Source: an optimization exercise on an open RTL-to-GDS flow (aim: small area and a short achievable clock period). Production flows keep margins and buffers that such runs may drop.
At most, simulation tests tie the RTL to the original design; equivalence was not proved.
Not every run is shown, and edits may drop behaviour that the tests do not exercise.
Only the layout flow was run in runs 4 to 9; the RTL was not checked for function there.
No activity file was given, so power comes from the tool's default toggle rates.

**Run 1: met1 routing**

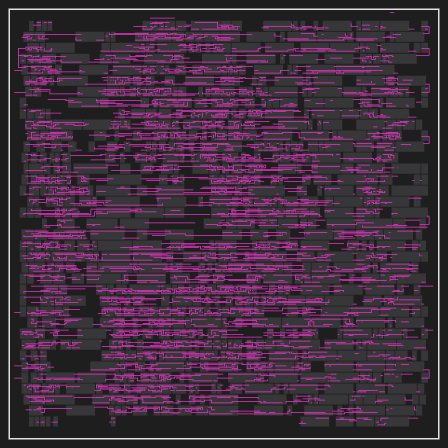
**Run 1: I/O pins on the die edge**

Pins as bars across the die edge, other pins in gray.
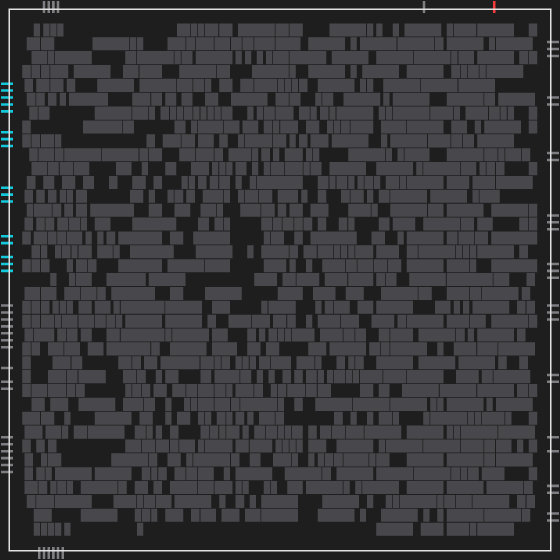
**Run 1: logic cells by family**

Scale bar: 20 µm.
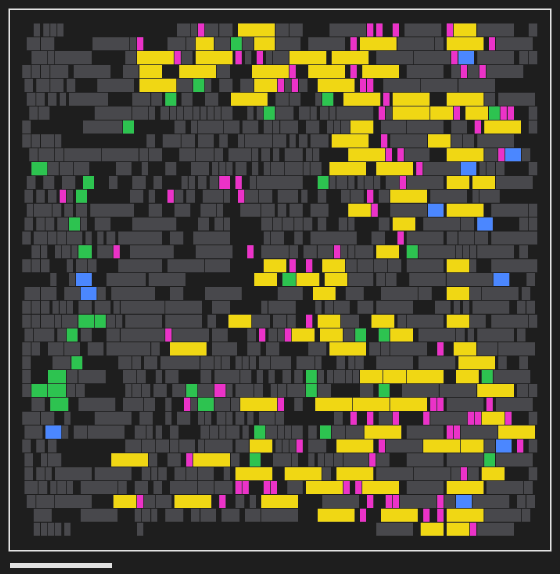
===== design/flow/flow/run.sh =====
#!/bin/bash
# Standard layout, with plain buffers (instead of delay cells) on the ports.
set -e
export BUFFER_PORTS_ARGS="-buffer_cell sky130_fd_sc_hd__buf_2"
bash standard.sh > standard.log 2>&1

===== design/flow/standard.sh =====
#!/bin/bash
# synth_recipe.tcl (not shown) runs the flow's synth.tcl, then flattens the netlist and writes it again
# the make line also repeats each setting of config.mk as NAME=value (left out here)
make -C /OpenROAD-flow-scripts/flow DESIGN_CONFIG=/design/flow/config.mk WORK_HOME=/design/flow/orfs CLKGATE_MAP_FILE= SYNTH_SCRIPT=/design/flow/synth_recipe.tcl "${@:-finish}"

===== design/flow/config.mk =====
export PLATFORM = sky130hd
export DESIGN_NAME = sigmoid9slices
export DESIGN_NICKNAME = sigmoid9slices
export VERILOG_FILES = /design/flow/design.v
export SDC_FILE = /design/flow/constraint.sdc
export NUM_CORES = 4
export LEC_CHECK = 0
export CAP_MARGIN = 20
export CORE_MARGIN = 2
export CORE_UTILIZATION = 70
export SETUP_SLACK_MARGIN = 5
export SLEW_MARGIN = 20

===== design/flow/constraint.sdc =====
create_clock -name core_clock -period 8.0 [get_ports {clk}]
set_input_delay 1.6000 -clock core_clock [delete_from_list [all_inputs] [get_ports {clk}]]
set_output_delay 1.6000 -clock core_clock [all_outputs]
set_load 0.01 [all_outputs]

===== design/flow/design.v =====
`timescale 1ns / 1ps
module sigmoid9slices (
    input wire clk,
    input wire rst_n,
    input wire signed [15:0] x0_in,
    input wire signed [15:0] x1_in,
    input wire valid_in,
    output reg signed [15:0] y0_out,
    output reg signed [15:0] y1_out,
    output reg valid_out
);
    reg v1, v2;
    always @(posedge clk or negedge rst_n)
        if (!rst_n) begin v1 <= 1'b0; v2 <= 1'b0; valid_out <= 1'b0; end
        else begin v1 <= valid_in; v2 <= v1; valid_out <= v2; end
    function [4:0] dec(input [15:0] x);
        reg [14:0] u;
        reg g1, g2, g3, g4, g5;
        begin
            u = x[14:0] ^ {15{x[15]}};
            g1 = u >= 1365; g2 = u >= 4096; g3 = u >= 6827; g4 = u >= 9557; g5 = u >= 12288;
            dec = {~g1, g1 & ~g2, g2 & ~g3, g3 & ~g4, g4 & ~g5};
        end
    endfunction
    reg [12:0] a0, a1;   
    reg [4:0] c0, c1;
    always @(posedge clk) begin
        a0 <= {x0_in[15], x0_in[11:0]}; a1 <= {x1_in[15], x1_in[11:0]};
        c0 <= dec(x0_in); c1 <= dec(x1_in);
    end
    wire [10:0] xr0 = a0[10:0];
    wire [10:0] xn0 = ~a0[10:0];
    wire sat0 = ~|c0[4:0];
    wire r0_0_0 = (c0[0] & xr0[0]) | (c0[1] & xn0[0]);
    wire r0_0_1 = c0[1];
    wire r0_1_0 = (c0[0] & xr0[0]) | (c0[1] & xn0[1]) | (c0[2] & xr0[0]) | (c0[3] & xr0[0]) | (c0[4] & xn0[0]);
    wire r0_1_1 = (c0[0] & xr0[1]) | c0[4];
    wire r0_2_0 = (c0[0] & xr0[1]) | (c0[1] & xn0[2]) | (c0[2] & xr0[1]) | (c0[3] & xr0[1]) | (c0[4] & xn0[1]);
    wire r0_2_1 = (c0[0] & xr0[2]);
    wire r0_3_0 = (c0[0] & xr0[0]) | (c0[1] & xr0[0]) | (c0[2] & xr0[2]) | (c0[3] & xr0[2]) | (c0[4] & xn0[2]);
    wire r0_3_1 = (c0[0] & xr0[2]) | (c0[1] & xn0[3]);
    wire r0_3_2 = (c0[0] & xr0[3]);
    wire r0_4_0 = (c0[0] & xr0[1]) | (c0[1] & xr0[1]) | (c0[2] & xr0[3]) | (c0[3] & xr0[0]) | (c0[4] & xn0[0]);
    wire r0_4_1 = (c0[0] & xr0[3]) | (c0[1] & xn0[4]) | (c0[3] & xr0[3]) | c0[4];
    wire r0_4_2 = (c0[0] & xr0[4]) | (c0[4] & xn0[3]);
    wire r0_5_0 = (c0[0] & xr0[2]) | (c0[1] & xr0[0]) | (c0[2] & xr0[4]) | (c0[3] & xr0[1]) | (c0[4] & xn0[1]);
    wire r0_5_1 = (c0[0] & xr0[4]) | (c0[1] & xr0[2]) | (c0[3] & xr0[4]) | (c0[4] & xn0[4]);
    wire r0_5_2 = (c0[0] & xr0[5]) | (c0[1] & xn0[5]);
    wire r0_6_0 = (c0[0] & xr0[3]) | (c0[1] & xr0[1]) | (c0[2] & xr0[5]) | (c0[3] & xr0[0]) | (c0[4] & xn0[2]);
    wire r0_6_1 = (c0[0] & xr0[5]) | (c0[1] & xr0[3]) | (c0[3] & xr0[2]) | (c0[4] & xn0[5]);
    wire r0_6_2 = (c0[0] & xr0[6]) | (c0[1] & xn0[6]) | (c0[3] & xr0[5]);
    wire r0_7_0 = (c0[0] & xr0[4]) | (c0[1] & xr0[2]) | (c0[2] & xr0[0]) | (c0[3] & xr0[1]) | (c0[4] & xn0[3]);
    wire r0_7_1 = (c0[0] & xr0[6]) | (c0[1] & xr0[4]) | (c0[2] & xr0[6]) | (c0[3] & xr0[3]) | (c0[4] & xn0[6]);
    wire r0_7_2 = (c0[0] & xr0[7]) | (c0[1] & xn0[7]) | (c0[3] & xr0[6]);
    wire r0_8_0 = (c0[0] & xr0[5]) | (c0[1] & xr0[3]) | (c0[2] & xr0[1]) | (c0[3] & xr0[0]) | (c0[4] & xn0[4]);
    wire r0_8_1 = (c0[0] & xr0[7]) | (c0[1] & xr0[5]) | (c0[2] & xr0[7]) | (c0[3] & xr0[2]) | (c0[4] & xn0[7]);
    wire r0_8_2 = (c0[0] & xr0[8]) | (c0[1] & xn0[8]) | (c0[3] & xr0[4]);
    wire r0_8_3 = (c0[3] & xr0[7]);
    wire r0_9_0 = (c0[0] & xr0[6]) | (c0[1] & xr0[4]) | (c0[2] & xr0[2]) | (c0[3] & xr0[1]) | (c0[4] & xr0[0]);
    wire r0_9_1 = (c0[0] & xr0[8]) | (c0[1] & xr0[6]) | (c0[2] & xr0[8]) | (c0[3] & xr0[3]) | (c0[4] & xn0[5]);
    wire r0_9_2 = (c0[0] & xr0[9]) | (c0[1] & xn0[9]) | (c0[3] & xr0[5]) | (c0[4] & xn0[8]);
    wire r0_9_3 = (c0[3] & xr0[8]);
    wire r0_10_0 = (c0[0] & xr0[7]) | (c0[1] & xr0[5]) | (c0[2] & xr0[3]) | (c0[3] & xr0[2]) | (c0[4] & xr0[1]);
    wire r0_10_1 = (c0[0] & xr0[9]) | (c0[1] & xr0[7]) | (c0[2] & xr0[9]) | (c0[3] & xr0[4]) | (c0[4] & xn0[6]);
    wire r0_10_2 = (c0[0] & xr0[10]) | (c0[1] & xn0[10]) | (c0[3] & xr0[6]) | (c0[4] & xn0[9]);
    wire r0_10_3 = (c0[3] & xr0[9]);
    wire r0_11_0 = (c0[0] & xr0[8]) | (c0[1] & xr0[6]) | (c0[2] & xr0[4]) | (c0[3] & xr0[3]) | (c0[4] & xr0[2]) | (sat0 & (a0[12] | ~a0[12]));
    wire r0_11_1 = (c0[0] & xr0[10]) | (c0[1] & xr0[8]) | (c0[2] & xr0[10]) | (c0[3] & xr0[5]) | (c0[4] & xn0[7]);
    wire r0_11_2 = (c0[0] & ((a0[12] & a0[11]) | (~a0[12] & a0[11]))) | (c0[1] & ((a0[12] & a0[11]) | (~a0[12] & a0[11]))) | c0[2] | (c0[3] & xr0[7]) | (c0[4] & xn0[10]);
    wire r0_11_3 = (c0[3] & ((a0[12] & ~a0[11] & a0[10]) | (~a0[12] & ~a0[11] & a0[10]) | (~a0[12] & a0[11] & a0[10])));
    wire r0_12_0 = (c0[0] & xr0[9]) | (c0[1] & xr0[7]) | (c0[2] & xr0[5]) | (c0[3] & xr0[4]) | (c0[4] & xr0[3]) | (sat0 & (~a0[12]));
    wire r0_12_1 = (c0[0] & ((a0[12] & ~a0[11]) | (~a0[12] & a0[11]))) | (c0[1] & xr0[9]) | (c0[2] & ((a0[12] & a0[11]) | (~a0[12] & ~a0[11]))) | (c0[3] & xr0[6]) | (c0[4] & xn0[8]);
    wire r0_12_2 = (c0[1] & ((a0[12] & a0[11]) | (a0[12] & ~a0[11]))) | (c0[3] & xr0[8]) | (c0[4] & ((~a0[12] & ~a0[11])));
    wire r0_12_3 = (c0[3] & ((a0[12] & a0[11] & ~a0[10]) | (~a0[12] & a0[11] & ~a0[10]) | (~a0[12] & a0[11] & a0[10])));
    wire r0_13_0 = (c0[0] & xr0[10]) | (c0[1] & xr0[8]) | (c0[2] & xr0[6]) | (c0[3] & xr0[5]) | (c0[4] & xr0[4]) | (sat0 & (a0[12]));
    wire r0_13_1 = (c0[0] & ((a0[12] & a0[11]))) | (c0[1] & xr0[10]) | (c0[2] & ((~a0[12] & a0[11]))) | (c0[3] & xr0[7]) | (c0[4] & xn0[9]);
    wire r0_13_2 = (c0[1] & ((~a0[12] & a0[11]) | (~a0[12] & ~a0[11]))) | (c0[3] & xr0[9]) | (c0[4] & ((~a0[12] & ~a0[11])));
    wire r0_13_3 = (c0[3] & ((a0[12] & ~a0[11] & ~a0[10]) | (a0[12] & ~a0[11] & a0[10]) | (a0[12] & a0[11] & ~a0[10])));
    wire r0_14_0 = (c0[0] & ((a0[12] & a0[11]) | (~a0[12] & ~a0[11]))) | (c0[1] & xr0[9]) | (c0[2] & xr0[7]) | (c0[3] & xr0[6]) | (c0[4] & xr0[5]) | (sat0 & (~a0[12]));
    wire r0_14_1 = (c0[1] & ((a0[12] & ~a0[11]) | (~a0[12] & a0[11]))) | (c0[2] & ((~a0[12] & ~a0[11]) | (~a0[12] & a0[11]))) | (c0[3] & xr0[8]) | (c0[4] & xn0[10]);
    wire r0_14_2 = (c0[3] & xr0[10]) | (c0[4] & ((~a0[12] & ~a0[11])));
    wire r0_14_3 = (c0[3] & ((~a0[12] & ~a0[11] & a0[10]) | (~a0[12] & a0[11] & ~a0[10]) | (~a0[12] & a0[11] & a0[10])));
    wire r0_15_0 = (c0[0] & ((~a0[12] & a0[11]))) | (c0[1] & xr0[10]) | (c0[2] & xr0[8]) | (c0[3] & xr0[7]) | (c0[4] & xr0[6]) | (sat0 & (~a0[12]));
    wire r0_15_1 = (c0[1] & ((~a0[12] & ~a0[11]))) | (c0[2] & ((a0[12] & ~a0[11]) | (a0[12] & a0[11]))) | (c0[3] & xr0[9]);
    wire r0_15_2 = (c0[3] & ((a0[12] & ~a0[11] & ~a0[10]) | (a0[12] & ~a0[11] & a0[10]) | (~a0[12] & a0[11] & ~a0[10]) | (~a0[12] & a0[11] & a0[10])));
    wire r0_16_0 = (c0[0] & ((~a0[12] & ~a0[11]) | (~a0[12] & a0[11]))) | (c0[1] & ((a0[12] & ~a0[11]) | (~a0[12] & a0[11]))) | (c0[2] & xr0[9]) | (c0[3] & xr0[8]) | (c0[4] & xr0[7]) | (sat0 & (~a0[12]));
    wire r0_16_1 = (c0[2] & ((a0[12] & ~a0[11]) | (a0[12] & a0[11]))) | (c0[3] & xr0[10]) | (c0[4] & ((~a0[12] & ~a0[11])));
    wire r0_16_2 = (c0[3] & ((a0[12] & ~a0[11] & ~a0[10]) | (a0[12] & ~a0[11] & a0[10]) | (~a0[12] & ~a0[11] & a0[10]) | (~a0[12] & a0[11] & ~a0[10]) | (~a0[12] & a0[11] & a0[10])));
    wire r0_17_0 = (c0[0] & ((~a0[12] & ~a0[11]) | (~a0[12] & a0[11]))) | (c0[1] & ((~a0[12] & ~a0[11]))) | (c0[2] & xr0[10]) | (c0[3] & xr0[9]) | (c0[4] & xr0[8]) | (sat0 & (~a0[12]));
    wire r0_17_1 = (c0[2] & ((a0[12] & ~a0[11]) | (a0[12] & a0[11]))) | (c0[3] & ((a0[12] & ~a0[11] & ~a0[10]) | (a0[12] & ~a0[11] & a0[10]) | (a0[12] & a0[11] & ~a0[10]) | (~a0[12] & ~a0[11] & a0[10]))) | (c0[4] & ((~a0[12] & ~a0[11])));
    wire r0_18_0 = (c0[0] & ((~a0[12] & ~a0[11]) | (~a0[12] & a0[11]))) | (c0[1] & ((~a0[12] & a0[11]) | (~a0[12] & ~a0[11]))) | (c0[2] & ((a0[12] & ~a0[11]) | (~a0[12] & a0[11]))) | (c0[3] & xr0[10]) | (c0[4] & xr0[9]) | (sat0 & (~a0[12]));
    wire r0_18_1 = (c0[3] & ((a0[12] & ~a0[11] & ~a0[10]) | (a0[12] & ~a0[11] & a0[10]) | (~a0[12] & a0[11] & ~a0[10]) | (~a0[12] & a0[11] & a0[10]))) | (c0[4] & ((~a0[12] & ~a0[11])));
    wire r0_19_0 = (c0[0] & ((~a0[12] & ~a0[11]) | (~a0[12] & a0[11]))) | (c0[1] & ((~a0[12] & a0[11]) | (~a0[12] & ~a0[11]))) | (c0[2] & ((a0[12] & ~a0[11]) | (~a0[12] & ~a0[11]) | (~a0[12] & a0[11]))) | (c0[3] & ((~a0[12] & a0[11] & ~a0[10]) | (~a0[12] & a0[11] & a0[10]))) | (c0[4] & xr0[10]) | (sat0 & (~a0[12]));
    wire r0_19_1 = (c0[4] & ((~a0[12] & ~a0[11])));
    wire r0_20_0 = (c0[0] & ((~a0[12] & ~a0[11]) | (~a0[12] & a0[11]))) | (c0[1] & ((~a0[12] & a0[11]) | (~a0[12] & ~a0[11]))) | (c0[2] & ((a0[12] & ~a0[11]) | (~a0[12] & ~a0[11]) | (~a0[12] & a0[11]))) | (c0[3] & ((a0[12] & a0[11] & ~a0[10]))) | c0[4] | (sat0 & (~a0[12]));
    wire r0_21_0 = (c0[0] & ((~a0[12] & ~a0[11]) | (~a0[12] & a0[11]))) | (c0[1] & ((~a0[12] & a0[11]) | (~a0[12] & ~a0[11]))) | (c0[2] & ((a0[12] & ~a0[11]) | (~a0[12] & ~a0[11]) | (~a0[12] & a0[11]))) | (c0[3] & ((~a0[12] & ~a0[11] & a0[10]) | (~a0[12] & a0[11] & ~a0[10]) | (~a0[12] & a0[11] & a0[10]))) | (sat0 & (~a0[12]));
    wire h0_1s = r0_8_0 ^ r0_8_1;
    wire h0_1c = r0_8_0 & r0_8_1;
    wire f0_2s = r0_9_0 ^ r0_9_1 ^ r0_9_2;
    wire f0_2c = (r0_9_0 & r0_9_1) | (r0_9_0 & r0_9_2) | (r0_9_1 & r0_9_2);
    wire f0_3s = r0_10_0 ^ r0_10_1 ^ r0_10_2;
    wire f0_3c = (r0_10_0 & r0_10_1) | (r0_10_0 & r0_10_2) | (r0_10_1 & r0_10_2);
    wire f0_4s = r0_11_0 ^ r0_11_1 ^ r0_11_2;
    wire f0_4c = (r0_11_0 & r0_11_1) | (r0_11_0 & r0_11_2) | (r0_11_1 & r0_11_2);
    wire f0_5s = r0_12_0 ^ r0_12_1 ^ r0_12_2;
    wire f0_5c = (r0_12_0 & r0_12_1) | (r0_12_0 & r0_12_2) | (r0_12_1 & r0_12_2);
    wire f0_6s = r0_13_0 ^ r0_13_1 ^ r0_13_2;
    wire f0_6c = (r0_13_0 & r0_13_1) | (r0_13_0 & r0_13_2) | (r0_13_1 & r0_13_2);
    wire f0_7s = r0_14_0 ^ r0_14_1 ^ r0_14_2;
    wire f0_7c = (r0_14_0 & r0_14_1) | (r0_14_0 & r0_14_2) | (r0_14_1 & r0_14_2);
    wire h0_8s = r0_15_0 ^ r0_15_1;
    wire h0_8c = r0_15_0 & r0_15_1;
    wire h0_9s = r0_16_0 ^ r0_16_1;
    wire h0_9c = r0_16_0 & r0_16_1;
    wire h0_10s = r0_3_0 ^ r0_3_1;
    wire h0_10c = r0_3_0 & r0_3_1;
    wire f0_11s = r0_4_0 ^ r0_4_1 ^ r0_4_2;
    wire f0_11c = (r0_4_0 & r0_4_1) | (r0_4_0 & r0_4_2) | (r0_4_1 & r0_4_2);
    wire f0_12s = r0_5_0 ^ r0_5_1 ^ r0_5_2;
    wire f0_12c = (r0_5_0 & r0_5_1) | (r0_5_0 & r0_5_2) | (r0_5_1 & r0_5_2);
    wire f0_13s = r0_6_0 ^ r0_6_1 ^ r0_6_2;
    wire f0_13c = (r0_6_0 & r0_6_1) | (r0_6_0 & r0_6_2) | (r0_6_1 & r0_6_2);
    wire f0_14s = r0_7_0 ^ r0_7_1 ^ r0_7_2;
    wire f0_14c = (r0_7_0 & r0_7_1) | (r0_7_0 & r0_7_2) | (r0_7_1 & r0_7_2);
    wire f0_15s = r0_8_2 ^ r0_8_3 ^ h0_1s;
    wire f0_15c = (r0_8_2 & r0_8_3) | (r0_8_2 & h0_1s) | (r0_8_3 & h0_1s);
    wire f0_16s = r0_9_3 ^ h0_1c ^ f0_2s;
    wire f0_16c = (r0_9_3 & h0_1c) | (r0_9_3 & f0_2s) | (h0_1c & f0_2s);
    wire f0_17s = r0_10_3 ^ f0_2c ^ f0_3s;
    wire f0_17c = (r0_10_3 & f0_2c) | (r0_10_3 & f0_3s) | (f0_2c & f0_3s);
    wire f0_18s = r0_11_3 ^ f0_3c ^ f0_4s;
    wire f0_18c = (r0_11_3 & f0_3c) | (r0_11_3 & f0_4s) | (f0_3c & f0_4s);
    wire f0_19s = r0_12_3 ^ f0_4c ^ f0_5s;
    wire f0_19c = (r0_12_3 & f0_4c) | (r0_12_3 & f0_5s) | (f0_4c & f0_5s);
    wire f0_20s = r0_13_3 ^ f0_5c ^ f0_6s;
    wire f0_20c = (r0_13_3 & f0_5c) | (r0_13_3 & f0_6s) | (f0_5c & f0_6s);
    wire f0_21s = r0_14_3 ^ f0_6c ^ f0_7s;
    wire f0_21c = (r0_14_3 & f0_6c) | (r0_14_3 & f0_7s) | (f0_6c & f0_7s);
    wire f0_22s = r0_15_2 ^ f0_7c ^ h0_8s;
    wire f0_22c = (r0_15_2 & f0_7c) | (r0_15_2 & h0_8s) | (f0_7c & h0_8s);
    wire f0_23s = r0_16_2 ^ h0_8c ^ h0_9s;
    wire f0_23c = (r0_16_2 & h0_8c) | (r0_16_2 & h0_9s) | (h0_8c & h0_9s);
    wire f0_24s = r0_17_0 ^ r0_17_1 ^ h0_9c;
    wire f0_24c = (r0_17_0 & r0_17_1) | (r0_17_0 & h0_9c) | (r0_17_1 & h0_9c);
    wire h0_25s = r0_18_0 ^ r0_18_1;
    wire h0_25c = r0_18_0 & r0_18_1;
    wire h0_26s = r0_19_0 ^ r0_19_1;
    wire h0_26c = r0_19_0 & r0_19_1;
    wire lg0_27 = (r0_1_0 & r0_1_1) | ((r0_1_0 | r0_1_1) & (r0_0_0 & r0_0_1));
    wire lp0_27 = (r0_1_0 | r0_1_1) & (r0_0_0 | r0_0_1);
    wire lg0_28 = (r0_3_2 & h0_10s) | ((r0_3_2 | h0_10s) & (r0_2_0 & r0_2_1));
    wire lp0_28 = (r0_3_2 | h0_10s) & (r0_2_0 | r0_2_1);
    wire lg0_29 = (f0_11c & f0_12s) | ((f0_11c | f0_12s) & (h0_10c & f0_11s));
    wire lp0_29 = (f0_11c | f0_12s) & (h0_10c | f0_11s);
    wire lg0_30 = (f0_13c & f0_14s) | ((f0_13c | f0_14s) & (f0_12c & f0_13s));
    wire lp0_30 = (f0_13c | f0_14s) & (f0_12c | f0_13s);
    wire lg0_31 = (f0_15c & f0_16s) | ((f0_15c | f0_16s) & (f0_14c & f0_15s));
    wire lp0_31 = (f0_15c | f0_16s) & (f0_14c | f0_15s);
    wire lg0_32 = lg0_28 | (lp0_28 & lg0_27);
    wire lp0_32 = lp0_28 & lp0_27;
    wire lg0_33 = lg0_30 | (lp0_30 & lg0_29);
    wire lp0_33 = lp0_30 & lp0_29;
    wire lg0_34 = (f0_16c & f0_17s) | ((f0_16c | f0_17s) & lg0_31);
    wire lp0_34 = (f0_16c | f0_17s) & lp0_31;
    wire lg0_35 = lg0_33 | (lp0_33 & lg0_32);
    wire lp0_35 = lp0_33 & lp0_32;
    wire lg0_36 = lg0_34 | (lp0_34 & lg0_35);
    wire lp0_36 = lp0_34 & lp0_35;
    reg [10:0] sa0, sb0;
    reg lc0;
    always @(posedge clk) begin
        sa0 <= {r0_21_0, r0_20_0, h0_25c, f0_24c, f0_23c, f0_22c, f0_21c, f0_20c, f0_19c, f0_18c, f0_17c};
        sb0 <= {1'b0, h0_26c, h0_26s, h0_25s, f0_24s, f0_23s, f0_22s, f0_21s, f0_20s, f0_19s, f0_18s};
        lc0 <= lg0_36;
    end
    wire [10:0] ys0;
    wire ys0_p0 = (sa0[0] ^ sb0[0]);
    wire ys0_p1 = (sa0[1] ^ sb0[1]);
    wire ys0_p2 = (sa0[2] ^ sb0[2]);
    wire ys0_p3 = (sa0[3] ^ sb0[3]);
    wire ys0_p4 = (sa0[4] ^ sb0[4]);
    wire ys0_p5 = (sa0[5] ^ sb0[5]);
    wire ys0_p6 = (sa0[6] ^ sb0[6]);
    wire ys0_p7 = (sa0[7] ^ sb0[7]);
    wire ys0_p8 = (sa0[8] ^ sb0[8]);
    wire ys0_p9 = (sa0[9] ^ sb0[9]);
    wire ys0_p10 = (sa0[10] ^ sb0[10]);
    wire ys0_g0 = (sa0[0] & sb0[0]) | (ys0_p0 & lc0);
    wire ys0_g1 = (sa0[1] & sb0[1]);
    wire ys0_g2 = (sa0[2] & sb0[2]);
    wire ys0_g3 = (sa0[3] & sb0[3]);
    wire ys0_g4 = (sa0[4] & sb0[4]);
    wire ys0_g5 = (sa0[5] & sb0[5]);
    wire ys0_g6 = (sa0[6] & sb0[6]);
    wire ys0_g7 = (sa0[7] & sb0[7]);
    wire ys0_g8 = (sa0[8] & sb0[8]);
    wire ys0_g9 = (sa0[9] & sb0[9]);
    wire ys0_g10 = (sa0[10] & sb0[10]);
    wire ys0_G37 = ys0_g1 | (ys0_p1 & ys0_g0);
    wire ys0_P37 = ys0_p1 & ys0_p0;
    wire ys0_G38 = ys0_g3 | (ys0_p3 & ys0_g2);
    wire ys0_P38 = ys0_p3 & ys0_p2;
    wire ys0_G39 = ys0_g5 | (ys0_p5 & ys0_g4);
    wire ys0_P39 = ys0_p5 & ys0_p4;
    wire ys0_G40 = ys0_g7 | (ys0_p7 & ys0_g6);
    wire ys0_P40 = ys0_p7 & ys0_p6;
    wire ys0_G41 = ys0_g9 | (ys0_p9 & ys0_g8);
    wire ys0_P41 = ys0_p9 & ys0_p8;
    wire ys0_G42 = ys0_G38 | (ys0_P38 & ys0_G37);
    wire ys0_P42 = ys0_P38 & ys0_P37;
    wire ys0_G43 = ys0_G40 | (ys0_P40 & ys0_G39);
    wire ys0_P43 = ys0_P40 & ys0_P39;
    wire ys0_G44 = ys0_G43 | (ys0_P43 & ys0_G42);
    wire ys0_P44 = ys0_P43 & ys0_P42;
    wire ys0_G45 = ys0_G39 | (ys0_P39 & ys0_G42);
    wire ys0_P45 = ys0_P39 & ys0_P42;
    wire ys0_G46 = ys0_G41 | (ys0_P41 & ys0_G44);
    wire ys0_P46 = ys0_P41 & ys0_P44;
    wire ys0_G47 = ys0_g2 | (ys0_p2 & ys0_G37);
    wire ys0_P47 = ys0_p2 & ys0_P37;
    wire ys0_G48 = ys0_g4 | (ys0_p4 & ys0_G42);
    wire ys0_P48 = ys0_p4 & ys0_P42;
    wire ys0_G49 = ys0_g6 | (ys0_p6 & ys0_G45);
    wire ys0_P49 = ys0_p6 & ys0_P45;
    wire ys0_G50 = ys0_g8 | (ys0_p8 & ys0_G44);
    wire ys0_P50 = ys0_p8 & ys0_P44;
    wire ys0_G51 = ys0_g10 | (ys0_p10 & ys0_G46);
    wire ys0_P51 = ys0_p10 & ys0_P46;
    assign ys0[0] = ys0_p0 ^ lc0;
    assign ys0[1] = ys0_p1 ^ ys0_g0;
    assign ys0[2] = ys0_p2 ^ ys0_G37;
    assign ys0[3] = ys0_p3 ^ ys0_G47;
    assign ys0[4] = ys0_p4 ^ ys0_G42;
    assign ys0[5] = ys0_p5 ^ ys0_G48;
    assign ys0[6] = ys0_p6 ^ ys0_G45;
    assign ys0[7] = ys0_p7 ^ ys0_G49;
    assign ys0[8] = ys0_p8 ^ ys0_G44;
    assign ys0[9] = ys0_p9 ^ ys0_G50;
    assign ys0[10] = ys0_p10 ^ ys0_G46;
    always @(posedge clk) y0_out <= {5'b0, ys0};
    wire [10:0] xr1 = a1[10:0];
    wire [10:0] xn1 = ~a1[10:0];
    wire sat1 = ~|c1[4:0];
    wire r1_0_0 = (c1[0] & xr1[0]) | (c1[1] & xn1[0]);
    wire r1_0_1 = c1[1];
    wire r1_1_0 = (c1[0] & xr1[0]) | (c1[1] & xn1[1]) | (c1[2] & xr1[0]) | (c1[3] & xr1[0]) | (c1[4] & xn1[0]);
    wire r1_1_1 = (c1[0] & xr1[1]) | c1[4];
    wire r1_2_0 = (c1[0] & xr1[1]) | (c1[1] & xn1[2]) | (c1[2] & xr1[1]) | (c1[3] & xr1[1]) | (c1[4] & xn1[1]);
    wire r1_2_1 = (c1[0] & xr1[2]);
    wire r1_3_0 = (c1[0] & xr1[0]) | (c1[1] & xr1[0]) | (c1[2] & xr1[2]) | (c1[3] & xr1[2]) | (c1[4] & xn1[2]);
    wire r1_3_1 = (c1[0] & xr1[2]) | (c1[1] & xn1[3]);
    wire r1_3_2 = (c1[0] & xr1[3]);
    wire r1_4_0 = (c1[0] & xr1[1]) | (c1[1] & xr1[1]) | (c1[2] & xr1[3]) | (c1[3] & xr1[0]) | (c1[4] & xn1[0]);
    wire r1_4_1 = (c1[0] & xr1[3]) | (c1[1] & xn1[4]) | (c1[3] & xr1[3]) | c1[4];
    wire r1_4_2 = (c1[0] & xr1[4]) | (c1[4] & xn1[3]);
    wire r1_5_0 = (c1[0] & xr1[2]) | (c1[1] & xr1[0]) | (c1[2] & xr1[4]) | (c1[3] & xr1[1]) | (c1[4] & xn1[1]);
    wire r1_5_1 = (c1[0] & xr1[4]) | (c1[1] & xr1[2]) | (c1[3] & xr1[4]) | (c1[4] & xn1[4]);
    wire r1_5_2 = (c1[0] & xr1[5]) | (c1[1] & xn1[5]);
    wire r1_6_0 = (c1[0] & xr1[3]) | (c1[1] & xr1[1]) | (c1[2] & xr1[5]) | (c1[3] & xr1[0]) | (c1[4] & xn1[2]);
    wire r1_6_1 = (c1[0] & xr1[5]) | (c1[1] & xr1[3]) | (c1[3] & xr1[2]) | (c1[4] & xn1[5]);
    wire r1_6_2 = (c1[0] & xr1[6]) | (c1[1] & xn1[6]) | (c1[3] & xr1[5]);
    wire r1_7_0 = (c1[0] & xr1[4]) | (c1[1] & xr1[2]) | (c1[2] & xr1[0]) | (c1[3] & xr1[1]) | (c1[4] & xn1[3]);
    wire r1_7_1 = (c1[0] & xr1[6]) | (c1[1] & xr1[4]) | (c1[2] & xr1[6]) | (c1[3] & xr1[3]) | (c1[4] & xn1[6]);
    wire r1_7_2 = (c1[0] & xr1[7]) | (c1[1] & xn1[7]) | (c1[3] & xr1[6]);
    wire r1_8_0 = (c1[0] & xr1[5]) | (c1[1] & xr1[3]) | (c1[2] & xr1[1]) | (c1[3] & xr1[0]) | (c1[4] & xn1[4]);
    wire r1_8_1 = (c1[0] & xr1[7]) | (c1[1] & xr1[5]) | (c1[2] & xr1[7]) | (c1[3] & xr1[2]) | (c1[4] & xn1[7]);
    wire r1_8_2 = (c1[0] & xr1[8]) | (c1[1] & xn1[8]) | (c1[3] & xr1[4]);
    wire r1_8_3 = (c1[3] & xr1[7]);
    wire r1_9_0 = (c1[0] & xr1[6]) | (c1[1] & xr1[4]) | (c1[2] & xr1[2]) | (c1[3] & xr1[1]) | (c1[4] & xr1[0]);
    wire r1_9_1 = (c1[0] & xr1[8]) | (c1[1] & xr1[6]) | (c1[2] & xr1[8]) | (c1[3] & xr1[3]) | (c1[4] & xn1[5]);
    wire r1_9_2 = (c1[0] & xr1[9]) | (c1[1] & xn1[9]) | (c1[3] & xr1[5]) | (c1[4] & xn1[8]);
    wire r1_9_3 = (c1[3] & xr1[8]);
    wire r1_10_0 = (c1[0] & xr1[7]) | (c1[1] & xr1[5]) | (c1[2] & xr1[3]) | (c1[3] & xr1[2]) | (c1[4] & xr1[1]);
    wire r1_10_1 = (c1[0] & xr1[9]) | (c1[1] & xr1[7]) | (c1[2] & xr1[9]) | (c1[3] & xr1[4]) | (c1[4] & xn1[6]);
    wire r1_10_2 = (c1[0] & xr1[10]) | (c1[1] & xn1[10]) | (c1[3] & xr1[6]) | (c1[4] & xn1[9]);
    wire r1_10_3 = (c1[3] & xr1[9]);
    wire r1_11_0 = (c1[0] & xr1[8]) | (c1[1] & xr1[6]) | (c1[2] & xr1[4]) | (c1[3] & xr1[3]) | (c1[4] & xr1[2]) | (sat1 & (a1[12] | ~a1[12]));
    wire r1_11_1 = (c1[0] & xr1[10]) | (c1[1] & xr1[8]) | (c1[2] & xr1[10]) | (c1[3] & xr1[5]) | (c1[4] & xn1[7]);
    wire r1_11_2 = (c1[0] & ((a1[12] & a1[11]) | (~a1[12] & a1[11]))) | (c1[1] & ((a1[12] & a1[11]) | (~a1[12] & a1[11]))) | c1[2] | (c1[3] & xr1[7]) | (c1[4] & xn1[10]);
    wire r1_11_3 = (c1[3] & ((a1[12] & ~a1[11] & a1[10]) | (~a1[12] & ~a1[11] & a1[10]) | (~a1[12] & a1[11] & a1[10])));
    wire r1_12_0 = (c1[0] & xr1[9]) | (c1[1] & xr1[7]) | (c1[2] & xr1[5]) | (c1[3] & xr1[4]) | (c1[4] & xr1[3]) | (sat1 & (~a1[12]));
    wire r1_12_1 = (c1[0] & ((a1[12] & ~a1[11]) | (~a1[12] & a1[11]))) | (c1[1] & xr1[9]) | (c1[2] & ((a1[12] & a1[11]) | (~a1[12] & ~a1[11]))) | (c1[3] & xr1[6]) | (c1[4] & xn1[8]);
    wire r1_12_2 = (c1[1] & ((a1[12] & a1[11]) | (a1[12] & ~a1[11]))) | (c1[3] & xr1[8]) | (c1[4] & ((~a1[12] & ~a1[11])));
    wire r1_12_3 = (c1[3] & ((a1[12] & a1[11] & ~a1[10]) | (~a1[12] & a1[11] & ~a1[10]) | (~a1[12] & a1[11] & a1[10])));
    wire r1_13_0 = (c1[0] & xr1[10]) | (c1[1] & xr1[8]) | (c1[2] & xr1[6]) | (c1[3] & xr1[5]) | (c1[4] & xr1[4]) | (sat1 & (a1[12]));
    wire r1_13_1 = (c1[0] & ((a1[12] & a1[11]))) | (c1[1] & xr1[10]) | (c1[2] & ((~a1[12] & a1[11]))) | (c1[3] & xr1[7]) | (c1[4] & xn1[9]);
    wire r1_13_2 = (c1[1] & ((~a1[12] & a1[11]) | (~a1[12] & ~a1[11]))) | (c1[3] & xr1[9]) | (c1[4] & ((~a1[12] & ~a1[11])));
    wire r1_13_3 = (c1[3] & ((a1[12] & ~a1[11] & ~a1[10]) | (a1[12] & ~a1[11] & a1[10]) | (a1[12] & a1[11] & ~a1[10])));
    wire r1_14_0 = (c1[0] & ((a1[12] & a1[11]) | (~a1[12] & ~a1[11]))) | (c1[1] & xr1[9]) | (c1[2] & xr1[7]) | (c1[3] & xr1[6]) | (c1[4] & xr1[5]) | (sat1 & (~a1[12]));
    wire r1_14_1 = (c1[1] & ((a1[12] & ~a1[11]) | (~a1[12] & a1[11]))) | (c1[2] & ((~a1[12] & ~a1[11]) | (~a1[12] & a1[11]))) | (c1[3] & xr1[8]) | (c1[4] & xn1[10]);
    wire r1_14_2 = (c1[3] & xr1[10]) | (c1[4] & ((~a1[12] & ~a1[11])));
    wire r1_14_3 = (c1[3] & ((~a1[12] & ~a1[11] & a1[10]) | (~a1[12] & a1[11] & ~a1[10]) | (~a1[12] & a1[11] & a1[10])));
    wire r1_15_0 = (c1[0] & ((~a1[12] & a1[11]))) | (c1[1] & xr1[10]) | (c1[2] & xr1[8]) | (c1[3] & xr1[7]) | (c1[4] & xr1[6]) | (sat1 & (~a1[12]));
    wire r1_15_1 = (c1[1] & ((~a1[12] & ~a1[11]))) | (c1[2] & ((a1[12] & ~a1[11]) | (a1[12] & a1[11]))) | (c1[3] & xr1[9]);
    wire r1_15_2 = (c1[3] & ((a1[12] & ~a1[11] & ~a1[10]) | (a1[12] & ~a1[11] & a1[10]) | (~a1[12] & a1[11] & ~a1[10]) | (~a1[12] & a1[11] & a1[10])));
    wire r1_16_0 = (c1[0] & ((~a1[12] & ~a1[11]) | (~a1[12] & a1[11]))) | (c1[1] & ((a1[12] & ~a1[11]) | (~a1[12] & a1[11]))) | (c1[2] & xr1[9]) | (c1[3] & xr1[8]) | (c1[4] & xr1[7]) | (sat1 & (~a1[12]));
    wire r1_16_1 = (c1[2] & ((a1[12] & ~a1[11]) | (a1[12] & a1[11]))) | (c1[3] & xr1[10]) | (c1[4] & ((~a1[12] & ~a1[11])));
    wire r1_16_2 = (c1[3] & ((a1[12] & ~a1[11] & ~a1[10]) | (a1[12] & ~a1[11] & a1[10]) | (~a1[12] & ~a1[11] & a1[10]) | (~a1[12] & a1[11] & ~a1[10]) | (~a1[12] & a1[11] & a1[10])));
    wire r1_17_0 = (c1[0] & ((~a1[12] & ~a1[11]) | (~a1[12] & a1[11]))) | (c1[1] & ((~a1[12] & ~a1[11]))) | (c1[2] & xr1[10]) | (c1[3] & xr1[9]) | (c1[4] & xr1[8]) | (sat1 & (~a1[12]));
    wire r1_17_1 = (c1[2] & ((a1[12] & ~a1[11]) | (a1[12] & a1[11]))) | (c1[3] & ((a1[12] & ~a1[11] & ~a1[10]) | (a1[12] & ~a1[11] & a1[10]) | (a1[12] & a1[11] & ~a1[10]) | (~a1[12] & ~a1[11] & a1[10]))) | (c1[4] & ((~a1[12] & ~a1[11])));
    wire r1_18_0 = (c1[0] & ((~a1[12] & ~a1[11]) | (~a1[12] & a1[11]))) | (c1[1] & ((~a1[12] & a1[11]) | (~a1[12] & ~a1[11]))) | (c1[2] & ((a1[12] & ~a1[11]) | (~a1[12] & a1[11]))) | (c1[3] & xr1[10]) | (c1[4] & xr1[9]) | (sat1 & (~a1[12]));
    wire r1_18_1 = (c1[3] & ((a1[12] & ~a1[11] & ~a1[10]) | (a1[12] & ~a1[11] & a1[10]) | (~a1[12] & a1[11] & ~a1[10]) | (~a1[12] & a1[11] & a1[10]))) | (c1[4] & ((~a1[12] & ~a1[11])));
    wire r1_19_0 = (c1[0] & ((~a1[12] & ~a1[11]) | (~a1[12] & a1[11]))) | (c1[1] & ((~a1[12] & a1[11]) | (~a1[12] & ~a1[11]))) | (c1[2] & ((a1[12] & ~a1[11]) | (~a1[12] & ~a1[11]) | (~a1[12] & a1[11]))) | (c1[3] & ((~a1[12] & a1[11] & ~a1[10]) | (~a1[12] & a1[11] & a1[10]))) | (c1[4] & xr1[10]) | (sat1 & (~a1[12]));
    wire r1_19_1 = (c1[4] & ((~a1[12] & ~a1[11])));
    wire r1_20_0 = (c1[0] & ((~a1[12] & ~a1[11]) | (~a1[12] & a1[11]))) | (c1[1] & ((~a1[12] & a1[11]) | (~a1[12] & ~a1[11]))) | (c1[2] & ((a1[12] & ~a1[11]) | (~a1[12] & ~a1[11]) | (~a1[12] & a1[11]))) | (c1[3] & ((a1[12] & a1[11] & ~a1[10]))) | c1[4] | (sat1 & (~a1[12]));
    wire r1_21_0 = (c1[0] & ((~a1[12] & ~a1[11]) | (~a1[12] & a1[11]))) | (c1[1] & ((~a1[12] & a1[11]) | (~a1[12] & ~a1[11]))) | (c1[2] & ((a1[12] & ~a1[11]) | (~a1[12] & ~a1[11]) | (~a1[12] & a1[11]))) | (c1[3] & ((~a1[12] & ~a1[11] & a1[10]) | (~a1[12] & a1[11] & ~a1[10]) | (~a1[12] & a1[11] & a1[10]))) | (sat1 & (~a1[12]));
    wire h1_52s = r1_8_0 ^ r1_8_1;
    wire h1_52c = r1_8_0 & r1_8_1;
    wire f1_53s = r1_9_0 ^ r1_9_1 ^ r1_9_2;
    wire f1_53c = (r1_9_0 & r1_9_1) | (r1_9_0 & r1_9_2) | (r1_9_1 & r1_9_2);
    wire f1_54s = r1_10_0 ^ r1_10_1 ^ r1_10_2;
    wire f1_54c = (r1_10_0 & r1_10_1) | (r1_10_0 & r1_10_2) | (r1_10_1 & r1_10_2);
    wire f1_55s = r1_11_0 ^ r1_11_1 ^ r1_11_2;
    wire f1_55c = (r1_11_0 & r1_11_1) | (r1_11_0 & r1_11_2) | (r1_11_1 & r1_11_2);
    wire f1_56s = r1_12_0 ^ r1_12_1 ^ r1_12_2;
    wire f1_56c = (r1_12_0 & r1_12_1) | (r1_12_0 & r1_12_2) | (r1_12_1 & r1_12_2);
    wire f1_57s = r1_13_0 ^ r1_13_1 ^ r1_13_2;
    wire f1_57c = (r1_13_0 & r1_13_1) | (r1_13_0 & r1_13_2) | (r1_13_1 & r1_13_2);
    wire f1_58s = r1_14_0 ^ r1_14_1 ^ r1_14_2;
    wire f1_58c = (r1_14_0 & r1_14_1) | (r1_14_0 & r1_14_2) | (r1_14_1 & r1_14_2);
    wire h1_59s = r1_15_0 ^ r1_15_1;
    wire h1_59c = r1_15_0 & r1_15_1;
    wire h1_60s = r1_16_0 ^ r1_16_1;
    wire h1_60c = r1_16_0 & r1_16_1;
    wire h1_61s = r1_3_0 ^ r1_3_1;
    wire h1_61c = r1_3_0 & r1_3_1;
    wire f1_62s = r1_4_0 ^ r1_4_1 ^ r1_4_2;
    wire f1_62c = (r1_4_0 & r1_4_1) | (r1_4_0 & r1_4_2) | (r1_4_1 & r1_4_2);
    wire f1_63s = r1_5_0 ^ r1_5_1 ^ r1_5_2;
    wire f1_63c = (r1_5_0 & r1_5_1) | (r1_5_0 & r1_5_2) | (r1_5_1 & r1_5_2);
    wire f1_64s = r1_6_0 ^ r1_6_1 ^ r1_6_2;
    wire f1_64c = (r1_6_0 & r1_6_1) | (r1_6_0 & r1_6_2) | (r1_6_1 & r1_6_2);
    wire f1_65s = r1_7_0 ^ r1_7_1 ^ r1_7_2;
    wire f1_65c = (r1_7_0 & r1_7_1) | (r1_7_0 & r1_7_2) | (r1_7_1 & r1_7_2);
    wire f1_66s = r1_8_2 ^ r1_8_3 ^ h1_52s;
    wire f1_66c = (r1_8_2 & r1_8_3) | (r1_8_2 & h1_52s) | (r1_8_3 & h1_52s);
    wire f1_67s = r1_9_3 ^ h1_52c ^ f1_53s;
    wire f1_67c = (r1_9_3 & h1_52c) | (r1_9_3 & f1_53s) | (h1_52c & f1_53s);
    wire f1_68s = r1_10_3 ^ f1_53c ^ f1_54s;
    wire f1_68c = (r1_10_3 & f1_53c) | (r1_10_3 & f1_54s) | (f1_53c & f1_54s);
    wire f1_69s = r1_11_3 ^ f1_54c ^ f1_55s;
    wire f1_69c = (r1_11_3 & f1_54c) | (r1_11_3 & f1_55s) | (f1_54c & f1_55s);
    wire f1_70s = r1_12_3 ^ f1_55c ^ f1_56s;
    wire f1_70c = (r1_12_3 & f1_55c) | (r1_12_3 & f1_56s) | (f1_55c & f1_56s);
    wire f1_71s = r1_13_3 ^ f1_56c ^ f1_57s;
    wire f1_71c = (r1_13_3 & f1_56c) | (r1_13_3 & f1_57s) | (f1_56c & f1_57s);
    wire f1_72s = r1_14_3 ^ f1_57c ^ f1_58s;
    wire f1_72c = (r1_14_3 & f1_57c) | (r1_14_3 & f1_58s) | (f1_57c & f1_58s);
    wire f1_73s = r1_15_2 ^ f1_58c ^ h1_59s;
    wire f1_73c = (r1_15_2 & f1_58c) | (r1_15_2 & h1_59s) | (f1_58c & h1_59s);
    wire f1_74s = r1_16_2 ^ h1_59c ^ h1_60s;
    wire f1_74c = (r1_16_2 & h1_59c) | (r1_16_2 & h1_60s) | (h1_59c & h1_60s);
    wire f1_75s = r1_17_0 ^ r1_17_1 ^ h1_60c;
    wire f1_75c = (r1_17_0 & r1_17_1) | (r1_17_0 & h1_60c) | (r1_17_1 & h1_60c);
    wire h1_76s = r1_18_0 ^ r1_18_1;
    wire h1_76c = r1_18_0 & r1_18_1;
    wire h1_77s = r1_19_0 ^ r1_19_1;
    wire h1_77c = r1_19_0 & r1_19_1;
    wire lg1_78 = (r1_1_0 & r1_1_1) | ((r1_1_0 | r1_1_1) & (r1_0_0 & r1_0_1));
    wire lp1_78 = (r1_1_0 | r1_1_1) & (r1_0_0 | r1_0_1);
    wire lg1_79 = (r1_3_2 & h1_61s) | ((r1_3_2 | h1_61s) & (r1_2_0 & r1_2_1));
    wire lp1_79 = (r1_3_2 | h1_61s) & (r1_2_0 | r1_2_1);
    wire lg1_80 = (f1_62c & f1_63s) | ((f1_62c | f1_63s) & (h1_61c & f1_62s));
    wire lp1_80 = (f1_62c | f1_63s) & (h1_61c | f1_62s);
    wire lg1_81 = (f1_64c & f1_65s) | ((f1_64c | f1_65s) & (f1_63c & f1_64s));
    wire lp1_81 = (f1_64c | f1_65s) & (f1_63c | f1_64s);
    wire lg1_82 = (f1_66c & f1_67s) | ((f1_66c | f1_67s) & (f1_65c & f1_66s));
    wire lp1_82 = (f1_66c | f1_67s) & (f1_65c | f1_66s);
    wire lg1_83 = lg1_79 | (lp1_79 & lg1_78);
    wire lp1_83 = lp1_79 & lp1_78;
    wire lg1_84 = lg1_81 | (lp1_81 & lg1_80);
    wire lp1_84 = lp1_81 & lp1_80;
    wire lg1_85 = (f1_67c & f1_68s) | ((f1_67c | f1_68s) & lg1_82);
    wire lp1_85 = (f1_67c | f1_68s) & lp1_82;
    wire lg1_86 = lg1_84 | (lp1_84 & lg1_83);
    wire lp1_86 = lp1_84 & lp1_83;
    wire lg1_87 = lg1_85 | (lp1_85 & lg1_86);
    wire lp1_87 = lp1_85 & lp1_86;
    reg [10:0] sa1, sb1;
    reg lc1;
    always @(posedge clk) begin
        sa1 <= {r1_21_0, r1_20_0, h1_76c, f1_75c, f1_74c, f1_73c, f1_72c, f1_71c, f1_70c, f1_69c, f1_68c};
        sb1 <= {1'b0, h1_77c, h1_77s, h1_76s, f1_75s, f1_74s, f1_73s, f1_72s, f1_71s, f1_70s, f1_69s};
        lc1 <= lg1_87;
    end
    wire [10:0] ys1;
    wire ys1_p0 = (sa1[0] ^ sb1[0]);
    wire ys1_p1 = (sa1[1] ^ sb1[1]);
    wire ys1_p2 = (sa1[2] ^ sb1[2]);
    wire ys1_p3 = (sa1[3] ^ sb1[3]);
    wire ys1_p4 = (sa1[4] ^ sb1[4]);
    wire ys1_p5 = (sa1[5] ^ sb1[5]);
    wire ys1_p6 = (sa1[6] ^ sb1[6]);
    wire ys1_p7 = (sa1[7] ^ sb1[7]);
    wire ys1_p8 = (sa1[8] ^ sb1[8]);
    wire ys1_p9 = (sa1[9] ^ sb1[9]);
    wire ys1_p10 = (sa1[10] ^ sb1[10]);
    wire ys1_g0 = (sa1[0] & sb1[0]) | (ys1_p0 & lc1);
    wire ys1_g1 = (sa1[1] & sb1[1]);
    wire ys1_g2 = (sa1[2] & sb1[2]);
    wire ys1_g3 = (sa1[3] & sb1[3]);
    wire ys1_g4 = (sa1[4] & sb1[4]);
    wire ys1_g5 = (sa1[5] & sb1[5]);
    wire ys1_g6 = (sa1[6] & sb1[6]);
    wire ys1_g7 = (sa1[7] & sb1[7]);
    wire ys1_g8 = (sa1[8] & sb1[8]);
    wire ys1_g9 = (sa1[9] & sb1[9]);
    wire ys1_g10 = (sa1[10] & sb1[10]);
    wire ys1_G88 = ys1_g1 | (ys1_p1 & ys1_g0);
    wire ys1_P88 = ys1_p1 & ys1_p0;
    wire ys1_G89 = ys1_g3 | (ys1_p3 & ys1_g2);
    wire ys1_P89 = ys1_p3 & ys1_p2;
    wire ys1_G90 = ys1_g5 | (ys1_p5 & ys1_g4);
    wire ys1_P90 = ys1_p5 & ys1_p4;
    wire ys1_G91 = ys1_g7 | (ys1_p7 & ys1_g6);
    wire ys1_P91 = ys1_p7 & ys1_p6;
    wire ys1_G92 = ys1_g9 | (ys1_p9 & ys1_g8);
    wire ys1_P92 = ys1_p9 & ys1_p8;
    wire ys1_G93 = ys1_G89 | (ys1_P89 & ys1_G88);
    wire ys1_P93 = ys1_P89 & ys1_P88;
    wire ys1_G94 = ys1_G91 | (ys1_P91 & ys1_G90);
    wire ys1_P94 = ys1_P91 & ys1_P90;
    wire ys1_G95 = ys1_G94 | (ys1_P94 & ys1_G93);
    wire ys1_P95 = ys1_P94 & ys1_P93;
    wire ys1_G96 = ys1_G90 | (ys1_P90 & ys1_G93);
    wire ys1_P96 = ys1_P90 & ys1_P93;
    wire ys1_G97 = ys1_G92 | (ys1_P92 & ys1_G95);
    wire ys1_P97 = ys1_P92 & ys1_P95;
    wire ys1_G98 = ys1_g2 | (ys1_p2 & ys1_G88);
    wire ys1_P98 = ys1_p2 & ys1_P88;
    wire ys1_G99 = ys1_g4 | (ys1_p4 & ys1_G93);
    wire ys1_P99 = ys1_p4 & ys1_P93;
    wire ys1_G100 = ys1_g6 | (ys1_p6 & ys1_G96);
    wire ys1_P100 = ys1_p6 & ys1_P96;
    wire ys1_G101 = ys1_g8 | (ys1_p8 & ys1_G95);
    wire ys1_P101 = ys1_p8 & ys1_P95;
    wire ys1_G102 = ys1_g10 | (ys1_p10 & ys1_G97);
    wire ys1_P102 = ys1_p10 & ys1_P97;
    assign ys1[0] = ys1_p0 ^ lc1;
    assign ys1[1] = ys1_p1 ^ ys1_g0;
    assign ys1[2] = ys1_p2 ^ ys1_G88;
    assign ys1[3] = ys1_p3 ^ ys1_G98;
    assign ys1[4] = ys1_p4 ^ ys1_G93;
    assign ys1[5] = ys1_p5 ^ ys1_G99;
    assign ys1[6] = ys1_p6 ^ ys1_G96;
    assign ys1[7] = ys1_p7 ^ ys1_G100;
    assign ys1[8] = ys1_p8 ^ ys1_G95;
    assign ys1[9] = ys1_p9 ^ ys1_G101;
    assign ys1[10] = ys1_p10 ^ ys1_G97;
    always @(posedge clk) y1_out <= {5'b0, ys1};
endmodule

==> impl_metrics.json, run 1 <==
{
  "status": "no timing/DRC/antenna violations",
  "cts.repair_timing.setup_buffer_count": 0,
  "fin_crit_ns": 2.91,
  "initial_utilization_pct": 71.4,
  "hp-class": "flop to flop",
  "hp-start": "v2",
  "synth_top_area_share_pct": 28.1,
  "cts_repair_resize_count": 13,
  "power_density_nw_per_um2": 205,
  "post-synth-top-area-cell": "sky130_fd_sc_hd__dfxtp_1",
  "post_synthesis_cell_type_count": 81,
  "ctsHtreeMaxLevel": 3,
  "power.ir.vdd_worst_v": 0.000155,
  "number_of_antenna_violations_at_the_first_check_in_global_routing": 0,
  "crit_fanout": 6,
  "drt-pass1-iter-count": 6,
  "synth_sequential_area_ratio_pct": 29.1,
  "final_hold_violating_endpoints": 0,
  "synth_area_leaders": "sky130_fd_sc_hd__dfxtp_1 (28%), sky130_fd_sc_hd__fa_1 (14%), sky130_fd_sc_hd__ha_1 (6.5%)",
  "cp_top_family": "adder cells",
  "drt.antenna.violating_nets": 0,
  "clock_sink_count": 105,
  "final_cell_mix": "sky130_fd_sc_hd__nand2_1 (90), sky130_fd_sc_hd__dfxtp_1 (89), sky130_fd_sc_hd__inv_1 (82)",
  "worstSetupPathType": "flop to flop",
  "setup_viol_count_final": 0,
  "timing.critical_path.mode_cell": "sky130_fd_sc_hd__fa_1",
  "grt_util_all_layers_pct": 30.2,
  "max-cap-violations": 0,
  "synthesis.area_um2": 7270,
  "fmax_mhz": 344,
  "worst-slew-pin-transition_ns": 0.671,
  "dpl_cell_area_um2": 7470,
  "worst_path_largest_cell_delay_ns": 0.53,
  "synth_area_per_cell_um2": 8.70,
  "critical_path_end_type": "flop",
  "die_width_um": 106,
  "worst_slew_margin_rel_pct": 54.8,
  "core_area_um2": 10200,
  "layout_worst_path_cycle_share_pct": 36.4,
  "fin_setup_tns_ns": 0,
  "crit_path_start": "c1[3]",
  "number_of_enable_flip_flop_cells_after_synthesis": 0,
  "route.detailed.wl_per_inst_um": 17.2,
  "clk_transition_reported_paths_ns": 0.11,
  "cts.hold.buffers_added": 0,
  "grt_pass1_vias": 5913,
  "maximum_number_of_pins_on_one_net_before_global_route_repair": 35,
  "antenna_cells_inserted": 0,
  "top_reg_cell_synth": "sky130_fd_sc_hd__dfxtp_1",
  "worst_setup_path_start_kind": "flop",
  "ys_ff_latch": 105,
  "postSynth.asyncResetShare_pct": 2.86,
  "drcViolationCount": 0,
  "post_dr_vias_cell": 6.34,
  "post_synth_inst_count": 836,
  "synthToLayoutAreaGrowth_pct": 8.64,
  "critical_path_slowest_stage_cell": "sky130_fd_sc_hd__fa_1",
  "final.setup_skew_ns": 0.0218,
  "nNetsFinal": 988,
  "dp_hpwl_um": 12500,
  "cts_max_path_buffers": 2,
  "static-leakage-power_nw": 3.53,
  "rsz0062_at_grt": "true",
  "cts_tree": "yes",
  "critical_path.n_buffers_inverters": 3,
  "drv_slew": 0,
  "layout-drive-gt1-share_pct": 14.6,
  "synth-warning-count": 1,
  "clock-root-buffer": "sky130_fd_sc_hd__clkbuf_8",
  "final_area_um2": 7900,
  "worst_r2r_startpoint": "c1[3]",
  "data_arrival_time_at_the_worst_slack_endpoint_ns": 3.19,
  "cells_along_the_critical_path": "buf_12, buf_6, nand2_2, o21ai_2, a211oi_2, fa_1, fa_1, inv_2, maj3_2, a21oi_2, nor2_1, or3_1",
  "placement_rows": 37,
  "dr.first_iter.drc_count": 806,
  "wire_length_of_the_first_global_routing_pass_um": 27700,
  "clock_latency_ns": 0.39,
  "gp_congestion": 0.954,
  "ios": 68,
  "number_of_buffers_inserted_during_clock_tree_synthesis": 9,
  "grt_overflow": 0,
  "worst-endpoint-required_ns": 8.28,
  "die-area_um2": 11200
}
About 'met1 routing':
share of all routed wire: 42%
wire length on this layer: 7180 µm
longest straight run: 23.5 µm
nets with wire on the layer: 894
overall routed net length: 17300 µm
DR vias: 6366
met1 routing resource usage after global routing: 40.3%

About 'I/O pins on the die edge':
legend:
  `x1_in`:
    color: cyan
    pins: 16
    direction: input
    edge: west
  `clk`:
    color: red
    pins: 1
    direction: input
    edge: north
all pins by edge: 32 west, 24 east, 6 north, 6 south
die height: 106 µm
# port buffers: 57

About 'logic cells by family':
legend:
  inv cells:
    color: magenta
    cells: 87
    most_used: inv_1
  xor and xnor cells:
    color: blue
    cells: 11
    most_used: xnor2_1
  and/or cells:
    color: green
    cells: 35
    most_used: and2_1
  fa/ha/maj cells:
    color: yellow
    cells: 92
    most_used: fa_1
fraction of standard cell area in multi-input logic: 58.5%
most common cell after layout, fill and taps aside: sky130_fd_sc_hd__nand2_1

run 1: state kept, by name, summed over array words and instances (netlist names), 10 cells and up:
register  count
a1           13
sb0          10
sa1          11
y1_out       11
a0           13
sa0          11
y0_out       11
sb1          10
run 1: cells in the mapped netlist (all sizes together), types with 6 or more instances:
library cell	n
clkbuf	40
nor2b	11
nand3	21
nor2	41
nand2	91
and3	7
and2	13
nand4	8
nor3	14
xnor2	6
a31oi	7
inv	87
buf	24
o211ai	10
ha	38
nand2b	18
a21oi	38
dfxtp	102
a211oi	11
fa	52
o21ai	39
a221oi	7
a222oi	11
a22oi	20
a2111oi	8
o21a	8
run 1: cell families (layout without fill, tap and decap cells):
family	Yosys count	in the layout	share of synthesized area, %
xor+xnor	11	11	1.33
simple gates	257	257	17.9
other cells	1	10	0.0516
compound gates	217	217	21.5
buf+inv	151	174	8.62
mux	2	2	0.275
flops	105	105	29.1
fa+ha+maj	92	92	21.1
run 1: layout make-up:
type | instances | area, µm²
multi-input cells | 589 | 4620
clock buffers | 10 | 128
fillers | 706 | 2290
inverters | 87 | 332
well taps | 136 | 170
clock inverters | 6 | 50.0
repair buffers | 71 | 442
flip-flops and latches | 105 | 2160
run 1: worst paths after layout:
kind | end | slack [ns] | depth (start not counted)
setup / recovery | lc1 | 5.09 | 12
hold / removal | valid_out | 0.36 | 0
setup reg to reg | lc1 | 5.09 | 12
hold reg to reg | valid_out | 0.36 | 0
max in group asynchronous | v1 | 6.89 | 1
min in group asynchronous | v2 | 1.00 | 1
run 1: report_power, final:
| group | internal (mW) | switching (mW) | total (mW) |
|---|---|---|---|
| Clock | 0.118 | 0.193 | 0.312 |
| Sequential | 0.640 | 0.0765 | 0.717 |
| Combinational | 0.262 | 0.330 | 0.592 |
| Total | 1.02 | 0.599 | 1.62 |
run 1: layer usage:
layer	share of wire (%)	GRT usage, %
met5	0	0
met4	2.7	9.77
met3	8.1	5.40
met2	48	50.2
met1	42	40.3
run 1: metrics by stage:
stage	total power, mW	hold WS, ns	setup WS (ns)	cells	util [%]
finish	1.62	0.361	5.09	1004	77.5
global route	1.73	0.379	4.88	1004	77.5
CTS	1.60	0.364	5.01	991	75.3
detailed placement	1.29	0.338	4.65	975	73.3
global placement	1.24	0.344	4.75	975	73.3
floorplan	1.10	0.331	5.02	845	-
**Run 1: sizing map**

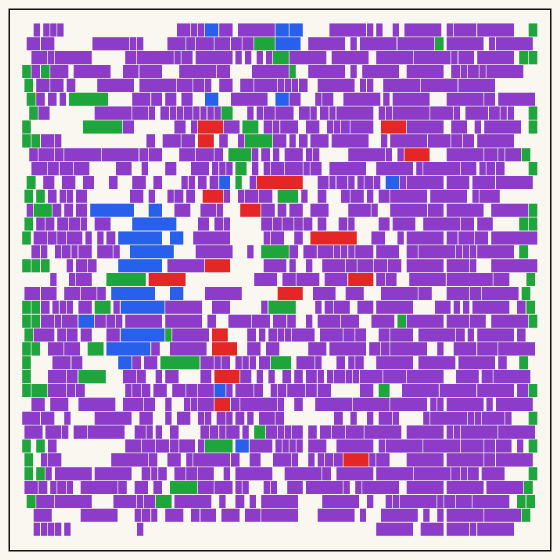

==> run 2, diff against run 1 <==
==> design/flow/run.sh (new file) <==
#!/bin/bash
# synth_recipe.tcl (not shown) runs the flow's synth.tcl, then flattens the netlist and writes it again
# the make line also repeats each setting of config.mk as NAME=value (left out here)
make -C /OpenROAD-flow-scripts/flow DESIGN_CONFIG=/design/flow/config.mk WORK_HOME=/design/flow/orfs CLKGATE_MAP_FILE= SYNTH_SCRIPT=/design/flow/synth_recipe.tcl finish
removed: design/flow/flow/run.sh
removed: design/flow/standard.sh
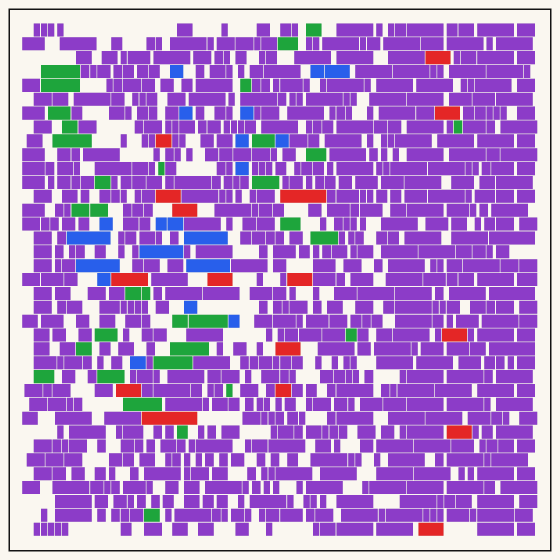
**Above:** run 2 (sizing map).
legend:
  x6 and larger:
    color: red
    cells: 16
    share: 1.8%
  x2:
    color: green
    cells: 33
    share: 3.8%
  x1 and smaller:
    color: purple
    cells: 799
    share: 92%
  x3 and x4:
    color: blue
    cells: 20
    share: 2.3%
nonclk buf count: 71
final standard cell area without fillers: 8200 µm²

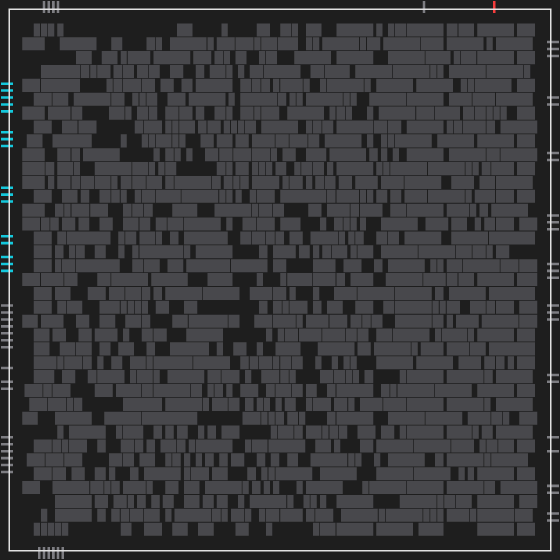
**Above:** run 2 (I/O pins on the die edge).
Pins as bars across the die edge, other pins in gray.
legend:
  `x1_in`:
    color: cyan
    pins: 16
    direction: input
    edge: west
  `clk`:
    color: red
    pins: 1
    direction: input
    edge: north
width of the die: 106 µm

==> run 2 against run 1 <==
Against the previous run:
- still clean
- non-clock buffer count unchanged
- combinational power up 11%
- area after synthesis unchanged
- first-iteration DRC count up 30%
- count of clock-buffer cells in the layout up 1
- sequential cell count unchanged
- sequential share of layout area down 1.1 points
- final area up 3.8%
- sequential power about the same
- register-to-register slack worse by 0.11 ns
- largest cell class unchanged
==> impl_metrics.json, run 2 <==
{
  "clock-root-buffer": "sky130_fd_sc_hd__clkbuf_8",
  "die-area_um2": 11200,
  "drt-pass1-iter-count": 9,
  "fillCellCount": 690,
  "drcViolationCount": 0,
  "layout-drive-gt1-share_pct": 7.95,
  "status": "no timing/DRC/antenna violations",
  "synth-warning-count": 1,
  "clock_latency_ns": 0.39,
  "clk_transition_reported_paths_ns": 0.10,
  "gp_congestion": 0.934,
  "cts_tree": "yes",
  "wire_length_of_the_first_global_routing_pass_um": 29600,
  "placement_rows": 37,
  "worstSetupPathType": "flop to flop",
  "power.ir.vdd_worst_v": 0.000181,
  "post_dr_vias_cell": 6.47,
  "finish.cell_count_without_fillers": 1004,
  "drv_slew": 0,
  "synth_top_area_share_pct": 28.1,
  "cells_along_the_critical_path": "buf_4, or2_2, nor4_1, and2_1, a2111oi_1, fa_1, inv_1, fa_1",
  "worst_slew_margin_rel_pct": 51.6,
  "io_buffers": 57,
  "ios": 68,
  "synth_sequential_area_ratio_pct": 29.1,
  "grt_overflow": 0,
  "antenna_cells_inserted": 0,
  "static-leakage-power_nw": 3.62,
  "hp-class": "flop to flop",
  "fmax_mhz": 331,
  "drt.antenna.violating_nets": 0,
  "rsz0062_at_grt": "true",
  "crit_fanout": 33,
  "synthMostInstantiatedCell": "sky130_fd_sc_hd__dfxtp_1",
  "cts_max_path_buffers": 2,
  "data_arrival_time_at_the_worst_slack_endpoint_ns": 3.29,
  "number_of_buffers_inserted_during_clock_tree_synthesis": 9,
  "worst_path_largest_cell_delay_ns": 0.58,
  "ctsHtreeMaxLevel": 3,
  "worst_setup_path_start_kind": "flop",
  "multi_input_comb_area_um2": 4620,
  "synthesis.area_um2": 7270,
  "synthToLayoutAreaGrowth_pct": 12.7,
  "initial_utilization_pct": 71.4,
  "final_cell_mix": "sky130_fd_sc_hd__nand2_1 (91), sky130_fd_sc_hd__dfxtp_1 (90), sky130_fd_sc_hd__inv_1 (83)",
  "final_hold_violating_endpoints": 0,
  "post_synth_inst_count": 836,
  "critical_path_end_type": "flop",
  "numPlacedInstances": 976,
  "grt_util_all_layers_pct": 32.6,
  "postSynth.asyncResetShare_pct": 2.86,
  "clock_sink_count": 105,
  "grt_pass1_vias": 6256,
  "final.setup_skew_ns": 0.0185,
  "number_of_antenna_violations_at_the_first_check_in_global_routing": 0,
  "critical_path_slowest_stage_cell": "sky130_fd_sc_hd__fa_1",
  "worst-endpoint-required_ns": 8.27,
  "route.detailed.wl_per_inst_um": 18.2,
  "setup_viol_count_final": 0,
  "worst-slew-pin-transition_ns": 0.719,
  "core_area_um2": 10200,
  "ys_ff_latch": 105,
  "regArea_um2": 2140,
  "number_of_enable_flip_flop_cells_after_synthesis": 0,
  "top_reg_cell_synth": "sky130_fd_sc_hd__dfxtp_1",
  "layout.cells.most_common": "sky130_fd_sc_hd__nand2_1",
  "post-synth-top-area-cell": "sky130_fd_sc_hd__dfxtp_1",
  "timing.critical_path.mode_cell": "sky130_fd_sc_hd__fa_1"
}
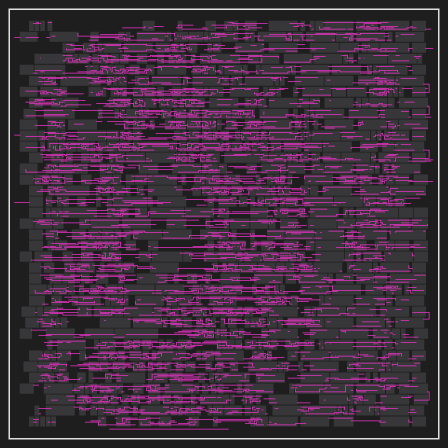
**Above:** run 2 (met1 routing).
share of all routed wire: 40%
longest straight run: 29.4 µm
main direction: horizontal
overall routed net length: 18300 µm
DR vias: 6493
met1 routing resource usage after global routing: 42.5%

==> run 2: cell counts after synthesis <==
Identical to the previous run, type by type.
==> run 2: critical path: cells and delay by family, from the launching register on <==
family | cells | cell delay [ns]
AOI/OAI and AO/OA | 1 | 0.10
adders and majority gates | 2 | 1.00
buffers and inverters | 2 | 0.28
DFF | 1 | 0.31
and+or+nand+nor | 3 | 1.21
==> run 2: worst paths after layout <==
kind / startpoint / slack [ns] / endpoint / cells after the start
worst max-delay path: c0[3] / 4.98 / sb0[3] / 8
worst max register to register: c0[3] / 4.98 / sb0[3] / 8
worst min register to register: v1 / 0.37 / v2 / 0
worst min-delay path: v1 / 0.37 / v2 / 0
max in group asynchronous: rst_n / 6.46 / valid_out / 1
min in group asynchronous: rst_n / 1.39 / v2 / 1
==> run 2: final cells by class <==
cell class / instances / share of cell area [%]
multi-input combinational: 589 / 56.4
tap: 136 / 2.08
clock inverter: 5 / 0.748
timing repair buffer: 71 / 8.87
sequential: 105 / 26.2
clock buffer: 11 / 1.73
inverter: 87 / 4.05
==> run 2: per-layer routing <==
metal  track usage, %  up-vias  part of all wire, %
met1             42.5     3030                   40
li1                 -     2990                    -
met4             12.2        0                  3.0
met2             55.1      413                   48
met3             5.03       60                  8.6
met5                0        -                    0
==> run 2: kinds of logic after synthesis <==
group | after synthesis | share of synthesized area [%]
AO/OA/AOI/OAI | 217 | 21.5
XOR/XNOR | 11 | 1.33
adder cells (fa/ha/maj) | 92 | 21.1
buffers and inverters | 151 | 8.62
flip-flops | 105 | 29.1
multiplexers | 2 | 0.275
other | 1 | 0.0516
AND/OR/NAND/NOR | 257 | 17.9
==> run 2: power by group <==
group	total, mW	internal (mW)	switching (mW)
logic	0.659	0.314	0.345
clock network	0.341	0.156	0.186
registers	0.717	0.641	0.0762
==> run 2: what timing repair did <==
item	4_1_cts	5_1_grt
pin swaps	2	10
hold buffers	0	0
gates resized for setup	27	32
buffers inserted	0	11
gates cloned	0	1
endpoints found under the setup margin	22	21
==> run 2: stage by stage <==
step,setup WS [ns],instance area [µm²],utilization (%),hold WS (ns)
5_1_grt,4.86,8200,80.5,0.392
4_1_cts,5.00,7990,78.5,0.380
3_3_place_gp,4.34,7760,76.2,0.343
3_5_place_dp,4.24,7760,76.2,0.350
6_report,4.98,8200,80.5,0.371
2_1_floorplan,5.02,7310,-,0.331
**Run 2: logic cells by family**

Scale bar: 20 µm.
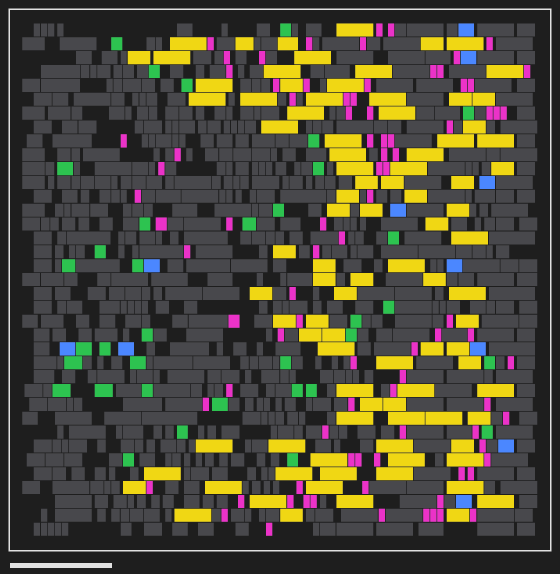

==> run 3, diff against run 2 <==
--- a/design/flow/config.mk
+++ b/design/flow/config.mk
@@ -8,5 +8,5 @@
 export CAP_MARGIN = 20
 export CORE_MARGIN = 2
 export CORE_UTILIZATION = 70
-export SETUP_SLACK_MARGIN = 5
+export SETUP_SLACK_MARGIN = 4.5
 export SLEW_MARGIN = 20
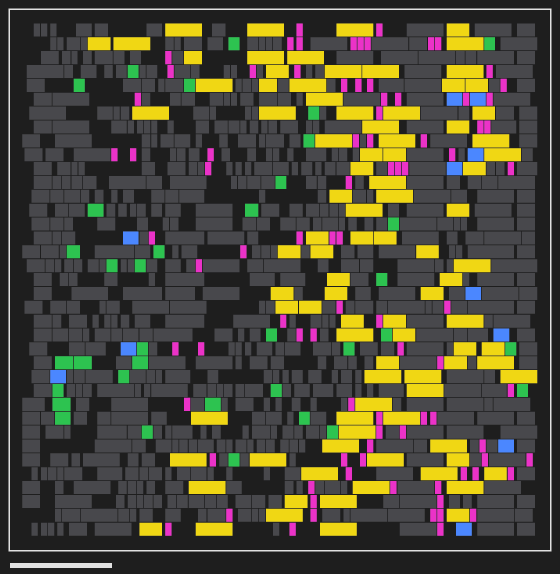
**Above:** run 3 (logic cells by family).
Scale bar: 20 µm.
legend:
  inv cells:
    color: magenta
    cells: 87
    most_used: inv_1
  xor and xnor cells:
    color: blue
    cells: 11
    most_used: xnor2_1
    where: spread over the die
  fa/ha/maj cells:
    color: yellow
    cells: 92
    most_used: fa_1
  and/or cells:
    color: green
    cells: 35
    most_used: and2_1
most common cell after layout, fill and taps aside: sky130_fd_sc_hd__dfxtp_1
fraction of standard cell area in multi-input logic: 57.3%
final std cells w/o fill: 991

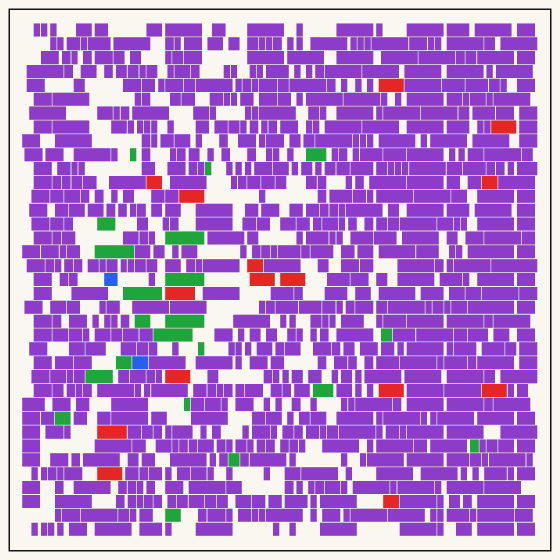
**Above:** run 3 (sizing map).
legend:
  x6 and larger:
    color: red
    cells: 15
    share: 1.8%
  x2:
    color: green
    cells: 21
    share: 2.5%
  x3 and x4:
    color: blue
    cells: 2
    share: 0.23%
  x1 and smaller:
    color: purple
    cells: 817
    share: 96%
final standard cell area without fillers: 7960 µm²
nonclk buf count: 58

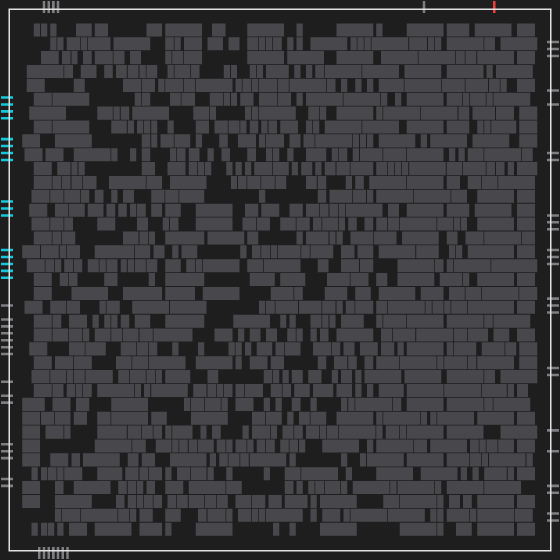
**Above:** run 3 (I/O pins on the die edge).
Pins as bars across the die edge, other pins in gray.
legend:
  `clk`:
    color: red
    pins: 1
    direction: input
    edge: north
  `x1_in`:
    color: cyan
    pins: 16
    direction: input
    edge: west
all pins by edge: 31 west, 24 east, 7 south, 6 north

==> run 3 against run 2 <==
Against the previous run:
- still clean
- die area is the same
- sequential cell count is the same
- via count shrank 1.8%
- power shrank 3.3%
- synthesized cell count is the same
- clock skew shrank 0.0094 ns
- combinational power shrank 4.4%
- area after synthesis is the same
- largest power group unchanged
==> impl_metrics.json, run 3 <==
{
  "synth_xor_area_share_pct": 1.33,
  "final.setup_skew_ns": 0.00907,
  "placement_rows": 37,
  "largest_registers": "a0 x13, a1 x13",
  "number_of_enable_flip_flop_cells_after_synthesis": 0,
  "layout-drive-gt1-share_pct": 4.44,
  "hp-class": "flop to flop",
  "io_buffers": 57,
  "yosys.area_share.adder_pct": 21.1,
  "maximum_number_of_pins_on_one_net_before_global_route_repair": 35,
  "rsz0062_at_grt": "false",
  "synth_top_area_share_pct": 28.1,
  "synth_area_per_cell_um2": 8.70,
  "clock_latency_ns": 0.39,
  "synth-simple-area-share_pct": 17.9,
  "ys_ff_latch": 105,
  "gp_congestion": 0.949,
  "synthToLayoutAreaGrowth_pct": 9.48,
  "setup_viol_count_final": 0,
  "ios": 68,
  "clk_transition_reported_paths_ns": 0.10,
  "antenna_cells_inserted": 0,
  "final_cell_mix": "sky130_fd_sc_hd__dfxtp_1 (96), sky130_fd_sc_hd__nand2_1 (91), sky130_fd_sc_hd__inv_1 (83)",
  "number_of_buffers_inserted_during_clock_tree_synthesis": 9,
  "worstSetupPathType": "flop to flop",
  "largest_family_of_logic_cells_by_synthesized_area": "compound AO/OA/AOI/OAI gates",
  "nNetsFinal": 975,
  "number_of_antenna_violations_at_the_first_check_in_global_routing": 0,
  "critical_path_end_type": "flop",
  "regArea_um2": 2120,
  "synth_area_leaders": "sky130_fd_sc_hd__dfxtp_1 (28%), sky130_fd_sc_hd__fa_1 (14%), sky130_fd_sc_hd__ha_1 (6.5%)",
  "grt_pass1_vias": 6206,
  "clock_sink_count": 105,
  "max-cap-violations": 0,
  "synth_compound_gate_area_share_pct": 21.5,
  "floorplan.die.height_um": 106,
  "status": "no timing/DRC/antenna violations",
  "drt.antenna.violating_nets": 0,
  "worst_path_largest_cell_delay_ns": 0.91,
  "post_synth_inst_count": 836,
  "synthesis.area_um2": 7270,
  "layout_worst_path_cycle_share_pct": 41.9,
  "worst_slew_margin_rel_pct": 36.4,
  "critical_path_slowest_stage_cell": "sky130_fd_sc_hd__dfxtp_1",
  "cts.hold.buffers_added": 0,
  "fmax_mhz": 299,
  "initial_utilization_pct": 71.4,
  "die_width_um": 106,
  "cells_along_the_critical_path": "nand2_1, nand2_1, nor2_1, fa_1, fa_1, inv_1, maj3_1, a21oi_1, nor2_1, or3_1",
  "grt_overflow": 0,
  "dp_hpwl_um": 12700,
  "core_area_um2": 10200,
  "most_numerous_cell_types_in_the_synthesized_netlist": "sky130_fd_sc_hd__dfxtp_1 (102), sky130_fd_sc_hd__nand2_1 (91), sky130_fd_sc_hd__inv_1 (83), sky130_fd_sc_hd__fa_1 (52), sky130_fd_sc_hd__nor2_1 (41)",
  "fin_crit_ns": 3.35,
  "synth-warning-count": 1,
  "synthMostInstantiatedCell": "sky130_fd_sc_hd__dfxtp_1",
  "whs_ns": 0.362,
  "cts_max_path_buffers": 2,
  "detailroute.via_count": 6378,
  "post-synth-top-area-cell": "sky130_fd_sc_hd__dfxtp_1",
  "multi_input_comb_area_um2": 4560,
  "clock-root-buffer": "sky130_fd_sc_hd__clkbuf_8",
  "crit_fanout": 25,
  "route.detailed.wl_per_inst_um": 17.0,
  "postSynth.asyncResetShare_pct": 2.86,
  "post_synthesis_cell_type_count": 81,
  "post_synth_mux_area_share_pct": 0.275,
  "drv_slew": 0,
  "worst_setup_path_start_kind": "flop",
  "worst-endpoint-required_ns": 8.26,
  "cts_tree": "yes",
  "fin_setup_tns_ns": 0,
  "power_density_nw_per_um2": 209,
  "dr.first_iter.drc_count": 1032,
  "fillCellCount": 705,
  "drt-pass1-iter-count": 6,
  "overall_routed_net_length_um": 16800,
  "data_arrival_time_at_the_worst_slack_endpoint_ns": 3.61,
  "wire_length_of_the_first_global_routing_pass_um": 28400,
  "numPlacedInstances": 975,
  "final_hold_violating_endpoints": 0,
  "static-leakage-power_nw": 3.44,
  "grt_util_all_layers_pct": 31.1,
  "drcViolationCount": 0,
  "worst-slew-pin-transition_ns": 0.952,
  "synth_sequential_area_ratio_pct": 29.1,
  "top_reg_cell_synth": "sky130_fd_sc_hd__dfxtp_1",
  "post_dr_vias_cell": 6.44,
  "die-area_um2": 11200,
  "power.ir.vdd_worst_v": 0.000182,
  "ctsHtreeMaxLevel": 3
}
==> run 3: kinds of logic (layout without fill, tap and decap cells) <==
logic type / Yosys count / after routing
DFF: 105 / 105
buffers and inverters: 151 / 161
other: 1 / 10
and+or+nand+nor: 257 / 257
AOI/OAI and AO/OA: 217 / 217
muxes: 2 / 2
xor gates and xnor gates: 11 / 11
adders and majority gates: 92 / 92
==> run 3: repair_timing <==
action                     CTS  global route
resized for setup            3             5
gates cloned                 0             0
setup buffers                0             0
setup endpoints to repair    3             5
==> run 3: power breakdown <==
group	switching [mW]	total (mW)	internal, mW
combinational	0.327	0.630	0.302
sequential	0.0763	0.718	0.642
clock	0.190	0.312	0.122
==> run 3: through the flow <==
step / util [%] / power, mW / setup slack, ns / instance area [µm²]
2_1_floorplan: - / 1.10 / 4.87 / 7300
3_3_place_gp: 76.1 / 1.30 / 4.34 / 7750
3_5_place_dp: 76.1 / 1.36 / 4.25 / 7750
4_1_cts: 78.1 / 1.67 / 4.52 / 7950
5_1_grt: 78.1 / 1.77 / 4.53 / 7960
6_report: 78.1 / 1.66 / 4.65 / 7960
==> run 3: path summary, 6_finish.rpt <==
check | from | endpoint | slack [ns] | cells past startpoint
max | c1[2] | lc1 | 4.65 | 10
min | v1 | v2 | 0.36 | 0
max reg2reg | c1[2] | lc1 | 4.65 | 10
min reg2reg | v1 | v2 | 0.36 | 0
max in group asynchronous | rst_n | v2 | 6.48 | 1
min in group asynchronous | rst_n | valid_out | 1.38 | 1
==> run 3: critical path, delay by kind of cell, from the launching register on <==
kind	cells	cell delay [ns]
AOI/OAI and AO/OA	1	0.13
adders and majority gates	3	1.32
buffers and inverters	1	0.06
DFF	1	0.91
and+or+nand+nor	5	0.80
==> run 3: cell type report <==
class | instances | area share, %
Clock buffer | 9 | 1.56
Clock inverter | 7 | 0.912
Inverter | 87 | 4.10
Multi-Input combinational cell | 589 | 57.3
Sequential cell | 105 | 26.7
Tap cell | 136 | 2.14
Timing Repair Buffer | 58 | 7.29
==> run 3: routing by layer <==
| metal | global-route usage [%] | vias up | part of all wire [%] | routed length [µm] |
|---|---|---|---|---|
| met1 | 40.8 | 2954 | 40 | 6760 |
| met5 | 0 | - | 0 | 0 |
| met3 | 5.52 | 46 | 9.0 | 1510 |
| met4 | 11.7 | 0 | 2.6 | 436 |
| met2 | 51.7 | 415 | 48 | 8110 |
| li1 | - | 2963 | - | - |
**Run 3: met1 routing**

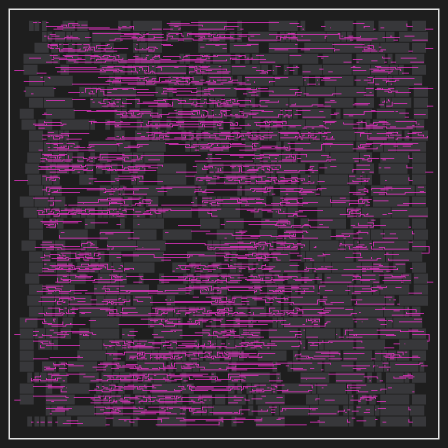

==> run 4, diff against run 3 <==
--- a/design/flow/design.v
+++ b/design/flow/design.v
@@ -17,8 +17,11 @@
         reg [14:0] u;
         reg g1, g2, g3, g4, g5;
         begin
-            u = x[14:0] ^ {15{x[15]}};
-            g1 = u >= 1365; g2 = u >= 4096; g3 = u >= 6827; g4 = u >= 9557; g5 = u >= 12288;
+            g1 = x[15] ? (x[14:0] <= 15'd31402) : (x[14:0] >= 15'd1365);
+            g2 = x[15] ? (x[14:0] <= 15'd28671) : (x[14:0] >= 15'd4096);
+            g3 = x[15] ? (x[14:0] <= 15'd25940) : (x[14:0] >= 15'd6827);
+            g4 = x[15] ? (x[14:0] <= 15'd23210) : (x[14:0] >= 15'd9557);
+            g5 = x[15] ? (x[14:0] <= 15'd20479) : (x[14:0] >= 15'd12288);
             dec = {~g1, g1 & ~g2, g2 & ~g3, g3 & ~g4, g4 & ~g5};
         end
     endfunction
--- a/design/flow/config.mk
+++ b/design/flow/config.mk
@@ -8,5 +8,5 @@
 export CAP_MARGIN = 20
 export CORE_MARGIN = 2
 export CORE_UTILIZATION = 70
-export SETUP_SLACK_MARGIN = 4.5
+export SETUP_SLACK_MARGIN = 5
 export SLEW_MARGIN = 20
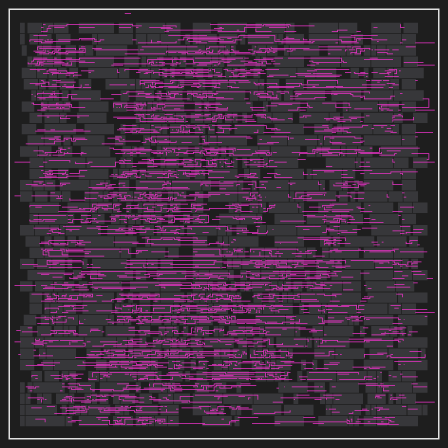
**Above:** run 4 (met1 routing).
nets with wire on the layer: 858
main direction: horizontal
longest straight run: 27.6 µm
wire length on this layer: 6810 µm
DR vias: 6197
overall routed net length: 16900 µm
met1 routing resource usage after global routing: 41.0%

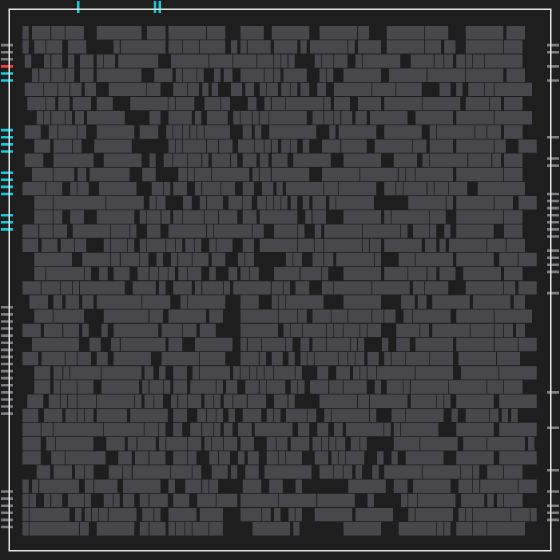
**Above:** run 4 (I/O pins on the die edge).
Pins as bars across the die edge, other pins in gray.
legend:
  `x1_in`:
    color: cyan
    pins: 16
    direction: input
    edge: 13 west, 3 north
  `clk`:
    color: red
    pins: 1
    direction: input
    edge: west
die height: 104 µm
width of the die: 104 µm

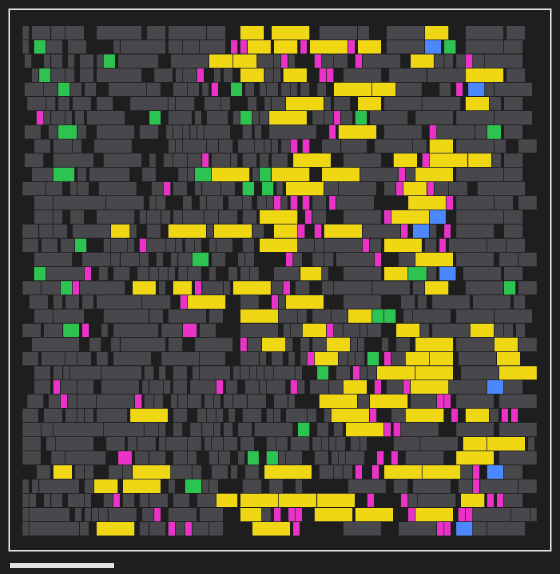
**Above:** run 4 (logic cells by family).
Scale bar: 20 µm.
legend:
  fa/ha/maj cells:
    color: yellow
    cells: 96
    most_used: fa_1
  xor and xnor cells:
    color: blue
    cells: 8
  and/or cells:
    color: green
    cells: 31
    most_used: and2_1
    where: spread over the die
  inv cells:
    color: magenta
    cells: 93
    most_used: inv_1
fraction of standard cell area in multi-input logic: 54.9%
final std cells w/o fill: 972

==> run 4 against run 3 <==
Against the previous run:
- sequential cell count stayed put
- first-iteration DRC count is 10% lower
- critical endpoint is now c0[1]
- area after synthesis is 4.4% lower
- synthesized cell count is 5.7% lower
- die area is 4.2% lower
- register-to-register slack better by 0.36 ns
- largest cell class unchanged
- via count is 2.8% lower
- power is 1.3% higher
- sequential power is 1% lower
==> impl_metrics.json, run 4 <==
{
  "top_reg_cell_synth": "sky130_fd_sc_hd__dfxtp_1",
  "io_buffers": 57,
  "drt-pass1-iter-count": 9,
  "hp-start": "v1",
  "crit_path_start": "x0_in[10]",
  "clk_transition_reported_paths_ns": 0.10,
  "fmax_mhz": 331,
  "synth_sequential_area_ratio_pct": 30.5,
  "whs_ns": 0.360,
  "worst_slew_margin_rel_pct": 56.1,
  "rsz0062_at_grt": "true",
  "fin_setup_tns_ns": 0,
  "number_of_enable_flip_flop_cells_after_synthesis": 0,
  "ys_ff_latch": 105,
  "critical_path_end_type": "flop",
  "synth_area_leaders": "sky130_fd_sc_hd__dfxtp_1 (29%), sky130_fd_sc_hd__fa_1 (15%), sky130_fd_sc_hd__ha_1 (6.8%)",
  "postSynth.asyncResetShare_pct": 2.86,
  "worst_r2r_startpoint": "c1[3]",
  "route.detailed.wl_per_inst_um": 17.4,
  "dp_hpwl_um": 11800,
  "clock_sink_count": 105,
  "post-synth-top-area-cell": "sky130_fd_sc_hd__dfxtp_1",
  "power_density_nw_per_um2": 208,
  "grt_overflow": 0,
  "cts.hold.buffers_added": 0,
  "worst-slew-pin-transition_ns": 0.657,
  "data_arrival_time_at_the_worst_slack_endpoint_ns": 3.32,
  "grt_pass1_vias": 5714,
  "largest_family_of_logic_cells_by_synthesized_area": "adder cells",
  "synth-warning-count": 1,
  "synthMostInstantiatedCell": "sky130_fd_sc_hd__dfxtp_1",
  "numPlacedInstances": 934,
  "final_cell_mix": "sky130_fd_sc_hd__inv_1 (87), sky130_fd_sc_hd__dfxtp_1 (87), sky130_fd_sc_hd__nand2_1 (80)",
  "final.setup_skew_ns": 0.0131,
  "largest_registers": "a0 x13, a1 x13",
  "drcViolationCount": 0,
  "core_area_um2": 9680,
  "synthesis.area_um2": 6950,
  "post_synth_mux_area_share_pct": 0.576,
  "number_of_buffers_inserted_during_clock_tree_synthesis": 9,
  "worst-endpoint-required_ns": 8.30,
  "cts_max_path_buffers": 2,
  "grt_util_all_layers_pct": 30.0,
  "synth_area_per_cell_um2": 8.82,
  "setup_viol_count_final": 0,
  "worst_setup_path_start_kind": "primary input",
  "gp_congestion": 0.942,
  "yosys.area_share.adder_pct": 22.7,
  "layout-drive-gt1-share_pct": 11.8,
  "drv_slew": 0,
  "power.ir.vdd_worst_v": 0.000117,
  "synth_compound_gate_area_share_pct": 20.1,
  "fin_crit_ns": 3.02,
  "most_numerous_cell_types_in_the_synthesized_netlist": "sky130_fd_sc_hd__dfxtp_1 (102), sky130_fd_sc_hd__inv_1 (93), sky130_fd_sc_hd__nand2_1 (82), sky130_fd_sc_hd__fa_1 (52), sky130_fd_sc_hd__a21oi_1 (42)",
  "wire_length_of_the_first_global_routing_pass_um": 26700,
  "synthToLayoutAreaGrowth_pct": 16.4,
  "ios": 68,
  "maximum_number_of_pins_on_one_net_before_global_route_repair": 33,
  "synth_top_area_share_pct": 29.4,
  "hp-class": "flop to flop",
  "nNetsFinal": 959,
  "initial_utilization_pct": 71.8,
  "drt.antenna.violating_nets": 0,
  "ctsHtreeMaxLevel": 3,
  "post_synth_inst_count": 788,
  "number_of_antenna_violations_at_the_first_check_in_global_routing": 0,
  "synth-simple-area-share_pct": 16.5,
  "static-leakage-power_nw": 3.57,
  "status": "no timing/DRC/antenna violations",
  "final_hold_violating_endpoints": 0,
  "clock_latency_ns": 0.39,
  "crit_fanout": 3,
  "clock-root-buffer": "sky130_fd_sc_hd__clkbuf_8",
  "die-area_um2": 10700,
  "layout_worst_path_cycle_share_pct": 37.8,
  "antenna_cells_inserted": 0,
  "dr.first_iter.drc_count": 926,
  "cts_tree": "yes",
  "max-cap-violations": 0,
  "worstSetupPathType": "primary input to flop",
  "placement_rows": 36,
  "synth_xor_area_share_pct": 1.01,
  "post_synthesis_cell_type_count": 69,
  "post_dr_vias_cell": 6.38
}
[run 4: cell families after synthesis]
| group | Yosys count |
|---|---|
| flip-flops | 105 |
| other | 1 |
| multiplexers | 4 |
| AND/OR/NAND/NOR | 228 |
| adder cells (fa/ha/maj) | 96 |
| buffers and inverters | 148 |
| XOR/XNOR | 8 |
| AO/OA/AOI/OAI | 198 |
[run 4: worst max-delay path, stage by stage]
cell	delay, ns
sky130_fd_sc_hd__clkdlybuf4s50_1	0.50
sky130_fd_sc_hd__inv_2	0.14
sky130_fd_sc_hd__nand4_1	0.11
sky130_fd_sc_hd__buf_4	0.17
sky130_fd_sc_hd__o221ai_4	0.16
sky130_fd_sc_hd__o311ai_4	0.15
sky130_fd_sc_hd__or2_4	0.27
sky130_fd_sc_hd__a221oi_2	0.21
[run 4: timing repair]
action	in CTS	in global routing
gates cloned	0	1
buffers inserted	1	20
endpoints found under the setup margin	13	13
pin swaps	6	21
resized for setup	42	43
[run 4: report_power, final]
part           switching [mW]  internal, mW  leakage (nW)
Clock                   0.200         0.119        0.0977
Sequential             0.0690         0.641         0.893
Combinational           0.334         0.318          2.58
[run 4: worst paths after layout]
check,slack [ns],end,depth (start not counted)
max,4.98,c0[1],8
min,0.36,v2,0
max reg2reg,5.01,lc1,11
min reg2reg,0.36,v2,0
max in group asynchronous,6.47,v1,1
min in group asynchronous,1.39,v2,1
[run 4: metal layers]
| metal | up-vias | global-route usage, % | share of wire [%] |
|---|---|---|---|
| met2 | 429 | 49.1 | 47 |
| met5 | - | 0 | 0 |
| li1 | 2829 | - | - |
| met1 | 2880 | 41.0 | 40 |
| met4 | 0 | 8.20 | 2.3 |
| met3 | 59 | 5.98 | 9.8 |
[run 4: area by class of cell]
cell class | instances | area (µm²)
well taps | 133 | 166
multi-input cells | 544 | 4440
fillers | 631 | 1590
clock buffers | 9 | 124
clock inverters | 7 | 62.6
flip-flops and latches | 105 | 2160
repair buffers | 81 | 786
inverters | 93 | 357
[run 4: metrics by stage]
step           util (%)  area (µm²)  power (mW)  setup WS (ns)
2_1_floorplan         -        6990        1.10           5.01
3_3_place_gp       77.3        7490        1.29           4.45
3_5_place_dp       77.3        7490        1.34           4.29
4_1_cts            80.1        7760        1.65           4.98
5_1_grt            83.6        8090        1.79           4.84
6_report           83.6        8090        1.68           4.98
**Run 4: sizing map**

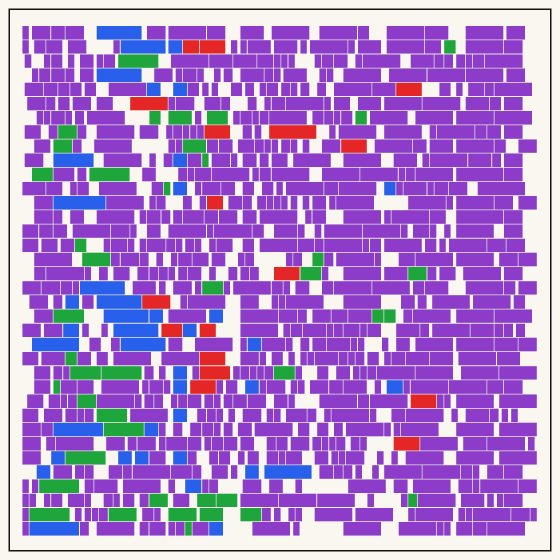

==> run 5, diff against run 4 <==
--- a/design/flow/design.v
+++ b/design/flow/design.v
@@ -13,7 +13,7 @@
     always @(posedge clk or negedge rst_n)
         if (!rst_n) begin v1 <= 1'b0; v2 <= 1'b0; valid_out <= 1'b0; end
         else begin v1 <= valid_in; v2 <= v1; valid_out <= v2; end
-    function [4:0] dec(input [15:0] x);
+    function [5:0] dec(input [15:0] x);
         reg [14:0] u;
         reg g1, g2, g3, g4, g5;
         begin
@@ -22,18 +22,18 @@
             g3 = x[15] ? (x[14:0] <= 15'd25940) : (x[14:0] >= 15'd6827);
             g4 = x[15] ? (x[14:0] <= 15'd23210) : (x[14:0] >= 15'd9557);
             g5 = x[15] ? (x[14:0] <= 15'd20479) : (x[14:0] >= 15'd12288);
-            dec = {~g1, g1 & ~g2, g2 & ~g3, g3 & ~g4, g4 & ~g5};
+            dec = {g5, ~g1, g1 & ~g2, g2 & ~g3, g3 & ~g4, g4 & ~g5};
         end
     endfunction
     reg [12:0] a0, a1;   
-    reg [4:0] c0, c1;
+    reg [5:0] c0, c1;
     always @(posedge clk) begin
         a0 <= {x0_in[15], x0_in[11:0]}; a1 <= {x1_in[15], x1_in[11:0]};
         c0 <= dec(x0_in); c1 <= dec(x1_in);
     end
     wire [10:0] xr0 = a0[10:0];
     wire [10:0] xn0 = ~a0[10:0];
-    wire sat0 = ~|c0[4:0];
+    wire sat0 = c0[5];
     wire r0_0_0 = (c0[0] & xr0[0]) | (c0[1] & xn0[0]);
     wire r0_0_1 = c0[1];
     wire r0_1_0 = (c0[0] & xr0[0]) | (c0[1] & xn0[1]) | (c0[2] & xr0[0]) | (c0[3] & xr0[0]) | (c0[4] & xn0[0]);
@@ -243,7 +243,7 @@
     always @(posedge clk) y0_out <= {5'b0, ys0};
     wire [10:0] xr1 = a1[10:0];
     wire [10:0] xn1 = ~a1[10:0];
-    wire sat1 = ~|c1[4:0];
+    wire sat1 = c1[5];
     wire r1_0_0 = (c1[0] & xr1[0]) | (c1[1] & xn1[0]);
     wire r1_0_1 = c1[1];
     wire r1_1_0 = (c1[0] & xr1[0]) | (c1[1] & xn1[1]) | (c1[2] & xr1[0]) | (c1[3] & xr1[0]) | (c1[4] & xn1[0]);
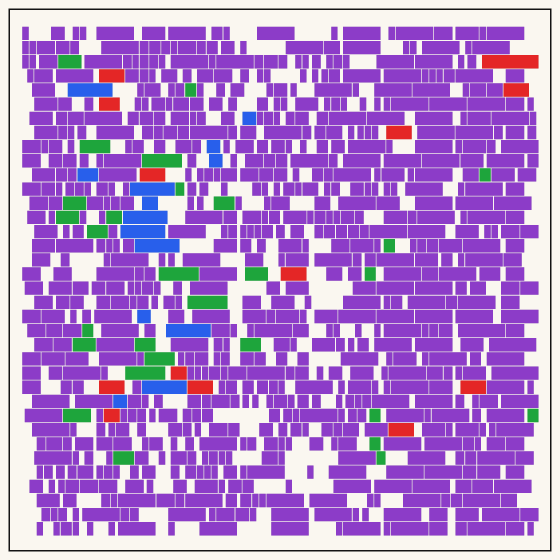
**Above:** run 5 (sizing map).
legend:
  x3 and x4:
    color: blue
    cells: 14
    share: 1.7%
  x1 and smaller:
    color: purple
    cells: 775
    share: 93%
  x2:
    color: green
    cells: 28
    share: 3.4%
  x6 and larger:
    color: red
    cells: 13
    share: 1.6%
nonclk buf count: 60
worst path setup slack after routing: 4.99 ns
final standard cell area without fillers: 7840 µm²
synth-to-layout area growth: 12.5%

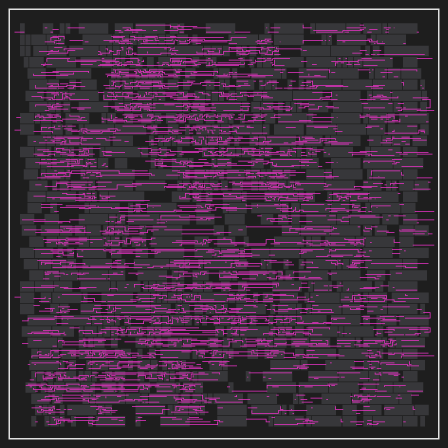
**Above:** run 5 (met1 routing).
share of all routed wire: 40%
longest straight run: 26.7 µm
DR vias: 6132
overall routed net length: 17000 µm
met1 routing resource usage after global routing: 38.7%

==> run 5 against run 4 <==
Against the previous run:
- via count down 1.0%
- die area up 0.26%
- area after synthesis up 0.27%
- sequential cell count up 2
- largest power group unchanged
- combinational power down 2%
- core utilization down 3.0 points
- global-route usage up 1.2 points
- first-iteration DRC count up 6.6%
- worst hold slack worse by 0.0015 ns
- sequential power up 3%
- setup slack better by 0.012 ns
==> impl_metrics.json, run 5 <==
{
  "final.setup_skew_ns": 0.0176,
  "multi_input_comb_area_um2": 4320,
  "gp_congestion": 0.949,
  "route.detailed.wl_per_inst_um": 17.7,
  "grt_overflow": 0,
  "synthesis.area_um2": 6970,
  "synthMostInstantiatedCell": "sky130_fd_sc_hd__dfxtp_1",
  "clock-root-buffer": "sky130_fd_sc_hd__clkbuf_8",
  "drt.antenna.violating_nets": 0,
  "worst_setup_path_start_kind": "primary input",
  "wire_length_of_the_first_global_routing_pass_um": 27300,
  "ff2ff_path_depth": 8,
  "top_reg_cell_synth": "sky130_fd_sc_hd__dfxtp_1",
  "number_of_buffers_inserted_during_clock_tree_synthesis": 9,
  "postSynth.asyncResetShare_pct": 2.80,
  "ctsHtreeMaxLevel": 3,
  "synth_area_leaders": "sky130_fd_sc_hd__dfxtp_1 (30%), sky130_fd_sc_hd__fa_1 (15%), sky130_fd_sc_hd__ha_1 (6.8%)",
  "post_synth_inst_count": 799,
  "p_int_mw": 1.11,
  "dp_hpwl_um": 12400,
  "post_synthesis_cell_type_count": 68,
  "number_of_enable_flip_flop_cells_after_synthesis": 0,
  "rsz0062_at_grt": "true",
  "initial_utilization_pct": 71.6,
  "static-leakage-power_nw": 3.48,
  "cts_tree": "yes",
  "placement_rows": 36,
  "hp-class": "flop to flop",
  "setup_viol_count_final": 0,
  "timing.hold.worst_path_depth": 0,
  "cts_max_path_buffers": 2,
  "power_density_nw_per_um2": 218,
  "seq_power_share_pct": 42.7,
  "regArea_um2": 2180,
  "nNetsFinal": 950,
  "ios": 68,
  "clock_latency_ns": 0.40,
  "status": "no timing/DRC/antenna violations",
  "post-synth-top-area-cell": "sky130_fd_sc_hd__dfxtp_1",
  "power.switching_mw": 0.603,
  "maximum_number_of_pins_on_one_net_before_global_route_repair": 31,
  "core_area_um2": 9730,
  "drcViolationCount": 0,
  "max-cap-violations": 0,
  "synth_area_per_cell_um2": 8.72,
  "grt_pass1_vias": 5842,
  "final_hold_violating_endpoints": 0,
  "drt-pass1-iter-count": 8,
  "power.share.clock_pct": 19.9,
  "power_switching_share_pct": 35.3,
  "die_width_um": 104,
  "most_numerous_cell_types_in_the_synthesized_netlist": "sky130_fd_sc_hd__dfxtp_1 (104), sky130_fd_sc_hd__inv_1 (90), sky130_fd_sc_hd__nand2_1 (86), sky130_fd_sc_hd__fa_1 (52), sky130_fd_sc_hd__nor2_1 (45)",
  "die-area_um2": 10800,
  "floorplan.die.height_um": 104,
  "crit_fanout": 6,
  "whs_ns": 0.358,
  "grt_util_all_layers_pct": 31.2,
  "synth-warning-count": 1,
  "ys_ff_latch": 107,
  "drv_slew": 0,
  "fillCellCount": 630
}
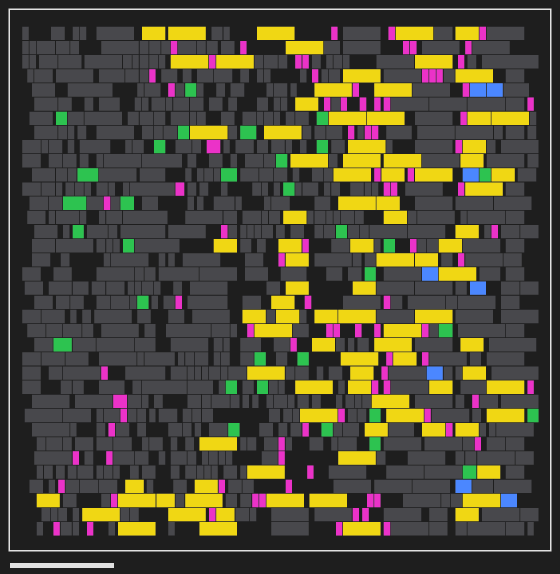
**Above:** run 5 (logic cells by family).
Scale bar: 20 µm.
legend:
  fa/ha/maj cells:
    color: yellow
    cells: 93
    most_used: fa_1
  inv cells:
    color: magenta
    cells: 91
    most_used: inv_1
    where: spread over the die
  xor and xnor cells:
    color: blue
    cells: 8
  and/or cells:
    color: green
    cells: 32
final std cells w/o fill: 963
fraction of standard cell area in multi-input logic: 55.1%

[run 5: cell families after synthesis]
logic type | synth area share [%]
fa+ha+maj | 22.2
flops | 31.0
other cells | 0.0538
mux | 0.754
compound gates | 20.0
buf+inv | 8.38
xor+xnor | 1.01
simple gates | 16.7
[run 5: cell type report]
cell class,instances,share of cell area [%]
Clock inverter,6,0.926
Clock buffer,10,1.63
Sequential cell,107,27.9
Timing Repair Buffer,60,7.92
Tap cell,133,2.12
Inverter,91,4.47
Multi-Input combinational cell,556,55.1
[run 5: final timing paths]
| check | startpoint | end |
|---|---|---|
| worst max-delay path | x0_in[8] | c0[2] |
| worst min-delay path | v2 | valid_out |
| worst max register to register | c0[3] | lc0 |
| worst min register to register | v2 | valid_out |
| max in group asynchronous | rst_n | v1 |
| min in group asynchronous | rst_n | v2 |
[run 5: per-stage QoR]
step | instances | power [mW] | instance area (µm²)
2_1_floorplan | 808 | 1.11 | 7000
3_3_place_gp | 944 | 1.31 | 7500
3_5_place_dp | 944 | 1.36 | 7500
4_1_cts | 960 | 1.71 | 7720
5_1_grt | 963 | 1.81 | 7840
6_report | 963 | 1.71 | 7840
[run 5: power groups by stage]
stage | logic [mW] | registers [mW] | clock network (mW)
floorplan | 0.386 | 0.726 | 0
global placement | 0.573 | 0.733 | 0
detailed placement | 0.621 | 0.740 | 0
CTS | 0.633 | 0.730 | 0.346
global route | 0.709 | 0.744 | 0.362
finish | 0.639 | 0.730 | 0.341
[run 5: repair_timing]
item / in CTS / in global routing
gates resized for setup: 13 / 29
pin swaps: 0 / 4
endpoints found under the setup margin: 4 / 12
hold buffers: 0 / 0
cloned: 0 / 0
buffers inserted: 0 / 3
hold endpoints to repair: 0 / 0
[run 5: per-layer routing]
metal	GRT usage [%]	routed length, µm	vias up
li1	-	-	2818
met1	38.7	6760	2885
met2	55.3	8380	372
met3	5.66	1420	57
met4	10.1	467	0
met5	0	0	-
[run 5: worst max-delay path, cell delays in order]
cell and delay, ns:
sky130_fd_sc_hd__clkdlybuf4s50_1 0.59, sky130_fd_sc_hd__and4bb_2 0.27, sky130_fd_sc_hd__nand2_1 0.09, sky130_fd_sc_hd__nor4_2 0.35, sky130_fd_sc_hd__a211o_1 0.15, sky130_fd_sc_hd__nand2_1 0.08, sky130_fd_sc_hd__and2_1 0.15
**Run 5: I/O pins on the die edge**

Pins as bars across the die edge, other pins in gray.
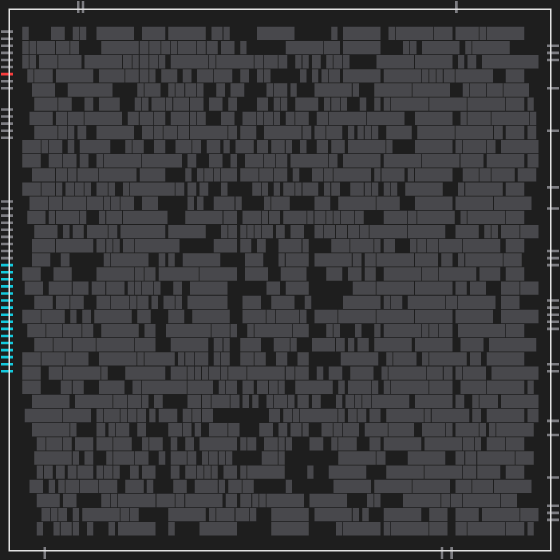

==> run 6: a larger rewrite; changed files in full <==
==> design/flow/design.v <==
`timescale 1ns / 1ps
module sigmoid9slices (
    input wire clk,
    input wire rst_n,
    input wire signed [15:0] x0_in,
    input wire signed [15:0] x1_in,
    input wire valid_in,
    output reg signed [15:0] y0_out,
    output reg signed [15:0] y1_out,
    output reg valid_out
);
    reg v1, v2;
    always @(posedge clk or negedge rst_n)
        if (!rst_n) begin v1 <= 1'b0; v2 <= 1'b0; valid_out <= 1'b0; end
        else begin v1 <= valid_in; v2 <= v1; valid_out <= v2; end
    function [4:0] dec(input [15:0] x);
        reg [14:0] u;
        reg g1, g2, g3, g4, g5;
        begin
            u = x[14:0] ^ {15{x[15]}};
            g1 = u >= 1365; g2 = u >= 4096; g3 = u >= 6827; g4 = u >= 9557; g5 = u >= 12288;
            dec = {~g1, g1 & ~g2, g2 & ~g3, g3 & ~g4, g4 & ~g5};
        end
    endfunction
    reg [12:0] a0, a1;   
    reg [4:0] c0, c1;
    always @(posedge clk) begin
        a0 <= {x0_in[15], x0_in[11:0]}; a1 <= {x1_in[15], x1_in[11:0]};
        c0 <= dec(x0_in); c1 <= dec(x1_in);
    end
    wire [10:0] xr0 = a0[10:0];
    wire [10:0] xn0 = ~a0[10:0];
    wire sat0 = ~|c0[4:0];
    wire r0_0_0 = (c0[0] & xr0[0]) | (c0[1] & xn0[0]);
    wire r0_0_1 = c0[1];
    wire r0_1_0 = (c0[0] & xr0[0]) | (c0[1] & xn0[1]) | (c0[2] & xr0[0]) | (c0[3] & xr0[0]) | (c0[4] & xn0[0]);
    wire r0_1_1 = (c0[0] & xr0[1]) | c0[4];
    wire r0_2_0 = (c0[0] & xr0[1]) | (c0[1] & xn0[2]) | (c0[2] & xr0[1]) | (c0[3] & xr0[1]) | (c0[4] & xn0[1]);
    wire r0_2_1 = (c0[0] & xr0[2]);
    wire r0_3_0 = (c0[0] & xr0[0]) | (c0[1] & xr0[0]) | (c0[2] & xr0[2]) | (c0[3] & xr0[2]) | (c0[4] & xn0[2]);
    wire r0_3_1 = (c0[0] & xr0[2]) | (c0[1] & xn0[3]);
    wire r0_3_2 = (c0[0] & xr0[3]);
    wire r0_4_0 = (c0[0] & xr0[1]) | (c0[1] & xr0[1]) | (c0[2] & xr0[3]) | (c0[3] & xr0[0]) | (c0[4] & xn0[0]);
    wire r0_4_1 = (c0[0] & xr0[3]) | (c0[1] & xn0[4]) | (c0[3] & xr0[3]) | c0[4];
    wire r0_4_2 = (c0[0] & xr0[4]) | (c0[4] & xn0[3]);
    wire r0_5_0 = (c0[0] & xr0[2]) | (c0[1] & xr0[0]) | (c0[2] & xr0[4]) | (c0[3] & xr0[1]) | (c0[4] & xn0[1]);
    wire r0_5_1 = (c0[0] & xr0[4]) | (c0[1] & xr0[2]) | (c0[3] & xr0[4]) | (c0[4] & xn0[4]);
    wire r0_5_2 = (c0[0] & xr0[5]) | (c0[1] & xn0[5]);
    wire r0_6_0 = (c0[0] & xr0[3]) | (c0[1] & xr0[1]) | (c0[2] & xr0[5]) | (c0[3] & xr0[0]) | (c0[4] & xn0[2]);
    wire r0_6_1 = (c0[0] & xr0[5]) | (c0[1] & xr0[3]) | (c0[3] & xr0[2]) | (c0[4] & xn0[5]);
    wire r0_6_2 = (c0[0] & xr0[6]) | (c0[1] & xn0[6]) | (c0[3] & xr0[5]);
    wire r0_7_0 = (c0[0] & xr0[4]) | (c0[1] & xr0[2]) | (c0[2] & xr0[0]) | (c0[3] & xr0[1]) | (c0[4] & xn0[3]);
    wire r0_7_1 = (c0[0] & xr0[6]) | (c0[1] & xr0[4]) | (c0[2] & xr0[6]) | (c0[3] & xr0[3]) | (c0[4] & xn0[6]);
    wire r0_7_2 = (c0[0] & xr0[7]) | (c0[1] & xn0[7]) | (c0[3] & xr0[6]);
    wire r0_8_0 = (c0[0] & xr0[5]) | (c0[1] & xr0[3]) | (c0[2] & xr0[1]) | (c0[3] & xr0[0]) | (c0[4] & xn0[4]);
    wire r0_8_1 = (c0[0] & xr0[7]) | (c0[1] & xr0[5]) | (c0[2] & xr0[7]) | (c0[3] & xr0[2]) | (c0[4] & xn0[7]);
    wire r0_8_2 = (c0[0] & xr0[8]) | (c0[1] & xn0[8]) | (c0[3] & xr0[4]);
    wire r0_8_3 = (c0[3] & xr0[7]);
    wire r0_9_0 = (c0[0] & xr0[6]) | (c0[1] & xr0[4]) | (c0[2] & xr0[2]) | (c0[3] & xr0[1]) | (c0[4] & xr0[0]);
    wire r0_9_1 = (c0[0] & xr0[8]) | (c0[1] & xr0[6]) | (c0[2] & xr0[8]) | (c0[3] & xr0[3]) | (c0[4] & xn0[5]);
    wire r0_9_2 = (c0[0] & xr0[9]) | (c0[1] & xn0[9]) | (c0[3] & xr0[5]) | (c0[4] & xn0[8]);
    wire r0_9_3 = (c0[3] & xr0[8]);
    wire r0_10_0 = (c0[0] & xr0[7]) | (c0[1] & xr0[5]) | (c0[2] & xr0[3]) | (c0[3] & xr0[2]) | (c0[4] & xr0[1]);
    wire r0_10_1 = (c0[0] & xr0[9]) | (c0[1] & xr0[7]) | (c0[2] & xr0[9]) | (c0[3] & xr0[4]) | (c0[4] & xn0[6]);
    wire r0_10_2 = (c0[0] & xr0[10]) | (c0[1] & xn0[10]) | (c0[3] & xr0[6]) | (c0[4] & xn0[9]);
    wire r0_10_3 = (c0[3] & xr0[9]);
    wire r0_11_0 = (c0[0] & xr0[8]) | (c0[1] & xr0[6]) | (c0[2] & xr0[4]) | (c0[3] & xr0[3]) | (c0[4] & xr0[2]) | (sat0 & (a0[12] | ~a0[12]));
    wire r0_11_1 = (c0[0] & xr0[10]) | (c0[1] & xr0[8]) | (c0[2] & xr0[10]) | (c0[3] & xr0[5]) | (c0[4] & xn0[7]);
    wire r0_11_2 = (c0[0] & ((a0[12] & a0[11]) | (~a0[12] & a0[11]))) | (c0[1] & ((a0[12] & a0[11]) | (~a0[12] & a0[11]))) | c0[2] | (c0[3] & xr0[7]) | (c0[4] & xn0[10]);
    wire r0_11_3 = (c0[3] & ((a0[12] & ~a0[11] & a0[10]) | (~a0[12] & ~a0[11] & a0[10]) | (~a0[12] & a0[11] & a0[10])));
    wire r0_12_0 = (c0[0] & xr0[9]) | (c0[1] & xr0[7]) | (c0[2] & xr0[5]) | (c0[3] & xr0[4]) | (c0[4] & xr0[3]) | (sat0 & (~a0[12]));
    wire r0_12_1 = (c0[0] & ((a0[12] & ~a0[11]) | (~a0[12] & a0[11]))) | (c0[1] & xr0[9]) | (c0[2] & ((a0[12] & a0[11]) | (~a0[12] & ~a0[11]))) | (c0[3] & xr0[6]) | (c0[4] & xn0[8]);
    wire r0_12_2 = (c0[1] & ((a0[12] & a0[11]) | (a0[12] & ~a0[11]))) | (c0[3] & xr0[8]) | (c0[4] & ((~a0[12] & ~a0[11])));
    wire r0_12_3 = (c0[3] & ((a0[12] & a0[11] & ~a0[10]) | (~a0[12] & a0[11] & ~a0[10]) | (~a0[12] & a0[11] & a0[10])));
    wire r0_13_0 = (c0[0] & xr0[10]) | (c0[1] & xr0[8]) | (c0[2] & xr0[6]) | (c0[3] & xr0[5]) | (c0[4] & xr0[4]) | (sat0 & (a0[12]));
    wire r0_13_1 = (c0[0] & ((a0[12] & a0[11]))) | (c0[1] & xr0[10]) | (c0[2] & ((~a0[12] & a0[11]))) | (c0[3] & xr0[7]) | (c0[4] & xn0[9]);
    wire r0_13_2 = (c0[1] & ((~a0[12] & a0[11]) | (~a0[12] & ~a0[11]))) | (c0[3] & xr0[9]) | (c0[4] & ((~a0[12] & ~a0[11])));
    wire r0_13_3 = (c0[3] & ((a0[12] & ~a0[11] & ~a0[10]) | (a0[12] & ~a0[11] & a0[10]) | (a0[12] & a0[11] & ~a0[10])));
    wire r0_14_0 = (c0[0] & ((a0[12] & a0[11]) | (~a0[12] & ~a0[11]))) | (c0[1] & xr0[9]) | (c0[2] & xr0[7]) | (c0[3] & xr0[6]) | (c0[4] & xr0[5]) | (sat0 & (~a0[12]));
    wire r0_14_1 = (c0[1] & ((a0[12] & ~a0[11]) | (~a0[12] & a0[11]))) | (c0[2] & ((~a0[12] & ~a0[11]) | (~a0[12] & a0[11]))) | (c0[3] & xr0[8]) | (c0[4] & xn0[10]);
    wire r0_14_2 = (c0[3] & xr0[10]) | (c0[4] & ((~a0[12] & ~a0[11])));
    wire r0_14_3 = (c0[3] & ((~a0[12] & ~a0[11] & a0[10]) | (~a0[12] & a0[11] & ~a0[10]) | (~a0[12] & a0[11] & a0[10])));
    wire r0_15_0 = (c0[0] & ((~a0[12] & a0[11]))) | (c0[1] & xr0[10]) | (c0[2] & xr0[8]) | (c0[3] & xr0[7]) | (c0[4] & xr0[6]) | (sat0 & (~a0[12]));
    wire r0_15_1 = (c0[1] & ((~a0[12] & ~a0[11]))) | (c0[2] & ((a0[12] & ~a0[11]) | (a0[12] & a0[11]))) | (c0[3] & xr0[9]);
    wire r0_15_2 = (c0[3] & ((a0[12] & ~a0[11] & ~a0[10]) | (a0[12] & ~a0[11] & a0[10]) | (~a0[12] & a0[11] & ~a0[10]) | (~a0[12] & a0[11] & a0[10])));
    wire r0_16_0 = (c0[0] & ((~a0[12] & ~a0[11]) | (~a0[12] & a0[11]))) | (c0[1] & ((a0[12] & ~a0[11]) | (~a0[12] & a0[11]))) | (c0[2] & xr0[9]) | (c0[3] & xr0[8]) | (c0[4] & xr0[7]) | (sat0 & (~a0[12]));
    wire r0_16_1 = (c0[2] & ((a0[12] & ~a0[11]) | (a0[12] & a0[11]))) | (c0[3] & xr0[10]) | (c0[4] & ((~a0[12] & ~a0[11])));
    wire r0_16_2 = (c0[3] & ((a0[12] & ~a0[11] & ~a0[10]) | (a0[12] & ~a0[11] & a0[10]) | (~a0[12] & ~a0[11] & a0[10]) | (~a0[12] & a0[11] & ~a0[10]) | (~a0[12] & a0[11] & a0[10])));
    wire r0_17_0 = (c0[0] & ((~a0[12] & ~a0[11]) | (~a0[12] & a0[11]))) | (c0[1] & ((~a0[12] & ~a0[11]))) | (c0[2] & xr0[10]) | (c0[3] & xr0[9]) | (c0[4] & xr0[8]) | (sat0 & (~a0[12]));
    wire r0_17_1 = (c0[2] & ((a0[12] & ~a0[11]) | (a0[12] & a0[11]))) | (c0[3] & ((a0[12] & ~a0[11] & ~a0[10]) | (a0[12] & ~a0[11] & a0[10]) | (a0[12] & a0[11] & ~a0[10]) | (~a0[12] & ~a0[11] & a0[10]))) | (c0[4] & ((~a0[12] & ~a0[11])));
    wire r0_18_0 = (c0[0] & ((~a0[12] & ~a0[11]) | (~a0[12] & a0[11]))) | (c0[1] & ((~a0[12] & a0[11]) | (~a0[12] & ~a0[11]))) | (c0[2] & ((a0[12] & ~a0[11]) | (~a0[12] & a0[11]))) | (c0[3] & xr0[10]) | (c0[4] & xr0[9]) | (sat0 & (~a0[12]));
    wire r0_18_1 = (c0[3] & ((a0[12] & ~a0[11] & ~a0[10]) | (a0[12] & ~a0[11] & a0[10]) | (~a0[12] & a0[11] & ~a0[10]) | (~a0[12] & a0[11] & a0[10]))) | (c0[4] & ((~a0[12] & ~a0[11])));
    wire r0_19_0 = (c0[0] & ((~a0[12] & ~a0[11]) | (~a0[12] & a0[11]))) | (c0[1] & ((~a0[12] & a0[11]) | (~a0[12] & ~a0[11]))) | (c0[2] & ((a0[12] & ~a0[11]) | (~a0[12] & ~a0[11]) | (~a0[12] & a0[11]))) | (c0[3] & ((~a0[12] & a0[11] & ~a0[10]) | (~a0[12] & a0[11] & a0[10]))) | (c0[4] & xr0[10]) | (sat0 & (~a0[12]));
    wire r0_19_1 = (c0[4] & ((~a0[12] & ~a0[11])));
    wire r0_20_0 = (c0[0] & ((~a0[12] & ~a0[11]) | (~a0[12] & a0[11]))) | (c0[1] & ((~a0[12] & a0[11]) | (~a0[12] & ~a0[11]))) | (c0[2] & ((a0[12] & ~a0[11]) | (~a0[12] & ~a0[11]) | (~a0[12] & a0[11]))) | (c0[3] & ((a0[12] & a0[11] & ~a0[10]))) | c0[4] | (sat0 & (~a0[12]));
    wire r0_21_0 = (c0[0] & ((~a0[12] & ~a0[11]) | (~a0[12] & a0[11]))) | (c0[1] & ((~a0[12] & a0[11]) | (~a0[12] & ~a0[11]))) | (c0[2] & ((a0[12] & ~a0[11]) | (~a0[12] & ~a0[11]) | (~a0[12] & a0[11]))) | (c0[3] & ((~a0[12] & ~a0[11] & a0[10]) | (~a0[12] & a0[11] & ~a0[10]) | (~a0[12] & a0[11] & a0[10]))) | (sat0 & (~a0[12]));
    wire h0_1s = r0_8_0 ^ r0_8_1;
    wire h0_1c = r0_8_0 & r0_8_1;
    wire f0_2s = r0_9_0 ^ r0_9_1 ^ r0_9_2;
    wire f0_2c = (r0_9_0 & r0_9_1) | (r0_9_0 & r0_9_2) | (r0_9_1 & r0_9_2);
    wire f0_3s = r0_10_0 ^ r0_10_1 ^ r0_10_2;
    wire f0_3c = (r0_10_0 & r0_10_1) | (r0_10_0 & r0_10_2) | (r0_10_1 & r0_10_2);
    wire f0_4s = r0_11_0 ^ r0_11_1 ^ r0_11_2;
    wire f0_4c = (r0_11_0 & r0_11_1) | (r0_11_0 & r0_11_2) | (r0_11_1 & r0_11_2);
    wire f0_5s = r0_12_0 ^ r0_12_1 ^ r0_12_2;
    wire f0_5c = (r0_12_0 & r0_12_1) | (r0_12_0 & r0_12_2) | (r0_12_1 & r0_12_2);
    wire f0_6s = r0_13_0 ^ r0_13_1 ^ r0_13_2;
    wire f0_6c = (r0_13_0 & r0_13_1) | (r0_13_0 & r0_13_2) | (r0_13_1 & r0_13_2);
    wire f0_7s = r0_14_0 ^ r0_14_1 ^ r0_14_2;
    wire f0_7c = (r0_14_0 & r0_14_1) | (r0_14_0 & r0_14_2) | (r0_14_1 & r0_14_2);
    wire h0_8s = r0_15_0 ^ r0_15_1;
    wire h0_8c = r0_15_0 & r0_15_1;
    wire h0_9s = r0_16_0 ^ r0_16_1;
    wire h0_9c = r0_16_0 & r0_16_1;
    wire h0_10s = r0_3_0 ^ r0_3_1;
    wire h0_10c = r0_3_0 & r0_3_1;
    wire f0_11s = r0_4_0 ^ r0_4_1 ^ r0_4_2;
    wire f0_11c = (r0_4_0 & r0_4_1) | (r0_4_0 & r0_4_2) | (r0_4_1 & r0_4_2);
    wire f0_12s = r0_5_0 ^ r0_5_1 ^ r0_5_2;
    wire f0_12c = (r0_5_0 & r0_5_1) | (r0_5_0 & r0_5_2) | (r0_5_1 & r0_5_2);
    wire f0_13s = r0_6_0 ^ r0_6_1 ^ r0_6_2;
    wire f0_13c = (r0_6_0 & r0_6_1) | (r0_6_0 & r0_6_2) | (r0_6_1 & r0_6_2);
    wire f0_14s = r0_7_0 ^ r0_7_1 ^ r0_7_2;
    wire f0_14c = (r0_7_0 & r0_7_1) | (r0_7_0 & r0_7_2) | (r0_7_1 & r0_7_2);
    wire f0_15s = r0_8_2 ^ r0_8_3 ^ h0_1s;
    wire f0_15c = (r0_8_2 & r0_8_3) | (r0_8_2 & h0_1s) | (r0_8_3 & h0_1s);
    wire f0_16s = r0_9_3 ^ h0_1c ^ f0_2s;
    wire f0_16c = (r0_9_3 & h0_1c) | (r0_9_3 & f0_2s) | (h0_1c & f0_2s);
    wire f0_17s = r0_10_3 ^ f0_2c ^ f0_3s;
    wire f0_17c = (r0_10_3 & f0_2c) | (r0_10_3 & f0_3s) | (f0_2c & f0_3s);
    wire f0_18s = r0_11_3 ^ f0_3c ^ f0_4s;
    wire f0_18c = (r0_11_3 & f0_3c) | (r0_11_3 & f0_4s) | (f0_3c & f0_4s);
    wire f0_19s = r0_12_3 ^ f0_4c ^ f0_5s;
    wire f0_19c = (r0_12_3 & f0_4c) | (r0_12_3 & f0_5s) | (f0_4c & f0_5s);
    wire f0_20s = r0_13_3 ^ f0_5c ^ f0_6s;
    wire f0_20c = (r0_13_3 & f0_5c) | (r0_13_3 & f0_6s) | (f0_5c & f0_6s);
    wire f0_21s = r0_14_3 ^ f0_6c ^ f0_7s;
    wire f0_21c = (r0_14_3 & f0_6c) | (r0_14_3 & f0_7s) | (f0_6c & f0_7s);
    wire f0_22s = r0_15_2 ^ f0_7c ^ h0_8s;
    wire f0_22c = (r0_15_2 & f0_7c) | (r0_15_2 & h0_8s) | (f0_7c & h0_8s);
    wire f0_23s = r0_16_2 ^ h0_8c ^ h0_9s;
    wire f0_23c = (r0_16_2 & h0_8c) | (r0_16_2 & h0_9s) | (h0_8c & h0_9s);
    wire f0_24s = r0_17_0 ^ r0_17_1 ^ h0_9c;
    wire f0_24c = (r0_17_0 & r0_17_1) | (r0_17_0 & h0_9c) | (r0_17_1 & h0_9c);
    wire h0_25s = r0_18_0 ^ r0_18_1;
    wire h0_25c = r0_18_0 & r0_18_1;
    wire h0_26s = r0_19_0 ^ r0_19_1;
    wire h0_26c = r0_19_0 & r0_19_1;
    wire lg0_27 = (r0_1_0 & r0_1_1) | ((r0_1_0 | r0_1_1) & (r0_0_0 & r0_0_1));
    wire lp0_27 = (r0_1_0 | r0_1_1) & (r0_0_0 | r0_0_1);
    wire lg0_28 = (r0_3_2 & h0_10s) | ((r0_3_2 | h0_10s) & (r0_2_0 & r0_2_1));
    wire lp0_28 = (r0_3_2 | h0_10s) & (r0_2_0 | r0_2_1);
    wire lg0_29 = (f0_11c & f0_12s) | ((f0_11c | f0_12s) & (h0_10c & f0_11s));
    wire lp0_29 = (f0_11c | f0_12s) & (h0_10c | f0_11s);
    wire lg0_30 = (f0_13c & f0_14s) | ((f0_13c | f0_14s) & (f0_12c & f0_13s));
    wire lp0_30 = (f0_13c | f0_14s) & (f0_12c | f0_13s);
    wire lg0_31 = (f0_15c & f0_16s) | ((f0_15c | f0_16s) & (f0_14c & f0_15s));
    wire lp0_31 = (f0_15c | f0_16s) & (f0_14c | f0_15s);
    wire lg0_32 = lg0_28 | (lp0_28 & lg0_27);
    wire lp0_32 = lp0_28 & lp0_27;
    wire lg0_33 = lg0_30 | (lp0_30 & lg0_29);
    wire lp0_33 = lp0_30 & lp0_29;
    wire lg0_34 = (f0_16c & f0_17s) | ((f0_16c | f0_17s) & lg0_31);
    wire lp0_34 = (f0_16c | f0_17s) & lp0_31;
    wire lg0_35 = lg0_33 | (lp0_33 & lg0_32);
    wire lp0_35 = lp0_33 & lp0_32;
    wire lg0_36 = lg0_34 | (lp0_34 & lg0_35);
    wire lp0_36 = lp0_34 & lp0_35;
    reg [10:0] sa0, sb0;
    reg lc0;
    always @(posedge clk) begin
        sa0 <= {r0_21_0, r0_20_0, h0_25c, f0_24c, f0_23c, f0_22c, f0_21c, f0_20c, f0_19c, f0_18c, f0_17c};
        sb0 <= {1'b0, h0_26c, h0_26s, h0_25s, f0_24s, f0_23s, f0_22s, f0_21s, f0_20s, f0_19s, f0_18s};
        lc0 <= lg0_36;
    end
    always @(posedge clk) y0_out <= {5'b0, sa0 + sb0 + {10'b0, lc0}};
    wire [10:0] xr1 = a1[10:0];
    wire [10:0] xn1 = ~a1[10:0];
    wire sat1 = ~|c1[4:0];
    wire r1_0_0 = (c1[0] & xr1[0]) | (c1[1] & xn1[0]);
    wire r1_0_1 = c1[1];
    wire r1_1_0 = (c1[0] & xr1[0]) | (c1[1] & xn1[1]) | (c1[2] & xr1[0]) | (c1[3] & xr1[0]) | (c1[4] & xn1[0]);
    wire r1_1_1 = (c1[0] & xr1[1]) | c1[4];
    wire r1_2_0 = (c1[0] & xr1[1]) | (c1[1] & xn1[2]) | (c1[2] & xr1[1]) | (c1[3] & xr1[1]) | (c1[4] & xn1[1]);
    wire r1_2_1 = (c1[0] & xr1[2]);
    wire r1_3_0 = (c1[0] & xr1[0]) | (c1[1] & xr1[0]) | (c1[2] & xr1[2]) | (c1[3] & xr1[2]) | (c1[4] & xn1[2]);
    wire r1_3_1 = (c1[0] & xr1[2]) | (c1[1] & xn1[3]);
    wire r1_3_2 = (c1[0] & xr1[3]);
    wire r1_4_0 = (c1[0] & xr1[1]) | (c1[1] & xr1[1]) | (c1[2] & xr1[3]) | (c1[3] & xr1[0]) | (c1[4] & xn1[0]);
    wire r1_4_1 = (c1[0] & xr1[3]) | (c1[1] & xn1[4]) | (c1[3] & xr1[3]) | c1[4];
    wire r1_4_2 = (c1[0] & xr1[4]) | (c1[4] & xn1[3]);
    wire r1_5_0 = (c1[0] & xr1[2]) | (c1[1] & xr1[0]) | (c1[2] & xr1[4]) | (c1[3] & xr1[1]) | (c1[4] & xn1[1]);
    wire r1_5_1 = (c1[0] & xr1[4]) | (c1[1] & xr1[2]) | (c1[3] & xr1[4]) | (c1[4] & xn1[4]);
    wire r1_5_2 = (c1[0] & xr1[5]) | (c1[1] & xn1[5]);
    wire r1_6_0 = (c1[0] & xr1[3]) | (c1[1] & xr1[1]) | (c1[2] & xr1[5]) | (c1[3] & xr1[0]) | (c1[4] & xn1[2]);
    wire r1_6_1 = (c1[0] & xr1[5]) | (c1[1] & xr1[3]) | (c1[3] & xr1[2]) | (c1[4] & xn1[5]);
    wire r1_6_2 = (c1[0] & xr1[6]) | (c1[1] & xn1[6]) | (c1[3] & xr1[5]);
    wire r1_7_0 = (c1[0] & xr1[4]) | (c1[1] & xr1[2]) | (c1[2] & xr1[0]) | (c1[3] & xr1[1]) | (c1[4] & xn1[3]);
    wire r1_7_1 = (c1[0] & xr1[6]) | (c1[1] & xr1[4]) | (c1[2] & xr1[6]) | (c1[3] & xr1[3]) | (c1[4] & xn1[6]);
    wire r1_7_2 = (c1[0] & xr1[7]) | (c1[1] & xn1[7]) | (c1[3] & xr1[6]);
    wire r1_8_0 = (c1[0] & xr1[5]) | (c1[1] & xr1[3]) | (c1[2] & xr1[1]) | (c1[3] & xr1[0]) | (c1[4] & xn1[4]);
    wire r1_8_1 = (c1[0] & xr1[7]) | (c1[1] & xr1[5]) | (c1[2] & xr1[7]) | (c1[3] & xr1[2]) | (c1[4] & xn1[7]);
    wire r1_8_2 = (c1[0] & xr1[8]) | (c1[1] & xn1[8]) | (c1[3] & xr1[4]);
    wire r1_8_3 = (c1[3] & xr1[7]);
    wire r1_9_0 = (c1[0] & xr1[6]) | (c1[1] & xr1[4]) | (c1[2] & xr1[2]) | (c1[3] & xr1[1]) | (c1[4] & xr1[0]);
    wire r1_9_1 = (c1[0] & xr1[8]) | (c1[1] & xr1[6]) | (c1[2] & xr1[8]) | (c1[3] & xr1[3]) | (c1[4] & xn1[5]);
    wire r1_9_2 = (c1[0] & xr1[9]) | (c1[1] & xn1[9]) | (c1[3] & xr1[5]) | (c1[4] & xn1[8]);
    wire r1_9_3 = (c1[3] & xr1[8]);
    wire r1_10_0 = (c1[0] & xr1[7]) | (c1[1] & xr1[5]) | (c1[2] & xr1[3]) | (c1[3] & xr1[2]) | (c1[4] & xr1[1]);
    wire r1_10_1 = (c1[0] & xr1[9]) | (c1[1] & xr1[7]) | (c1[2] & xr1[9]) | (c1[3] & xr1[4]) | (c1[4] & xn1[6]);
    wire r1_10_2 = (c1[0] & xr1[10]) | (c1[1] & xn1[10]) | (c1[3] & xr1[6]) | (c1[4] & xn1[9]);
    wire r1_10_3 = (c1[3] & xr1[9]);
    wire r1_11_0 = (c1[0] & xr1[8]) | (c1[1] & xr1[6]) | (c1[2] & xr1[4]) | (c1[3] & xr1[3]) | (c1[4] & xr1[2]) | (sat1 & (a1[12] | ~a1[12]));
    wire r1_11_1 = (c1[0] & xr1[10]) | (c1[1] & xr1[8]) | (c1[2] & xr1[10]) | (c1[3] & xr1[5]) | (c1[4] & xn1[7]);
    wire r1_11_2 = (c1[0] & ((a1[12] & a1[11]) | (~a1[12] & a1[11]))) | (c1[1] & ((a1[12] & a1[11]) | (~a1[12] & a1[11]))) | c1[2] | (c1[3] & xr1[7]) | (c1[4] & xn1[10]);
    wire r1_11_3 = (c1[3] & ((a1[12] & ~a1[11] & a1[10]) | (~a1[12] & ~a1[11] & a1[10]) | (~a1[12] & a1[11] & a1[10])));
    wire r1_12_0 = (c1[0] & xr1[9]) | (c1[1] & xr1[7]) | (c1[2] & xr1[5]) | (c1[3] & xr1[4]) | (c1[4] & xr1[3]) | (sat1 & (~a1[12]));
    wire r1_12_1 = (c1[0] & ((a1[12] & ~a1[11]) | (~a1[12] & a1[11]))) | (c1[1] & xr1[9]) | (c1[2] & ((a1[12] & a1[11]) | (~a1[12] & ~a1[11]))) | (c1[3] & xr1[6]) | (c1[4] & xn1[8]);
    wire r1_12_2 = (c1[1] & ((a1[12] & a1[11]) | (a1[12] & ~a1[11]))) | (c1[3] & xr1[8]) | (c1[4] & ((~a1[12] & ~a1[11])));
    wire r1_12_3 = (c1[3] & ((a1[12] & a1[11] & ~a1[10]) | (~a1[12] & a1[11] & ~a1[10]) | (~a1[12] & a1[11] & a1[10])));
    wire r1_13_0 = (c1[0] & xr1[10]) | (c1[1] & xr1[8]) | (c1[2] & xr1[6]) | (c1[3] & xr1[5]) | (c1[4] & xr1[4]) | (sat1 & (a1[12]));
    wire r1_13_1 = (c1[0] & ((a1[12] & a1[11]))) | (c1[1] & xr1[10]) | (c1[2] & ((~a1[12] & a1[11]))) | (c1[3] & xr1[7]) | (c1[4] & xn1[9]);
    wire r1_13_2 = (c1[1] & ((~a1[12] & a1[11]) | (~a1[12] & ~a1[11]))) | (c1[3] & xr1[9]) | (c1[4] & ((~a1[12] & ~a1[11])));
    wire r1_13_3 = (c1[3] & ((a1[12] & ~a1[11] & ~a1[10]) | (a1[12] & ~a1[11] & a1[10]) | (a1[12] & a1[11] & ~a1[10])));
    wire r1_14_0 = (c1[0] & ((a1[12] & a1[11]) | (~a1[12] & ~a1[11]))) | (c1[1] & xr1[9]) | (c1[2] & xr1[7]) | (c1[3] & xr1[6]) | (c1[4] & xr1[5]) | (sat1 & (~a1[12]));
    wire r1_14_1 = (c1[1] & ((a1[12] & ~a1[11]) | (~a1[12] & a1[11]))) | (c1[2] & ((~a1[12] & ~a1[11]) | (~a1[12] & a1[11]))) | (c1[3] & xr1[8]) | (c1[4] & xn1[10]);
    wire r1_14_2 = (c1[3] & xr1[10]) | (c1[4] & ((~a1[12] & ~a1[11])));
    wire r1_14_3 = (c1[3] & ((~a1[12] & ~a1[11] & a1[10]) | (~a1[12] & a1[11] & ~a1[10]) | (~a1[12] & a1[11] & a1[10])));
    wire r1_15_0 = (c1[0] & ((~a1[12] & a1[11]))) | (c1[1] & xr1[10]) | (c1[2] & xr1[8]) | (c1[3] & xr1[7]) | (c1[4] & xr1[6]) | (sat1 & (~a1[12]));
    wire r1_15_1 = (c1[1] & ((~a1[12] & ~a1[11]))) | (c1[2] & ((a1[12] & ~a1[11]) | (a1[12] & a1[11]))) | (c1[3] & xr1[9]);
    wire r1_15_2 = (c1[3] & ((a1[12] & ~a1[11] & ~a1[10]) | (a1[12] & ~a1[11] & a1[10]) | (~a1[12] & a1[11] & ~a1[10]) | (~a1[12] & a1[11] & a1[10])));
    wire r1_16_0 = (c1[0] & ((~a1[12] & ~a1[11]) | (~a1[12] & a1[11]))) | (c1[1] & ((a1[12] & ~a1[11]) | (~a1[12] & a1[11]))) | (c1[2] & xr1[9]) | (c1[3] & xr1[8]) | (c1[4] & xr1[7]) | (sat1 & (~a1[12]));
    wire r1_16_1 = (c1[2] & ((a1[12] & ~a1[11]) | (a1[12] & a1[11]))) | (c1[3] & xr1[10]) | (c1[4] & ((~a1[12] & ~a1[11])));
    wire r1_16_2 = (c1[3] & ((a1[12] & ~a1[11] & ~a1[10]) | (a1[12] & ~a1[11] & a1[10]) | (~a1[12] & ~a1[11] & a1[10]) | (~a1[12] & a1[11] & ~a1[10]) | (~a1[12] & a1[11] & a1[10])));
    wire r1_17_0 = (c1[0] & ((~a1[12] & ~a1[11]) | (~a1[12] & a1[11]))) | (c1[1] & ((~a1[12] & ~a1[11]))) | (c1[2] & xr1[10]) | (c1[3] & xr1[9]) | (c1[4] & xr1[8]) | (sat1 & (~a1[12]));
    wire r1_17_1 = (c1[2] & ((a1[12] & ~a1[11]) | (a1[12] & a1[11]))) | (c1[3] & ((a1[12] & ~a1[11] & ~a1[10]) | (a1[12] & ~a1[11] & a1[10]) | (a1[12] & a1[11] & ~a1[10]) | (~a1[12] & ~a1[11] & a1[10]))) | (c1[4] & ((~a1[12] & ~a1[11])));
    wire r1_18_0 = (c1[0] & ((~a1[12] & ~a1[11]) | (~a1[12] & a1[11]))) | (c1[1] & ((~a1[12] & a1[11]) | (~a1[12] & ~a1[11]))) | (c1[2] & ((a1[12] & ~a1[11]) | (~a1[12] & a1[11]))) | (c1[3] & xr1[10]) | (c1[4] & xr1[9]) | (sat1 & (~a1[12]));
    wire r1_18_1 = (c1[3] & ((a1[12] & ~a1[11] & ~a1[10]) | (a1[12] & ~a1[11] & a1[10]) | (~a1[12] & a1[11] & ~a1[10]) | (~a1[12] & a1[11] & a1[10]))) | (c1[4] & ((~a1[12] & ~a1[11])));
    wire r1_19_0 = (c1[0] & ((~a1[12] & ~a1[11]) | (~a1[12] & a1[11]))) | (c1[1] & ((~a1[12] & a1[11]) | (~a1[12] & ~a1[11]))) | (c1[2] & ((a1[12] & ~a1[11]) | (~a1[12] & ~a1[11]) | (~a1[12] & a1[11]))) | (c1[3] & ((~a1[12] & a1[11] & ~a1[10]) | (~a1[12] & a1[11] & a1[10]))) | (c1[4] & xr1[10]) | (sat1 & (~a1[12]));
    wire r1_19_1 = (c1[4] & ((~a1[12] & ~a1[11])));
    wire r1_20_0 = (c1[0] & ((~a1[12] & ~a1[11]) | (~a1[12] & a1[11]))) | (c1[1] & ((~a1[12] & a1[11]) | (~a1[12] & ~a1[11]))) | (c1[2] & ((a1[12] & ~a1[11]) | (~a1[12] & ~a1[11]) | (~a1[12] & a1[11]))) | (c1[3] & ((a1[12] & a1[11] & ~a1[10]))) | c1[4] | (sat1 & (~a1[12]));
    wire r1_21_0 = (c1[0] & ((~a1[12] & ~a1[11]) | (~a1[12] & a1[11]))) | (c1[1] & ((~a1[12] & a1[11]) | (~a1[12] & ~a1[11]))) | (c1[2] & ((a1[12] & ~a1[11]) | (~a1[12] & ~a1[11]) | (~a1[12] & a1[11]))) | (c1[3] & ((~a1[12] & ~a1[11] & a1[10]) | (~a1[12] & a1[11] & ~a1[10]) | (~a1[12] & a1[11] & a1[10]))) | (sat1 & (~a1[12]));
    wire h1_37s = r1_8_0 ^ r1_8_1;
    wire h1_37c = r1_8_0 & r1_8_1;
    wire f1_38s = r1_9_0 ^ r1_9_1 ^ r1_9_2;
    wire f1_38c = (r1_9_0 & r1_9_1) | (r1_9_0 & r1_9_2) | (r1_9_1 & r1_9_2);
    wire f1_39s = r1_10_0 ^ r1_10_1 ^ r1_10_2;
    wire f1_39c = (r1_10_0 & r1_10_1) | (r1_10_0 & r1_10_2) | (r1_10_1 & r1_10_2);
    wire f1_40s = r1_11_0 ^ r1_11_1 ^ r1_11_2;
    wire f1_40c = (r1_11_0 & r1_11_1) | (r1_11_0 & r1_11_2) | (r1_11_1 & r1_11_2);
    wire f1_41s = r1_12_0 ^ r1_12_1 ^ r1_12_2;
    wire f1_41c = (r1_12_0 & r1_12_1) | (r1_12_0 & r1_12_2) | (r1_12_1 & r1_12_2);
    wire f1_42s = r1_13_0 ^ r1_13_1 ^ r1_13_2;
    wire f1_42c = (r1_13_0 & r1_13_1) | (r1_13_0 & r1_13_2) | (r1_13_1 & r1_13_2);
    wire f1_43s = r1_14_0 ^ r1_14_1 ^ r1_14_2;
    wire f1_43c = (r1_14_0 & r1_14_1) | (r1_14_0 & r1_14_2) | (r1_14_1 & r1_14_2);
    wire h1_44s = r1_15_0 ^ r1_15_1;
    wire h1_44c = r1_15_0 & r1_15_1;
    wire h1_45s = r1_16_0 ^ r1_16_1;
    wire h1_45c = r1_16_0 & r1_16_1;
    wire h1_46s = r1_3_0 ^ r1_3_1;
    wire h1_46c = r1_3_0 & r1_3_1;
    wire f1_47s = r1_4_0 ^ r1_4_1 ^ r1_4_2;
    wire f1_47c = (r1_4_0 & r1_4_1) | (r1_4_0 & r1_4_2) | (r1_4_1 & r1_4_2);
    wire f1_48s = r1_5_0 ^ r1_5_1 ^ r1_5_2;
    wire f1_48c = (r1_5_0 & r1_5_1) | (r1_5_0 & r1_5_2) | (r1_5_1 & r1_5_2);
    wire f1_49s = r1_6_0 ^ r1_6_1 ^ r1_6_2;
    wire f1_49c = (r1_6_0 & r1_6_1) | (r1_6_0 & r1_6_2) | (r1_6_1 & r1_6_2);
    wire f1_50s = r1_7_0 ^ r1_7_1 ^ r1_7_2;
    wire f1_50c = (r1_7_0 & r1_7_1) | (r1_7_0 & r1_7_2) | (r1_7_1 & r1_7_2);
    wire f1_51s = r1_8_2 ^ r1_8_3 ^ h1_37s;
    wire f1_51c = (r1_8_2 & r1_8_3) | (r1_8_2 & h1_37s) | (r1_8_3 & h1_37s);
    wire f1_52s = r1_9_3 ^ h1_37c ^ f1_38s;
    wire f1_52c = (r1_9_3 & h1_37c) | (r1_9_3 & f1_38s) | (h1_37c & f1_38s);
    wire f1_53s = r1_10_3 ^ f1_38c ^ f1_39s;
    wire f1_53c = (r1_10_3 & f1_38c) | (r1_10_3 & f1_39s) | (f1_38c & f1_39s);
    wire f1_54s = r1_11_3 ^ f1_39c ^ f1_40s;
    wire f1_54c = (r1_11_3 & f1_39c) | (r1_11_3 & f1_40s) | (f1_39c & f1_40s);
    wire f1_55s = r1_12_3 ^ f1_40c ^ f1_41s;
    wire f1_55c = (r1_12_3 & f1_40c) | (r1_12_3 & f1_41s) | (f1_40c & f1_41s);
    wire f1_56s = r1_13_3 ^ f1_41c ^ f1_42s;
    wire f1_56c = (r1_13_3 & f1_41c) | (r1_13_3 & f1_42s) | (f1_41c & f1_42s);
    wire f1_57s = r1_14_3 ^ f1_42c ^ f1_43s;
    wire f1_57c = (r1_14_3 & f1_42c) | (r1_14_3 & f1_43s) | (f1_42c & f1_43s);
    wire f1_58s = r1_15_2 ^ f1_43c ^ h1_44s;
    wire f1_58c = (r1_15_2 & f1_43c) | (r1_15_2 & h1_44s) | (f1_43c & h1_44s);
    wire f1_59s = r1_16_2 ^ h1_44c ^ h1_45s;
    wire f1_59c = (r1_16_2 & h1_44c) | (r1_16_2 & h1_45s) | (h1_44c & h1_45s);
    wire f1_60s = r1_17_0 ^ r1_17_1 ^ h1_45c;
    wire f1_60c = (r1_17_0 & r1_17_1) | (r1_17_0 & h1_45c) | (r1_17_1 & h1_45c);
    wire h1_61s = r1_18_0 ^ r1_18_1;
    wire h1_61c = r1_18_0 & r1_18_1;
    wire h1_62s = r1_19_0 ^ r1_19_1;
    wire h1_62c = r1_19_0 & r1_19_1;
    wire lg1_63 = (r1_1_0 & r1_1_1) | ((r1_1_0 | r1_1_1) & (r1_0_0 & r1_0_1));
    wire lp1_63 = (r1_1_0 | r1_1_1) & (r1_0_0 | r1_0_1);
    wire lg1_64 = (r1_3_2 & h1_46s) | ((r1_3_2 | h1_46s) & (r1_2_0 & r1_2_1));
    wire lp1_64 = (r1_3_2 | h1_46s) & (r1_2_0 | r1_2_1);
    wire lg1_65 = (f1_47c & f1_48s) | ((f1_47c | f1_48s) & (h1_46c & f1_47s));
    wire lp1_65 = (f1_47c | f1_48s) & (h1_46c | f1_47s);
    wire lg1_66 = (f1_49c & f1_50s) | ((f1_49c | f1_50s) & (f1_48c & f1_49s));
    wire lp1_66 = (f1_49c | f1_50s) & (f1_48c | f1_49s);
    wire lg1_67 = (f1_51c & f1_52s) | ((f1_51c | f1_52s) & (f1_50c & f1_51s));
    wire lp1_67 = (f1_51c | f1_52s) & (f1_50c | f1_51s);
    wire lg1_68 = lg1_64 | (lp1_64 & lg1_63);
    wire lp1_68 = lp1_64 & lp1_63;
    wire lg1_69 = lg1_66 | (lp1_66 & lg1_65);
    wire lp1_69 = lp1_66 & lp1_65;
    wire lg1_70 = (f1_52c & f1_53s) | ((f1_52c | f1_53s) & lg1_67);
    wire lp1_70 = (f1_52c | f1_53s) & lp1_67;
    wire lg1_71 = lg1_69 | (lp1_69 & lg1_68);
    wire lp1_71 = lp1_69 & lp1_68;
    wire lg1_72 = lg1_70 | (lp1_70 & lg1_71);
    wire lp1_72 = lp1_70 & lp1_71;
    reg [10:0] sa1, sb1;
    reg lc1;
    always @(posedge clk) begin
        sa1 <= {r1_21_0, r1_20_0, h1_61c, f1_60c, f1_59c, f1_58c, f1_57c, f1_56c, f1_55c, f1_54c, f1_53c};
        sb1 <= {1'b0, h1_62c, h1_62s, h1_61s, f1_60s, f1_59s, f1_58s, f1_57s, f1_56s, f1_55s, f1_54s};
        lc1 <= lg1_72;
    end
    always @(posedge clk) y1_out <= {5'b0, sa1 + sb1 + {10'b0, lc1}};
endmodule
==> design/flow/config.mk <==
export PLATFORM = sky130hd
export DESIGN_NAME = sigmoid9slices
export DESIGN_NICKNAME = sigmoid9slices
export VERILOG_FILES = /design/flow/design.v
export SDC_FILE = /design/flow/constraint.sdc
export NUM_CORES = 4
export LEC_CHECK = 0
export CAP_MARGIN = 20
export CORE_MARGIN = 2
export CORE_UTILIZATION = 70
export SLEW_MARGIN = 20
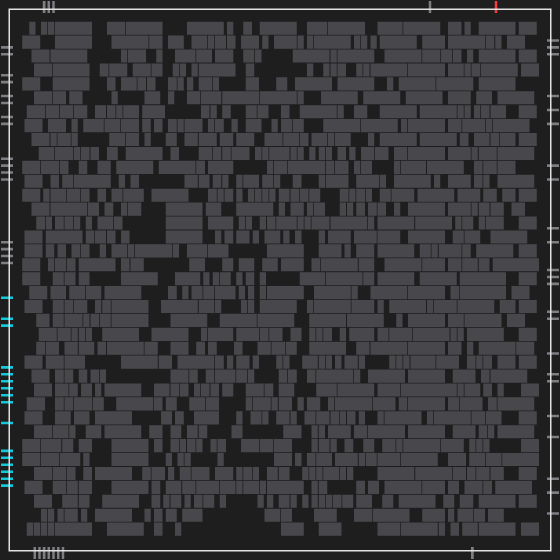
**Above:** run 6 (I/O pins on the die edge).
Pins as bars across the die edge, other pins in gray.
legend:
  `clk`:
    color: red
    pins: 1
    direction: input
    edge: north
  `x1_in`:
    color: cyan
    pins: 16
    direction: input
    edge: west
width of the die: 106 µm
die height: 106 µm

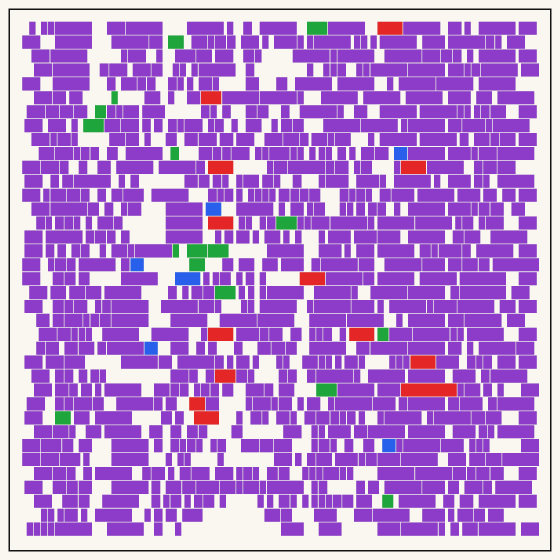
**Above:** run 6 (sizing map).
legend:
  x3 and x4:
    color: blue
    cells: 6
    share: 0.69%
  x6 and larger:
    color: red
    cells: 13
    share: 1.5%
  x2:
    color: green
    cells: 16
    share: 1.8%
  x1 and smaller:
    color: purple
    cells: 833
    share: 96%
final standard cell area without fillers: 7950 µm²
nonclk buf count: 59
worst path setup slack after routing: 4.39 ns

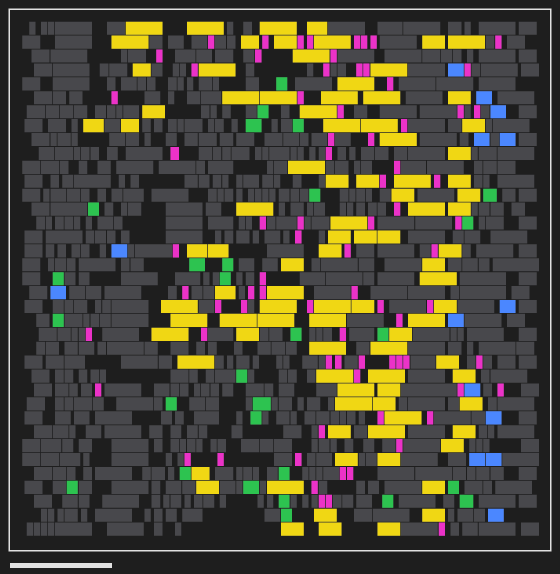
**Above:** run 6 (logic cells by family).
Scale bar: 20 µm.
legend:
  inv cells:
    color: magenta
    cells: 77
    most_used: inv_1
  fa/ha/maj cells:
    color: yellow
    cells: 93
    most_used: fa_1
  and/or cells:
    color: green
    cells: 28
    most_used: and3_1
    where: spread over the die
  xor and xnor cells:
    color: blue
    cells: 14
    most_used: xnor2_1
final std cells w/o fill: 1004
fraction of standard cell area in multi-input logic: 57.6%

==> run 6 against run 5 <==
Against the previous run:
- setup slack lost 0.60 ns
- clock skew shrank 0.0023 ns
- combinational power shrank 0.9%
- highest routed layer unchanged
- routed wire length grew 1.8%
- register-to-register slack lost 0.62 ns
- sequential share of layout area shrank 1.2 points
- core utilization shrank 2.5 points
- cell count grew 4.3%
- non-clock buffer count shrank 1
- final area grew 1.5%
- power shrank 1.3%
- sequential power shrank 3.2%
==> impl_metrics.json, run 6 <==
{
  "worst_setup_path_start_kind": "flop",
  "synthMostInstantiatedCell": "sky130_fd_sc_hd__dfxtp_1",
  "drt-pass1-iter-count": 7,
  "cells_along_the_critical_path": "clkinv_1, o21ai_0, a211oi_1, fa_1, fa_1, inv_1, o22ai_1, a2111oi_0, and3_1, a211o_1",
  "layout.cells.most_common": "sky130_fd_sc_hd__dfxtp_1",
  "grt_pass1_vias": 6316,
  "worstSetupPathType": "flop to flop",
  "cts_repair_resize_count": 0,
  "critical_path_slowest_stage_cell": "sky130_fd_sc_hd__dfxtp_1",
  "drcViolationCount": 0,
  "synth-simple-area-share_pct": 18.7,
  "synth_area_per_cell_um2": 8.59,
  "most_numerous_cell_types_in_the_synthesized_netlist": "sky130_fd_sc_hd__dfxtp_1 (102), sky130_fd_sc_hd__nand2_1 (96), sky130_fd_sc_hd__inv_1 (73), sky130_fd_sc_hd__a21oi_1 (52), sky130_fd_sc_hd__fa_1 (44)",
  "power_switching_share_pct": 35.0,
  "data_arrival_time_at_the_worst_slack_endpoint_ns": 3.94,
  "io_buffers": 57,
  "overall_routed_net_length_um": 17300,
  "synth-warning-count": 1,
  "clock-root-buffer": "sky130_fd_sc_hd__clkbuf_8",
  "number_of_buffers_inserted_during_clock_tree_synthesis": 9,
  "final.setup_skew_ns": 0.0153,
  "ctsHtreeMaxLevel": 3,
  "grt_overflow": 0,
  "placement_rows": 37,
  "yosys.area_share.adder_pct": 20.5,
  "fin_util_pct": 78.1,
  "layout_worst_path_cycle_share_pct": 45.1,
  "setup_viol_count_final": 0,
  "setup.reg_to_reg.worst_slack_ns": 4.39,
  "fmax_mhz": 277,
  "synth_sequential_area_ratio_pct": 29.3,
  "seq_cell_power_mw": 0.707,
  "drv_slew": 0,
  "cts_tree": "yes",
  "ios": 68,
  "r2r_end": "lc1",
  "synth_compound_gate_area_share_pct": 21.2,
  "power_leader": "sequential cells",
  "number_of_enable_flip_flop_cells_after_synthesis": 0,
  "whs_endpoint": "valid_out",
  "postSynth.asyncResetShare_pct": 2.86,
  "worst-slew-pin-transition_ns": 1.07,
  "synthToLayoutAreaGrowth_pct": 10.2,
  "initial_utilization_pct": 70.9,
  "synth_xor_area_share_pct": 1.70,
  "cts_max_path_buffers": 2,
  "power.switching_mw": 0.592,
  "rsz0062_at_grt": "false",
  "clock_sink_count": 105,
  "timing.critical_path.mode_cell": "sky130_fd_sc_hd__fa_1",
  "power_density_nw_per_um2": 212,
  "power.share.combinational_pct": 37.5,
  "dp_hpwl_um": 12800,
  "clock_latency_ns": 0.38,
  "core_area_um2": 10200,
  "ff2ff_path_depth": 10,
  "power.clock.total_mw": 0.349,
  "cts.hold.buffers_added": 0,
  "final_cell_mix": "sky130_fd_sc_hd__dfxtp_1 (102), sky130_fd_sc_hd__nand2_1 (96), sky130_fd_sc_hd__inv_1 (73)",
  "post_synth_mux_area_share_pct": 0.832,
  "dr.first_iter.drc_count": 762,
  "nNetsFinal": 982,
  "worst_path_largest_cell_delay_ns": 0.80,
  "clk_transition_reported_paths_ns": 0.11,
  "worst_r2r_startpoint": "c1[1]",
  "fin_setup_tns_ns": 0,
  "detailroute.via_count": 6392,
  "worst-endpoint-required_ns": 8.33,
  "number_of_antenna_violations_at_the_first_check_in_global_routing": 0,
  "synth_area_leaders": "sky130_fd_sc_hd__dfxtp_1 (28%), sky130_fd_sc_hd__fa_1 (12%), sky130_fd_sc_hd__ha_1 (6.9%)",
  "max-cap-violations": 0,
  "crit_fanout": 20,
  "static-leakage-power_nw": 3.47,
  "layout-drive-gt1-share_pct": 4.03,
  "die-area_um2": 11100,
  "drt.antenna.violating_nets": 0,
  "synth_top_area_share_pct": 28.3,
  "timing.hold.worst_path_depth": 0,
  "grt_util_all_layers_pct": 32.2,
  "top_reg_cell_synth": "sky130_fd_sc_hd__dfxtp_1",
  "maximum_number_of_pins_on_one_net_before_global_route_repair": 34,
  "largest_family_of_logic_cells_by_synthesized_area": "compound AO/OA/AOI/OAI gates",
  "post_synth_inst_count": 841,
  "p_int_mw": 1.10,
  "synthesis.area_um2": 7220,
  "crit_path_start": "c1[1]",
  "seq_power_share_pct": 41.8,
  "wire_length_of_the_first_global_routing_pass_um": 29200,
  "final_hold_violating_endpoints": 0,
  "worst_slew_margin_rel_pct": 28.9,
  "critical_path_end_type": "flop",
  "comb_pwr_mw": 0.633,
  "post_dr_vias_cell": 6.37,
  "post_synthesis_cell_type_count": 72,
  "status": "no timing/DRC/antenna violations",
  "largest_registers": "a0 x13, a1 x13",
  "antenna_cells_inserted": 0,
  "hp-class": "flop to flop",
  "power.ir.vdd_worst_v": 0.000145,
  "route.detailed.wl_per_inst_um": 17.3,
  "post-synth-top-area-cell": "sky130_fd_sc_hd__dfxtp_1",
  "gp_congestion": 0.927,
  "power.share.clock_pct": 20.7,
  "hp-start": "v2",
  "ys_ff_latch": 105,
  "cts.repair_timing.setup_buffer_count": 0,
  "fin_crit_ns": 3.61
}
run 6: changes by cell type in the layout (fill, tap and decap cells not counted), moves of 10 or more:
cell | previous run | this run
sky130_fd_sc_hd__a21oi_1 | 42 | 52
sky130_fd_sc_hd__nand2_1 | 86 | 96
sky130_fd_sc_hd__inv_1 | 88 | 73
sky130_fd_sc_hd__dlymetal6s2s_1 | 11 | 0
sky130_fd_sc_hd__clkdlybuf4s50_1 | 46 | 57
sky130_fd_sc_hd__nand2b_1 | 12 | 22
run 6: worst max-delay path: cells and delay by family (launching register included):
family / cells / cell delay [ns]
AO/OA/AOI/OAI: 5 / 0.93
adder cells (fa/ha/maj): 2 / 1.03
buffers and inverters: 2 / 0.57
flip-flops: 1 / 0.80
AND/OR/NAND/NOR: 1 / 0.23
run 6: cell families after synthesis:
| kind of cell | Yosys count |
|---|---|
| adder cells (fa/ha/maj) | 93 |
| other | 1 |
| flip-flops | 105 |
| multiplexers | 6 |
| XOR/XNOR | 14 |
| AO/OA/AOI/OAI | 222 |
| buffers and inverters | 134 |
| AND/OR/NAND/NOR | 266 |
run 6: area by class of cell:
| cell class | instances | area (µm²) |
|---|---|---|
| flip-flops and latches | 105 | 2120 |
| fillers | 744 | 2230 |
| clock buffers | 9 | 124 |
| multi-input cells | 611 | 4580 |
| inverters | 77 | 290 |
| well taps | 136 | 170 |
| repair buffers | 59 | 586 |
| clock inverters | 7 | 85.1 |
run 6: worst max-delay path by stage:
stage,cells after the start,to
floorplan,13,lc1
global placement,7,c0[1]
detailed placement,7,c1[1]
CTS,10,lc1
global route,10,lc1
finish,10,lc1
run 6: through the flow:
stage,power (mW),setup WS (ns),hold WS (ns),cell area (µm²),instances
2_1_floorplan,1.10,4.79,0.331,7250,850
3_3_place_gp,1.30,4.37,0.345,7740,988
3_5_place_dp,1.34,4.19,0.337,7740,988
4_1_cts,1.69,4.44,0.374,7950,1004
5_1_grt,1.80,4.08,0.393,7950,1004
6_report,1.69,4.39,0.370,7950,1004
run 6: layer usage:
layer | global-route usage, % | routed length, µm | part of all wire (%) | up-vias
li1 | - | - | - | 3004
met1 | 40.0 | 6990 | 40 | 2931
met2 | 55.3 | 8380 | 48 | 379
met3 | 4.33 | 1280 | 7.4 | 78
met4 | 15.6 | 688 | 4.0 | 0
met5 | 0 | 0 | 0 | -
**Run 6: met1 routing**

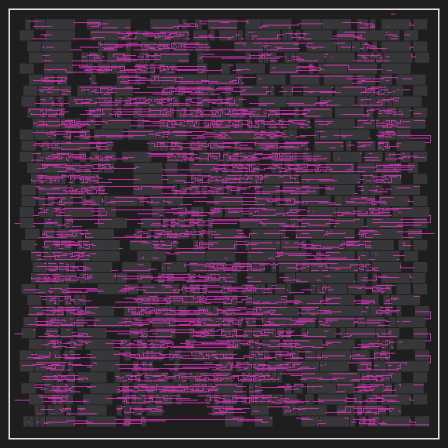

==> run 7: a larger rewrite; changed files in full <==
removed: design/flow/run.sh
==> design/flow/design.v <==
`timescale 1ns / 1ps
module sigmoid9slices (
    input wire clk,
    input wire rst_n,
    input wire signed [15:0] x0_in,
    input wire signed [15:0] x1_in,
    input wire valid_in,
    output reg signed [15:0] y0_out,
    output reg signed [15:0] y1_out,
    output reg valid_out
);
    reg v1, v2;
    always @(posedge clk or negedge rst_n)
        if (!rst_n) begin v1 <= 1'b0; v2 <= 1'b0; valid_out <= 1'b0; end
        else begin v1 <= valid_in; v2 <= v1; valid_out <= v2; end
    function [5:0] dec(input [15:0] x);
        reg [14:0] u;
        reg g1, g2, g3, g4, g5;
        begin
            g1 = x[15] ? (x[14:0] <= 15'd31402) : (x[14:0] >= 15'd1365);
            g2 = x[15] ? (x[14:0] <= 15'd28671) : (x[14:0] >= 15'd4096);
            g3 = x[15] ? (x[14:0] <= 15'd25940) : (x[14:0] >= 15'd6827);
            g4 = x[15] ? (x[14:0] <= 15'd23210) : (x[14:0] >= 15'd9557);
            g5 = x[15] ? (x[14:0] <= 15'd20479) : (x[14:0] >= 15'd12288);
            dec = {g5, ~g1, g1 & ~g2, g2 & ~g3, g3 & ~g4, g4 & ~g5};
        end
    endfunction
    reg [12:0] a0, a1;   
    reg [5:0] c0, c1;
    always @(posedge clk) begin
        a0 <= {x0_in[15], x0_in[11:0]}; a1 <= {x1_in[15], x1_in[11:0]};
        c0 <= dec(x0_in); c1 <= dec(x1_in);
    end
    wire [10:0] xr0 = a0[10:0];
    wire [10:0] xn0 = ~a0[10:0];
    wire sat0 = c0[5];
    wire r0_0_0 = (c0[0] & xr0[0]) | (c0[1] & xn0[0]);
    wire r0_0_1 = c0[1];
    wire r0_1_0 = ((c0[0] | c0[2] | c0[3]) & xr0[0]) | (c0[1] & xn0[1]) | (c0[4] & xn0[0]);
    wire r0_1_1 = (c0[0] & xr0[1]) | c0[4];
    wire r0_2_0 = ((c0[0] | c0[2] | c0[3]) & xr0[1]) | (c0[1] & xn0[2]) | (c0[4] & xn0[1]);
    wire r0_2_1 = (c0[0] & xr0[2]);
    wire r0_3_0 = ((c0[0] | c0[2] | c0[3]) & xr0[2]) | (c0[1] & xn0[3]) | (c0[4] & xn0[2]);
    wire r0_3_1 = ((c0[0] | c0[1]) & xr0[0]);
    wire r0_3_2 = (c0[0] & xr0[3]);
    wire r0_4_0 = ((c0[0] | c0[2] | c0[3]) & xr0[3]) | (c0[1] & xn0[4]) | (c0[4] & xn0[0]);
    wire r0_4_1 = ((c0[0] | c0[1]) & xr0[1]) | (c0[3] & xr0[0]) | c0[4];
    wire r0_4_2 = (c0[0] & xr0[4]) | (c0[4] & xn0[3]);
    wire r0_5_0 = ((c0[0] | c0[2] | c0[3]) & xr0[4]) | (c0[1] & xr0[0]) | (c0[4] & xn0[1]);
    wire r0_5_1 = ((c0[0] | c0[1]) & xr0[2]) | (c0[3] & xr0[1]) | (c0[4] & xn0[4]);
    wire r0_5_2 = (c0[0] & xr0[5]) | (c0[1] & xn0[5]);
    wire r0_6_0 = ((c0[0] | c0[2] | c0[3]) & xr0[5]) | (c0[1] & xr0[1]) | (c0[4] & xn0[2]);
    wire r0_6_1 = ((c0[0] | c0[1]) & xr0[3]) | (c0[3] & xr0[0]) | (c0[4] & xn0[5]);
    wire r0_6_2 = (c0[0] & xr0[6]) | (c0[1] & xn0[6]) | (c0[3] & xr0[2]);
    wire r0_7_0 = ((c0[0] | c0[2] | c0[3]) & xr0[6]) | (c0[1] & xr0[2]) | (c0[4] & xn0[3]);
    wire r0_7_1 = ((c0[0] | c0[1]) & xr0[4]) | (c0[2] & xr0[0]) | (c0[3] & xr0[1]) | (c0[4] & xn0[6]);
    wire r0_7_2 = (c0[0] & xr0[7]) | (c0[1] & xn0[7]) | (c0[3] & xr0[3]);
    wire r0_8_0 = ((c0[0] | c0[2] | c0[3]) & xr0[7]) | (c0[1] & xr0[3]) | (c0[4] & xn0[4]);
    wire r0_8_1 = ((c0[0] | c0[1]) & xr0[5]) | (c0[2] & xr0[1]) | (c0[3] & xr0[0]) | (c0[4] & xn0[7]);
    wire r0_8_2 = (c0[0] & xr0[8]) | (c0[1] & xn0[8]) | (c0[3] & xr0[2]);
    wire r0_8_3 = (c0[3] & xr0[4]);
    wire r0_9_0 = ((c0[0] | c0[2] | c0[3]) & xr0[8]) | (c0[1] & xr0[4]) | (c0[4] & xr0[0]);
    wire r0_9_1 = ((c0[0] | c0[1]) & xr0[6]) | (c0[2] & xr0[2]) | (c0[3] & xr0[1]) | (c0[4] & xn0[5]);
    wire r0_9_2 = (c0[0] & xr0[9]) | (c0[1] & xn0[9]) | (c0[3] & xr0[3]) | (c0[4] & xn0[8]);
    wire r0_9_3 = (c0[3] & xr0[5]);
    wire r0_10_0 = ((c0[0] | c0[2] | c0[3]) & xr0[9]) | (c0[1] & xr0[5]) | (c0[4] & xr0[1]);
    wire r0_10_1 = ((c0[0] | c0[1]) & xr0[7]) | (c0[2] & xr0[3]) | (c0[3] & xr0[2]) | (c0[4] & xn0[6]);
    wire r0_10_2 = (c0[0] & xr0[10]) | (c0[1] & xn0[10]) | (c0[3] & xr0[4]) | (c0[4] & xn0[9]);
    wire r0_10_3 = (c0[3] & xr0[6]);
    wire r0_11_0 = ((c0[0] | c0[1]) & xr0[8]) | (c0[2] & xr0[4]) | (c0[3] & xr0[3]) | (c0[4] & xr0[2]) | (sat0 & (a0[12] | ~a0[12]));
    wire r0_11_1 = ((c0[0] | c0[2]) & xr0[10]) | (c0[1] & xr0[6]) | (c0[3] & xr0[5]) | (c0[4] & xn0[7]);
    wire r0_11_2 = ((c0[0] | c0[1]) & ((a0[12] & a0[11]) | (~a0[12] & a0[11]))) | c0[2] | (c0[3] & xr0[7]) | (c0[4] & xn0[10]);
    wire r0_11_3 = (c0[3] & ((a0[12] & ~a0[11] & a0[10]) | (~a0[12] & ~a0[11] & a0[10]) | (~a0[12] & a0[11] & a0[10])));
    wire r0_12_0 = ((c0[0] | c0[1]) & xr0[9]) | (c0[2] & xr0[5]) | (c0[3] & xr0[4]) | (c0[4] & xr0[3]) | (sat0 & (~a0[12]));
    wire r0_12_1 = (c0[0] & ((a0[12] & ~a0[11]) | (~a0[12] & a0[11]))) | (c0[1] & xr0[7]) | (c0[2] & ((a0[12] & a0[11]) | (~a0[12] & ~a0[11]))) | (c0[3] & xr0[6]) | (c0[4] & xn0[8]);
    wire r0_12_2 = (c0[1] & ((a0[12] & a0[11]) | (a0[12] & ~a0[11]))) | (c0[3] & xr0[8]) | (c0[4] & ((~a0[12] & ~a0[11])));
    wire r0_12_3 = (c0[3] & ((a0[12] & a0[11] & ~a0[10]) | (~a0[12] & a0[11] & ~a0[10]) | (~a0[12] & a0[11] & a0[10])));
    wire r0_13_0 = ((c0[0] | c0[1]) & xr0[10]) | (c0[2] & xr0[6]) | (c0[3] & xr0[5]) | (c0[4] & xr0[4]) | (sat0 & (a0[12]));
    wire r0_13_1 = (c0[0] & ((a0[12] & a0[11]))) | (c0[1] & xr0[8]) | (c0[2] & ((~a0[12] & a0[11]))) | (c0[3] & xr0[7]) | (c0[4] & xn0[9]);
    wire r0_13_2 = (c0[1] & ((~a0[12] & a0[11]) | (~a0[12] & ~a0[11]))) | (c0[3] & xr0[9]) | (c0[4] & ((~a0[12] & ~a0[11])));
    wire r0_13_3 = (c0[3] & ((a0[12] & ~a0[11] & ~a0[10]) | (a0[12] & ~a0[11] & a0[10]) | (a0[12] & a0[11] & ~a0[10])));
    wire r0_14_0 = (c0[0] & ((a0[12] & a0[11]) | (~a0[12] & ~a0[11]))) | (c0[1] & xr0[9]) | (c0[2] & xr0[7]) | (c0[3] & xr0[6]) | (c0[4] & xr0[5]) | (sat0 & (~a0[12]));
    wire r0_14_1 = (c0[1] & ((a0[12] & ~a0[11]) | (~a0[12] & a0[11]))) | (c0[2] & ((~a0[12] & ~a0[11]) | (~a0[12] & a0[11]))) | (c0[3] & xr0[8]) | (c0[4] & xn0[10]);
    wire r0_14_2 = (c0[3] & xr0[10]) | (c0[4] & ((~a0[12] & ~a0[11])));
    wire r0_14_3 = (c0[3] & ((~a0[12] & ~a0[11] & a0[10]) | (~a0[12] & a0[11] & ~a0[10]) | (~a0[12] & a0[11] & a0[10])));
    wire r0_15_0 = (c0[0] & ((~a0[12] & a0[11]))) | (c0[1] & xr0[10]) | (c0[2] & xr0[8]) | (c0[3] & xr0[7]) | (c0[4] & xr0[6]) | (sat0 & (~a0[12]));
    wire r0_15_1 = (c0[1] & ((~a0[12] & ~a0[11]))) | (c0[2] & ((a0[12] & ~a0[11]) | (a0[12] & a0[11]))) | (c0[3] & xr0[9]);
    wire r0_15_2 = (c0[3] & ((a0[12] & ~a0[11] & ~a0[10]) | (a0[12] & ~a0[11] & a0[10]) | (~a0[12] & a0[11] & ~a0[10]) | (~a0[12] & a0[11] & a0[10])));
    wire r0_16_0 = (c0[0] & ((~a0[12] & ~a0[11]) | (~a0[12] & a0[11]))) | (c0[1] & ((a0[12] & ~a0[11]) | (~a0[12] & a0[11]))) | (c0[2] & xr0[9]) | (c0[3] & xr0[8]) | (c0[4] & xr0[7]) | (sat0 & (~a0[12]));
    wire r0_16_1 = (c0[2] & ((a0[12] & ~a0[11]) | (a0[12] & a0[11]))) | (c0[3] & xr0[10]) | (c0[4] & ((~a0[12] & ~a0[11])));
    wire r0_16_2 = (c0[3] & ((a0[12] & ~a0[11] & ~a0[10]) | (a0[12] & ~a0[11] & a0[10]) | (~a0[12] & ~a0[11] & a0[10]) | (~a0[12] & a0[11] & ~a0[10]) | (~a0[12] & a0[11] & a0[10])));
    wire r0_17_0 = (c0[0] & ((~a0[12] & ~a0[11]) | (~a0[12] & a0[11]))) | ((c0[1] | c0[4]) & ((~a0[12] & ~a0[11]))) | (c0[2] & xr0[10]) | (c0[3] & xr0[9]) | (sat0 & (~a0[12]));
    wire r0_17_1 = (c0[2] & ((a0[12] & ~a0[11]) | (a0[12] & a0[11]))) | (c0[3] & ((a0[12] & ~a0[11] & ~a0[10]) | (a0[12] & ~a0[11] & a0[10]) | (a0[12] & a0[11] & ~a0[10]) | (~a0[12] & ~a0[11] & a0[10]))) | (c0[4] & xr0[8]);
    wire r0_18_0 = (c0[0] & ((~a0[12] & ~a0[11]) | (~a0[12] & a0[11]))) | (c0[1] & ((~a0[12] & a0[11]) | (~a0[12] & ~a0[11]))) | (c0[2] & ((a0[12] & ~a0[11]) | (~a0[12] & a0[11]))) | (c0[3] & xr0[10]) | (c0[4] & xr0[9]) | (sat0 & (~a0[12]));
    wire r0_18_1 = (c0[3] & ((a0[12] & ~a0[11] & ~a0[10]) | (a0[12] & ~a0[11] & a0[10]) | (~a0[12] & a0[11] & ~a0[10]) | (~a0[12] & a0[11] & a0[10]))) | (c0[4] & ((~a0[12] & ~a0[11])));
    wire r0_19_0 = (c0[0] & ((~a0[12] & ~a0[11]) | (~a0[12] & a0[11]))) | (c0[1] & ((~a0[12] & a0[11]) | (~a0[12] & ~a0[11]))) | (c0[2] & ((a0[12] & ~a0[11]) | (~a0[12] & ~a0[11]) | (~a0[12] & a0[11]))) | (c0[3] & ((~a0[12] & a0[11] & ~a0[10]) | (~a0[12] & a0[11] & a0[10]))) | (c0[4] & xr0[10]) | (sat0 & (~a0[12]));
    wire r0_19_1 = (c0[4] & ((~a0[12] & ~a0[11])));
    wire r0_20_0 = (c0[0] & ((~a0[12] & ~a0[11]) | (~a0[12] & a0[11]))) | (c0[1] & ((~a0[12] & a0[11]) | (~a0[12] & ~a0[11]))) | (c0[2] & ((a0[12] & ~a0[11]) | (~a0[12] & ~a0[11]) | (~a0[12] & a0[11]))) | (c0[3] & ((a0[12] & a0[11] & ~a0[10]))) | c0[4] | (sat0 & (~a0[12]));
    wire r0_21_0 = (c0[0] & ((~a0[12] & ~a0[11]) | (~a0[12] & a0[11]))) | (c0[1] & ((~a0[12] & a0[11]) | (~a0[12] & ~a0[11]))) | (c0[2] & ((a0[12] & ~a0[11]) | (~a0[12] & ~a0[11]) | (~a0[12] & a0[11]))) | (c0[3] & ((~a0[12] & ~a0[11] & a0[10]) | (~a0[12] & a0[11] & ~a0[10]) | (~a0[12] & a0[11] & a0[10]))) | (sat0 & (~a0[12]));
    wire h0_1s = r0_8_0 ^ r0_8_1;
    wire h0_1c = r0_8_0 & r0_8_1;
    wire f0_2s = r0_9_0 ^ r0_9_1 ^ r0_9_2;
    wire f0_2c = (r0_9_0 & r0_9_1) | (r0_9_0 & r0_9_2) | (r0_9_1 & r0_9_2);
    wire f0_3s = r0_10_0 ^ r0_10_1 ^ r0_10_2;
    wire f0_3c = (r0_10_0 & r0_10_1) | (r0_10_0 & r0_10_2) | (r0_10_1 & r0_10_2);
    wire f0_4s = r0_11_0 ^ r0_11_1 ^ r0_11_2;
    wire f0_4c = (r0_11_0 & r0_11_1) | (r0_11_0 & r0_11_2) | (r0_11_1 & r0_11_2);
    wire f0_5s = r0_12_0 ^ r0_12_1 ^ r0_12_2;
    wire f0_5c = (r0_12_0 & r0_12_1) | (r0_12_0 & r0_12_2) | (r0_12_1 & r0_12_2);
    wire f0_6s = r0_13_0 ^ r0_13_1 ^ r0_13_2;
    wire f0_6c = (r0_13_0 & r0_13_1) | (r0_13_0 & r0_13_2) | (r0_13_1 & r0_13_2);
    wire f0_7s = r0_14_0 ^ r0_14_1 ^ r0_14_2;
    wire f0_7c = (r0_14_0 & r0_14_1) | (r0_14_0 & r0_14_2) | (r0_14_1 & r0_14_2);
    wire h0_8s = r0_15_0 ^ r0_15_1;
    wire h0_8c = r0_15_0 & r0_15_1;
    wire h0_9s = r0_16_0 ^ r0_16_1;
    wire h0_9c = r0_16_0 & r0_16_1;
    wire h0_10s = r0_3_0 ^ r0_3_1;
    wire h0_10c = r0_3_0 & r0_3_1;
    wire f0_11s = r0_4_0 ^ r0_4_1 ^ r0_4_2;
    wire f0_11c = (r0_4_0 & r0_4_1) | (r0_4_0 & r0_4_2) | (r0_4_1 & r0_4_2);
    wire f0_12s = r0_5_0 ^ r0_5_1 ^ r0_5_2;
    wire f0_12c = (r0_5_0 & r0_5_1) | (r0_5_0 & r0_5_2) | (r0_5_1 & r0_5_2);
    wire f0_13s = r0_6_0 ^ r0_6_1 ^ r0_6_2;
    wire f0_13c = (r0_6_0 & r0_6_1) | (r0_6_0 & r0_6_2) | (r0_6_1 & r0_6_2);
    wire f0_14s = r0_7_0 ^ r0_7_1 ^ r0_7_2;
    wire f0_14c = (r0_7_0 & r0_7_1) | (r0_7_0 & r0_7_2) | (r0_7_1 & r0_7_2);
    wire f0_15s = r0_8_2 ^ r0_8_3 ^ h0_1s;
    wire f0_15c = (r0_8_2 & r0_8_3) | (r0_8_2 & h0_1s) | (r0_8_3 & h0_1s);
    wire f0_16s = r0_9_3 ^ h0_1c ^ f0_2s;
    wire f0_16c = (r0_9_3 & h0_1c) | (r0_9_3 & f0_2s) | (h0_1c & f0_2s);
    wire f0_17s = r0_10_3 ^ f0_2c ^ f0_3s;
    wire f0_17c = (r0_10_3 & f0_2c) | (r0_10_3 & f0_3s) | (f0_2c & f0_3s);
    wire f0_18s = r0_11_3 ^ f0_3c ^ f0_4s;
    wire f0_18c = (r0_11_3 & f0_3c) | (r0_11_3 & f0_4s) | (f0_3c & f0_4s);
    wire f0_19s = r0_12_3 ^ f0_4c ^ f0_5s;
    wire f0_19c = (r0_12_3 & f0_4c) | (r0_12_3 & f0_5s) | (f0_4c & f0_5s);
    wire f0_20s = r0_13_3 ^ f0_5c ^ f0_6s;
    wire f0_20c = (r0_13_3 & f0_5c) | (r0_13_3 & f0_6s) | (f0_5c & f0_6s);
    wire f0_21s = r0_14_3 ^ f0_6c ^ f0_7s;
    wire f0_21c = (r0_14_3 & f0_6c) | (r0_14_3 & f0_7s) | (f0_6c & f0_7s);
    wire f0_22s = r0_15_2 ^ f0_7c ^ h0_8s;
    wire f0_22c = (r0_15_2 & f0_7c) | (r0_15_2 & h0_8s) | (f0_7c & h0_8s);
    wire f0_23s = r0_16_2 ^ h0_8c ^ h0_9s;
    wire f0_23c = (r0_16_2 & h0_8c) | (r0_16_2 & h0_9s) | (h0_8c & h0_9s);
    wire f0_24s = r0_17_0 ^ r0_17_1 ^ h0_9c;
    wire f0_24c = (r0_17_0 & r0_17_1) | (r0_17_0 & h0_9c) | (r0_17_1 & h0_9c);
    wire h0_25s = r0_18_0 ^ r0_18_1;
    wire h0_25c = r0_18_0 & r0_18_1;
    wire h0_26s = r0_19_0 ^ r0_19_1;
    wire h0_26c = r0_19_0 & r0_19_1;
    wire lg0_27 = (r0_1_0 & r0_1_1) | ((r0_1_0 | r0_1_1) & (r0_0_0 & r0_0_1));
    wire lp0_27 = (r0_1_0 | r0_1_1) & (r0_0_0 | r0_0_1);
    wire lg0_28 = (r0_3_2 & h0_10s) | ((r0_3_2 | h0_10s) & (r0_2_0 & r0_2_1));
    wire lp0_28 = (r0_3_2 | h0_10s) & (r0_2_0 | r0_2_1);
    wire lg0_29 = (f0_11c & f0_12s) | ((f0_11c | f0_12s) & (h0_10c & f0_11s));
    wire lp0_29 = (f0_11c | f0_12s) & (h0_10c | f0_11s);
    wire lg0_30 = (f0_13c & f0_14s) | ((f0_13c | f0_14s) & (f0_12c & f0_13s));
    wire lp0_30 = (f0_13c | f0_14s) & (f0_12c | f0_13s);
    wire lg0_31 = (f0_15c & f0_16s) | ((f0_15c | f0_16s) & (f0_14c & f0_15s));
    wire lp0_31 = (f0_15c | f0_16s) & (f0_14c | f0_15s);
    wire lg0_32 = lg0_28 | (lp0_28 & lg0_27);
    wire lp0_32 = lp0_28 & lp0_27;
    wire lg0_33 = lg0_30 | (lp0_30 & lg0_29);
    wire lp0_33 = lp0_30 & lp0_29;
    wire lg0_34 = (f0_16c & f0_17s) | ((f0_16c | f0_17s) & lg0_31);
    wire lp0_34 = (f0_16c | f0_17s) & lp0_31;
    wire lg0_35 = lg0_33 | (lp0_33 & lg0_32);
    wire lp0_35 = lp0_33 & lp0_32;
    wire lg0_36 = lg0_34 | (lp0_34 & lg0_35);
    wire lp0_36 = lp0_34 & lp0_35;
    reg [10:0] sa0, sb0;
    reg lc0;
    always @(posedge clk) begin
        sa0 <= {r0_21_0, r0_20_0, h0_25c, f0_24c, f0_23c, f0_22c, f0_21c, f0_20c, f0_19c, f0_18c, f0_17c};
        sb0 <= {1'b0, h0_26c, h0_26s, h0_25s, f0_24s, f0_23s, f0_22s, f0_21s, f0_20s, f0_19s, f0_18s};
        lc0 <= lg0_36;
    end
    wire [10:0] ys0;
    wire ys0_p0 = (sa0[0] ^ sb0[0]);
    wire ys0_p1 = (sa0[1] ^ sb0[1]);
    wire ys0_p2 = (sa0[2] ^ sb0[2]);
    wire ys0_p3 = (sa0[3] ^ sb0[3]);
    wire ys0_p4 = (sa0[4] ^ sb0[4]);
    wire ys0_p5 = (sa0[5] ^ sb0[5]);
    wire ys0_p6 = (sa0[6] ^ sb0[6]);
    wire ys0_p7 = (sa0[7] ^ sb0[7]);
    wire ys0_p8 = (sa0[8] ^ sb0[8]);
    wire ys0_p9 = (sa0[9] ^ sb0[9]);
    wire ys0_p10 = (sa0[10] ^ sb0[10]);
    wire ys0_g0 = (sa0[0] & sb0[0]) | (ys0_p0 & lc0);
    wire ys0_g1 = (sa0[1] & sb0[1]);
    wire ys0_g2 = (sa0[2] & sb0[2]);
    wire ys0_g3 = (sa0[3] & sb0[3]);
    wire ys0_g4 = (sa0[4] & sb0[4]);
    wire ys0_g5 = (sa0[5] & sb0[5]);
    wire ys0_g6 = (sa0[6] & sb0[6]);
    wire ys0_g7 = (sa0[7] & sb0[7]);
    wire ys0_g8 = (sa0[8] & sb0[8]);
    wire ys0_g9 = (sa0[9] & sb0[9]);
    wire ys0_g10 = (sa0[10] & sb0[10]);
    wire ys0_G37 = ys0_g1 | (ys0_p1 & ys0_g0);
    wire ys0_P37 = ys0_p1 & ys0_p0;
    wire ys0_G38 = ys0_g3 | (ys0_p3 & ys0_g2);
    wire ys0_P38 = ys0_p3 & ys0_p2;
    wire ys0_G39 = ys0_g5 | (ys0_p5 & ys0_g4);
    wire ys0_P39 = ys0_p5 & ys0_p4;
    wire ys0_G40 = ys0_g7 | (ys0_p7 & ys0_g6);
    wire ys0_P40 = ys0_p7 & ys0_p6;
    wire ys0_G41 = ys0_g9 | (ys0_p9 & ys0_g8);
    wire ys0_P41 = ys0_p9 & ys0_p8;
    wire ys0_G42 = ys0_G38 | (ys0_P38 & ys0_G37);
    wire ys0_P42 = ys0_P38 & ys0_P37;
    wire ys0_G43 = ys0_G40 | (ys0_P40 & ys0_G39);
    wire ys0_P43 = ys0_P40 & ys0_P39;
    wire ys0_G44 = ys0_G43 | (ys0_P43 & ys0_G42);
    wire ys0_P44 = ys0_P43 & ys0_P42;
    wire ys0_G45 = ys0_G39 | (ys0_P39 & ys0_G42);
    wire ys0_P45 = ys0_P39 & ys0_P42;
    wire ys0_G46 = ys0_G41 | (ys0_P41 & ys0_G44);
    wire ys0_P46 = ys0_P41 & ys0_P44;
    wire ys0_G47 = ys0_g2 | (ys0_p2 & ys0_G37);
    wire ys0_P47 = ys0_p2 & ys0_P37;
    wire ys0_G48 = ys0_g4 | (ys0_p4 & ys0_G42);
    wire ys0_P48 = ys0_p4 & ys0_P42;
    wire ys0_G49 = ys0_g6 | (ys0_p6 & ys0_G45);
    wire ys0_P49 = ys0_p6 & ys0_P45;
    wire ys0_G50 = ys0_g8 | (ys0_p8 & ys0_G44);
    wire ys0_P50 = ys0_p8 & ys0_P44;
    wire ys0_G51 = ys0_g10 | (ys0_p10 & ys0_G46);
    wire ys0_P51 = ys0_p10 & ys0_P46;
    assign ys0[0] = ys0_p0 ^ lc0;
    assign ys0[1] = ys0_p1 ^ ys0_g0;
    assign ys0[2] = ys0_p2 ^ ys0_G37;
    assign ys0[3] = ys0_p3 ^ ys0_G47;
    assign ys0[4] = ys0_p4 ^ ys0_G42;
    assign ys0[5] = ys0_p5 ^ ys0_G48;
    assign ys0[6] = ys0_p6 ^ ys0_G45;
    assign ys0[7] = ys0_p7 ^ ys0_G49;
    assign ys0[8] = ys0_p8 ^ ys0_G44;
    assign ys0[9] = ys0_p9 ^ ys0_G50;
    assign ys0[10] = ys0_p10 ^ ys0_G46;
    always @(posedge clk) y0_out <= {5'b0, ys0};
    wire [10:0] xr1 = a1[10:0];
    wire [10:0] xn1 = ~a1[10:0];
    wire sat1 = c1[5];
    wire r1_0_0 = (c1[0] & xr1[0]) | (c1[1] & xn1[0]);
    wire r1_0_1 = c1[1];
    wire r1_1_0 = ((c1[0] | c1[2] | c1[3]) & xr1[0]) | (c1[1] & xn1[1]) | (c1[4] & xn1[0]);
    wire r1_1_1 = (c1[0] & xr1[1]) | c1[4];
    wire r1_2_0 = ((c1[0] | c1[2] | c1[3]) & xr1[1]) | (c1[1] & xn1[2]) | (c1[4] & xn1[1]);
    wire r1_2_1 = (c1[0] & xr1[2]);
    wire r1_3_0 = ((c1[0] | c1[2] | c1[3]) & xr1[2]) | (c1[1] & xn1[3]) | (c1[4] & xn1[2]);
    wire r1_3_1 = ((c1[0] | c1[1]) & xr1[0]);
    wire r1_3_2 = (c1[0] & xr1[3]);
    wire r1_4_0 = ((c1[0] | c1[2] | c1[3]) & xr1[3]) | (c1[1] & xn1[4]) | (c1[4] & xn1[0]);
    wire r1_4_1 = ((c1[0] | c1[1]) & xr1[1]) | (c1[3] & xr1[0]) | c1[4];
    wire r1_4_2 = (c1[0] & xr1[4]) | (c1[4] & xn1[3]);
    wire r1_5_0 = ((c1[0] | c1[2] | c1[3]) & xr1[4]) | (c1[1] & xr1[0]) | (c1[4] & xn1[1]);
    wire r1_5_1 = ((c1[0] | c1[1]) & xr1[2]) | (c1[3] & xr1[1]) | (c1[4] & xn1[4]);
    wire r1_5_2 = (c1[0] & xr1[5]) | (c1[1] & xn1[5]);
    wire r1_6_0 = ((c1[0] | c1[2] | c1[3]) & xr1[5]) | (c1[1] & xr1[1]) | (c1[4] & xn1[2]);
    wire r1_6_1 = ((c1[0] | c1[1]) & xr1[3]) | (c1[3] & xr1[0]) | (c1[4] & xn1[5]);
    wire r1_6_2 = (c1[0] & xr1[6]) | (c1[1] & xn1[6]) | (c1[3] & xr1[2]);
    wire r1_7_0 = ((c1[0] | c1[2] | c1[3]) & xr1[6]) | (c1[1] & xr1[2]) | (c1[4] & xn1[3]);
    wire r1_7_1 = ((c1[0] | c1[1]) & xr1[4]) | (c1[2] & xr1[0]) | (c1[3] & xr1[1]) | (c1[4] & xn1[6]);
    wire r1_7_2 = (c1[0] & xr1[7]) | (c1[1] & xn1[7]) | (c1[3] & xr1[3]);
    wire r1_8_0 = ((c1[0] | c1[2] | c1[3]) & xr1[7]) | (c1[1] & xr1[3]) | (c1[4] & xn1[4]);
    wire r1_8_1 = ((c1[0] | c1[1]) & xr1[5]) | (c1[2] & xr1[1]) | (c1[3] & xr1[0]) | (c1[4] & xn1[7]);
    wire r1_8_2 = (c1[0] & xr1[8]) | (c1[1] & xn1[8]) | (c1[3] & xr1[2]);
    wire r1_8_3 = (c1[3] & xr1[4]);
    wire r1_9_0 = ((c1[0] | c1[2] | c1[3]) & xr1[8]) | (c1[1] & xr1[4]) | (c1[4] & xr1[0]);
    wire r1_9_1 = ((c1[0] | c1[1]) & xr1[6]) | (c1[2] & xr1[2]) | (c1[3] & xr1[1]) | (c1[4] & xn1[5]);
    wire r1_9_2 = (c1[0] & xr1[9]) | (c1[1] & xn1[9]) | (c1[3] & xr1[3]) | (c1[4] & xn1[8]);
    wire r1_9_3 = (c1[3] & xr1[5]);
    wire r1_10_0 = ((c1[0] | c1[2] | c1[3]) & xr1[9]) | (c1[1] & xr1[5]) | (c1[4] & xr1[1]);
    wire r1_10_1 = ((c1[0] | c1[1]) & xr1[7]) | (c1[2] & xr1[3]) | (c1[3] & xr1[2]) | (c1[4] & xn1[6]);
    wire r1_10_2 = (c1[0] & xr1[10]) | (c1[1] & xn1[10]) | (c1[3] & xr1[4]) | (c1[4] & xn1[9]);
    wire r1_10_3 = (c1[3] & xr1[6]);
    wire r1_11_0 = ((c1[0] | c1[1]) & xr1[8]) | (c1[2] & xr1[4]) | (c1[3] & xr1[3]) | (c1[4] & xr1[2]) | (sat1 & (a1[12] | ~a1[12]));
    wire r1_11_1 = ((c1[0] | c1[2]) & xr1[10]) | (c1[1] & xr1[6]) | (c1[3] & xr1[5]) | (c1[4] & xn1[7]);
    wire r1_11_2 = ((c1[0] | c1[1]) & ((a1[12] & a1[11]) | (~a1[12] & a1[11]))) | c1[2] | (c1[3] & xr1[7]) | (c1[4] & xn1[10]);
    wire r1_11_3 = (c1[3] & ((a1[12] & ~a1[11] & a1[10]) | (~a1[12] & ~a1[11] & a1[10]) | (~a1[12] & a1[11] & a1[10])));
    wire r1_12_0 = ((c1[0] | c1[1]) & xr1[9]) | (c1[2] & xr1[5]) | (c1[3] & xr1[4]) | (c1[4] & xr1[3]) | (sat1 & (~a1[12]));
    wire r1_12_1 = (c1[0] & ((a1[12] & ~a1[11]) | (~a1[12] & a1[11]))) | (c1[1] & xr1[7]) | (c1[2] & ((a1[12] & a1[11]) | (~a1[12] & ~a1[11]))) | (c1[3] & xr1[6]) | (c1[4] & xn1[8]);
    wire r1_12_2 = (c1[1] & ((a1[12] & a1[11]) | (a1[12] & ~a1[11]))) | (c1[3] & xr1[8]) | (c1[4] & ((~a1[12] & ~a1[11])));
    wire r1_12_3 = (c1[3] & ((a1[12] & a1[11] & ~a1[10]) | (~a1[12] & a1[11] & ~a1[10]) | (~a1[12] & a1[11] & a1[10])));
    wire r1_13_0 = ((c1[0] | c1[1]) & xr1[10]) | (c1[2] & xr1[6]) | (c1[3] & xr1[5]) | (c1[4] & xr1[4]) | (sat1 & (a1[12]));
    wire r1_13_1 = (c1[0] & ((a1[12] & a1[11]))) | (c1[1] & xr1[8]) | (c1[2] & ((~a1[12] & a1[11]))) | (c1[3] & xr1[7]) | (c1[4] & xn1[9]);
    wire r1_13_2 = (c1[1] & ((~a1[12] & a1[11]) | (~a1[12] & ~a1[11]))) | (c1[3] & xr1[9]) | (c1[4] & ((~a1[12] & ~a1[11])));
    wire r1_13_3 = (c1[3] & ((a1[12] & ~a1[11] & ~a1[10]) | (a1[12] & ~a1[11] & a1[10]) | (a1[12] & a1[11] & ~a1[10])));
    wire r1_14_0 = (c1[0] & ((a1[12] & a1[11]) | (~a1[12] & ~a1[11]))) | (c1[1] & xr1[9]) | (c1[2] & xr1[7]) | (c1[3] & xr1[6]) | (c1[4] & xr1[5]) | (sat1 & (~a1[12]));
    wire r1_14_1 = (c1[1] & ((a1[12] & ~a1[11]) | (~a1[12] & a1[11]))) | (c1[2] & ((~a1[12] & ~a1[11]) | (~a1[12] & a1[11]))) | (c1[3] & xr1[8]) | (c1[4] & xn1[10]);
    wire r1_14_2 = (c1[3] & xr1[10]) | (c1[4] & ((~a1[12] & ~a1[11])));
    wire r1_14_3 = (c1[3] & ((~a1[12] & ~a1[11] & a1[10]) | (~a1[12] & a1[11] & ~a1[10]) | (~a1[12] & a1[11] & a1[10])));
    wire r1_15_0 = (c1[0] & ((~a1[12] & a1[11]))) | (c1[1] & xr1[10]) | (c1[2] & xr1[8]) | (c1[3] & xr1[7]) | (c1[4] & xr1[6]) | (sat1 & (~a1[12]));
    wire r1_15_1 = (c1[1] & ((~a1[12] & ~a1[11]))) | (c1[2] & ((a1[12] & ~a1[11]) | (a1[12] & a1[11]))) | (c1[3] & xr1[9]);
    wire r1_15_2 = (c1[3] & ((a1[12] & ~a1[11] & ~a1[10]) | (a1[12] & ~a1[11] & a1[10]) | (~a1[12] & a1[11] & ~a1[10]) | (~a1[12] & a1[11] & a1[10])));
    wire r1_16_0 = (c1[0] & ((~a1[12] & ~a1[11]) | (~a1[12] & a1[11]))) | (c1[1] & ((a1[12] & ~a1[11]) | (~a1[12] & a1[11]))) | (c1[2] & xr1[9]) | (c1[3] & xr1[8]) | (c1[4] & xr1[7]) | (sat1 & (~a1[12]));
    wire r1_16_1 = (c1[2] & ((a1[12] & ~a1[11]) | (a1[12] & a1[11]))) | (c1[3] & xr1[10]) | (c1[4] & ((~a1[12] & ~a1[11])));
    wire r1_16_2 = (c1[3] & ((a1[12] & ~a1[11] & ~a1[10]) | (a1[12] & ~a1[11] & a1[10]) | (~a1[12] & ~a1[11] & a1[10]) | (~a1[12] & a1[11] & ~a1[10]) | (~a1[12] & a1[11] & a1[10])));
    wire r1_17_0 = (c1[0] & ((~a1[12] & ~a1[11]) | (~a1[12] & a1[11]))) | ((c1[1] | c1[4]) & ((~a1[12] & ~a1[11]))) | (c1[2] & xr1[10]) | (c1[3] & xr1[9]) | (sat1 & (~a1[12]));
    wire r1_17_1 = (c1[2] & ((a1[12] & ~a1[11]) | (a1[12] & a1[11]))) | (c1[3] & ((a1[12] & ~a1[11] & ~a1[10]) | (a1[12] & ~a1[11] & a1[10]) | (a1[12] & a1[11] & ~a1[10]) | (~a1[12] & ~a1[11] & a1[10]))) | (c1[4] & xr1[8]);
    wire r1_18_0 = (c1[0] & ((~a1[12] & ~a1[11]) | (~a1[12] & a1[11]))) | (c1[1] & ((~a1[12] & a1[11]) | (~a1[12] & ~a1[11]))) | (c1[2] & ((a1[12] & ~a1[11]) | (~a1[12] & a1[11]))) | (c1[3] & xr1[10]) | (c1[4] & xr1[9]) | (sat1 & (~a1[12]));
    wire r1_18_1 = (c1[3] & ((a1[12] & ~a1[11] & ~a1[10]) | (a1[12] & ~a1[11] & a1[10]) | (~a1[12] & a1[11] & ~a1[10]) | (~a1[12] & a1[11] & a1[10]))) | (c1[4] & ((~a1[12] & ~a1[11])));
    wire r1_19_0 = (c1[0] & ((~a1[12] & ~a1[11]) | (~a1[12] & a1[11]))) | (c1[1] & ((~a1[12] & a1[11]) | (~a1[12] & ~a1[11]))) | (c1[2] & ((a1[12] & ~a1[11]) | (~a1[12] & ~a1[11]) | (~a1[12] & a1[11]))) | (c1[3] & ((~a1[12] & a1[11] & ~a1[10]) | (~a1[12] & a1[11] & a1[10]))) | (c1[4] & xr1[10]) | (sat1 & (~a1[12]));
    wire r1_19_1 = (c1[4] & ((~a1[12] & ~a1[11])));
    wire r1_20_0 = (c1[0] & ((~a1[12] & ~a1[11]) | (~a1[12] & a1[11]))) | (c1[1] & ((~a1[12] & a1[11]) | (~a1[12] & ~a1[11]))) | (c1[2] & ((a1[12] & ~a1[11]) | (~a1[12] & ~a1[11]) | (~a1[12] & a1[11]))) | (c1[3] & ((a1[12] & a1[11] & ~a1[10]))) | c1[4] | (sat1 & (~a1[12]));
    wire r1_21_0 = (c1[0] & ((~a1[12] & ~a1[11]) | (~a1[12] & a1[11]))) | (c1[1] & ((~a1[12] & a1[11]) | (~a1[12] & ~a1[11]))) | (c1[2] & ((a1[12] & ~a1[11]) | (~a1[12] & ~a1[11]) | (~a1[12] & a1[11]))) | (c1[3] & ((~a1[12] & ~a1[11] & a1[10]) | (~a1[12] & a1[11] & ~a1[10]) | (~a1[12] & a1[11] & a1[10]))) | (sat1 & (~a1[12]));
    wire h1_52s = r1_8_0 ^ r1_8_1;
    wire h1_52c = r1_8_0 & r1_8_1;
    wire f1_53s = r1_9_0 ^ r1_9_1 ^ r1_9_2;
    wire f1_53c = (r1_9_0 & r1_9_1) | (r1_9_0 & r1_9_2) | (r1_9_1 & r1_9_2);
    wire f1_54s = r1_10_0 ^ r1_10_1 ^ r1_10_2;
    wire f1_54c = (r1_10_0 & r1_10_1) | (r1_10_0 & r1_10_2) | (r1_10_1 & r1_10_2);
    wire f1_55s = r1_11_0 ^ r1_11_1 ^ r1_11_2;
    wire f1_55c = (r1_11_0 & r1_11_1) | (r1_11_0 & r1_11_2) | (r1_11_1 & r1_11_2);
    wire f1_56s = r1_12_0 ^ r1_12_1 ^ r1_12_2;
    wire f1_56c = (r1_12_0 & r1_12_1) | (r1_12_0 & r1_12_2) | (r1_12_1 & r1_12_2);
    wire f1_57s = r1_13_0 ^ r1_13_1 ^ r1_13_2;
    wire f1_57c = (r1_13_0 & r1_13_1) | (r1_13_0 & r1_13_2) | (r1_13_1 & r1_13_2);
    wire f1_58s = r1_14_0 ^ r1_14_1 ^ r1_14_2;
    wire f1_58c = (r1_14_0 & r1_14_1) | (r1_14_0 & r1_14_2) | (r1_14_1 & r1_14_2);
    wire h1_59s = r1_15_0 ^ r1_15_1;
    wire h1_59c = r1_15_0 & r1_15_1;
    wire h1_60s = r1_16_0 ^ r1_16_1;
    wire h1_60c = r1_16_0 & r1_16_1;
    wire h1_61s = r1_3_0 ^ r1_3_1;
    wire h1_61c = r1_3_0 & r1_3_1;
    wire f1_62s = r1_4_0 ^ r1_4_1 ^ r1_4_2;
    wire f1_62c = (r1_4_0 & r1_4_1) | (r1_4_0 & r1_4_2) | (r1_4_1 & r1_4_2);
    wire f1_63s = r1_5_0 ^ r1_5_1 ^ r1_5_2;
    wire f1_63c = (r1_5_0 & r1_5_1) | (r1_5_0 & r1_5_2) | (r1_5_1 & r1_5_2);
    wire f1_64s = r1_6_0 ^ r1_6_1 ^ r1_6_2;
    wire f1_64c = (r1_6_0 & r1_6_1) | (r1_6_0 & r1_6_2) | (r1_6_1 & r1_6_2);
    wire f1_65s = r1_7_0 ^ r1_7_1 ^ r1_7_2;
    wire f1_65c = (r1_7_0 & r1_7_1) | (r1_7_0 & r1_7_2) | (r1_7_1 & r1_7_2);
    wire f1_66s = r1_8_2 ^ r1_8_3 ^ h1_52s;
    wire f1_66c = (r1_8_2 & r1_8_3) | (r1_8_2 & h1_52s) | (r1_8_3 & h1_52s);
    wire f1_67s = r1_9_3 ^ h1_52c ^ f1_53s;
    wire f1_67c = (r1_9_3 & h1_52c) | (r1_9_3 & f1_53s) | (h1_52c & f1_53s);
    wire f1_68s = r1_10_3 ^ f1_53c ^ f1_54s;
    wire f1_68c = (r1_10_3 & f1_53c) | (r1_10_3 & f1_54s) | (f1_53c & f1_54s);
    wire f1_69s = r1_11_3 ^ f1_54c ^ f1_55s;
    wire f1_69c = (r1_11_3 & f1_54c) | (r1_11_3 & f1_55s) | (f1_54c & f1_55s);
    wire f1_70s = r1_12_3 ^ f1_55c ^ f1_56s;
    wire f1_70c = (r1_12_3 & f1_55c) | (r1_12_3 & f1_56s) | (f1_55c & f1_56s);
    wire f1_71s = r1_13_3 ^ f1_56c ^ f1_57s;
    wire f1_71c = (r1_13_3 & f1_56c) | (r1_13_3 & f1_57s) | (f1_56c & f1_57s);
    wire f1_72s = r1_14_3 ^ f1_57c ^ f1_58s;
    wire f1_72c = (r1_14_3 & f1_57c) | (r1_14_3 & f1_58s) | (f1_57c & f1_58s);
    wire f1_73s = r1_15_2 ^ f1_58c ^ h1_59s;
    wire f1_73c = (r1_15_2 & f1_58c) | (r1_15_2 & h1_59s) | (f1_58c & h1_59s);
    wire f1_74s = r1_16_2 ^ h1_59c ^ h1_60s;
    wire f1_74c = (r1_16_2 & h1_59c) | (r1_16_2 & h1_60s) | (h1_59c & h1_60s);
    wire f1_75s = r1_17_0 ^ r1_17_1 ^ h1_60c;
    wire f1_75c = (r1_17_0 & r1_17_1) | (r1_17_0 & h1_60c) | (r1_17_1 & h1_60c);
    wire h1_76s = r1_18_0 ^ r1_18_1;
    wire h1_76c = r1_18_0 & r1_18_1;
    wire h1_77s = r1_19_0 ^ r1_19_1;
    wire h1_77c = r1_19_0 & r1_19_1;
    wire lg1_78 = (r1_1_0 & r1_1_1) | ((r1_1_0 | r1_1_1) & (r1_0_0 & r1_0_1));
    wire lp1_78 = (r1_1_0 | r1_1_1) & (r1_0_0 | r1_0_1);
    wire lg1_79 = (r1_3_2 & h1_61s) | ((r1_3_2 | h1_61s) & (r1_2_0 & r1_2_1));
    wire lp1_79 = (r1_3_2 | h1_61s) & (r1_2_0 | r1_2_1);
    wire lg1_80 = (f1_62c & f1_63s) | ((f1_62c | f1_63s) & (h1_61c & f1_62s));
    wire lp1_80 = (f1_62c | f1_63s) & (h1_61c | f1_62s);
    wire lg1_81 = (f1_64c & f1_65s) | ((f1_64c | f1_65s) & (f1_63c & f1_64s));
    wire lp1_81 = (f1_64c | f1_65s) & (f1_63c | f1_64s);
    wire lg1_82 = (f1_66c & f1_67s) | ((f1_66c | f1_67s) & (f1_65c & f1_66s));
    wire lp1_82 = (f1_66c | f1_67s) & (f1_65c | f1_66s);
    wire lg1_83 = lg1_79 | (lp1_79 & lg1_78);
    wire lp1_83 = lp1_79 & lp1_78;
    wire lg1_84 = lg1_81 | (lp1_81 & lg1_80);
    wire lp1_84 = lp1_81 & lp1_80;
    wire lg1_85 = (f1_67c & f1_68s) | ((f1_67c | f1_68s) & lg1_82);
    wire lp1_85 = (f1_67c | f1_68s) & lp1_82;
    wire lg1_86 = lg1_84 | (lp1_84 & lg1_83);
    wire lp1_86 = lp1_84 & lp1_83;
    wire lg1_87 = lg1_85 | (lp1_85 & lg1_86);
    wire lp1_87 = lp1_85 & lp1_86;
    reg [10:0] sa1, sb1;
    reg lc1;
    always @(posedge clk) begin
        sa1 <= {r1_21_0, r1_20_0, h1_76c, f1_75c, f1_74c, f1_73c, f1_72c, f1_71c, f1_70c, f1_69c, f1_68c};
        sb1 <= {1'b0, h1_77c, h1_77s, h1_76s, f1_75s, f1_74s, f1_73s, f1_72s, f1_71s, f1_70s, f1_69s};
        lc1 <= lg1_87;
    end
    wire [10:0] ys1;
    wire ys1_p0 = (sa1[0] ^ sb1[0]);
    wire ys1_p1 = (sa1[1] ^ sb1[1]);
    wire ys1_p2 = (sa1[2] ^ sb1[2]);
    wire ys1_p3 = (sa1[3] ^ sb1[3]);
    wire ys1_p4 = (sa1[4] ^ sb1[4]);
    wire ys1_p5 = (sa1[5] ^ sb1[5]);
    wire ys1_p6 = (sa1[6] ^ sb1[6]);
    wire ys1_p7 = (sa1[7] ^ sb1[7]);
    wire ys1_p8 = (sa1[8] ^ sb1[8]);
    wire ys1_p9 = (sa1[9] ^ sb1[9]);
    wire ys1_p10 = (sa1[10] ^ sb1[10]);
    wire ys1_g0 = (sa1[0] & sb1[0]) | (ys1_p0 & lc1);
    wire ys1_g1 = (sa1[1] & sb1[1]);
    wire ys1_g2 = (sa1[2] & sb1[2]);
    wire ys1_g3 = (sa1[3] & sb1[3]);
    wire ys1_g4 = (sa1[4] & sb1[4]);
    wire ys1_g5 = (sa1[5] & sb1[5]);
    wire ys1_g6 = (sa1[6] & sb1[6]);
    wire ys1_g7 = (sa1[7] & sb1[7]);
    wire ys1_g8 = (sa1[8] & sb1[8]);
    wire ys1_g9 = (sa1[9] & sb1[9]);
    wire ys1_g10 = (sa1[10] & sb1[10]);
    wire ys1_G88 = ys1_g1 | (ys1_p1 & ys1_g0);
    wire ys1_P88 = ys1_p1 & ys1_p0;
    wire ys1_G89 = ys1_g3 | (ys1_p3 & ys1_g2);
    wire ys1_P89 = ys1_p3 & ys1_p2;
    wire ys1_G90 = ys1_g5 | (ys1_p5 & ys1_g4);
    wire ys1_P90 = ys1_p5 & ys1_p4;
    wire ys1_G91 = ys1_g7 | (ys1_p7 & ys1_g6);
    wire ys1_P91 = ys1_p7 & ys1_p6;
    wire ys1_G92 = ys1_g9 | (ys1_p9 & ys1_g8);
    wire ys1_P92 = ys1_p9 & ys1_p8;
    wire ys1_G93 = ys1_G89 | (ys1_P89 & ys1_G88);
    wire ys1_P93 = ys1_P89 & ys1_P88;
    wire ys1_G94 = ys1_G91 | (ys1_P91 & ys1_G90);
    wire ys1_P94 = ys1_P91 & ys1_P90;
    wire ys1_G95 = ys1_G94 | (ys1_P94 & ys1_G93);
    wire ys1_P95 = ys1_P94 & ys1_P93;
    wire ys1_G96 = ys1_G90 | (ys1_P90 & ys1_G93);
    wire ys1_P96 = ys1_P90 & ys1_P93;
    wire ys1_G97 = ys1_G92 | (ys1_P92 & ys1_G95);
    wire ys1_P97 = ys1_P92 & ys1_P95;
    wire ys1_G98 = ys1_g2 | (ys1_p2 & ys1_G88);
    wire ys1_P98 = ys1_p2 & ys1_P88;
    wire ys1_G99 = ys1_g4 | (ys1_p4 & ys1_G93);
    wire ys1_P99 = ys1_p4 & ys1_P93;
    wire ys1_G100 = ys1_g6 | (ys1_p6 & ys1_G96);
    wire ys1_P100 = ys1_p6 & ys1_P96;
    wire ys1_G101 = ys1_g8 | (ys1_p8 & ys1_G95);
    wire ys1_P101 = ys1_p8 & ys1_P95;
    wire ys1_G102 = ys1_g10 | (ys1_p10 & ys1_G97);
    wire ys1_P102 = ys1_p10 & ys1_P97;
    assign ys1[0] = ys1_p0 ^ lc1;
    assign ys1[1] = ys1_p1 ^ ys1_g0;
    assign ys1[2] = ys1_p2 ^ ys1_G88;
    assign ys1[3] = ys1_p3 ^ ys1_G98;
    assign ys1[4] = ys1_p4 ^ ys1_G93;
    assign ys1[5] = ys1_p5 ^ ys1_G99;
    assign ys1[6] = ys1_p6 ^ ys1_G96;
    assign ys1[7] = ys1_p7 ^ ys1_G100;
    assign ys1[8] = ys1_p8 ^ ys1_G95;
    assign ys1[9] = ys1_p9 ^ ys1_G101;
    assign ys1[10] = ys1_p10 ^ ys1_G97;
    always @(posedge clk) y1_out <= {5'b0, ys1};
endmodule
==> design/flow/flow/run.sh <==
#!/bin/bash
# Standard layout, with plain buffers (instead of delay cells) on the ports, and the
# timing repair aimed at a setup slack of 5.6 ns.
set -e
export BUFFER_PORTS_ARGS="-buffer_cell sky130_fd_sc_hd__buf_2"
bash standard.sh finish SETUP_SLACK_MARGIN=5.6 > standard.log 2>&1
==> design/flow/standard.sh <==
#!/bin/bash
# synth_recipe.tcl (not shown) runs the flow's synth.tcl, then flattens the netlist and writes it again
# the make line also repeats each setting of config.mk as NAME=value (left out here)
make -C /OpenROAD-flow-scripts/flow DESIGN_CONFIG=/design/flow/config.mk WORK_HOME=/design/flow/orfs CLKGATE_MAP_FILE= SYNTH_SCRIPT=/design/flow/synth_recipe.tcl "${@:-finish}"
==> design/flow/config.mk <==
export PLATFORM = sky130hd
export DESIGN_NAME = sigmoid9slices
export DESIGN_NICKNAME = sigmoid9slices
export VERILOG_FILES = /design/flow/design.v
export SDC_FILE = /design/flow/constraint.sdc
export NUM_CORES = 4
export LEC_CHECK = 0
export CAP_MARGIN = 20
export CORE_MARGIN = 2
export CORE_UTILIZATION = 70
export SETUP_SLACK_MARGIN = 5
export SLEW_MARGIN = 20
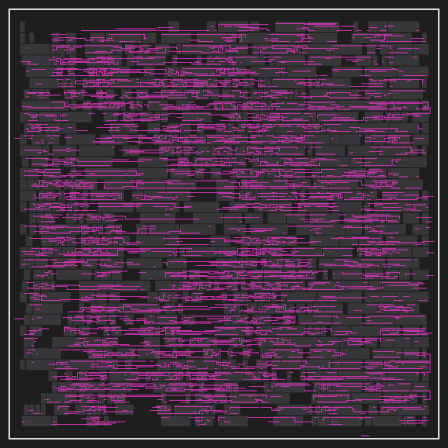
**Above:** run 7 (met1 routing).
main direction: horizontal
longest straight run: 32.2 µm
share of all routed wire: 40%
DR vias: 6127
overall routed net length: 18700 µm
met1 routing resource usage after global routing: 42.2%

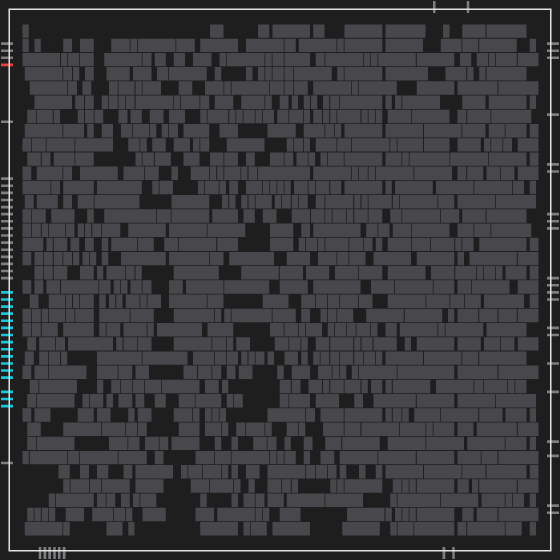
**Above:** run 7 (I/O pins on the die edge).
Pins as bars across the die edge, other pins in gray.
legend:
  `clk`:
    color: red
    pins: 1
    direction: input
    edge: west
  `x1_in`:
    color: cyan
    pins: 16
    direction: input
    edge: west
width of the die: 103 µm
die height: 103 µm

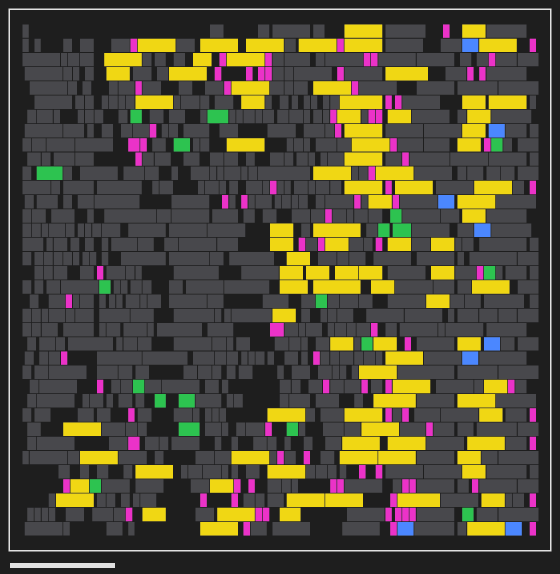
**Above:** run 7 (logic cells by family).
Scale bar: 20 µm.
legend:
  inv cells:
    color: magenta
    cells: 91
    most_used: inv_1
    where: spread over the die
  and/or cells:
    color: green
    cells: 19
    most_used: or2_1
  xor and xnor cells:
    color: blue
    cells: 8
  fa/ha/maj cells:
    color: yellow
    cells: 93
    most_used: fa_1
fraction of standard cell area in multi-input logic: 55.4%
final std cells w/o fill: 950
most common cell after layout, fill and taps aside: sky130_fd_sc_hd__inv_1

==> run 7 against run 6 <==
Against the previous run:
- setup slack better by 0.69 ns
- non-clock buffer count up 21
- clock skew down 0.0021 ns
==> impl_metrics.json, run 7 <==
{
  "critical_path.n_buffers_inverters": 1,
  "worst_path_largest_cell_delay_ns": 0.54,
  "whs_ns": 0.373,
  "post_synth_mux_area_share_pct": 0.888,
  "synthesis.area_um2": 6910,
  "power.ir.vdd_worst_v": 0.000151,
  "grt_util_all_layers_pct": 32.2,
  "fillCellCount": 548,
  "post-synth-top-area-cell": "sky130_fd_sc_hd__dfxtp_1",
  "post-layout-total-power_mw": 1.77,
  "wire_length_of_the_first_global_routing_pass_um": 26700,
  "ys_ff_latch": 107,
  "regArea_um2": 2220,
  "synth_area_per_cell_um2": 8.95,
  "layout_worst_path_cycle_share_pct": 36.5,
  "cp_top_family": "adder cells",
  "post_dr_vias_cell": 6.45,
  "synth_xor_area_share_pct": 1.01,
  "nNetsFinal": 937,
  "route.detailed.wl_per_inst_um": 19.7,
  "placement_rows": 36,
  "maximum_number_of_pins_on_one_net_before_global_route_repair": 22,
  "clock_latency_ns": 0.39,
  "synthToLayoutAreaGrowth_pct": 15.4,
  "rsz0062_at_grt": "true",
  "synth_compound_gate_area_share_pct": 21.1,
  "synth_top_area_share_pct": 30.1,
  "cts_max_path_buffers": 2,
  "final_hold_violating_endpoints": 0,
  "number_of_enable_flip_flop_cells_after_synthesis": 0,
  "data_arrival_time_at_the_worst_slack_endpoint_ns": 3.18,
  "cts_tree": "yes",
  "critical_path_end_type": "flop",
  "hp-class": "flop to flop",
  "drcViolationCount": 0,
  "synth_area_leaders": "sky130_fd_sc_hd__dfxtp_1 (30%), sky130_fd_sc_hd__fa_1 (15%), sky130_fd_sc_hd__ha_1 (6.9%)",
  "critical_path_slowest_stage_cell": "sky130_fd_sc_hd__fa_1",
  "worst-slew-pin-transition_ns": 0.560,
  "post_synthesis_cell_type_count": 67,
  "core_area_um2": 9680,
  "post_synth_inst_count": 772,
  "status": "no timing/DRC/antenna violations",
  "grt_pass1_vias": 5691,
  "power_density_nw_per_um2": 222,
  "most_numerous_cell_types_in_the_synthesized_netlist": "sky130_fd_sc_hd__dfxtp_1 (104), sky130_fd_sc_hd__inv_1 (87), sky130_fd_sc_hd__nand2_1 (75), sky130_fd_sc_hd__fa_1 (52), sky130_fd_sc_hd__a21oi_1 (44)",
  "setup_viol_count_final": 0,
  "initial_utilization_pct": 71.3,
  "yosys.area_share.adder_pct": 22.4,
  "fin_crit_ns": 2.92,
  "multi_input_comb_area_um2": 4410,
  "number_of_buffers_inserted_during_clock_tree_synthesis": 9,
  "worst_setup_path_start_kind": "flop",
  "largest_registers": "a0 x13, a1 x13",
  "dr.first_iter.drc_count": 668,
  "max-cap-violations": 0,
  "fin_setup_tns_ns": 0,
  "synthMostInstantiatedCell": "sky130_fd_sc_hd__dfxtp_1",
  "static-leakage-power_nw": 3.56,
  "crit_fanout": 21,
  "cells_along_the_critical_path": "or2_4, a221o_1, fa_1, inv_1, fa_1, nor2b_4, o31ai_1, a221oi_2, a31oi_1",
  "number_of_antenna_violations_at_the_first_check_in_global_routing": 0,
  "drv_slew": 0,
  "largest_family_of_logic_cells_by_synthesized_area": "adder cells",
  "final.setup_skew_ns": 0.0133,
  "worst_slew_margin_rel_pct": 62.6,
  "worstSetupPathType": "flop to flop",
  "worst-endpoint-required_ns": 8.26,
  "ios": 68,
  "gp_congestion": 0.978,
  "drt.antenna.violating_nets": 0,
  "io_buffers": 57,
  "synth-simple-area-share_pct": 14.5,
  "clock_sink_count": 107,
  "antenna_cells_inserted": 0,
  "dp_hpwl_um": 11600,
  "synth-warning-count": 1,
  "cts.hold.buffers_added": 0,
  "layout-drive-gt1-share_pct": 22.8,
  "postSynth.asyncResetShare_pct": 2.80,
  "grt_overflow": 0,
  "drt-pass1-iter-count": 13,
  "synth_sequential_area_ratio_pct": 31.2,
  "cts.repair_timing.setup_buffer_count": 19,
  "clock-root-buffer": "sky130_fd_sc_hd__clkbuf_8",
  "timing.critical_path.mode_cell": "sky130_fd_sc_hd__fa_1",
  "die-area_um2": 10700,
  "ctsHtreeMaxLevel": 3,
  "cts_repair_resize_count": 54,
  "fmax_mhz": 343,
  "final_cell_mix": "sky130_fd_sc_hd__inv_1 (83), sky130_fd_sc_hd__nand2_1 (74), sky130_fd_sc_hd__dfxtp_1 (71)",
  "clk_transition_reported_paths_ns": 0.11,
  "top_reg_cell_synth": "sky130_fd_sc_hd__dfxtp_1"
}
==> run 7: cell count changes in the layout (fill, tap and decap cells not counted), moves of 11 or more <==
cell                              before  now
sky130_fd_sc_hd__clkdlybuf4s50_1      57    0
sky130_fd_sc_hd__buf_2                 0   34
sky130_fd_sc_hd__dfxtp_1             102   71
sky130_fd_sc_hd__buf_6                 0   23
sky130_fd_sc_hd__dfxtp_2               0   23
sky130_fd_sc_hd__nand2_1              96   74
sky130_fd_sc_hd__o21ai_0              42   20
sky130_fd_sc_hd__buf_4                 2   22
sky130_fd_sc_hd__a21oi_1              52   41
==> run 7: through the flow <==
| step | area, µm² | utilization, % | setup WS [ns] | std cells |
|---|---|---|---|---|
| after detailed placement | 7180 | 74.2 | 4.58 | 911 |
| after floorplan | 7030 | - | 5.07 | 781 |
| after CTS | 7720 | 79.7 | 5.08 | 946 |
| after global placement | 7180 | 74.2 | 4.71 | 911 |
| after global routing | 7970 | 82.3 | 5.02 | 950 |
| final | 7970 | 82.3 | 5.08 | 950 |
==> run 7: path summary, 6_finish.rpt <==
path                            startpoint  end  slack, ns  depth (start not counted)
worst max-delay path                 c0[1]  lc0       5.08                          9
worst min-delay path                    v1   v2       0.37                          0
worst max register to register       c0[1]  lc0       5.08                          9
worst min register to register          v1   v2       0.37                          0
max in group asynchronous            rst_n   v1       6.90                          1
min in group asynchronous            rst_n   v2       0.99                          1
==> run 7: final cells by class <==
| cell class | instances | share of cell area (%) |
|---|---|---|
| sequential | 107 | 27.9 |
| clock inverter | 7 | 1.04 |
| tap | 133 | 2.09 |
| inverter | 91 | 4.40 |
| timing repair buffer | 80 | 7.65 |
| multi-input combinational | 523 | 55.4 |
| clock buffer | 9 | 1.55 |
==> run 7: cell families after synthesis <==
kind of cell / Yosys count
xor+xnor: 8
other cells: 1
flops: 107
compound gates: 203
fa+ha+maj: 93
simple gates: 203
mux: 6
buf+inv: 151
==> run 7: per-layer routing <==
layer	vias up	part of all wire, %	track usage [%]
met4	0	4.0	12.8
li1	2741	-	-
met5	-	0	0
met1	2873	40	42.2
met2	432	47	52.6
met3	81	9.1	6.52
==> run 7: where the power goes <==
| part | internal, mW | total, mW | switching [mW] |
|---|---|---|---|
| Sequential | 0.657 | 0.739 | 0.0823 |
| Combinational | 0.319 | 0.672 | 0.353 |
| Clock | 0.151 | 0.357 | 0.206 |
**Run 7: sizing map**

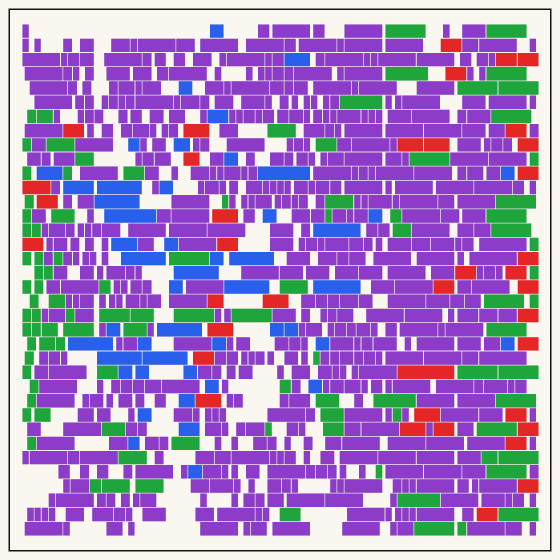

==> run 8, diff against run 7 <==
==> design/flow/flow/run.sh (replaced) <==
#!/bin/bash
# Standard layout, with plain buffers (instead of delay cells) on the ports, and the
# timing repair aimed at a setup slack of 5.3 ns.
set -e
export BUFFER_PORTS_ARGS="-buffer_cell sky130_fd_sc_hd__buf_2"
bash standard.sh finish SETUP_SLACK_MARGIN=5.3 > standard.log 2>&1
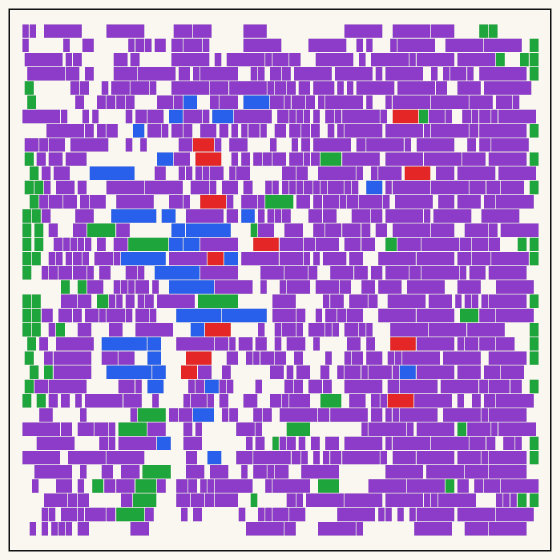
**Above:** run 8 (sizing map).
legend:
  x1 and smaller:
    color: purple
    cells: 685
    share: 85%
  x2:
    color: green
    cells: 78
    share: 9.7%
  x6 and larger:
    color: red
    cells: 12
    share: 1.5%
  x3 and x4:
    color: blue
    cells: 33
    share: 4.1%
final standard cell area without fillers: 7520 µm²
worst path setup slack after routing: 4.93 ns

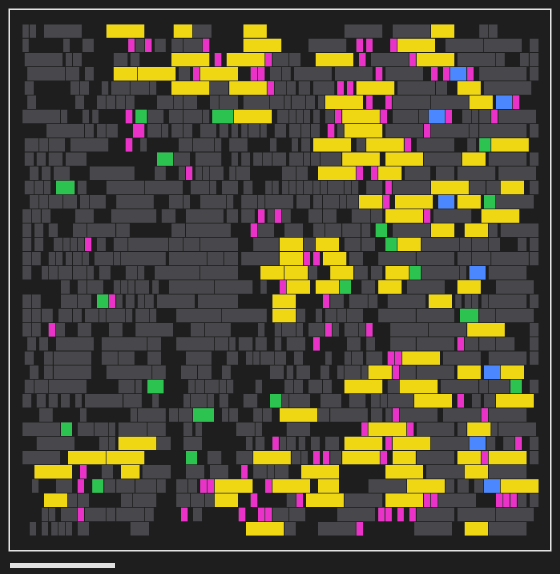
**Above:** run 8 (logic cells by family).
Scale bar: 20 µm.
legend:
  fa/ha/maj cells:
    color: yellow
    cells: 93
    most_used: fa_1
  inv cells:
    color: magenta
    cells: 91
    most_used: inv_1
  and/or cells:
    color: green
    cells: 19
    most_used: or2_1
  xor and xnor cells:
    color: blue
    cells: 8
fraction of standard cell area in multi-input logic: 56.4%
most common cell after layout, fill and taps aside: sky130_fd_sc_hd__dfxtp_1
final std cells w/o fill: 941

==> run 8 against run 7 <==
Against the previous run:
- count of clock-buffer cells in the layout is 1 higher
- synthesized cell count stayed put
- sequential share of layout area is 1.3 points higher
- area after synthesis is the same
- critical path depth rose by 1
- critical endpoint unchanged
- largest power group unchanged
- highest routed layer unchanged
==> impl_metrics.json, run 8 <==
{
  "route.detailed.wl_per_inst_um": 17.0,
  "yosys.area_share.adder_pct": 22.4,
  "fmax_mhz": 326,
  "power_density_nw_per_um2": 210,
  "dp_hpwl_um": 11900,
  "wire_length_of_the_first_global_routing_pass_um": 26300,
  "number_of_enable_flip_flop_cells_after_synthesis": 0,
  "critical_path_end_type": "flop",
  "grt_pass1_vias": 5592,
  "power.ir.vdd_worst_v": 0.000110,
  "worst_slew_margin_rel_pct": 65.8,
  "number_of_antenna_violations_at_the_first_check_in_global_routing": 0,
  "postSynth.asyncResetShare_pct": 2.80,
  "rsz0062_at_grt": "true",
  "fin_setup_tns_ns": 0,
  "hp-class": "flop to flop",
  "ys_ff_latch": 107,
  "worst-slew-pin-transition_ns": 0.512,
  "synth_compound_gate_area_share_pct": 21.1,
  "layout_worst_path_cycle_share_pct": 38.4,
  "status": "no timing/DRC/antenna violations",
  "initial_utilization_pct": 71.3,
  "synth-simple-area-share_pct": 14.5,
  "maximum_number_of_pins_on_one_net_before_global_route_repair": 25,
  "static-leakage-power_nw": 3.43,
  "final_cell_mix": "sky130_fd_sc_hd__dfxtp_1 (92), sky130_fd_sc_hd__inv_1 (87), sky130_fd_sc_hd__nand2_1 (75)",
  "largest_family_of_logic_cells_by_synthesized_area": "adder cells",
  "die-area_um2": 10700,
  "core_area_um2": 9680,
  "drt-pass1-iter-count": 9,
  "synth_area_leaders": "sky130_fd_sc_hd__dfxtp_1 (30%), sky130_fd_sc_hd__fa_1 (15%), sky130_fd_sc_hd__ha_1 (6.9%)",
  "post_synth_mux_area_share_pct": 0.888,
  "largest_registers": "a0 x13, a1 x13",
  "clock_latency_ns": 0.36,
  "layout-drive-gt1-share_pct": 15.2,
  "crit_fanout": 4,
  "worst-endpoint-required_ns": 8.24,
  "highest_layer": "met4",
  "setup.reg_to_reg.worst_slack_ns": 4.93,
  "final_hold_violating_endpoints": 0,
  "setup_viol_count_final": 0,
  "synth_top_area_share_pct": 30.1,
  "synthesis.area_um2": 6910,
  "synthMostInstantiatedCell": "sky130_fd_sc_hd__dfxtp_1",
  "fin_crit_ns": 3.07,
  "io_buffers": 57,
  "top_reg_cell_synth": "sky130_fd_sc_hd__dfxtp_1",
  "final.setup_skew_ns": 0.0121,
  "cts_tree": "yes",
  "nNetsFinal": 928,
  "synthToLayoutAreaGrowth_pct": 8.89,
  "synth_xor_area_share_pct": 1.01,
  "floorplan.die.height_um": 103,
  "cts_max_path_buffers": 2,
  "dpl_cell_area_um2": 7140,
  "grt_overflow": 0,
  "antenna_cells_inserted": 0,
  "clk_transition_reported_paths_ns": 0.11,
  "ctsHtreeMaxLevel": 3,
  "drt.antenna.violating_nets": 0,
  "wire_length_on_met1_um": 6840,
  "clock_sink_count": 107,
  "worstSetupPathType": "flop to flop",
  "worst_setup_path_start_kind": "flop",
  "wl_met3_um": 1260,
  "gp_congestion": 0.981,
  "data_arrival_time_at_the_worst_slack_endpoint_ns": 3.30,
  "synth_sequential_area_ratio_pct": 31.2,
  "ios": 68,
  "post-synth-top-area-cell": "sky130_fd_sc_hd__dfxtp_1",
  "numPlacedInstances": 911,
  "synth_area_per_cell_um2": 8.95,
  "synth-warning-count": 1,
  "drv_slew": 0,
  "die_width_um": 103,
  "cts.hold.buffers_added": 0,
  "grt_util_all_layers_pct": 31.1,
  "post_synthesis_cell_type_count": 67,
  "placement_rows": 36,
  "drcViolationCount": 0,
  "max-cap-violations": 0,
  "detailroute.wirelength.met2_um": 7500,
  "post_dr_vias_cell": 6.26,
  "post_synth_inst_count": 772,
  "clock-root-buffer": "sky130_fd_sc_hd__clkbuf_8",
  "dr.first_iter.drc_count": 719,
  "most_numerous_cell_types_in_the_synthesized_netlist": "sky130_fd_sc_hd__dfxtp_1 (104), sky130_fd_sc_hd__inv_1 (87), sky130_fd_sc_hd__nand2_1 (75), sky130_fd_sc_hd__fa_1 (52), sky130_fd_sc_hd__a21oi_1 (44)",
  "number_of_buffers_inserted_during_clock_tree_synthesis": 9
}
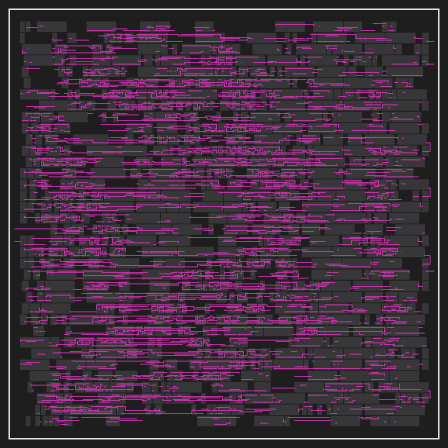
**Above:** run 8 (met1 routing).
nets with wire on the layer: 842
wire length on this layer: 6840 µm
DR vias: 5892
met1 routing resource usage after global routing: 43.3%
overall routed net length: 16000 µm

run 8: cell counts after synthesis:
No cell type changed its count.
run 8: final cells by class:
cell class                      instances  area (µm²)
Multi-Input combinational cell        523        4240
Sequential cell                       107        2200
Fill cell                             660        2160
Timing Repair Buffer                   71         390
Inverter                               91         344
Tap cell                              133         166
Clock buffer                           10         128
Clock inverter                          6        55.1
run 8: cells by family after synthesis:
kind of cell,count (synthesis)
muxes,6
xor gates and xnor gates,8
AOI/OAI and AO/OA,203
adders and majority gates,93
other,1
and+or+nand+nor,203
buffers and inverters,151
DFF,107
run 8: through the flow:
step	power [mW]	util [%]	setup WS [ns]	hold WS (ns)
after floorplan	1.09	-	5.07	0.331
after global placement	1.21	73.7	4.71	0.341
after detailed placement	1.27	73.7	4.56	0.336
after CTS	1.58	77.5	5.02	0.371
after global routing	1.69	77.7	4.80	0.383
final	1.58	77.7	4.93	0.369
run 8: what timing repair did:
action / in CTS / in global routing
setup endpoints to repair: 8 / 3
resized for setup: 30 / 3
pin swaps: 7 / 0
cloned: 0 / 0
buffers inserted: 13 / 1
hold endpoints to repair: 0 / 0
run 8: critical path: stages, from the launching register on:
cell and delay (ns):
sky130_fd_sc_hd__dfxtp_4 0.36, sky130_fd_sc_hd__or3_4 0.40, sky130_fd_sc_hd__a222oi_1 0.26, sky130_fd_sc_hd__inv_1 0.12
sky130_fd_sc_hd__fa_1 0.51, sky130_fd_sc_hd__inv_1 0.05, sky130_fd_sc_hd__fa_1 0.50, sky130_fd_sc_hd__nor2b_4 0.15
sky130_fd_sc_hd__o31ai_1 0.07, sky130_fd_sc_hd__a221oi_1 0.37, sky130_fd_sc_hd__a31oi_1 0.15
run 8: where the power goes:
group | internal [mW] | switching [mW]
Clock | 0.120 | 0.194
Sequential | 0.646 | 0.0628
Combinational | 0.249 | 0.308
Total | 1.01 | 0.564
run 8: worst paths after layout:
kind / startpoint / end / depth (start not counted)
worst max-delay path: c0[3] / lc0 / 10
worst min-delay path: v1 / v2 / 0
worst max register to register: c0[3] / lc0 / 10
worst min register to register: v1 / v2 / 0
max in group asynchronous: rst_n / valid_out / 1
min in group asynchronous: rst_n / v1 / 1
run 8: metal layers:
metal  GRT usage, %  vias to the layer above
met2           49.2                      356
met5              0                        -
met4           12.2                        0
li1               -                     2721
met1           43.3                     2772
met3           4.50                       43
**Run 8: I/O pins on the die edge**

Pins as bars across the die edge, other pins in gray.
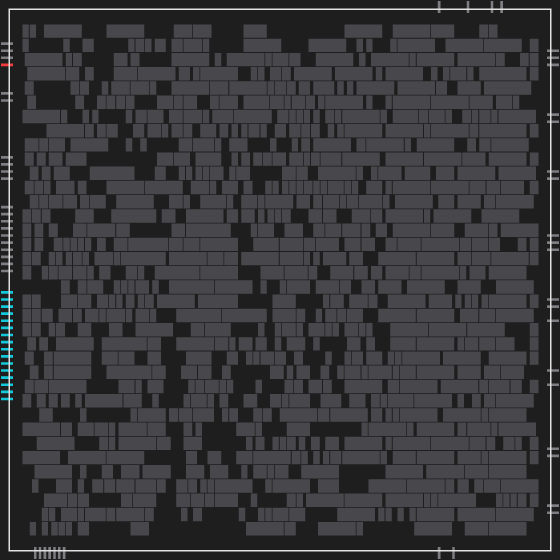

==> run 9, diff against run 8 <==
--- a/design/flow/design.v
+++ b/design/flow/design.v
@@ -13,7 +13,7 @@
     always @(posedge clk or negedge rst_n)
         if (!rst_n) begin v1 <= 1'b0; v2 <= 1'b0; valid_out <= 1'b0; end
         else begin v1 <= valid_in; v2 <= v1; valid_out <= v2; end
-    function [5:0] dec(input [15:0] x);
+    function [4:0] dec(input [15:0] x);
         reg [14:0] u;
         reg g1, g2, g3, g4, g5;
         begin
@@ -22,18 +22,19 @@
             g3 = x[15] ? (x[14:0] <= 15'd25940) : (x[14:0] >= 15'd6827);
             g4 = x[15] ? (x[14:0] <= 15'd23210) : (x[14:0] >= 15'd9557);
             g5 = x[15] ? (x[14:0] <= 15'd20479) : (x[14:0] >= 15'd12288);
-            dec = {g5, ~g1, g1 & ~g2, g2 & ~g3, g3 & ~g4, g4 & ~g5};
+            dec = {g5, g4, g3, g2, g1};   
         end
     endfunction
     reg [12:0] a0, a1;   
-    reg [5:0] c0, c1;
+    reg [4:0] th0, th1;
     always @(posedge clk) begin
         a0 <= {x0_in[15], x0_in[11:0]}; a1 <= {x1_in[15], x1_in[11:0]};
-        c0 <= dec(x0_in); c1 <= dec(x1_in);
+        th0 <= dec(x0_in); th1 <= dec(x1_in);
     end
     wire [10:0] xr0 = a0[10:0];
     wire [10:0] xn0 = ~a0[10:0];
-    wire sat0 = c0[5];
+    wire [4:0] c0 = {~th0[0], th0[0] & ~th0[1], th0[1] & ~th0[2], th0[2] & ~th0[3], th0[3] & ~th0[4]};
+    wire sat0 = th0[4];
     wire r0_0_0 = (c0[0] & xr0[0]) | (c0[1] & xn0[0]);
     wire r0_0_1 = c0[1];
     wire r0_1_0 = ((c0[0] | c0[2] | c0[3]) & xr0[0]) | (c0[1] & xn0[1]) | (c0[4] & xn0[0]);
@@ -243,7 +244,8 @@
     always @(posedge clk) y0_out <= {5'b0, ys0};
     wire [10:0] xr1 = a1[10:0];
     wire [10:0] xn1 = ~a1[10:0];
-    wire sat1 = c1[5];
+    wire [4:0] c1 = {~th1[0], th1[0] & ~th1[1], th1[1] & ~th1[2], th1[2] & ~th1[3], th1[3] & ~th1[4]};
+    wire sat1 = th1[4];
     wire r1_0_0 = (c1[0] & xr1[0]) | (c1[1] & xn1[0]);
     wire r1_0_1 = c1[1];
     wire r1_1_0 = ((c1[0] | c1[2] | c1[3]) & xr1[0]) | (c1[1] & xn1[1]) | (c1[4] & xn1[0]);
==> design/flow/flow/run.sh (replaced) <==
#!/bin/bash
# Standard layout, with plain buffers (instead of delay cells) on the ports, and the
# timing repair aimed at a setup slack of 5.6 ns.
set -e
export BUFFER_PORTS_ARGS="-buffer_cell sky130_fd_sc_hd__buf_2"
bash standard.sh finish SETUP_SLACK_MARGIN=5.6 > standard.log 2>&1
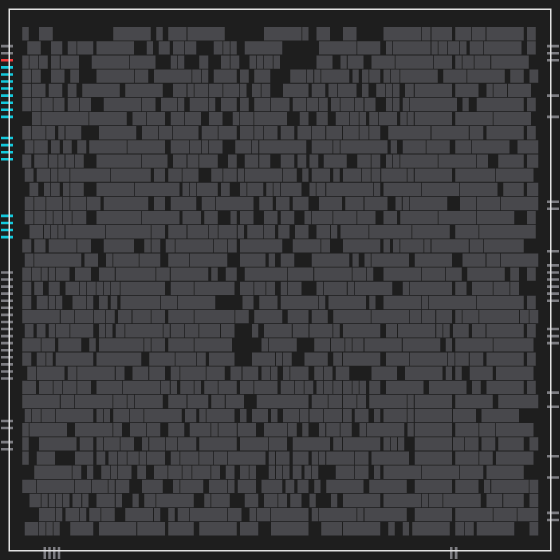
**Above:** run 9 (I/O pins on the die edge).
Pins as bars across the die edge, other pins in gray.
legend:
  `clk`:
    color: red
    pins: 1
    direction: input
    edge: west
  `x1_in`:
    color: cyan
    pins: 16
    direction: input
    edge: west
width of the die: 104 µm
die height: 104 µm

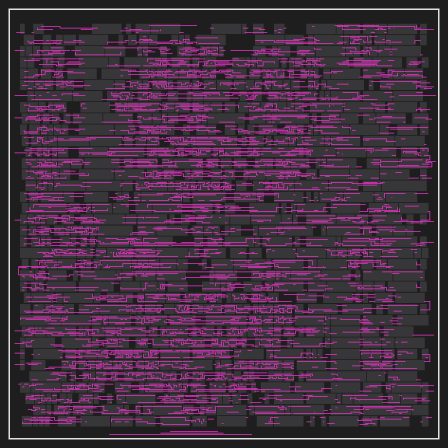
**Above:** run 9 (met1 routing).
nets with wire on the layer: 872
wire length on this layer: 7550 µm
DR vias: 6832
met1 routing resource usage after global routing: 46.5%

==> run 9 against run 8 <==
Against the previous run:
- synthesized cell count increased by 0.91%
- non-clock buffer count increased by 57
- first-iteration DRC count increased by 56%
- final area increased by 14%
- cell count increased by 7.1%
- highest routed layer unchanged
==> impl_metrics.json, run 9 <==
{
  "status": "no timing/DRC/antenna violations",
  "grt_util_all_layers_pct": 36.5,
  "worst_r2r_startpoint": "a1[9]",
  "final.setup_skew_ns": 0.0175,
  "layout.cells.most_common": "sky130_fd_sc_hd__dfxtp_1",
  "setup.reg_to_reg.worst_slack_ns": 4.51,
  "crit_fanout": 10,
  "timing.hold.worst_path_depth": 0,
  "synthMostInstantiatedCell": "sky130_fd_sc_hd__dfxtp_1",
  "cts_tree": "yes",
  "worst_setup_path_start_kind": "flop",
  "gp_congestion": 1.01,
  "worst_path_largest_cell_delay_ns": 0.61,
  "number_of_buffers_inserted_during_clock_tree_synthesis": 9,
  "final_hold_violating_endpoints": 0,
  "ios": 68,
  "crit_path_start": "a1[9]",
  "worstSetupPathType": "flop to flop",
  "final_cell_mix": "sky130_fd_sc_hd__dfxtp_1 (82), sky130_fd_sc_hd__nor2_1 (63), sky130_fd_sc_hd__buf_4 (57)",
  "cp_top_family": "simple AND/OR/NAND/NOR gates",
  "drt.antenna.violating_nets": 0,
  "ff2ff_path_depth": 9,
  "max-cap-violations": 0,
  "nNetsFinal": 993,
  "drcViolationCount": 0,
  "critical_path_slowest_stage_cell": "sky130_fd_sc_hd__dfxtp_1",
  "number_of_enable_flip_flop_cells_after_synthesis": 0,
  "fin_crit_ns": 3.49,
  "worst_slew_margin_rel_pct": 63.2,
  "most_numerous_cell_types_in_the_synthesized_netlist": "sky130_fd_sc_hd__dfxtp_1 (102), sky130_fd_sc_hd__nor2_1 (67), sky130_fd_sc_hd__inv_1 (62), sky130_fd_sc_hd__nand2_1 (60), sky130_fd_sc_hd__fa_1 (52)",
  "post-layout-total-power_mw": 1.87,
  "final_area_um2": 8550,
  "synthesis.area_um2": 6980,
  "whs_ns": 0.425,
  "route.detailed.wl_per_inst_um": 20.5,
  "hp-class": "flop to flop",
  "grt_overflow": 0,
  "clock_sink_count": 105,
  "data_arrival_time_at_the_worst_slack_endpoint_ns": 3.80,
  "worst-slew-pin-transition_ns": 0.551,
  "synth_sequential_area_ratio_pct": 30.3,
  "clock-root-buffer": "sky130_fd_sc_hd__clkbuf_8",
  "setup_viol_count_final": 0,
  "ys_ff_latch": 105,
  "r2r_end": "lc1",
  "fin_ws_ns": 4.51,
  "dr.first_iter.drc_count": 1121,
  "ctsHtreeMaxLevel": 3,
  "rsz0062_at_grt": "true",
  "synthToLayoutAreaGrowth_pct": 22.5,
  "placement_rows": 36,
  "synth-warning-count": 1,
  "grt_pass1_vias": 6265,
  "static-leakage-power_nw": 3.84,
  "io_buffers": 57,
  "worst-endpoint-required_ns": 8.31,
  "post_synthesis_cell_type_count": 65,
  "die-area_um2": 10800,
  "maximum_number_of_pins_on_one_net_before_global_route_repair": 25,
  "initial_utilization_pct": 71.7,
  "numPlacedInstances": 925,
  "overall_routed_net_length_um": 20700,
  "dpl_cell_area_um2": 7370,
  "fin_setup_tns_ns": 0,
  "clk_transition_reported_paths_ns": 0.11,
  "hp-start": "v1",
  "synth_area_leaders": "sky130_fd_sc_hd__dfxtp_1 (29%), sky130_fd_sc_hd__fa_1 (15%), sky130_fd_sc_hd__ha_1 (6.5%)",
  "critical_path_end_type": "flop",
  "antenna_cells_inserted": 0,
  "wire_length_of_the_first_global_routing_pass_um": 31600,
  "dp_hpwl_um": 12800,
  "drt-pass1-iter-count": 7,
  "synth_area_per_cell_um2": 8.96,
  "timing.critical_path.mode_cell": "sky130_fd_sc_hd__fa_1",
  "postSynth.asyncResetShare_pct": 2.86,
  "post_synth_inst_count": 779,
  "synth_top_area_share_pct": 29.3,
  "largest_registers": "a0 x13, a1 x13",
  "post_dr_vias_cell": 6.78,
  "core_area_um2": 9730,
  "cts.hold.buffers_added": 0
}
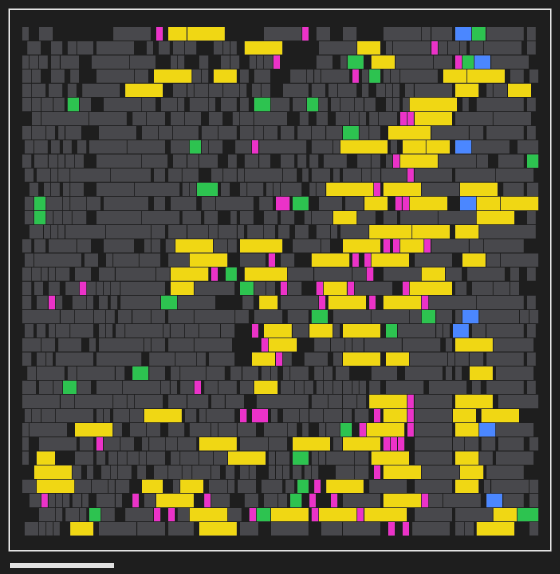
**Above:** run 9 (logic cells by family).
Scale bar: 20 µm.
legend:
  inv cells:
    color: magenta
    cells: 62
    most_used: inv_1
  xor and xnor cells:
    color: blue
    cells: 8
    most_used: xor2_1
  fa/ha/maj cells:
    color: yellow
    cells: 92
    most_used: fa_1
  and/or cells:
    color: green
    cells: 29
    most_used: and3_1
    where: spread over the die
final std cells w/o fill: 1008
fraction of standard cell area in multi-input logic: 56.3%

[run 9: changes by cell type in the layout (fill, tap and decap cells not counted), sizes merged, moves of 6 or more]
cell,previous run,this run
and3,0,6
inv,94,63
a22oi,18,9
o211ai,10,16
nand4b,8,2
a222oi,5,13
nand2,75,60
a211oi,7,13
a21o,3,13
nor2,37,68
buf,71,126
[run 9: worst max-delay path by stage]
stage               depth (start not counted)  endpoint
floorplan                                  13       lc1
global placement                           12       lc1
detailed placement                         12       lc1
CTS                                        11       lc1
global route                               12       lc1
finish                                      9       lc1
[run 9: logic make-up after synthesis]
family | share of synthesized area [%]
DFF | 30.3
and+or+nand+nor | 16.2
AOI/OAI and AO/OA | 23.2
xor gates and xnor gates | 1.00
buffers and inverters | 7.15
muxes | 0.143
adders and majority gates | 21.9
other | 0.0537
[run 9: report_power, final]
part	switching, mW	internal [mW]	leakage (nW)	total (mW)
combinational	0.427	0.363	2.84	0.790
clock	0.192	0.151	0.108	0.343
sequential	0.0832	0.656	0.889	0.739
[run 9: routing by layer]
| layer | vias up | GRT usage [%] | routed length (µm) |
|---|---|---|---|
| li1 | 2962 | - | - |
| met1 | 3177 | 46.5 | 7550 |
| met2 | 549 | 60.5 | 9830 |
| met3 | 144 | 7.52 | 2120 |
| met4 | 0 | 15.7 | 1200 |
| met5 | - | 0 | 0 |
[run 9: area by class of cell]
cell class,count,area (µm²)
flip-flops and latches,105,2160
repair buffers,128,955
clock buffers,9,124
multi-input cells,564,4810
inverters,62,241
well taps,133,166
clock inverters,7,88.8
fillers,497,1180
[run 9: worst reg2reg max path, cell delays in order (launching register included)]
cell and delay, ns:
sky130_fd_sc_hd__dfxtp_1 0.61, sky130_fd_sc_hd__nor2_1 0.17, sky130_fd_sc_hd__a2111o_1 0.39, sky130_fd_sc_hd__fa_1 0.48, sky130_fd_sc_hd__fa_1 0.54, sky130_fd_sc_hd__nand2b_4 0.13, sky130_fd_sc_hd__o221ai_2 0.10, sky130_fd_sc_hd__or4_1 0.47
sky130_fd_sc_hd__or3_1 0.40, sky130_fd_sc_hd__o211ai_1 0.12
[run 9: timing repair]
item,4_1_cts,5_1_grt
cloned,3,2
setup endpoints to repair,58,50
hold endpoints to repair,0,0
setup buffers,25,37
gates resized for setup,70,61
pin swaps,18,30
**Run 9: sizing map**

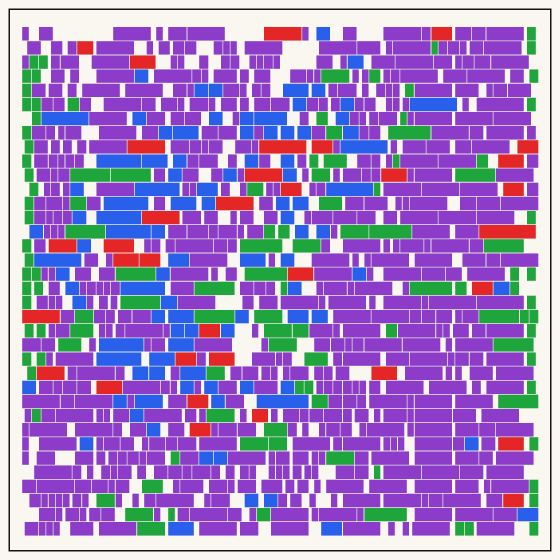

## Run 10: large edit since run 9, in outline
design/flow/design.v: 456 -> 452 lines; modules unchanged: 0
  sigmoid9slices: edited, 455 -> 451 lines
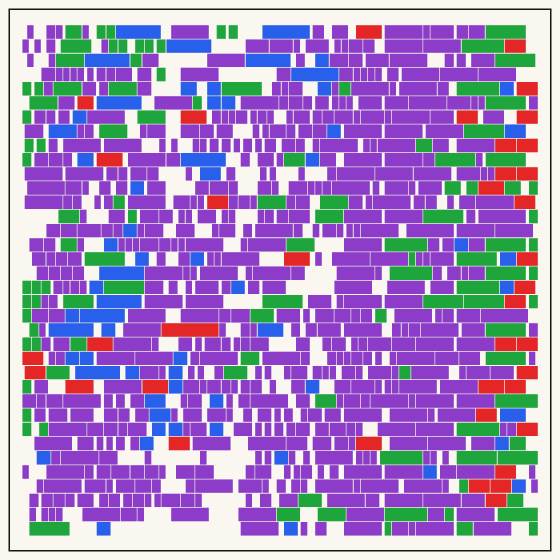
**Above:** run 10 (sizing map).
legend:
  x3 and x4:
    color: blue
    cells: 62
    share: 7.5%
  x1 and smaller:
    color: purple
    cells: 618
    share: 75%
  x2:
    color: green
    cells: 109
    share: 13%
  x6 and larger:
    color: red
    cells: 38
    share: 4.6%
nonclk buf count: 99
worst path setup slack after routing: 5.16 ns
synth-to-layout area growth: 17.5%
final standard cell area without fillers: 8140 µm²

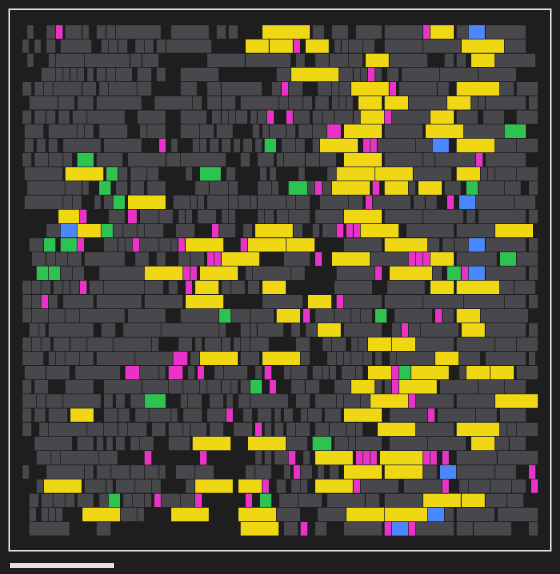
**Above:** run 10 (logic cells by family).
Scale bar: 20 µm.
legend:
  and/or cells:
    color: green
    cells: 24
    most_used: and2_1
  fa/ha/maj cells:
    color: yellow
    cells: 91
    most_used: fa_1
  xor and xnor cells:
    color: blue
    cells: 9
    most_used: xor2_1
  inv cells:
    color: magenta
    cells: 78
    most_used: inv_1
final std cells w/o fill: 960
most common cell after layout, fill and taps aside: sky130_fd_sc_hd__nand2_1
fraction of standard cell area in multi-input logic: 54.2%

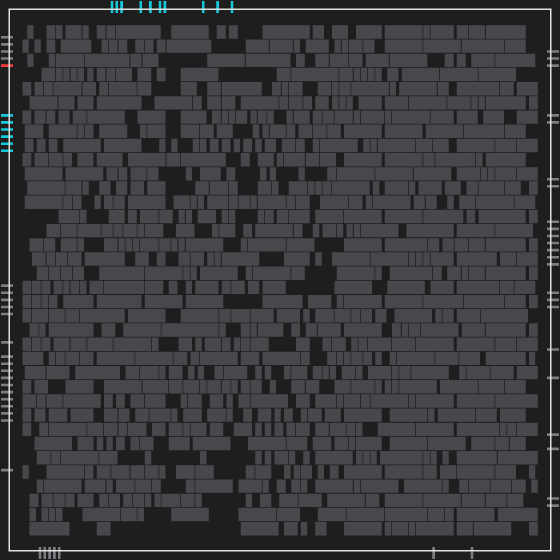
**Above:** run 10 (I/O pins on the die edge).
Pins as bars across the die edge, other pins in gray.
legend:
  `clk`:
    color: red
    pins: 1
    direction: input
    edge: west
  `x1_in`:
    color: cyan
    pins: 16
    direction: input
    edge: 10 north, 6 west
all pins by edge: 28 west, 23 east, 10 north, 7 south
width of the die: 103 µm
die height: 103 µm

==> run 10 against run 9 <==
Against the previous run:
- die area down 0.70%
- largest power group is now sequential cells
- clock power about the same
- via count down 7.1%
- still clean
- sequential share of layout area up 3.0 points
- power down 8.7%
- final area down 4.8%
- largest cell class unchanged
- area after synthesis down 0.74%
- setup slack better by 0.65 ns
- register-to-register slack better by 0.65 ns
- synthesized cell count down 2.6%
- first-iteration DRC count down 11%
==> impl_metrics.json, run 10 <==
{
  "hp-class": "flop to flop",
  "synth_top_area_share_pct": 31.2,
  "largest_registers": "a0 x13, a1 x13",
  "synth_sequential_area_ratio_pct": 32.3,
  "wire_length_of_the_first_global_routing_pass_um": 28700,
  "grt_overflow": 0,
  "route.detailed.wl_per_inst_um": 20.6,
  "nNetsFinal": 947,
  "max-cap-violations": 0,
  "critical_path_end_type": "flop",
  "post_synthesis_cell_type_count": 64,
  "synthesis.area_um2": 6930,
  "data_arrival_time_at_the_worst_slack_endpoint_ns": 3.18,
  "fin_crit_ns": 2.84,
  "cts.repair_timing.setup_buffer_count": 29,
  "synthMostInstantiatedCell": "sky130_fd_sc_hd__dfxtp_1",
  "post-layout-total-power_mw": 1.71,
  "antenna_cells_inserted": 0,
  "ios": 68,
  "worst_setup_path_start_kind": "flop",
  "final_hold_violating_endpoints": 0,
  "rsz0062_at_grt": "true",
  "final_cell_mix": "sky130_fd_sc_hd__nand2_1 (79), sky130_fd_sc_hd__dfxtp_1 (75), sky130_fd_sc_hd__inv_1 (71)",
  "drv_slew": 0,
  "worst_slew_margin_rel_pct": 66.5,
  "synth-warning-count": 1,
  "detailroute.via_count": 6345,
  "ys_ff_latch": 111,
  "placement_rows": 36,
  "worst-endpoint-required_ns": 8.34,
  "number_of_antenna_violations_at_the_first_check_in_global_routing": 0,
  "setup_viol_count_final": 0,
  "status": "no timing/DRC/antenna violations",
  "grt_util_all_layers_pct": 34.8,
  "drt.antenna.violating_nets": 0,
  "layout_worst_path_cycle_share_pct": 35.5,
  "layout-drive-gt1-share_pct": 25.3,
  "most_numerous_cell_types_in_the_synthesized_netlist": "sky130_fd_sc_hd__dfxtp_1 (108), sky130_fd_sc_hd__nand2_1 (81), sky130_fd_sc_hd__inv_1 (77), sky130_fd_sc_hd__fa_1 (52), sky130_fd_sc_hd__clkbuf_1 (42)",
  "overall_routed_net_length_um": 19700,
  "cts_repair_resize_count": 57,
  "clk_transition_reported_paths_ns": 0.10,
  "cts.hold.buffers_added": 0,
  "fmax_mhz": 352,
  "final.setup_skew_ns": 0.0192,
  "dpl_cell_area_um2": 7180,
  "ff2ff_path_depth": 9,
  "drcViolationCount": 0,
  "clock_sink_count": 111,
  "fin_setup_tns_ns": 0,
  "power.ir.vdd_worst_v": 0.000162,
  "fin_util_pct": 84.0,
  "static-leakage-power_nw": 3.61,
  "synth_area_per_cell_um2": 9.13,
  "postSynth.asyncResetShare_pct": 2.70,
  "power_density_nw_per_um2": 210,
  "post_dr_vias_cell": 6.61,
  "ctsHtreeMaxLevel": 3,
  "timing.hold.worst_path_depth": 0,
  "maximum_number_of_pins_on_one_net_before_global_route_repair": 26,
  "worst-slew-pin-transition_ns": 0.502,
  "initial_utilization_pct": 71.5,
  "clock_latency_ns": 0.40,
  "fillCellCount": 557,
  "grt_pass1_vias": 5832,
  "cts_max_path_buffers": 2,
  "io_buffers": 57,
  "die-area_um2": 10700,
  "synth_area_leaders": "sky130_fd_sc_hd__dfxtp_1 (31%), sky130_fd_sc_hd__fa_1 (15%), sky130_fd_sc_hd__ha_1 (6.9%)",
  "post-synth-top-area-cell": "sky130_fd_sc_hd__dfxtp_1",
  "setup.reg_to_reg.worst_slack_ns": 5.16,
  "dp_hpwl_um": 12300,
  "number_of_buffers_inserted_during_clock_tree_synthesis": 9,
  "top_reg_cell_synth": "sky130_fd_sc_hd__dfxtp_1",
  "worstSetupPathType": "flop to flop",
  "gp_congestion": 0.999,
  "number_of_enable_flip_flop_cells_after_synthesis": 0,
  "clock-root-buffer": "sky130_fd_sc_hd__clkbuf_8",
  "dr.first_iter.drc_count": 996,
  "crit_fanout": 4,
  "core_area_um2": 9680,
  "post_synth_inst_count": 759,
  "cts_tree": "yes",
  "drt-pass1-iter-count": 9
}
==> run 10: cell types whose count changed in the layout (fill, tap and decap cells not counted), sizes merged, moves of 13 or more <==
cell / change
nor2: -41
buf: -27
nand2: +21
a21oi: -18
a22oi: +13
nor2b: -13
==> run 10: power by group <==
group / leakage, nW / switching (mW) / internal (mW)
Sequential: 0.945 / 0.0805 / 0.667
Combinational: 2.57 / 0.327 / 0.295
Clock: 0.0912 / 0.194 / 0.147
==> run 10: layer usage <==
metal  GRT usage, %  vias to the layer above  routed length [µm]  share of wire (%)
li1               -                     2811                   -                  -
met1           46.2                     2945                7660                 39
met2           54.7                      485                9340                 47
met3           8.74                      104                1850                9.4
met4           14.7                        0                 886                4.5
met5              0                        -                   0                  0
==> run 10: critical path, cell delays in order (launching register included) <==
cell and delay [ns]:
sky130_fd_sc_hd__dfxtp_4 0.36, sky130_fd_sc_hd__or3_4 0.40, sky130_fd_sc_hd__a222oi_1 0.30, sky130_fd_sc_hd__inv_1 0.10, sky130_fd_sc_hd__fa_1 0.51, sky130_fd_sc_hd__inv_1 0.05, sky130_fd_sc_hd__fa_1 0.45, sky130_fd_sc_hd__a221o_1 0.35
sky130_fd_sc_hd__nand2b_4 0.15, sky130_fd_sc_hd__a22oi_2 0.12
==> run 10: path summary, 6_finish.rpt <==
check	to	startpoint
setup / recovery	lgh1	c1[0]
hold / removal	v2	v1
setup reg to reg	lgh1	c1[0]
hold reg to reg	v2	v1
max in group asynchronous	v2	rst_n
min in group asynchronous	valid_out	rst_n
==> run 10: area by class of cell <==
| type | count | area [µm²] | share of cell area (%) |
|---|---|---|---|
| clock buffer | 12 | 135 | 1.66 |
| multi-input combinational | 523 | 4410 | 54.2 |
| inverter | 78 | 309 | 3.80 |
| sequential | 111 | 2310 | 28.3 |
| tap | 133 | 166 | 2.04 |
| timing repair buffer | 99 | 753 | 9.25 |
| clock inverter | 4 | 55.1 | 0.676 |
==> run 10: through the flow <==
step / hold WS [ns] / std cells / setup WS (ns)
floorplan: 0.331 / 768 / 5.13
global placement: 0.344 / 902 / 4.75
detailed placement: 0.354 / 902 / 4.57
CTS: 0.387 / 947 / 5.18
global route: 0.403 / 960 / 5.06
finish: 0.395 / 960 / 5.16
==> run 10: kinds of logic after synthesis <==
group	synth area share, %
xor+xnor	1.14
compound gates	21.0
other cells	0.0541
fa+ha+maj	22.1
buf+inv	7.93
flops	32.3
simple gates	15.0
mux	0.578
**Run 10: met1 routing**

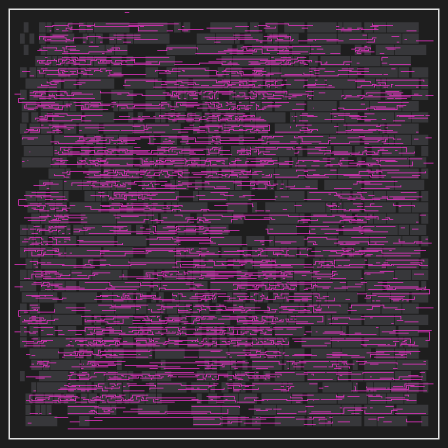

==> run 11, diff against run 10 <==
--- a/design/flow/config.mk
+++ b/design/flow/config.mk
@@ -5,6 +5,7 @@
 export SDC_FILE = /design/flow/constraint.sdc
 export NUM_CORES = 4
 export LEC_CHECK = 0
+export ABC_AREA = 1
 export CAP_MARGIN = 20
 export CORE_MARGIN = 2
 export CORE_UTILIZATION = 70
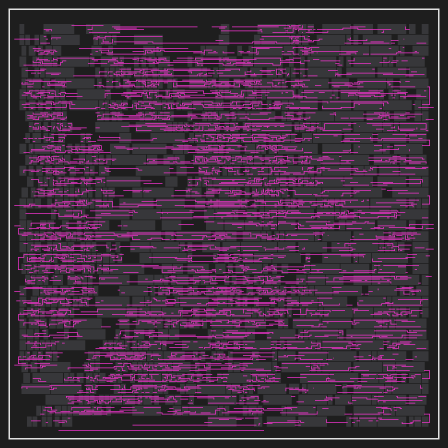
**Above:** run 11 (met1 routing).
main direction: horizontal
nets with wire on the layer: 1074
overall routed net length: 20100 µm
DR vias: 7092
met1 routing resource usage after global routing: 46.8%

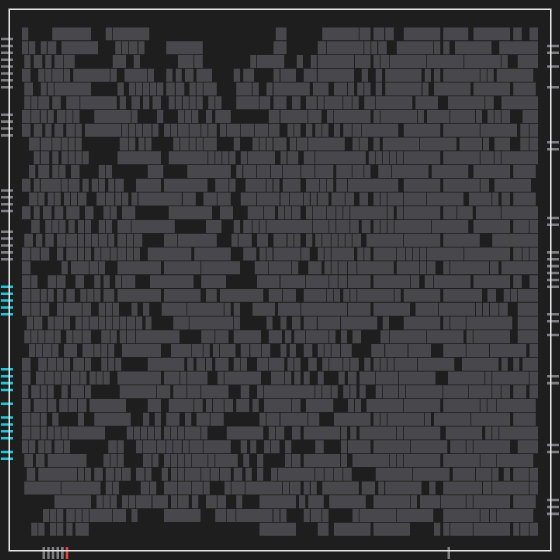
**Above:** run 11 (I/O pins on the die edge).
Pins as bars across the die edge, other pins in gray.
legend:
  `clk`:
    color: red
    pins: 1
    direction: input
    edge: south
  `x1_in`:
    color: cyan
    pins: 16
    direction: input
    edge: west
all pins by edge: 37 west, 24 east, 7 south
width of the die: 107 µm
die height: 107 µm

==> run 11 against run 10 <==
Against the previous run:
- still clean on timing, DRC and antenna
- sequential power grew 2%
- core utilization shrank 2.0 points
- via count grew 12%
- worst hold slack lost 0.014 ns
- register-to-register slack gained 0.39 ns
- clock skew shrank 0.0067 ns
- non-clock buffer count shrank 7
- power grew 6.1%
- area after synthesis grew 6.6%
- setup slack gained 0.36 ns
- synthesized cell count grew 27%
- largest power group unchanged
- highest routed layer unchanged
==> impl_metrics.json, run 11 <==
{
  "hp-class": "flop to flop",
  "worstSetupPathType": "flop to output port",
  "number_of_antenna_violations_at_the_first_check_in_global_routing": 0,
  "dr.first_iter.drc_count": 890,
  "wl_met3_um": 1950,
  "clk_transition_reported_paths_ns": 0.10,
  "layout_worst_path_cycle_share_pct": 31.0,
  "antenna_cells_inserted": 0,
  "final.setup_skew_ns": 0.0125,
  "gp_congestion": 1.03,
  "setup_viol_count_final": 0,
  "initial_utilization_pct": 71.9,
  "worst_setup_path_start_kind": "flop",
  "fillCellCount": 641,
  "synthesis.area_um2": 7390,
  "top_reg_cell_synth": "sky130_fd_sc_hd__dfxtp_1",
  "die-area_um2": 11400,
  "placement_rows": 37,
  "fmax_mhz": 404,
  "synth_top_area_share_pct": 29.3,
  "worst_slew_margin_rel_pct": 57.5,
  "io_buffers": 57,
  "synth_sequential_area_ratio_pct": 30.3,
  "power.switching_mw": 0.690,
  "highest_layer": "met4",
  "clock_latency_ns": 0.38,
  "synth_area_per_cell_um2": 7.68,
  "cells_along_the_critical_path": "buf_2",
  "ctsHtreeMaxLevel": 3,
  "worst-endpoint-required_ns": 6.40,
  "post_synth_inst_count": 962,
  "drcViolationCount": 0,
  "cts_max_path_buffers": 2,
  "finish.cell_count_without_fillers": 1182,
  "max-cap-violations": 0,
  "route.detailed.wl_per_inst_um": 17.0,
  "data_arrival_time_at_the_worst_slack_endpoint_ns": 0.88,
  "power.ir.vdd_worst_v": 0.000220,
  "drt.antenna.violating_nets": 0,
  "post_dr_vias_cell": 6.00,
  "regArea_um2": 2310,
  "post-synth-top-area-cell": "sky130_fd_sc_hd__dfxtp_1",
  "critical_path_slowest_stage_cell": "sky130_fd_sc_hd__dfrtp_1",
  "wire_length_on_met1_um": 8060,
  "synth_area_leaders": "sky130_fd_sc_hd__dfxtp_1 (29%), sky130_fd_sc_hd__fa_1 (14%), sky130_fd_sc_hd__nand2_1 (11%)",
  "layout-drive-gt1-share_pct": 18.6,
  "fin_crit_ns": 2.48,
  "rsz0062_at_grt": "true",
  "worst-slew-pin-transition_ns": 0.636,
  "static-leakage-power_nw": 4.32,
  "numPlacedInstances": 1131,
  "p_int_mw": 1.12,
  "grt_pass1_vias": 6774,
  "synthMostInstantiatedCell": "sky130_fd_sc_hd__nand2_1",
  "crit_fanout": 1,
  "grt_util_all_layers_pct": 35.5,
  "nNetsFinal": 1166,
  "detailroute.wirelength.met2_um": 9280,
  "cp_top_family": "flip-flops",
  "seq_power_share_pct": 42.2,
  "final_cell_mix": "sky130_fd_sc_hd__nand2_1 (218), sky130_fd_sc_hd__inv_1 (145), sky130_fd_sc_hd__dfxtp_1 (79)",
  "power.share.combinational_pct": 40.3,
  "power_switching_share_pct": 38.0,
  "ios": 68,
  "critical_path_end_type": "output port",
  "clock_sink_count": 111,
  "synthToLayoutAreaGrowth_pct": 14.1,
  "number_of_enable_flip_flop_cells_after_synthesis": 0,
  "clock-root-buffer": "sky130_fd_sc_hd__clkbuf_8",
  "status": "no timing/DRC/antenna violations",
  "critical_path.n_buffers_inverters": 1,
  "core_area_um2": 10300,
  "number_of_buffers_inserted_during_clock_tree_synthesis": 9,
  "layout.cells.most_common": "sky130_fd_sc_hd__nand2_1",
  "final_hold_violating_endpoints": 0,
  "power.share.clock_pct": 17.5,
  "drv_slew": 0,
  "maximum_number_of_pins_on_one_net_before_global_route_repair": 19,
  "multi_input_comb_area_um2": 4540,
  "ys_ff_latch": 111,
  "synth-warning-count": 1,
  "drt-pass1-iter-count": 7,
  "fin_setup_tns_ns": 0,
  "power_density_nw_per_um2": 215,
  "dp_hpwl_um": 14700,
  "cts_tree": "yes",
  "largest_registers": "a0 x13, a1 x13",
  "grt_overflow": 0,
  "most_numerous_cell_types_in_the_synthesized_netlist": "sky130_fd_sc_hd__nand2_1 (220), sky130_fd_sc_hd__inv_1 (157), sky130_fd_sc_hd__dfxtp_1 (108), sky130_fd_sc_hd__nor2_1 (77), sky130_fd_sc_hd__fa_1 (52)",
  "worst_path_largest_cell_delay_ns": 0.37,
  "postSynth.asyncResetShare_pct": 2.70,
  "wire_length_of_the_first_global_routing_pass_um": 32100,
  "post_synthesis_cell_type_count": 49
}
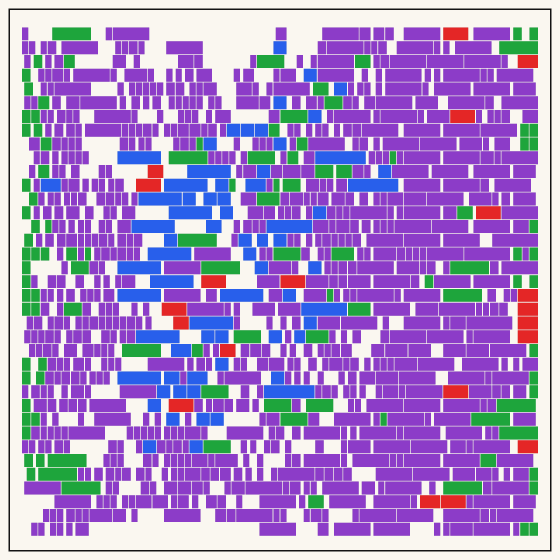
**Above:** run 11 (sizing map).
legend:
  x1 and smaller:
    color: purple
    cells: 851
    share: 81%
  x6 and larger:
    color: red
    cells: 20
    share: 1.9%
  x2:
    color: green
    cells: 108
    share: 10%
  x3 and x4:
    color: blue
    cells: 67
    share: 6.4%
nonclk buf count: 92
worst path setup slack after routing: 5.52 ns

[run 11: changes by cell type in the layout (fill, tap and decap cells not counted), moves of 19 or more]
cell,change
sky130_fd_sc_hd__a21oi_1,+19
sky130_fd_sc_hd__a22oi_1,-19
sky130_fd_sc_hd__buf_6,-19
sky130_fd_sc_hd__inv_1,+74
sky130_fd_sc_hd__nand2_1,+139
sky130_fd_sc_hd__nand3_1,+21
sky130_fd_sc_hd__nor2_1,+47
[run 11: logic make-up after synthesis]
kind of cell / after synthesis / synth area share [%]
and+or+nand+nor: 381 / 21.8
buffers and inverters: 194 / 11.0
AOI/OAI and AO/OA: 177 / 15.5
DFF: 111 / 30.3
adders and majority gates: 90 / 20.5
xor gates and xnor gates: 8 / 0.949
other: 1 / 0.0508
[run 11: final cells by class]
cell class / instances / area share (%)
sequential: 111 / 27.4
clock buffer: 11 / 1.68
timing repair buffer: 92 / 7.02
clock inverter: 5 / 0.475
inverter: 161 / 7.51
tap: 136 / 2.02
multi-input combinational: 666 / 53.9
[run 11: worst paths after layout]
check,slack [ns],to,start,cells past startpoint
max in group asynchronous,6.90,valid_out,rst_n,1
min reg2reg,0.38,v2,v1,0
max reg2reg,5.55,lgh0,a0[5],11
min,0.38,v2,v1,0
min in group asynchronous,0.99,v1,rst_n,1
max,5.52,valid_out,valid_out,1
[run 11: power groups by stage]
stage	Clock (mW)	Combinational, mW	Sequential (mW)
CTS	0.321	0.688	0.759
floorplan	0	0.430	0.773
global placement	0	0.591	0.763
detailed placement	0	0.650	0.774
finish	0.317	0.732	0.765
global route	0.344	0.819	0.775
[run 11: stage by stage]
step	utilization [%]	worst slack [ns]	power, mW	instance area, µm²	hold WS, ns
2_1_floorplan	-	5.61	1.20	7430	0.331
3_3_place_gp	74.8	5.13	1.35	7680	0.344
3_5_place_dp	74.8	5.05	1.42	7680	0.348
4_1_cts	79.4	5.50	1.77	8160	0.373
5_1_grt	82.0	5.48	1.94	8430	0.373
6_report	82.0	5.52	1.81	8430	0.381
[run 11: layer usage]
layer  up-vias  GRT usage (%)
met2       515           58.3
met4         0           15.0
met1      3211           46.8
met5         -              0
li1       3269              -
met3        97           5.59
[run 11: what timing repair did]
action / CTS / global route
resized for setup: 40 / 56
pin swaps: 6 / 17
hold buffers: 0 / 0
setup endpoints to repair: 54 / 41
setup buffers: 22 / 13

## port drivers added, routing unchanged
No port has a modelled driver above. Below, the same layouts with a new extraction and two added sets of constraints. Step 1 sets driving cells, clkbuf_16 on the clock port and buf_2 on the other inputs (assumed; they add their load-dependent delay and slew). Step 2, shift: input delay + t, output delay - t, t = (earliest + latest rising clock arrival at the registers) / 2. This alone moves slack from input paths to output paths. Three values: no drivers, after step 1, after step 2; two values: the first two.
run	t (ns)	setup slack, ns	worst hold slack (ns)	worst data-port slew with drivers (ns)	cell pins on the clock port's net
run 1	0.414	5.090 / 5.090 / 4.881	0.361 / 0.361 / 0.361	0.03	1
run 2	0.412	4.981 / 4.981 / 4.672	0.371 / 0.371 / 0.371	0.04	1
run 3	0.414	4.651 / 4.651 / 4.424	0.362 / 0.362 / 0.362	0.04	1
run 4	0.416	4.976 / 4.988 / 4.571	0.360 / 0.360 / 0.360	0.04	1
run 5	0.422	4.988 / 4.993 / 4.571	0.358 / 0.358 / 0.358	0.04	1
run 6	0.408	4.389 / 4.389 / 4.070	0.370 / 0.370 / 0.370	0.03	1
run 7	0.417	5.081 / 5.081 / 5.063	0.373 / 0.373 / 0.373	0.05	1
run 8	0.389	4.932 / 4.932 / 4.932	0.369 / 0.369 / 0.369	0.03	1
run 9	0.421	4.508 / 4.508 / 4.508	0.425 / 0.425 / 0.425	0.06	1
run 10	0.429	5.162 / 5.162 / 5.008	0.395 / 0.395 / 0.395	0.06	1
run 11	0.410	5.523 / 5.490 / 5.325	0.381 / 0.381 / 0.381	0.03	1
After both steps every run listed still meets setup and hold. For run 5, which loses most, drivers alone change the setup slack by +0.005 ns; drivers and shift together by -0.417 ns.
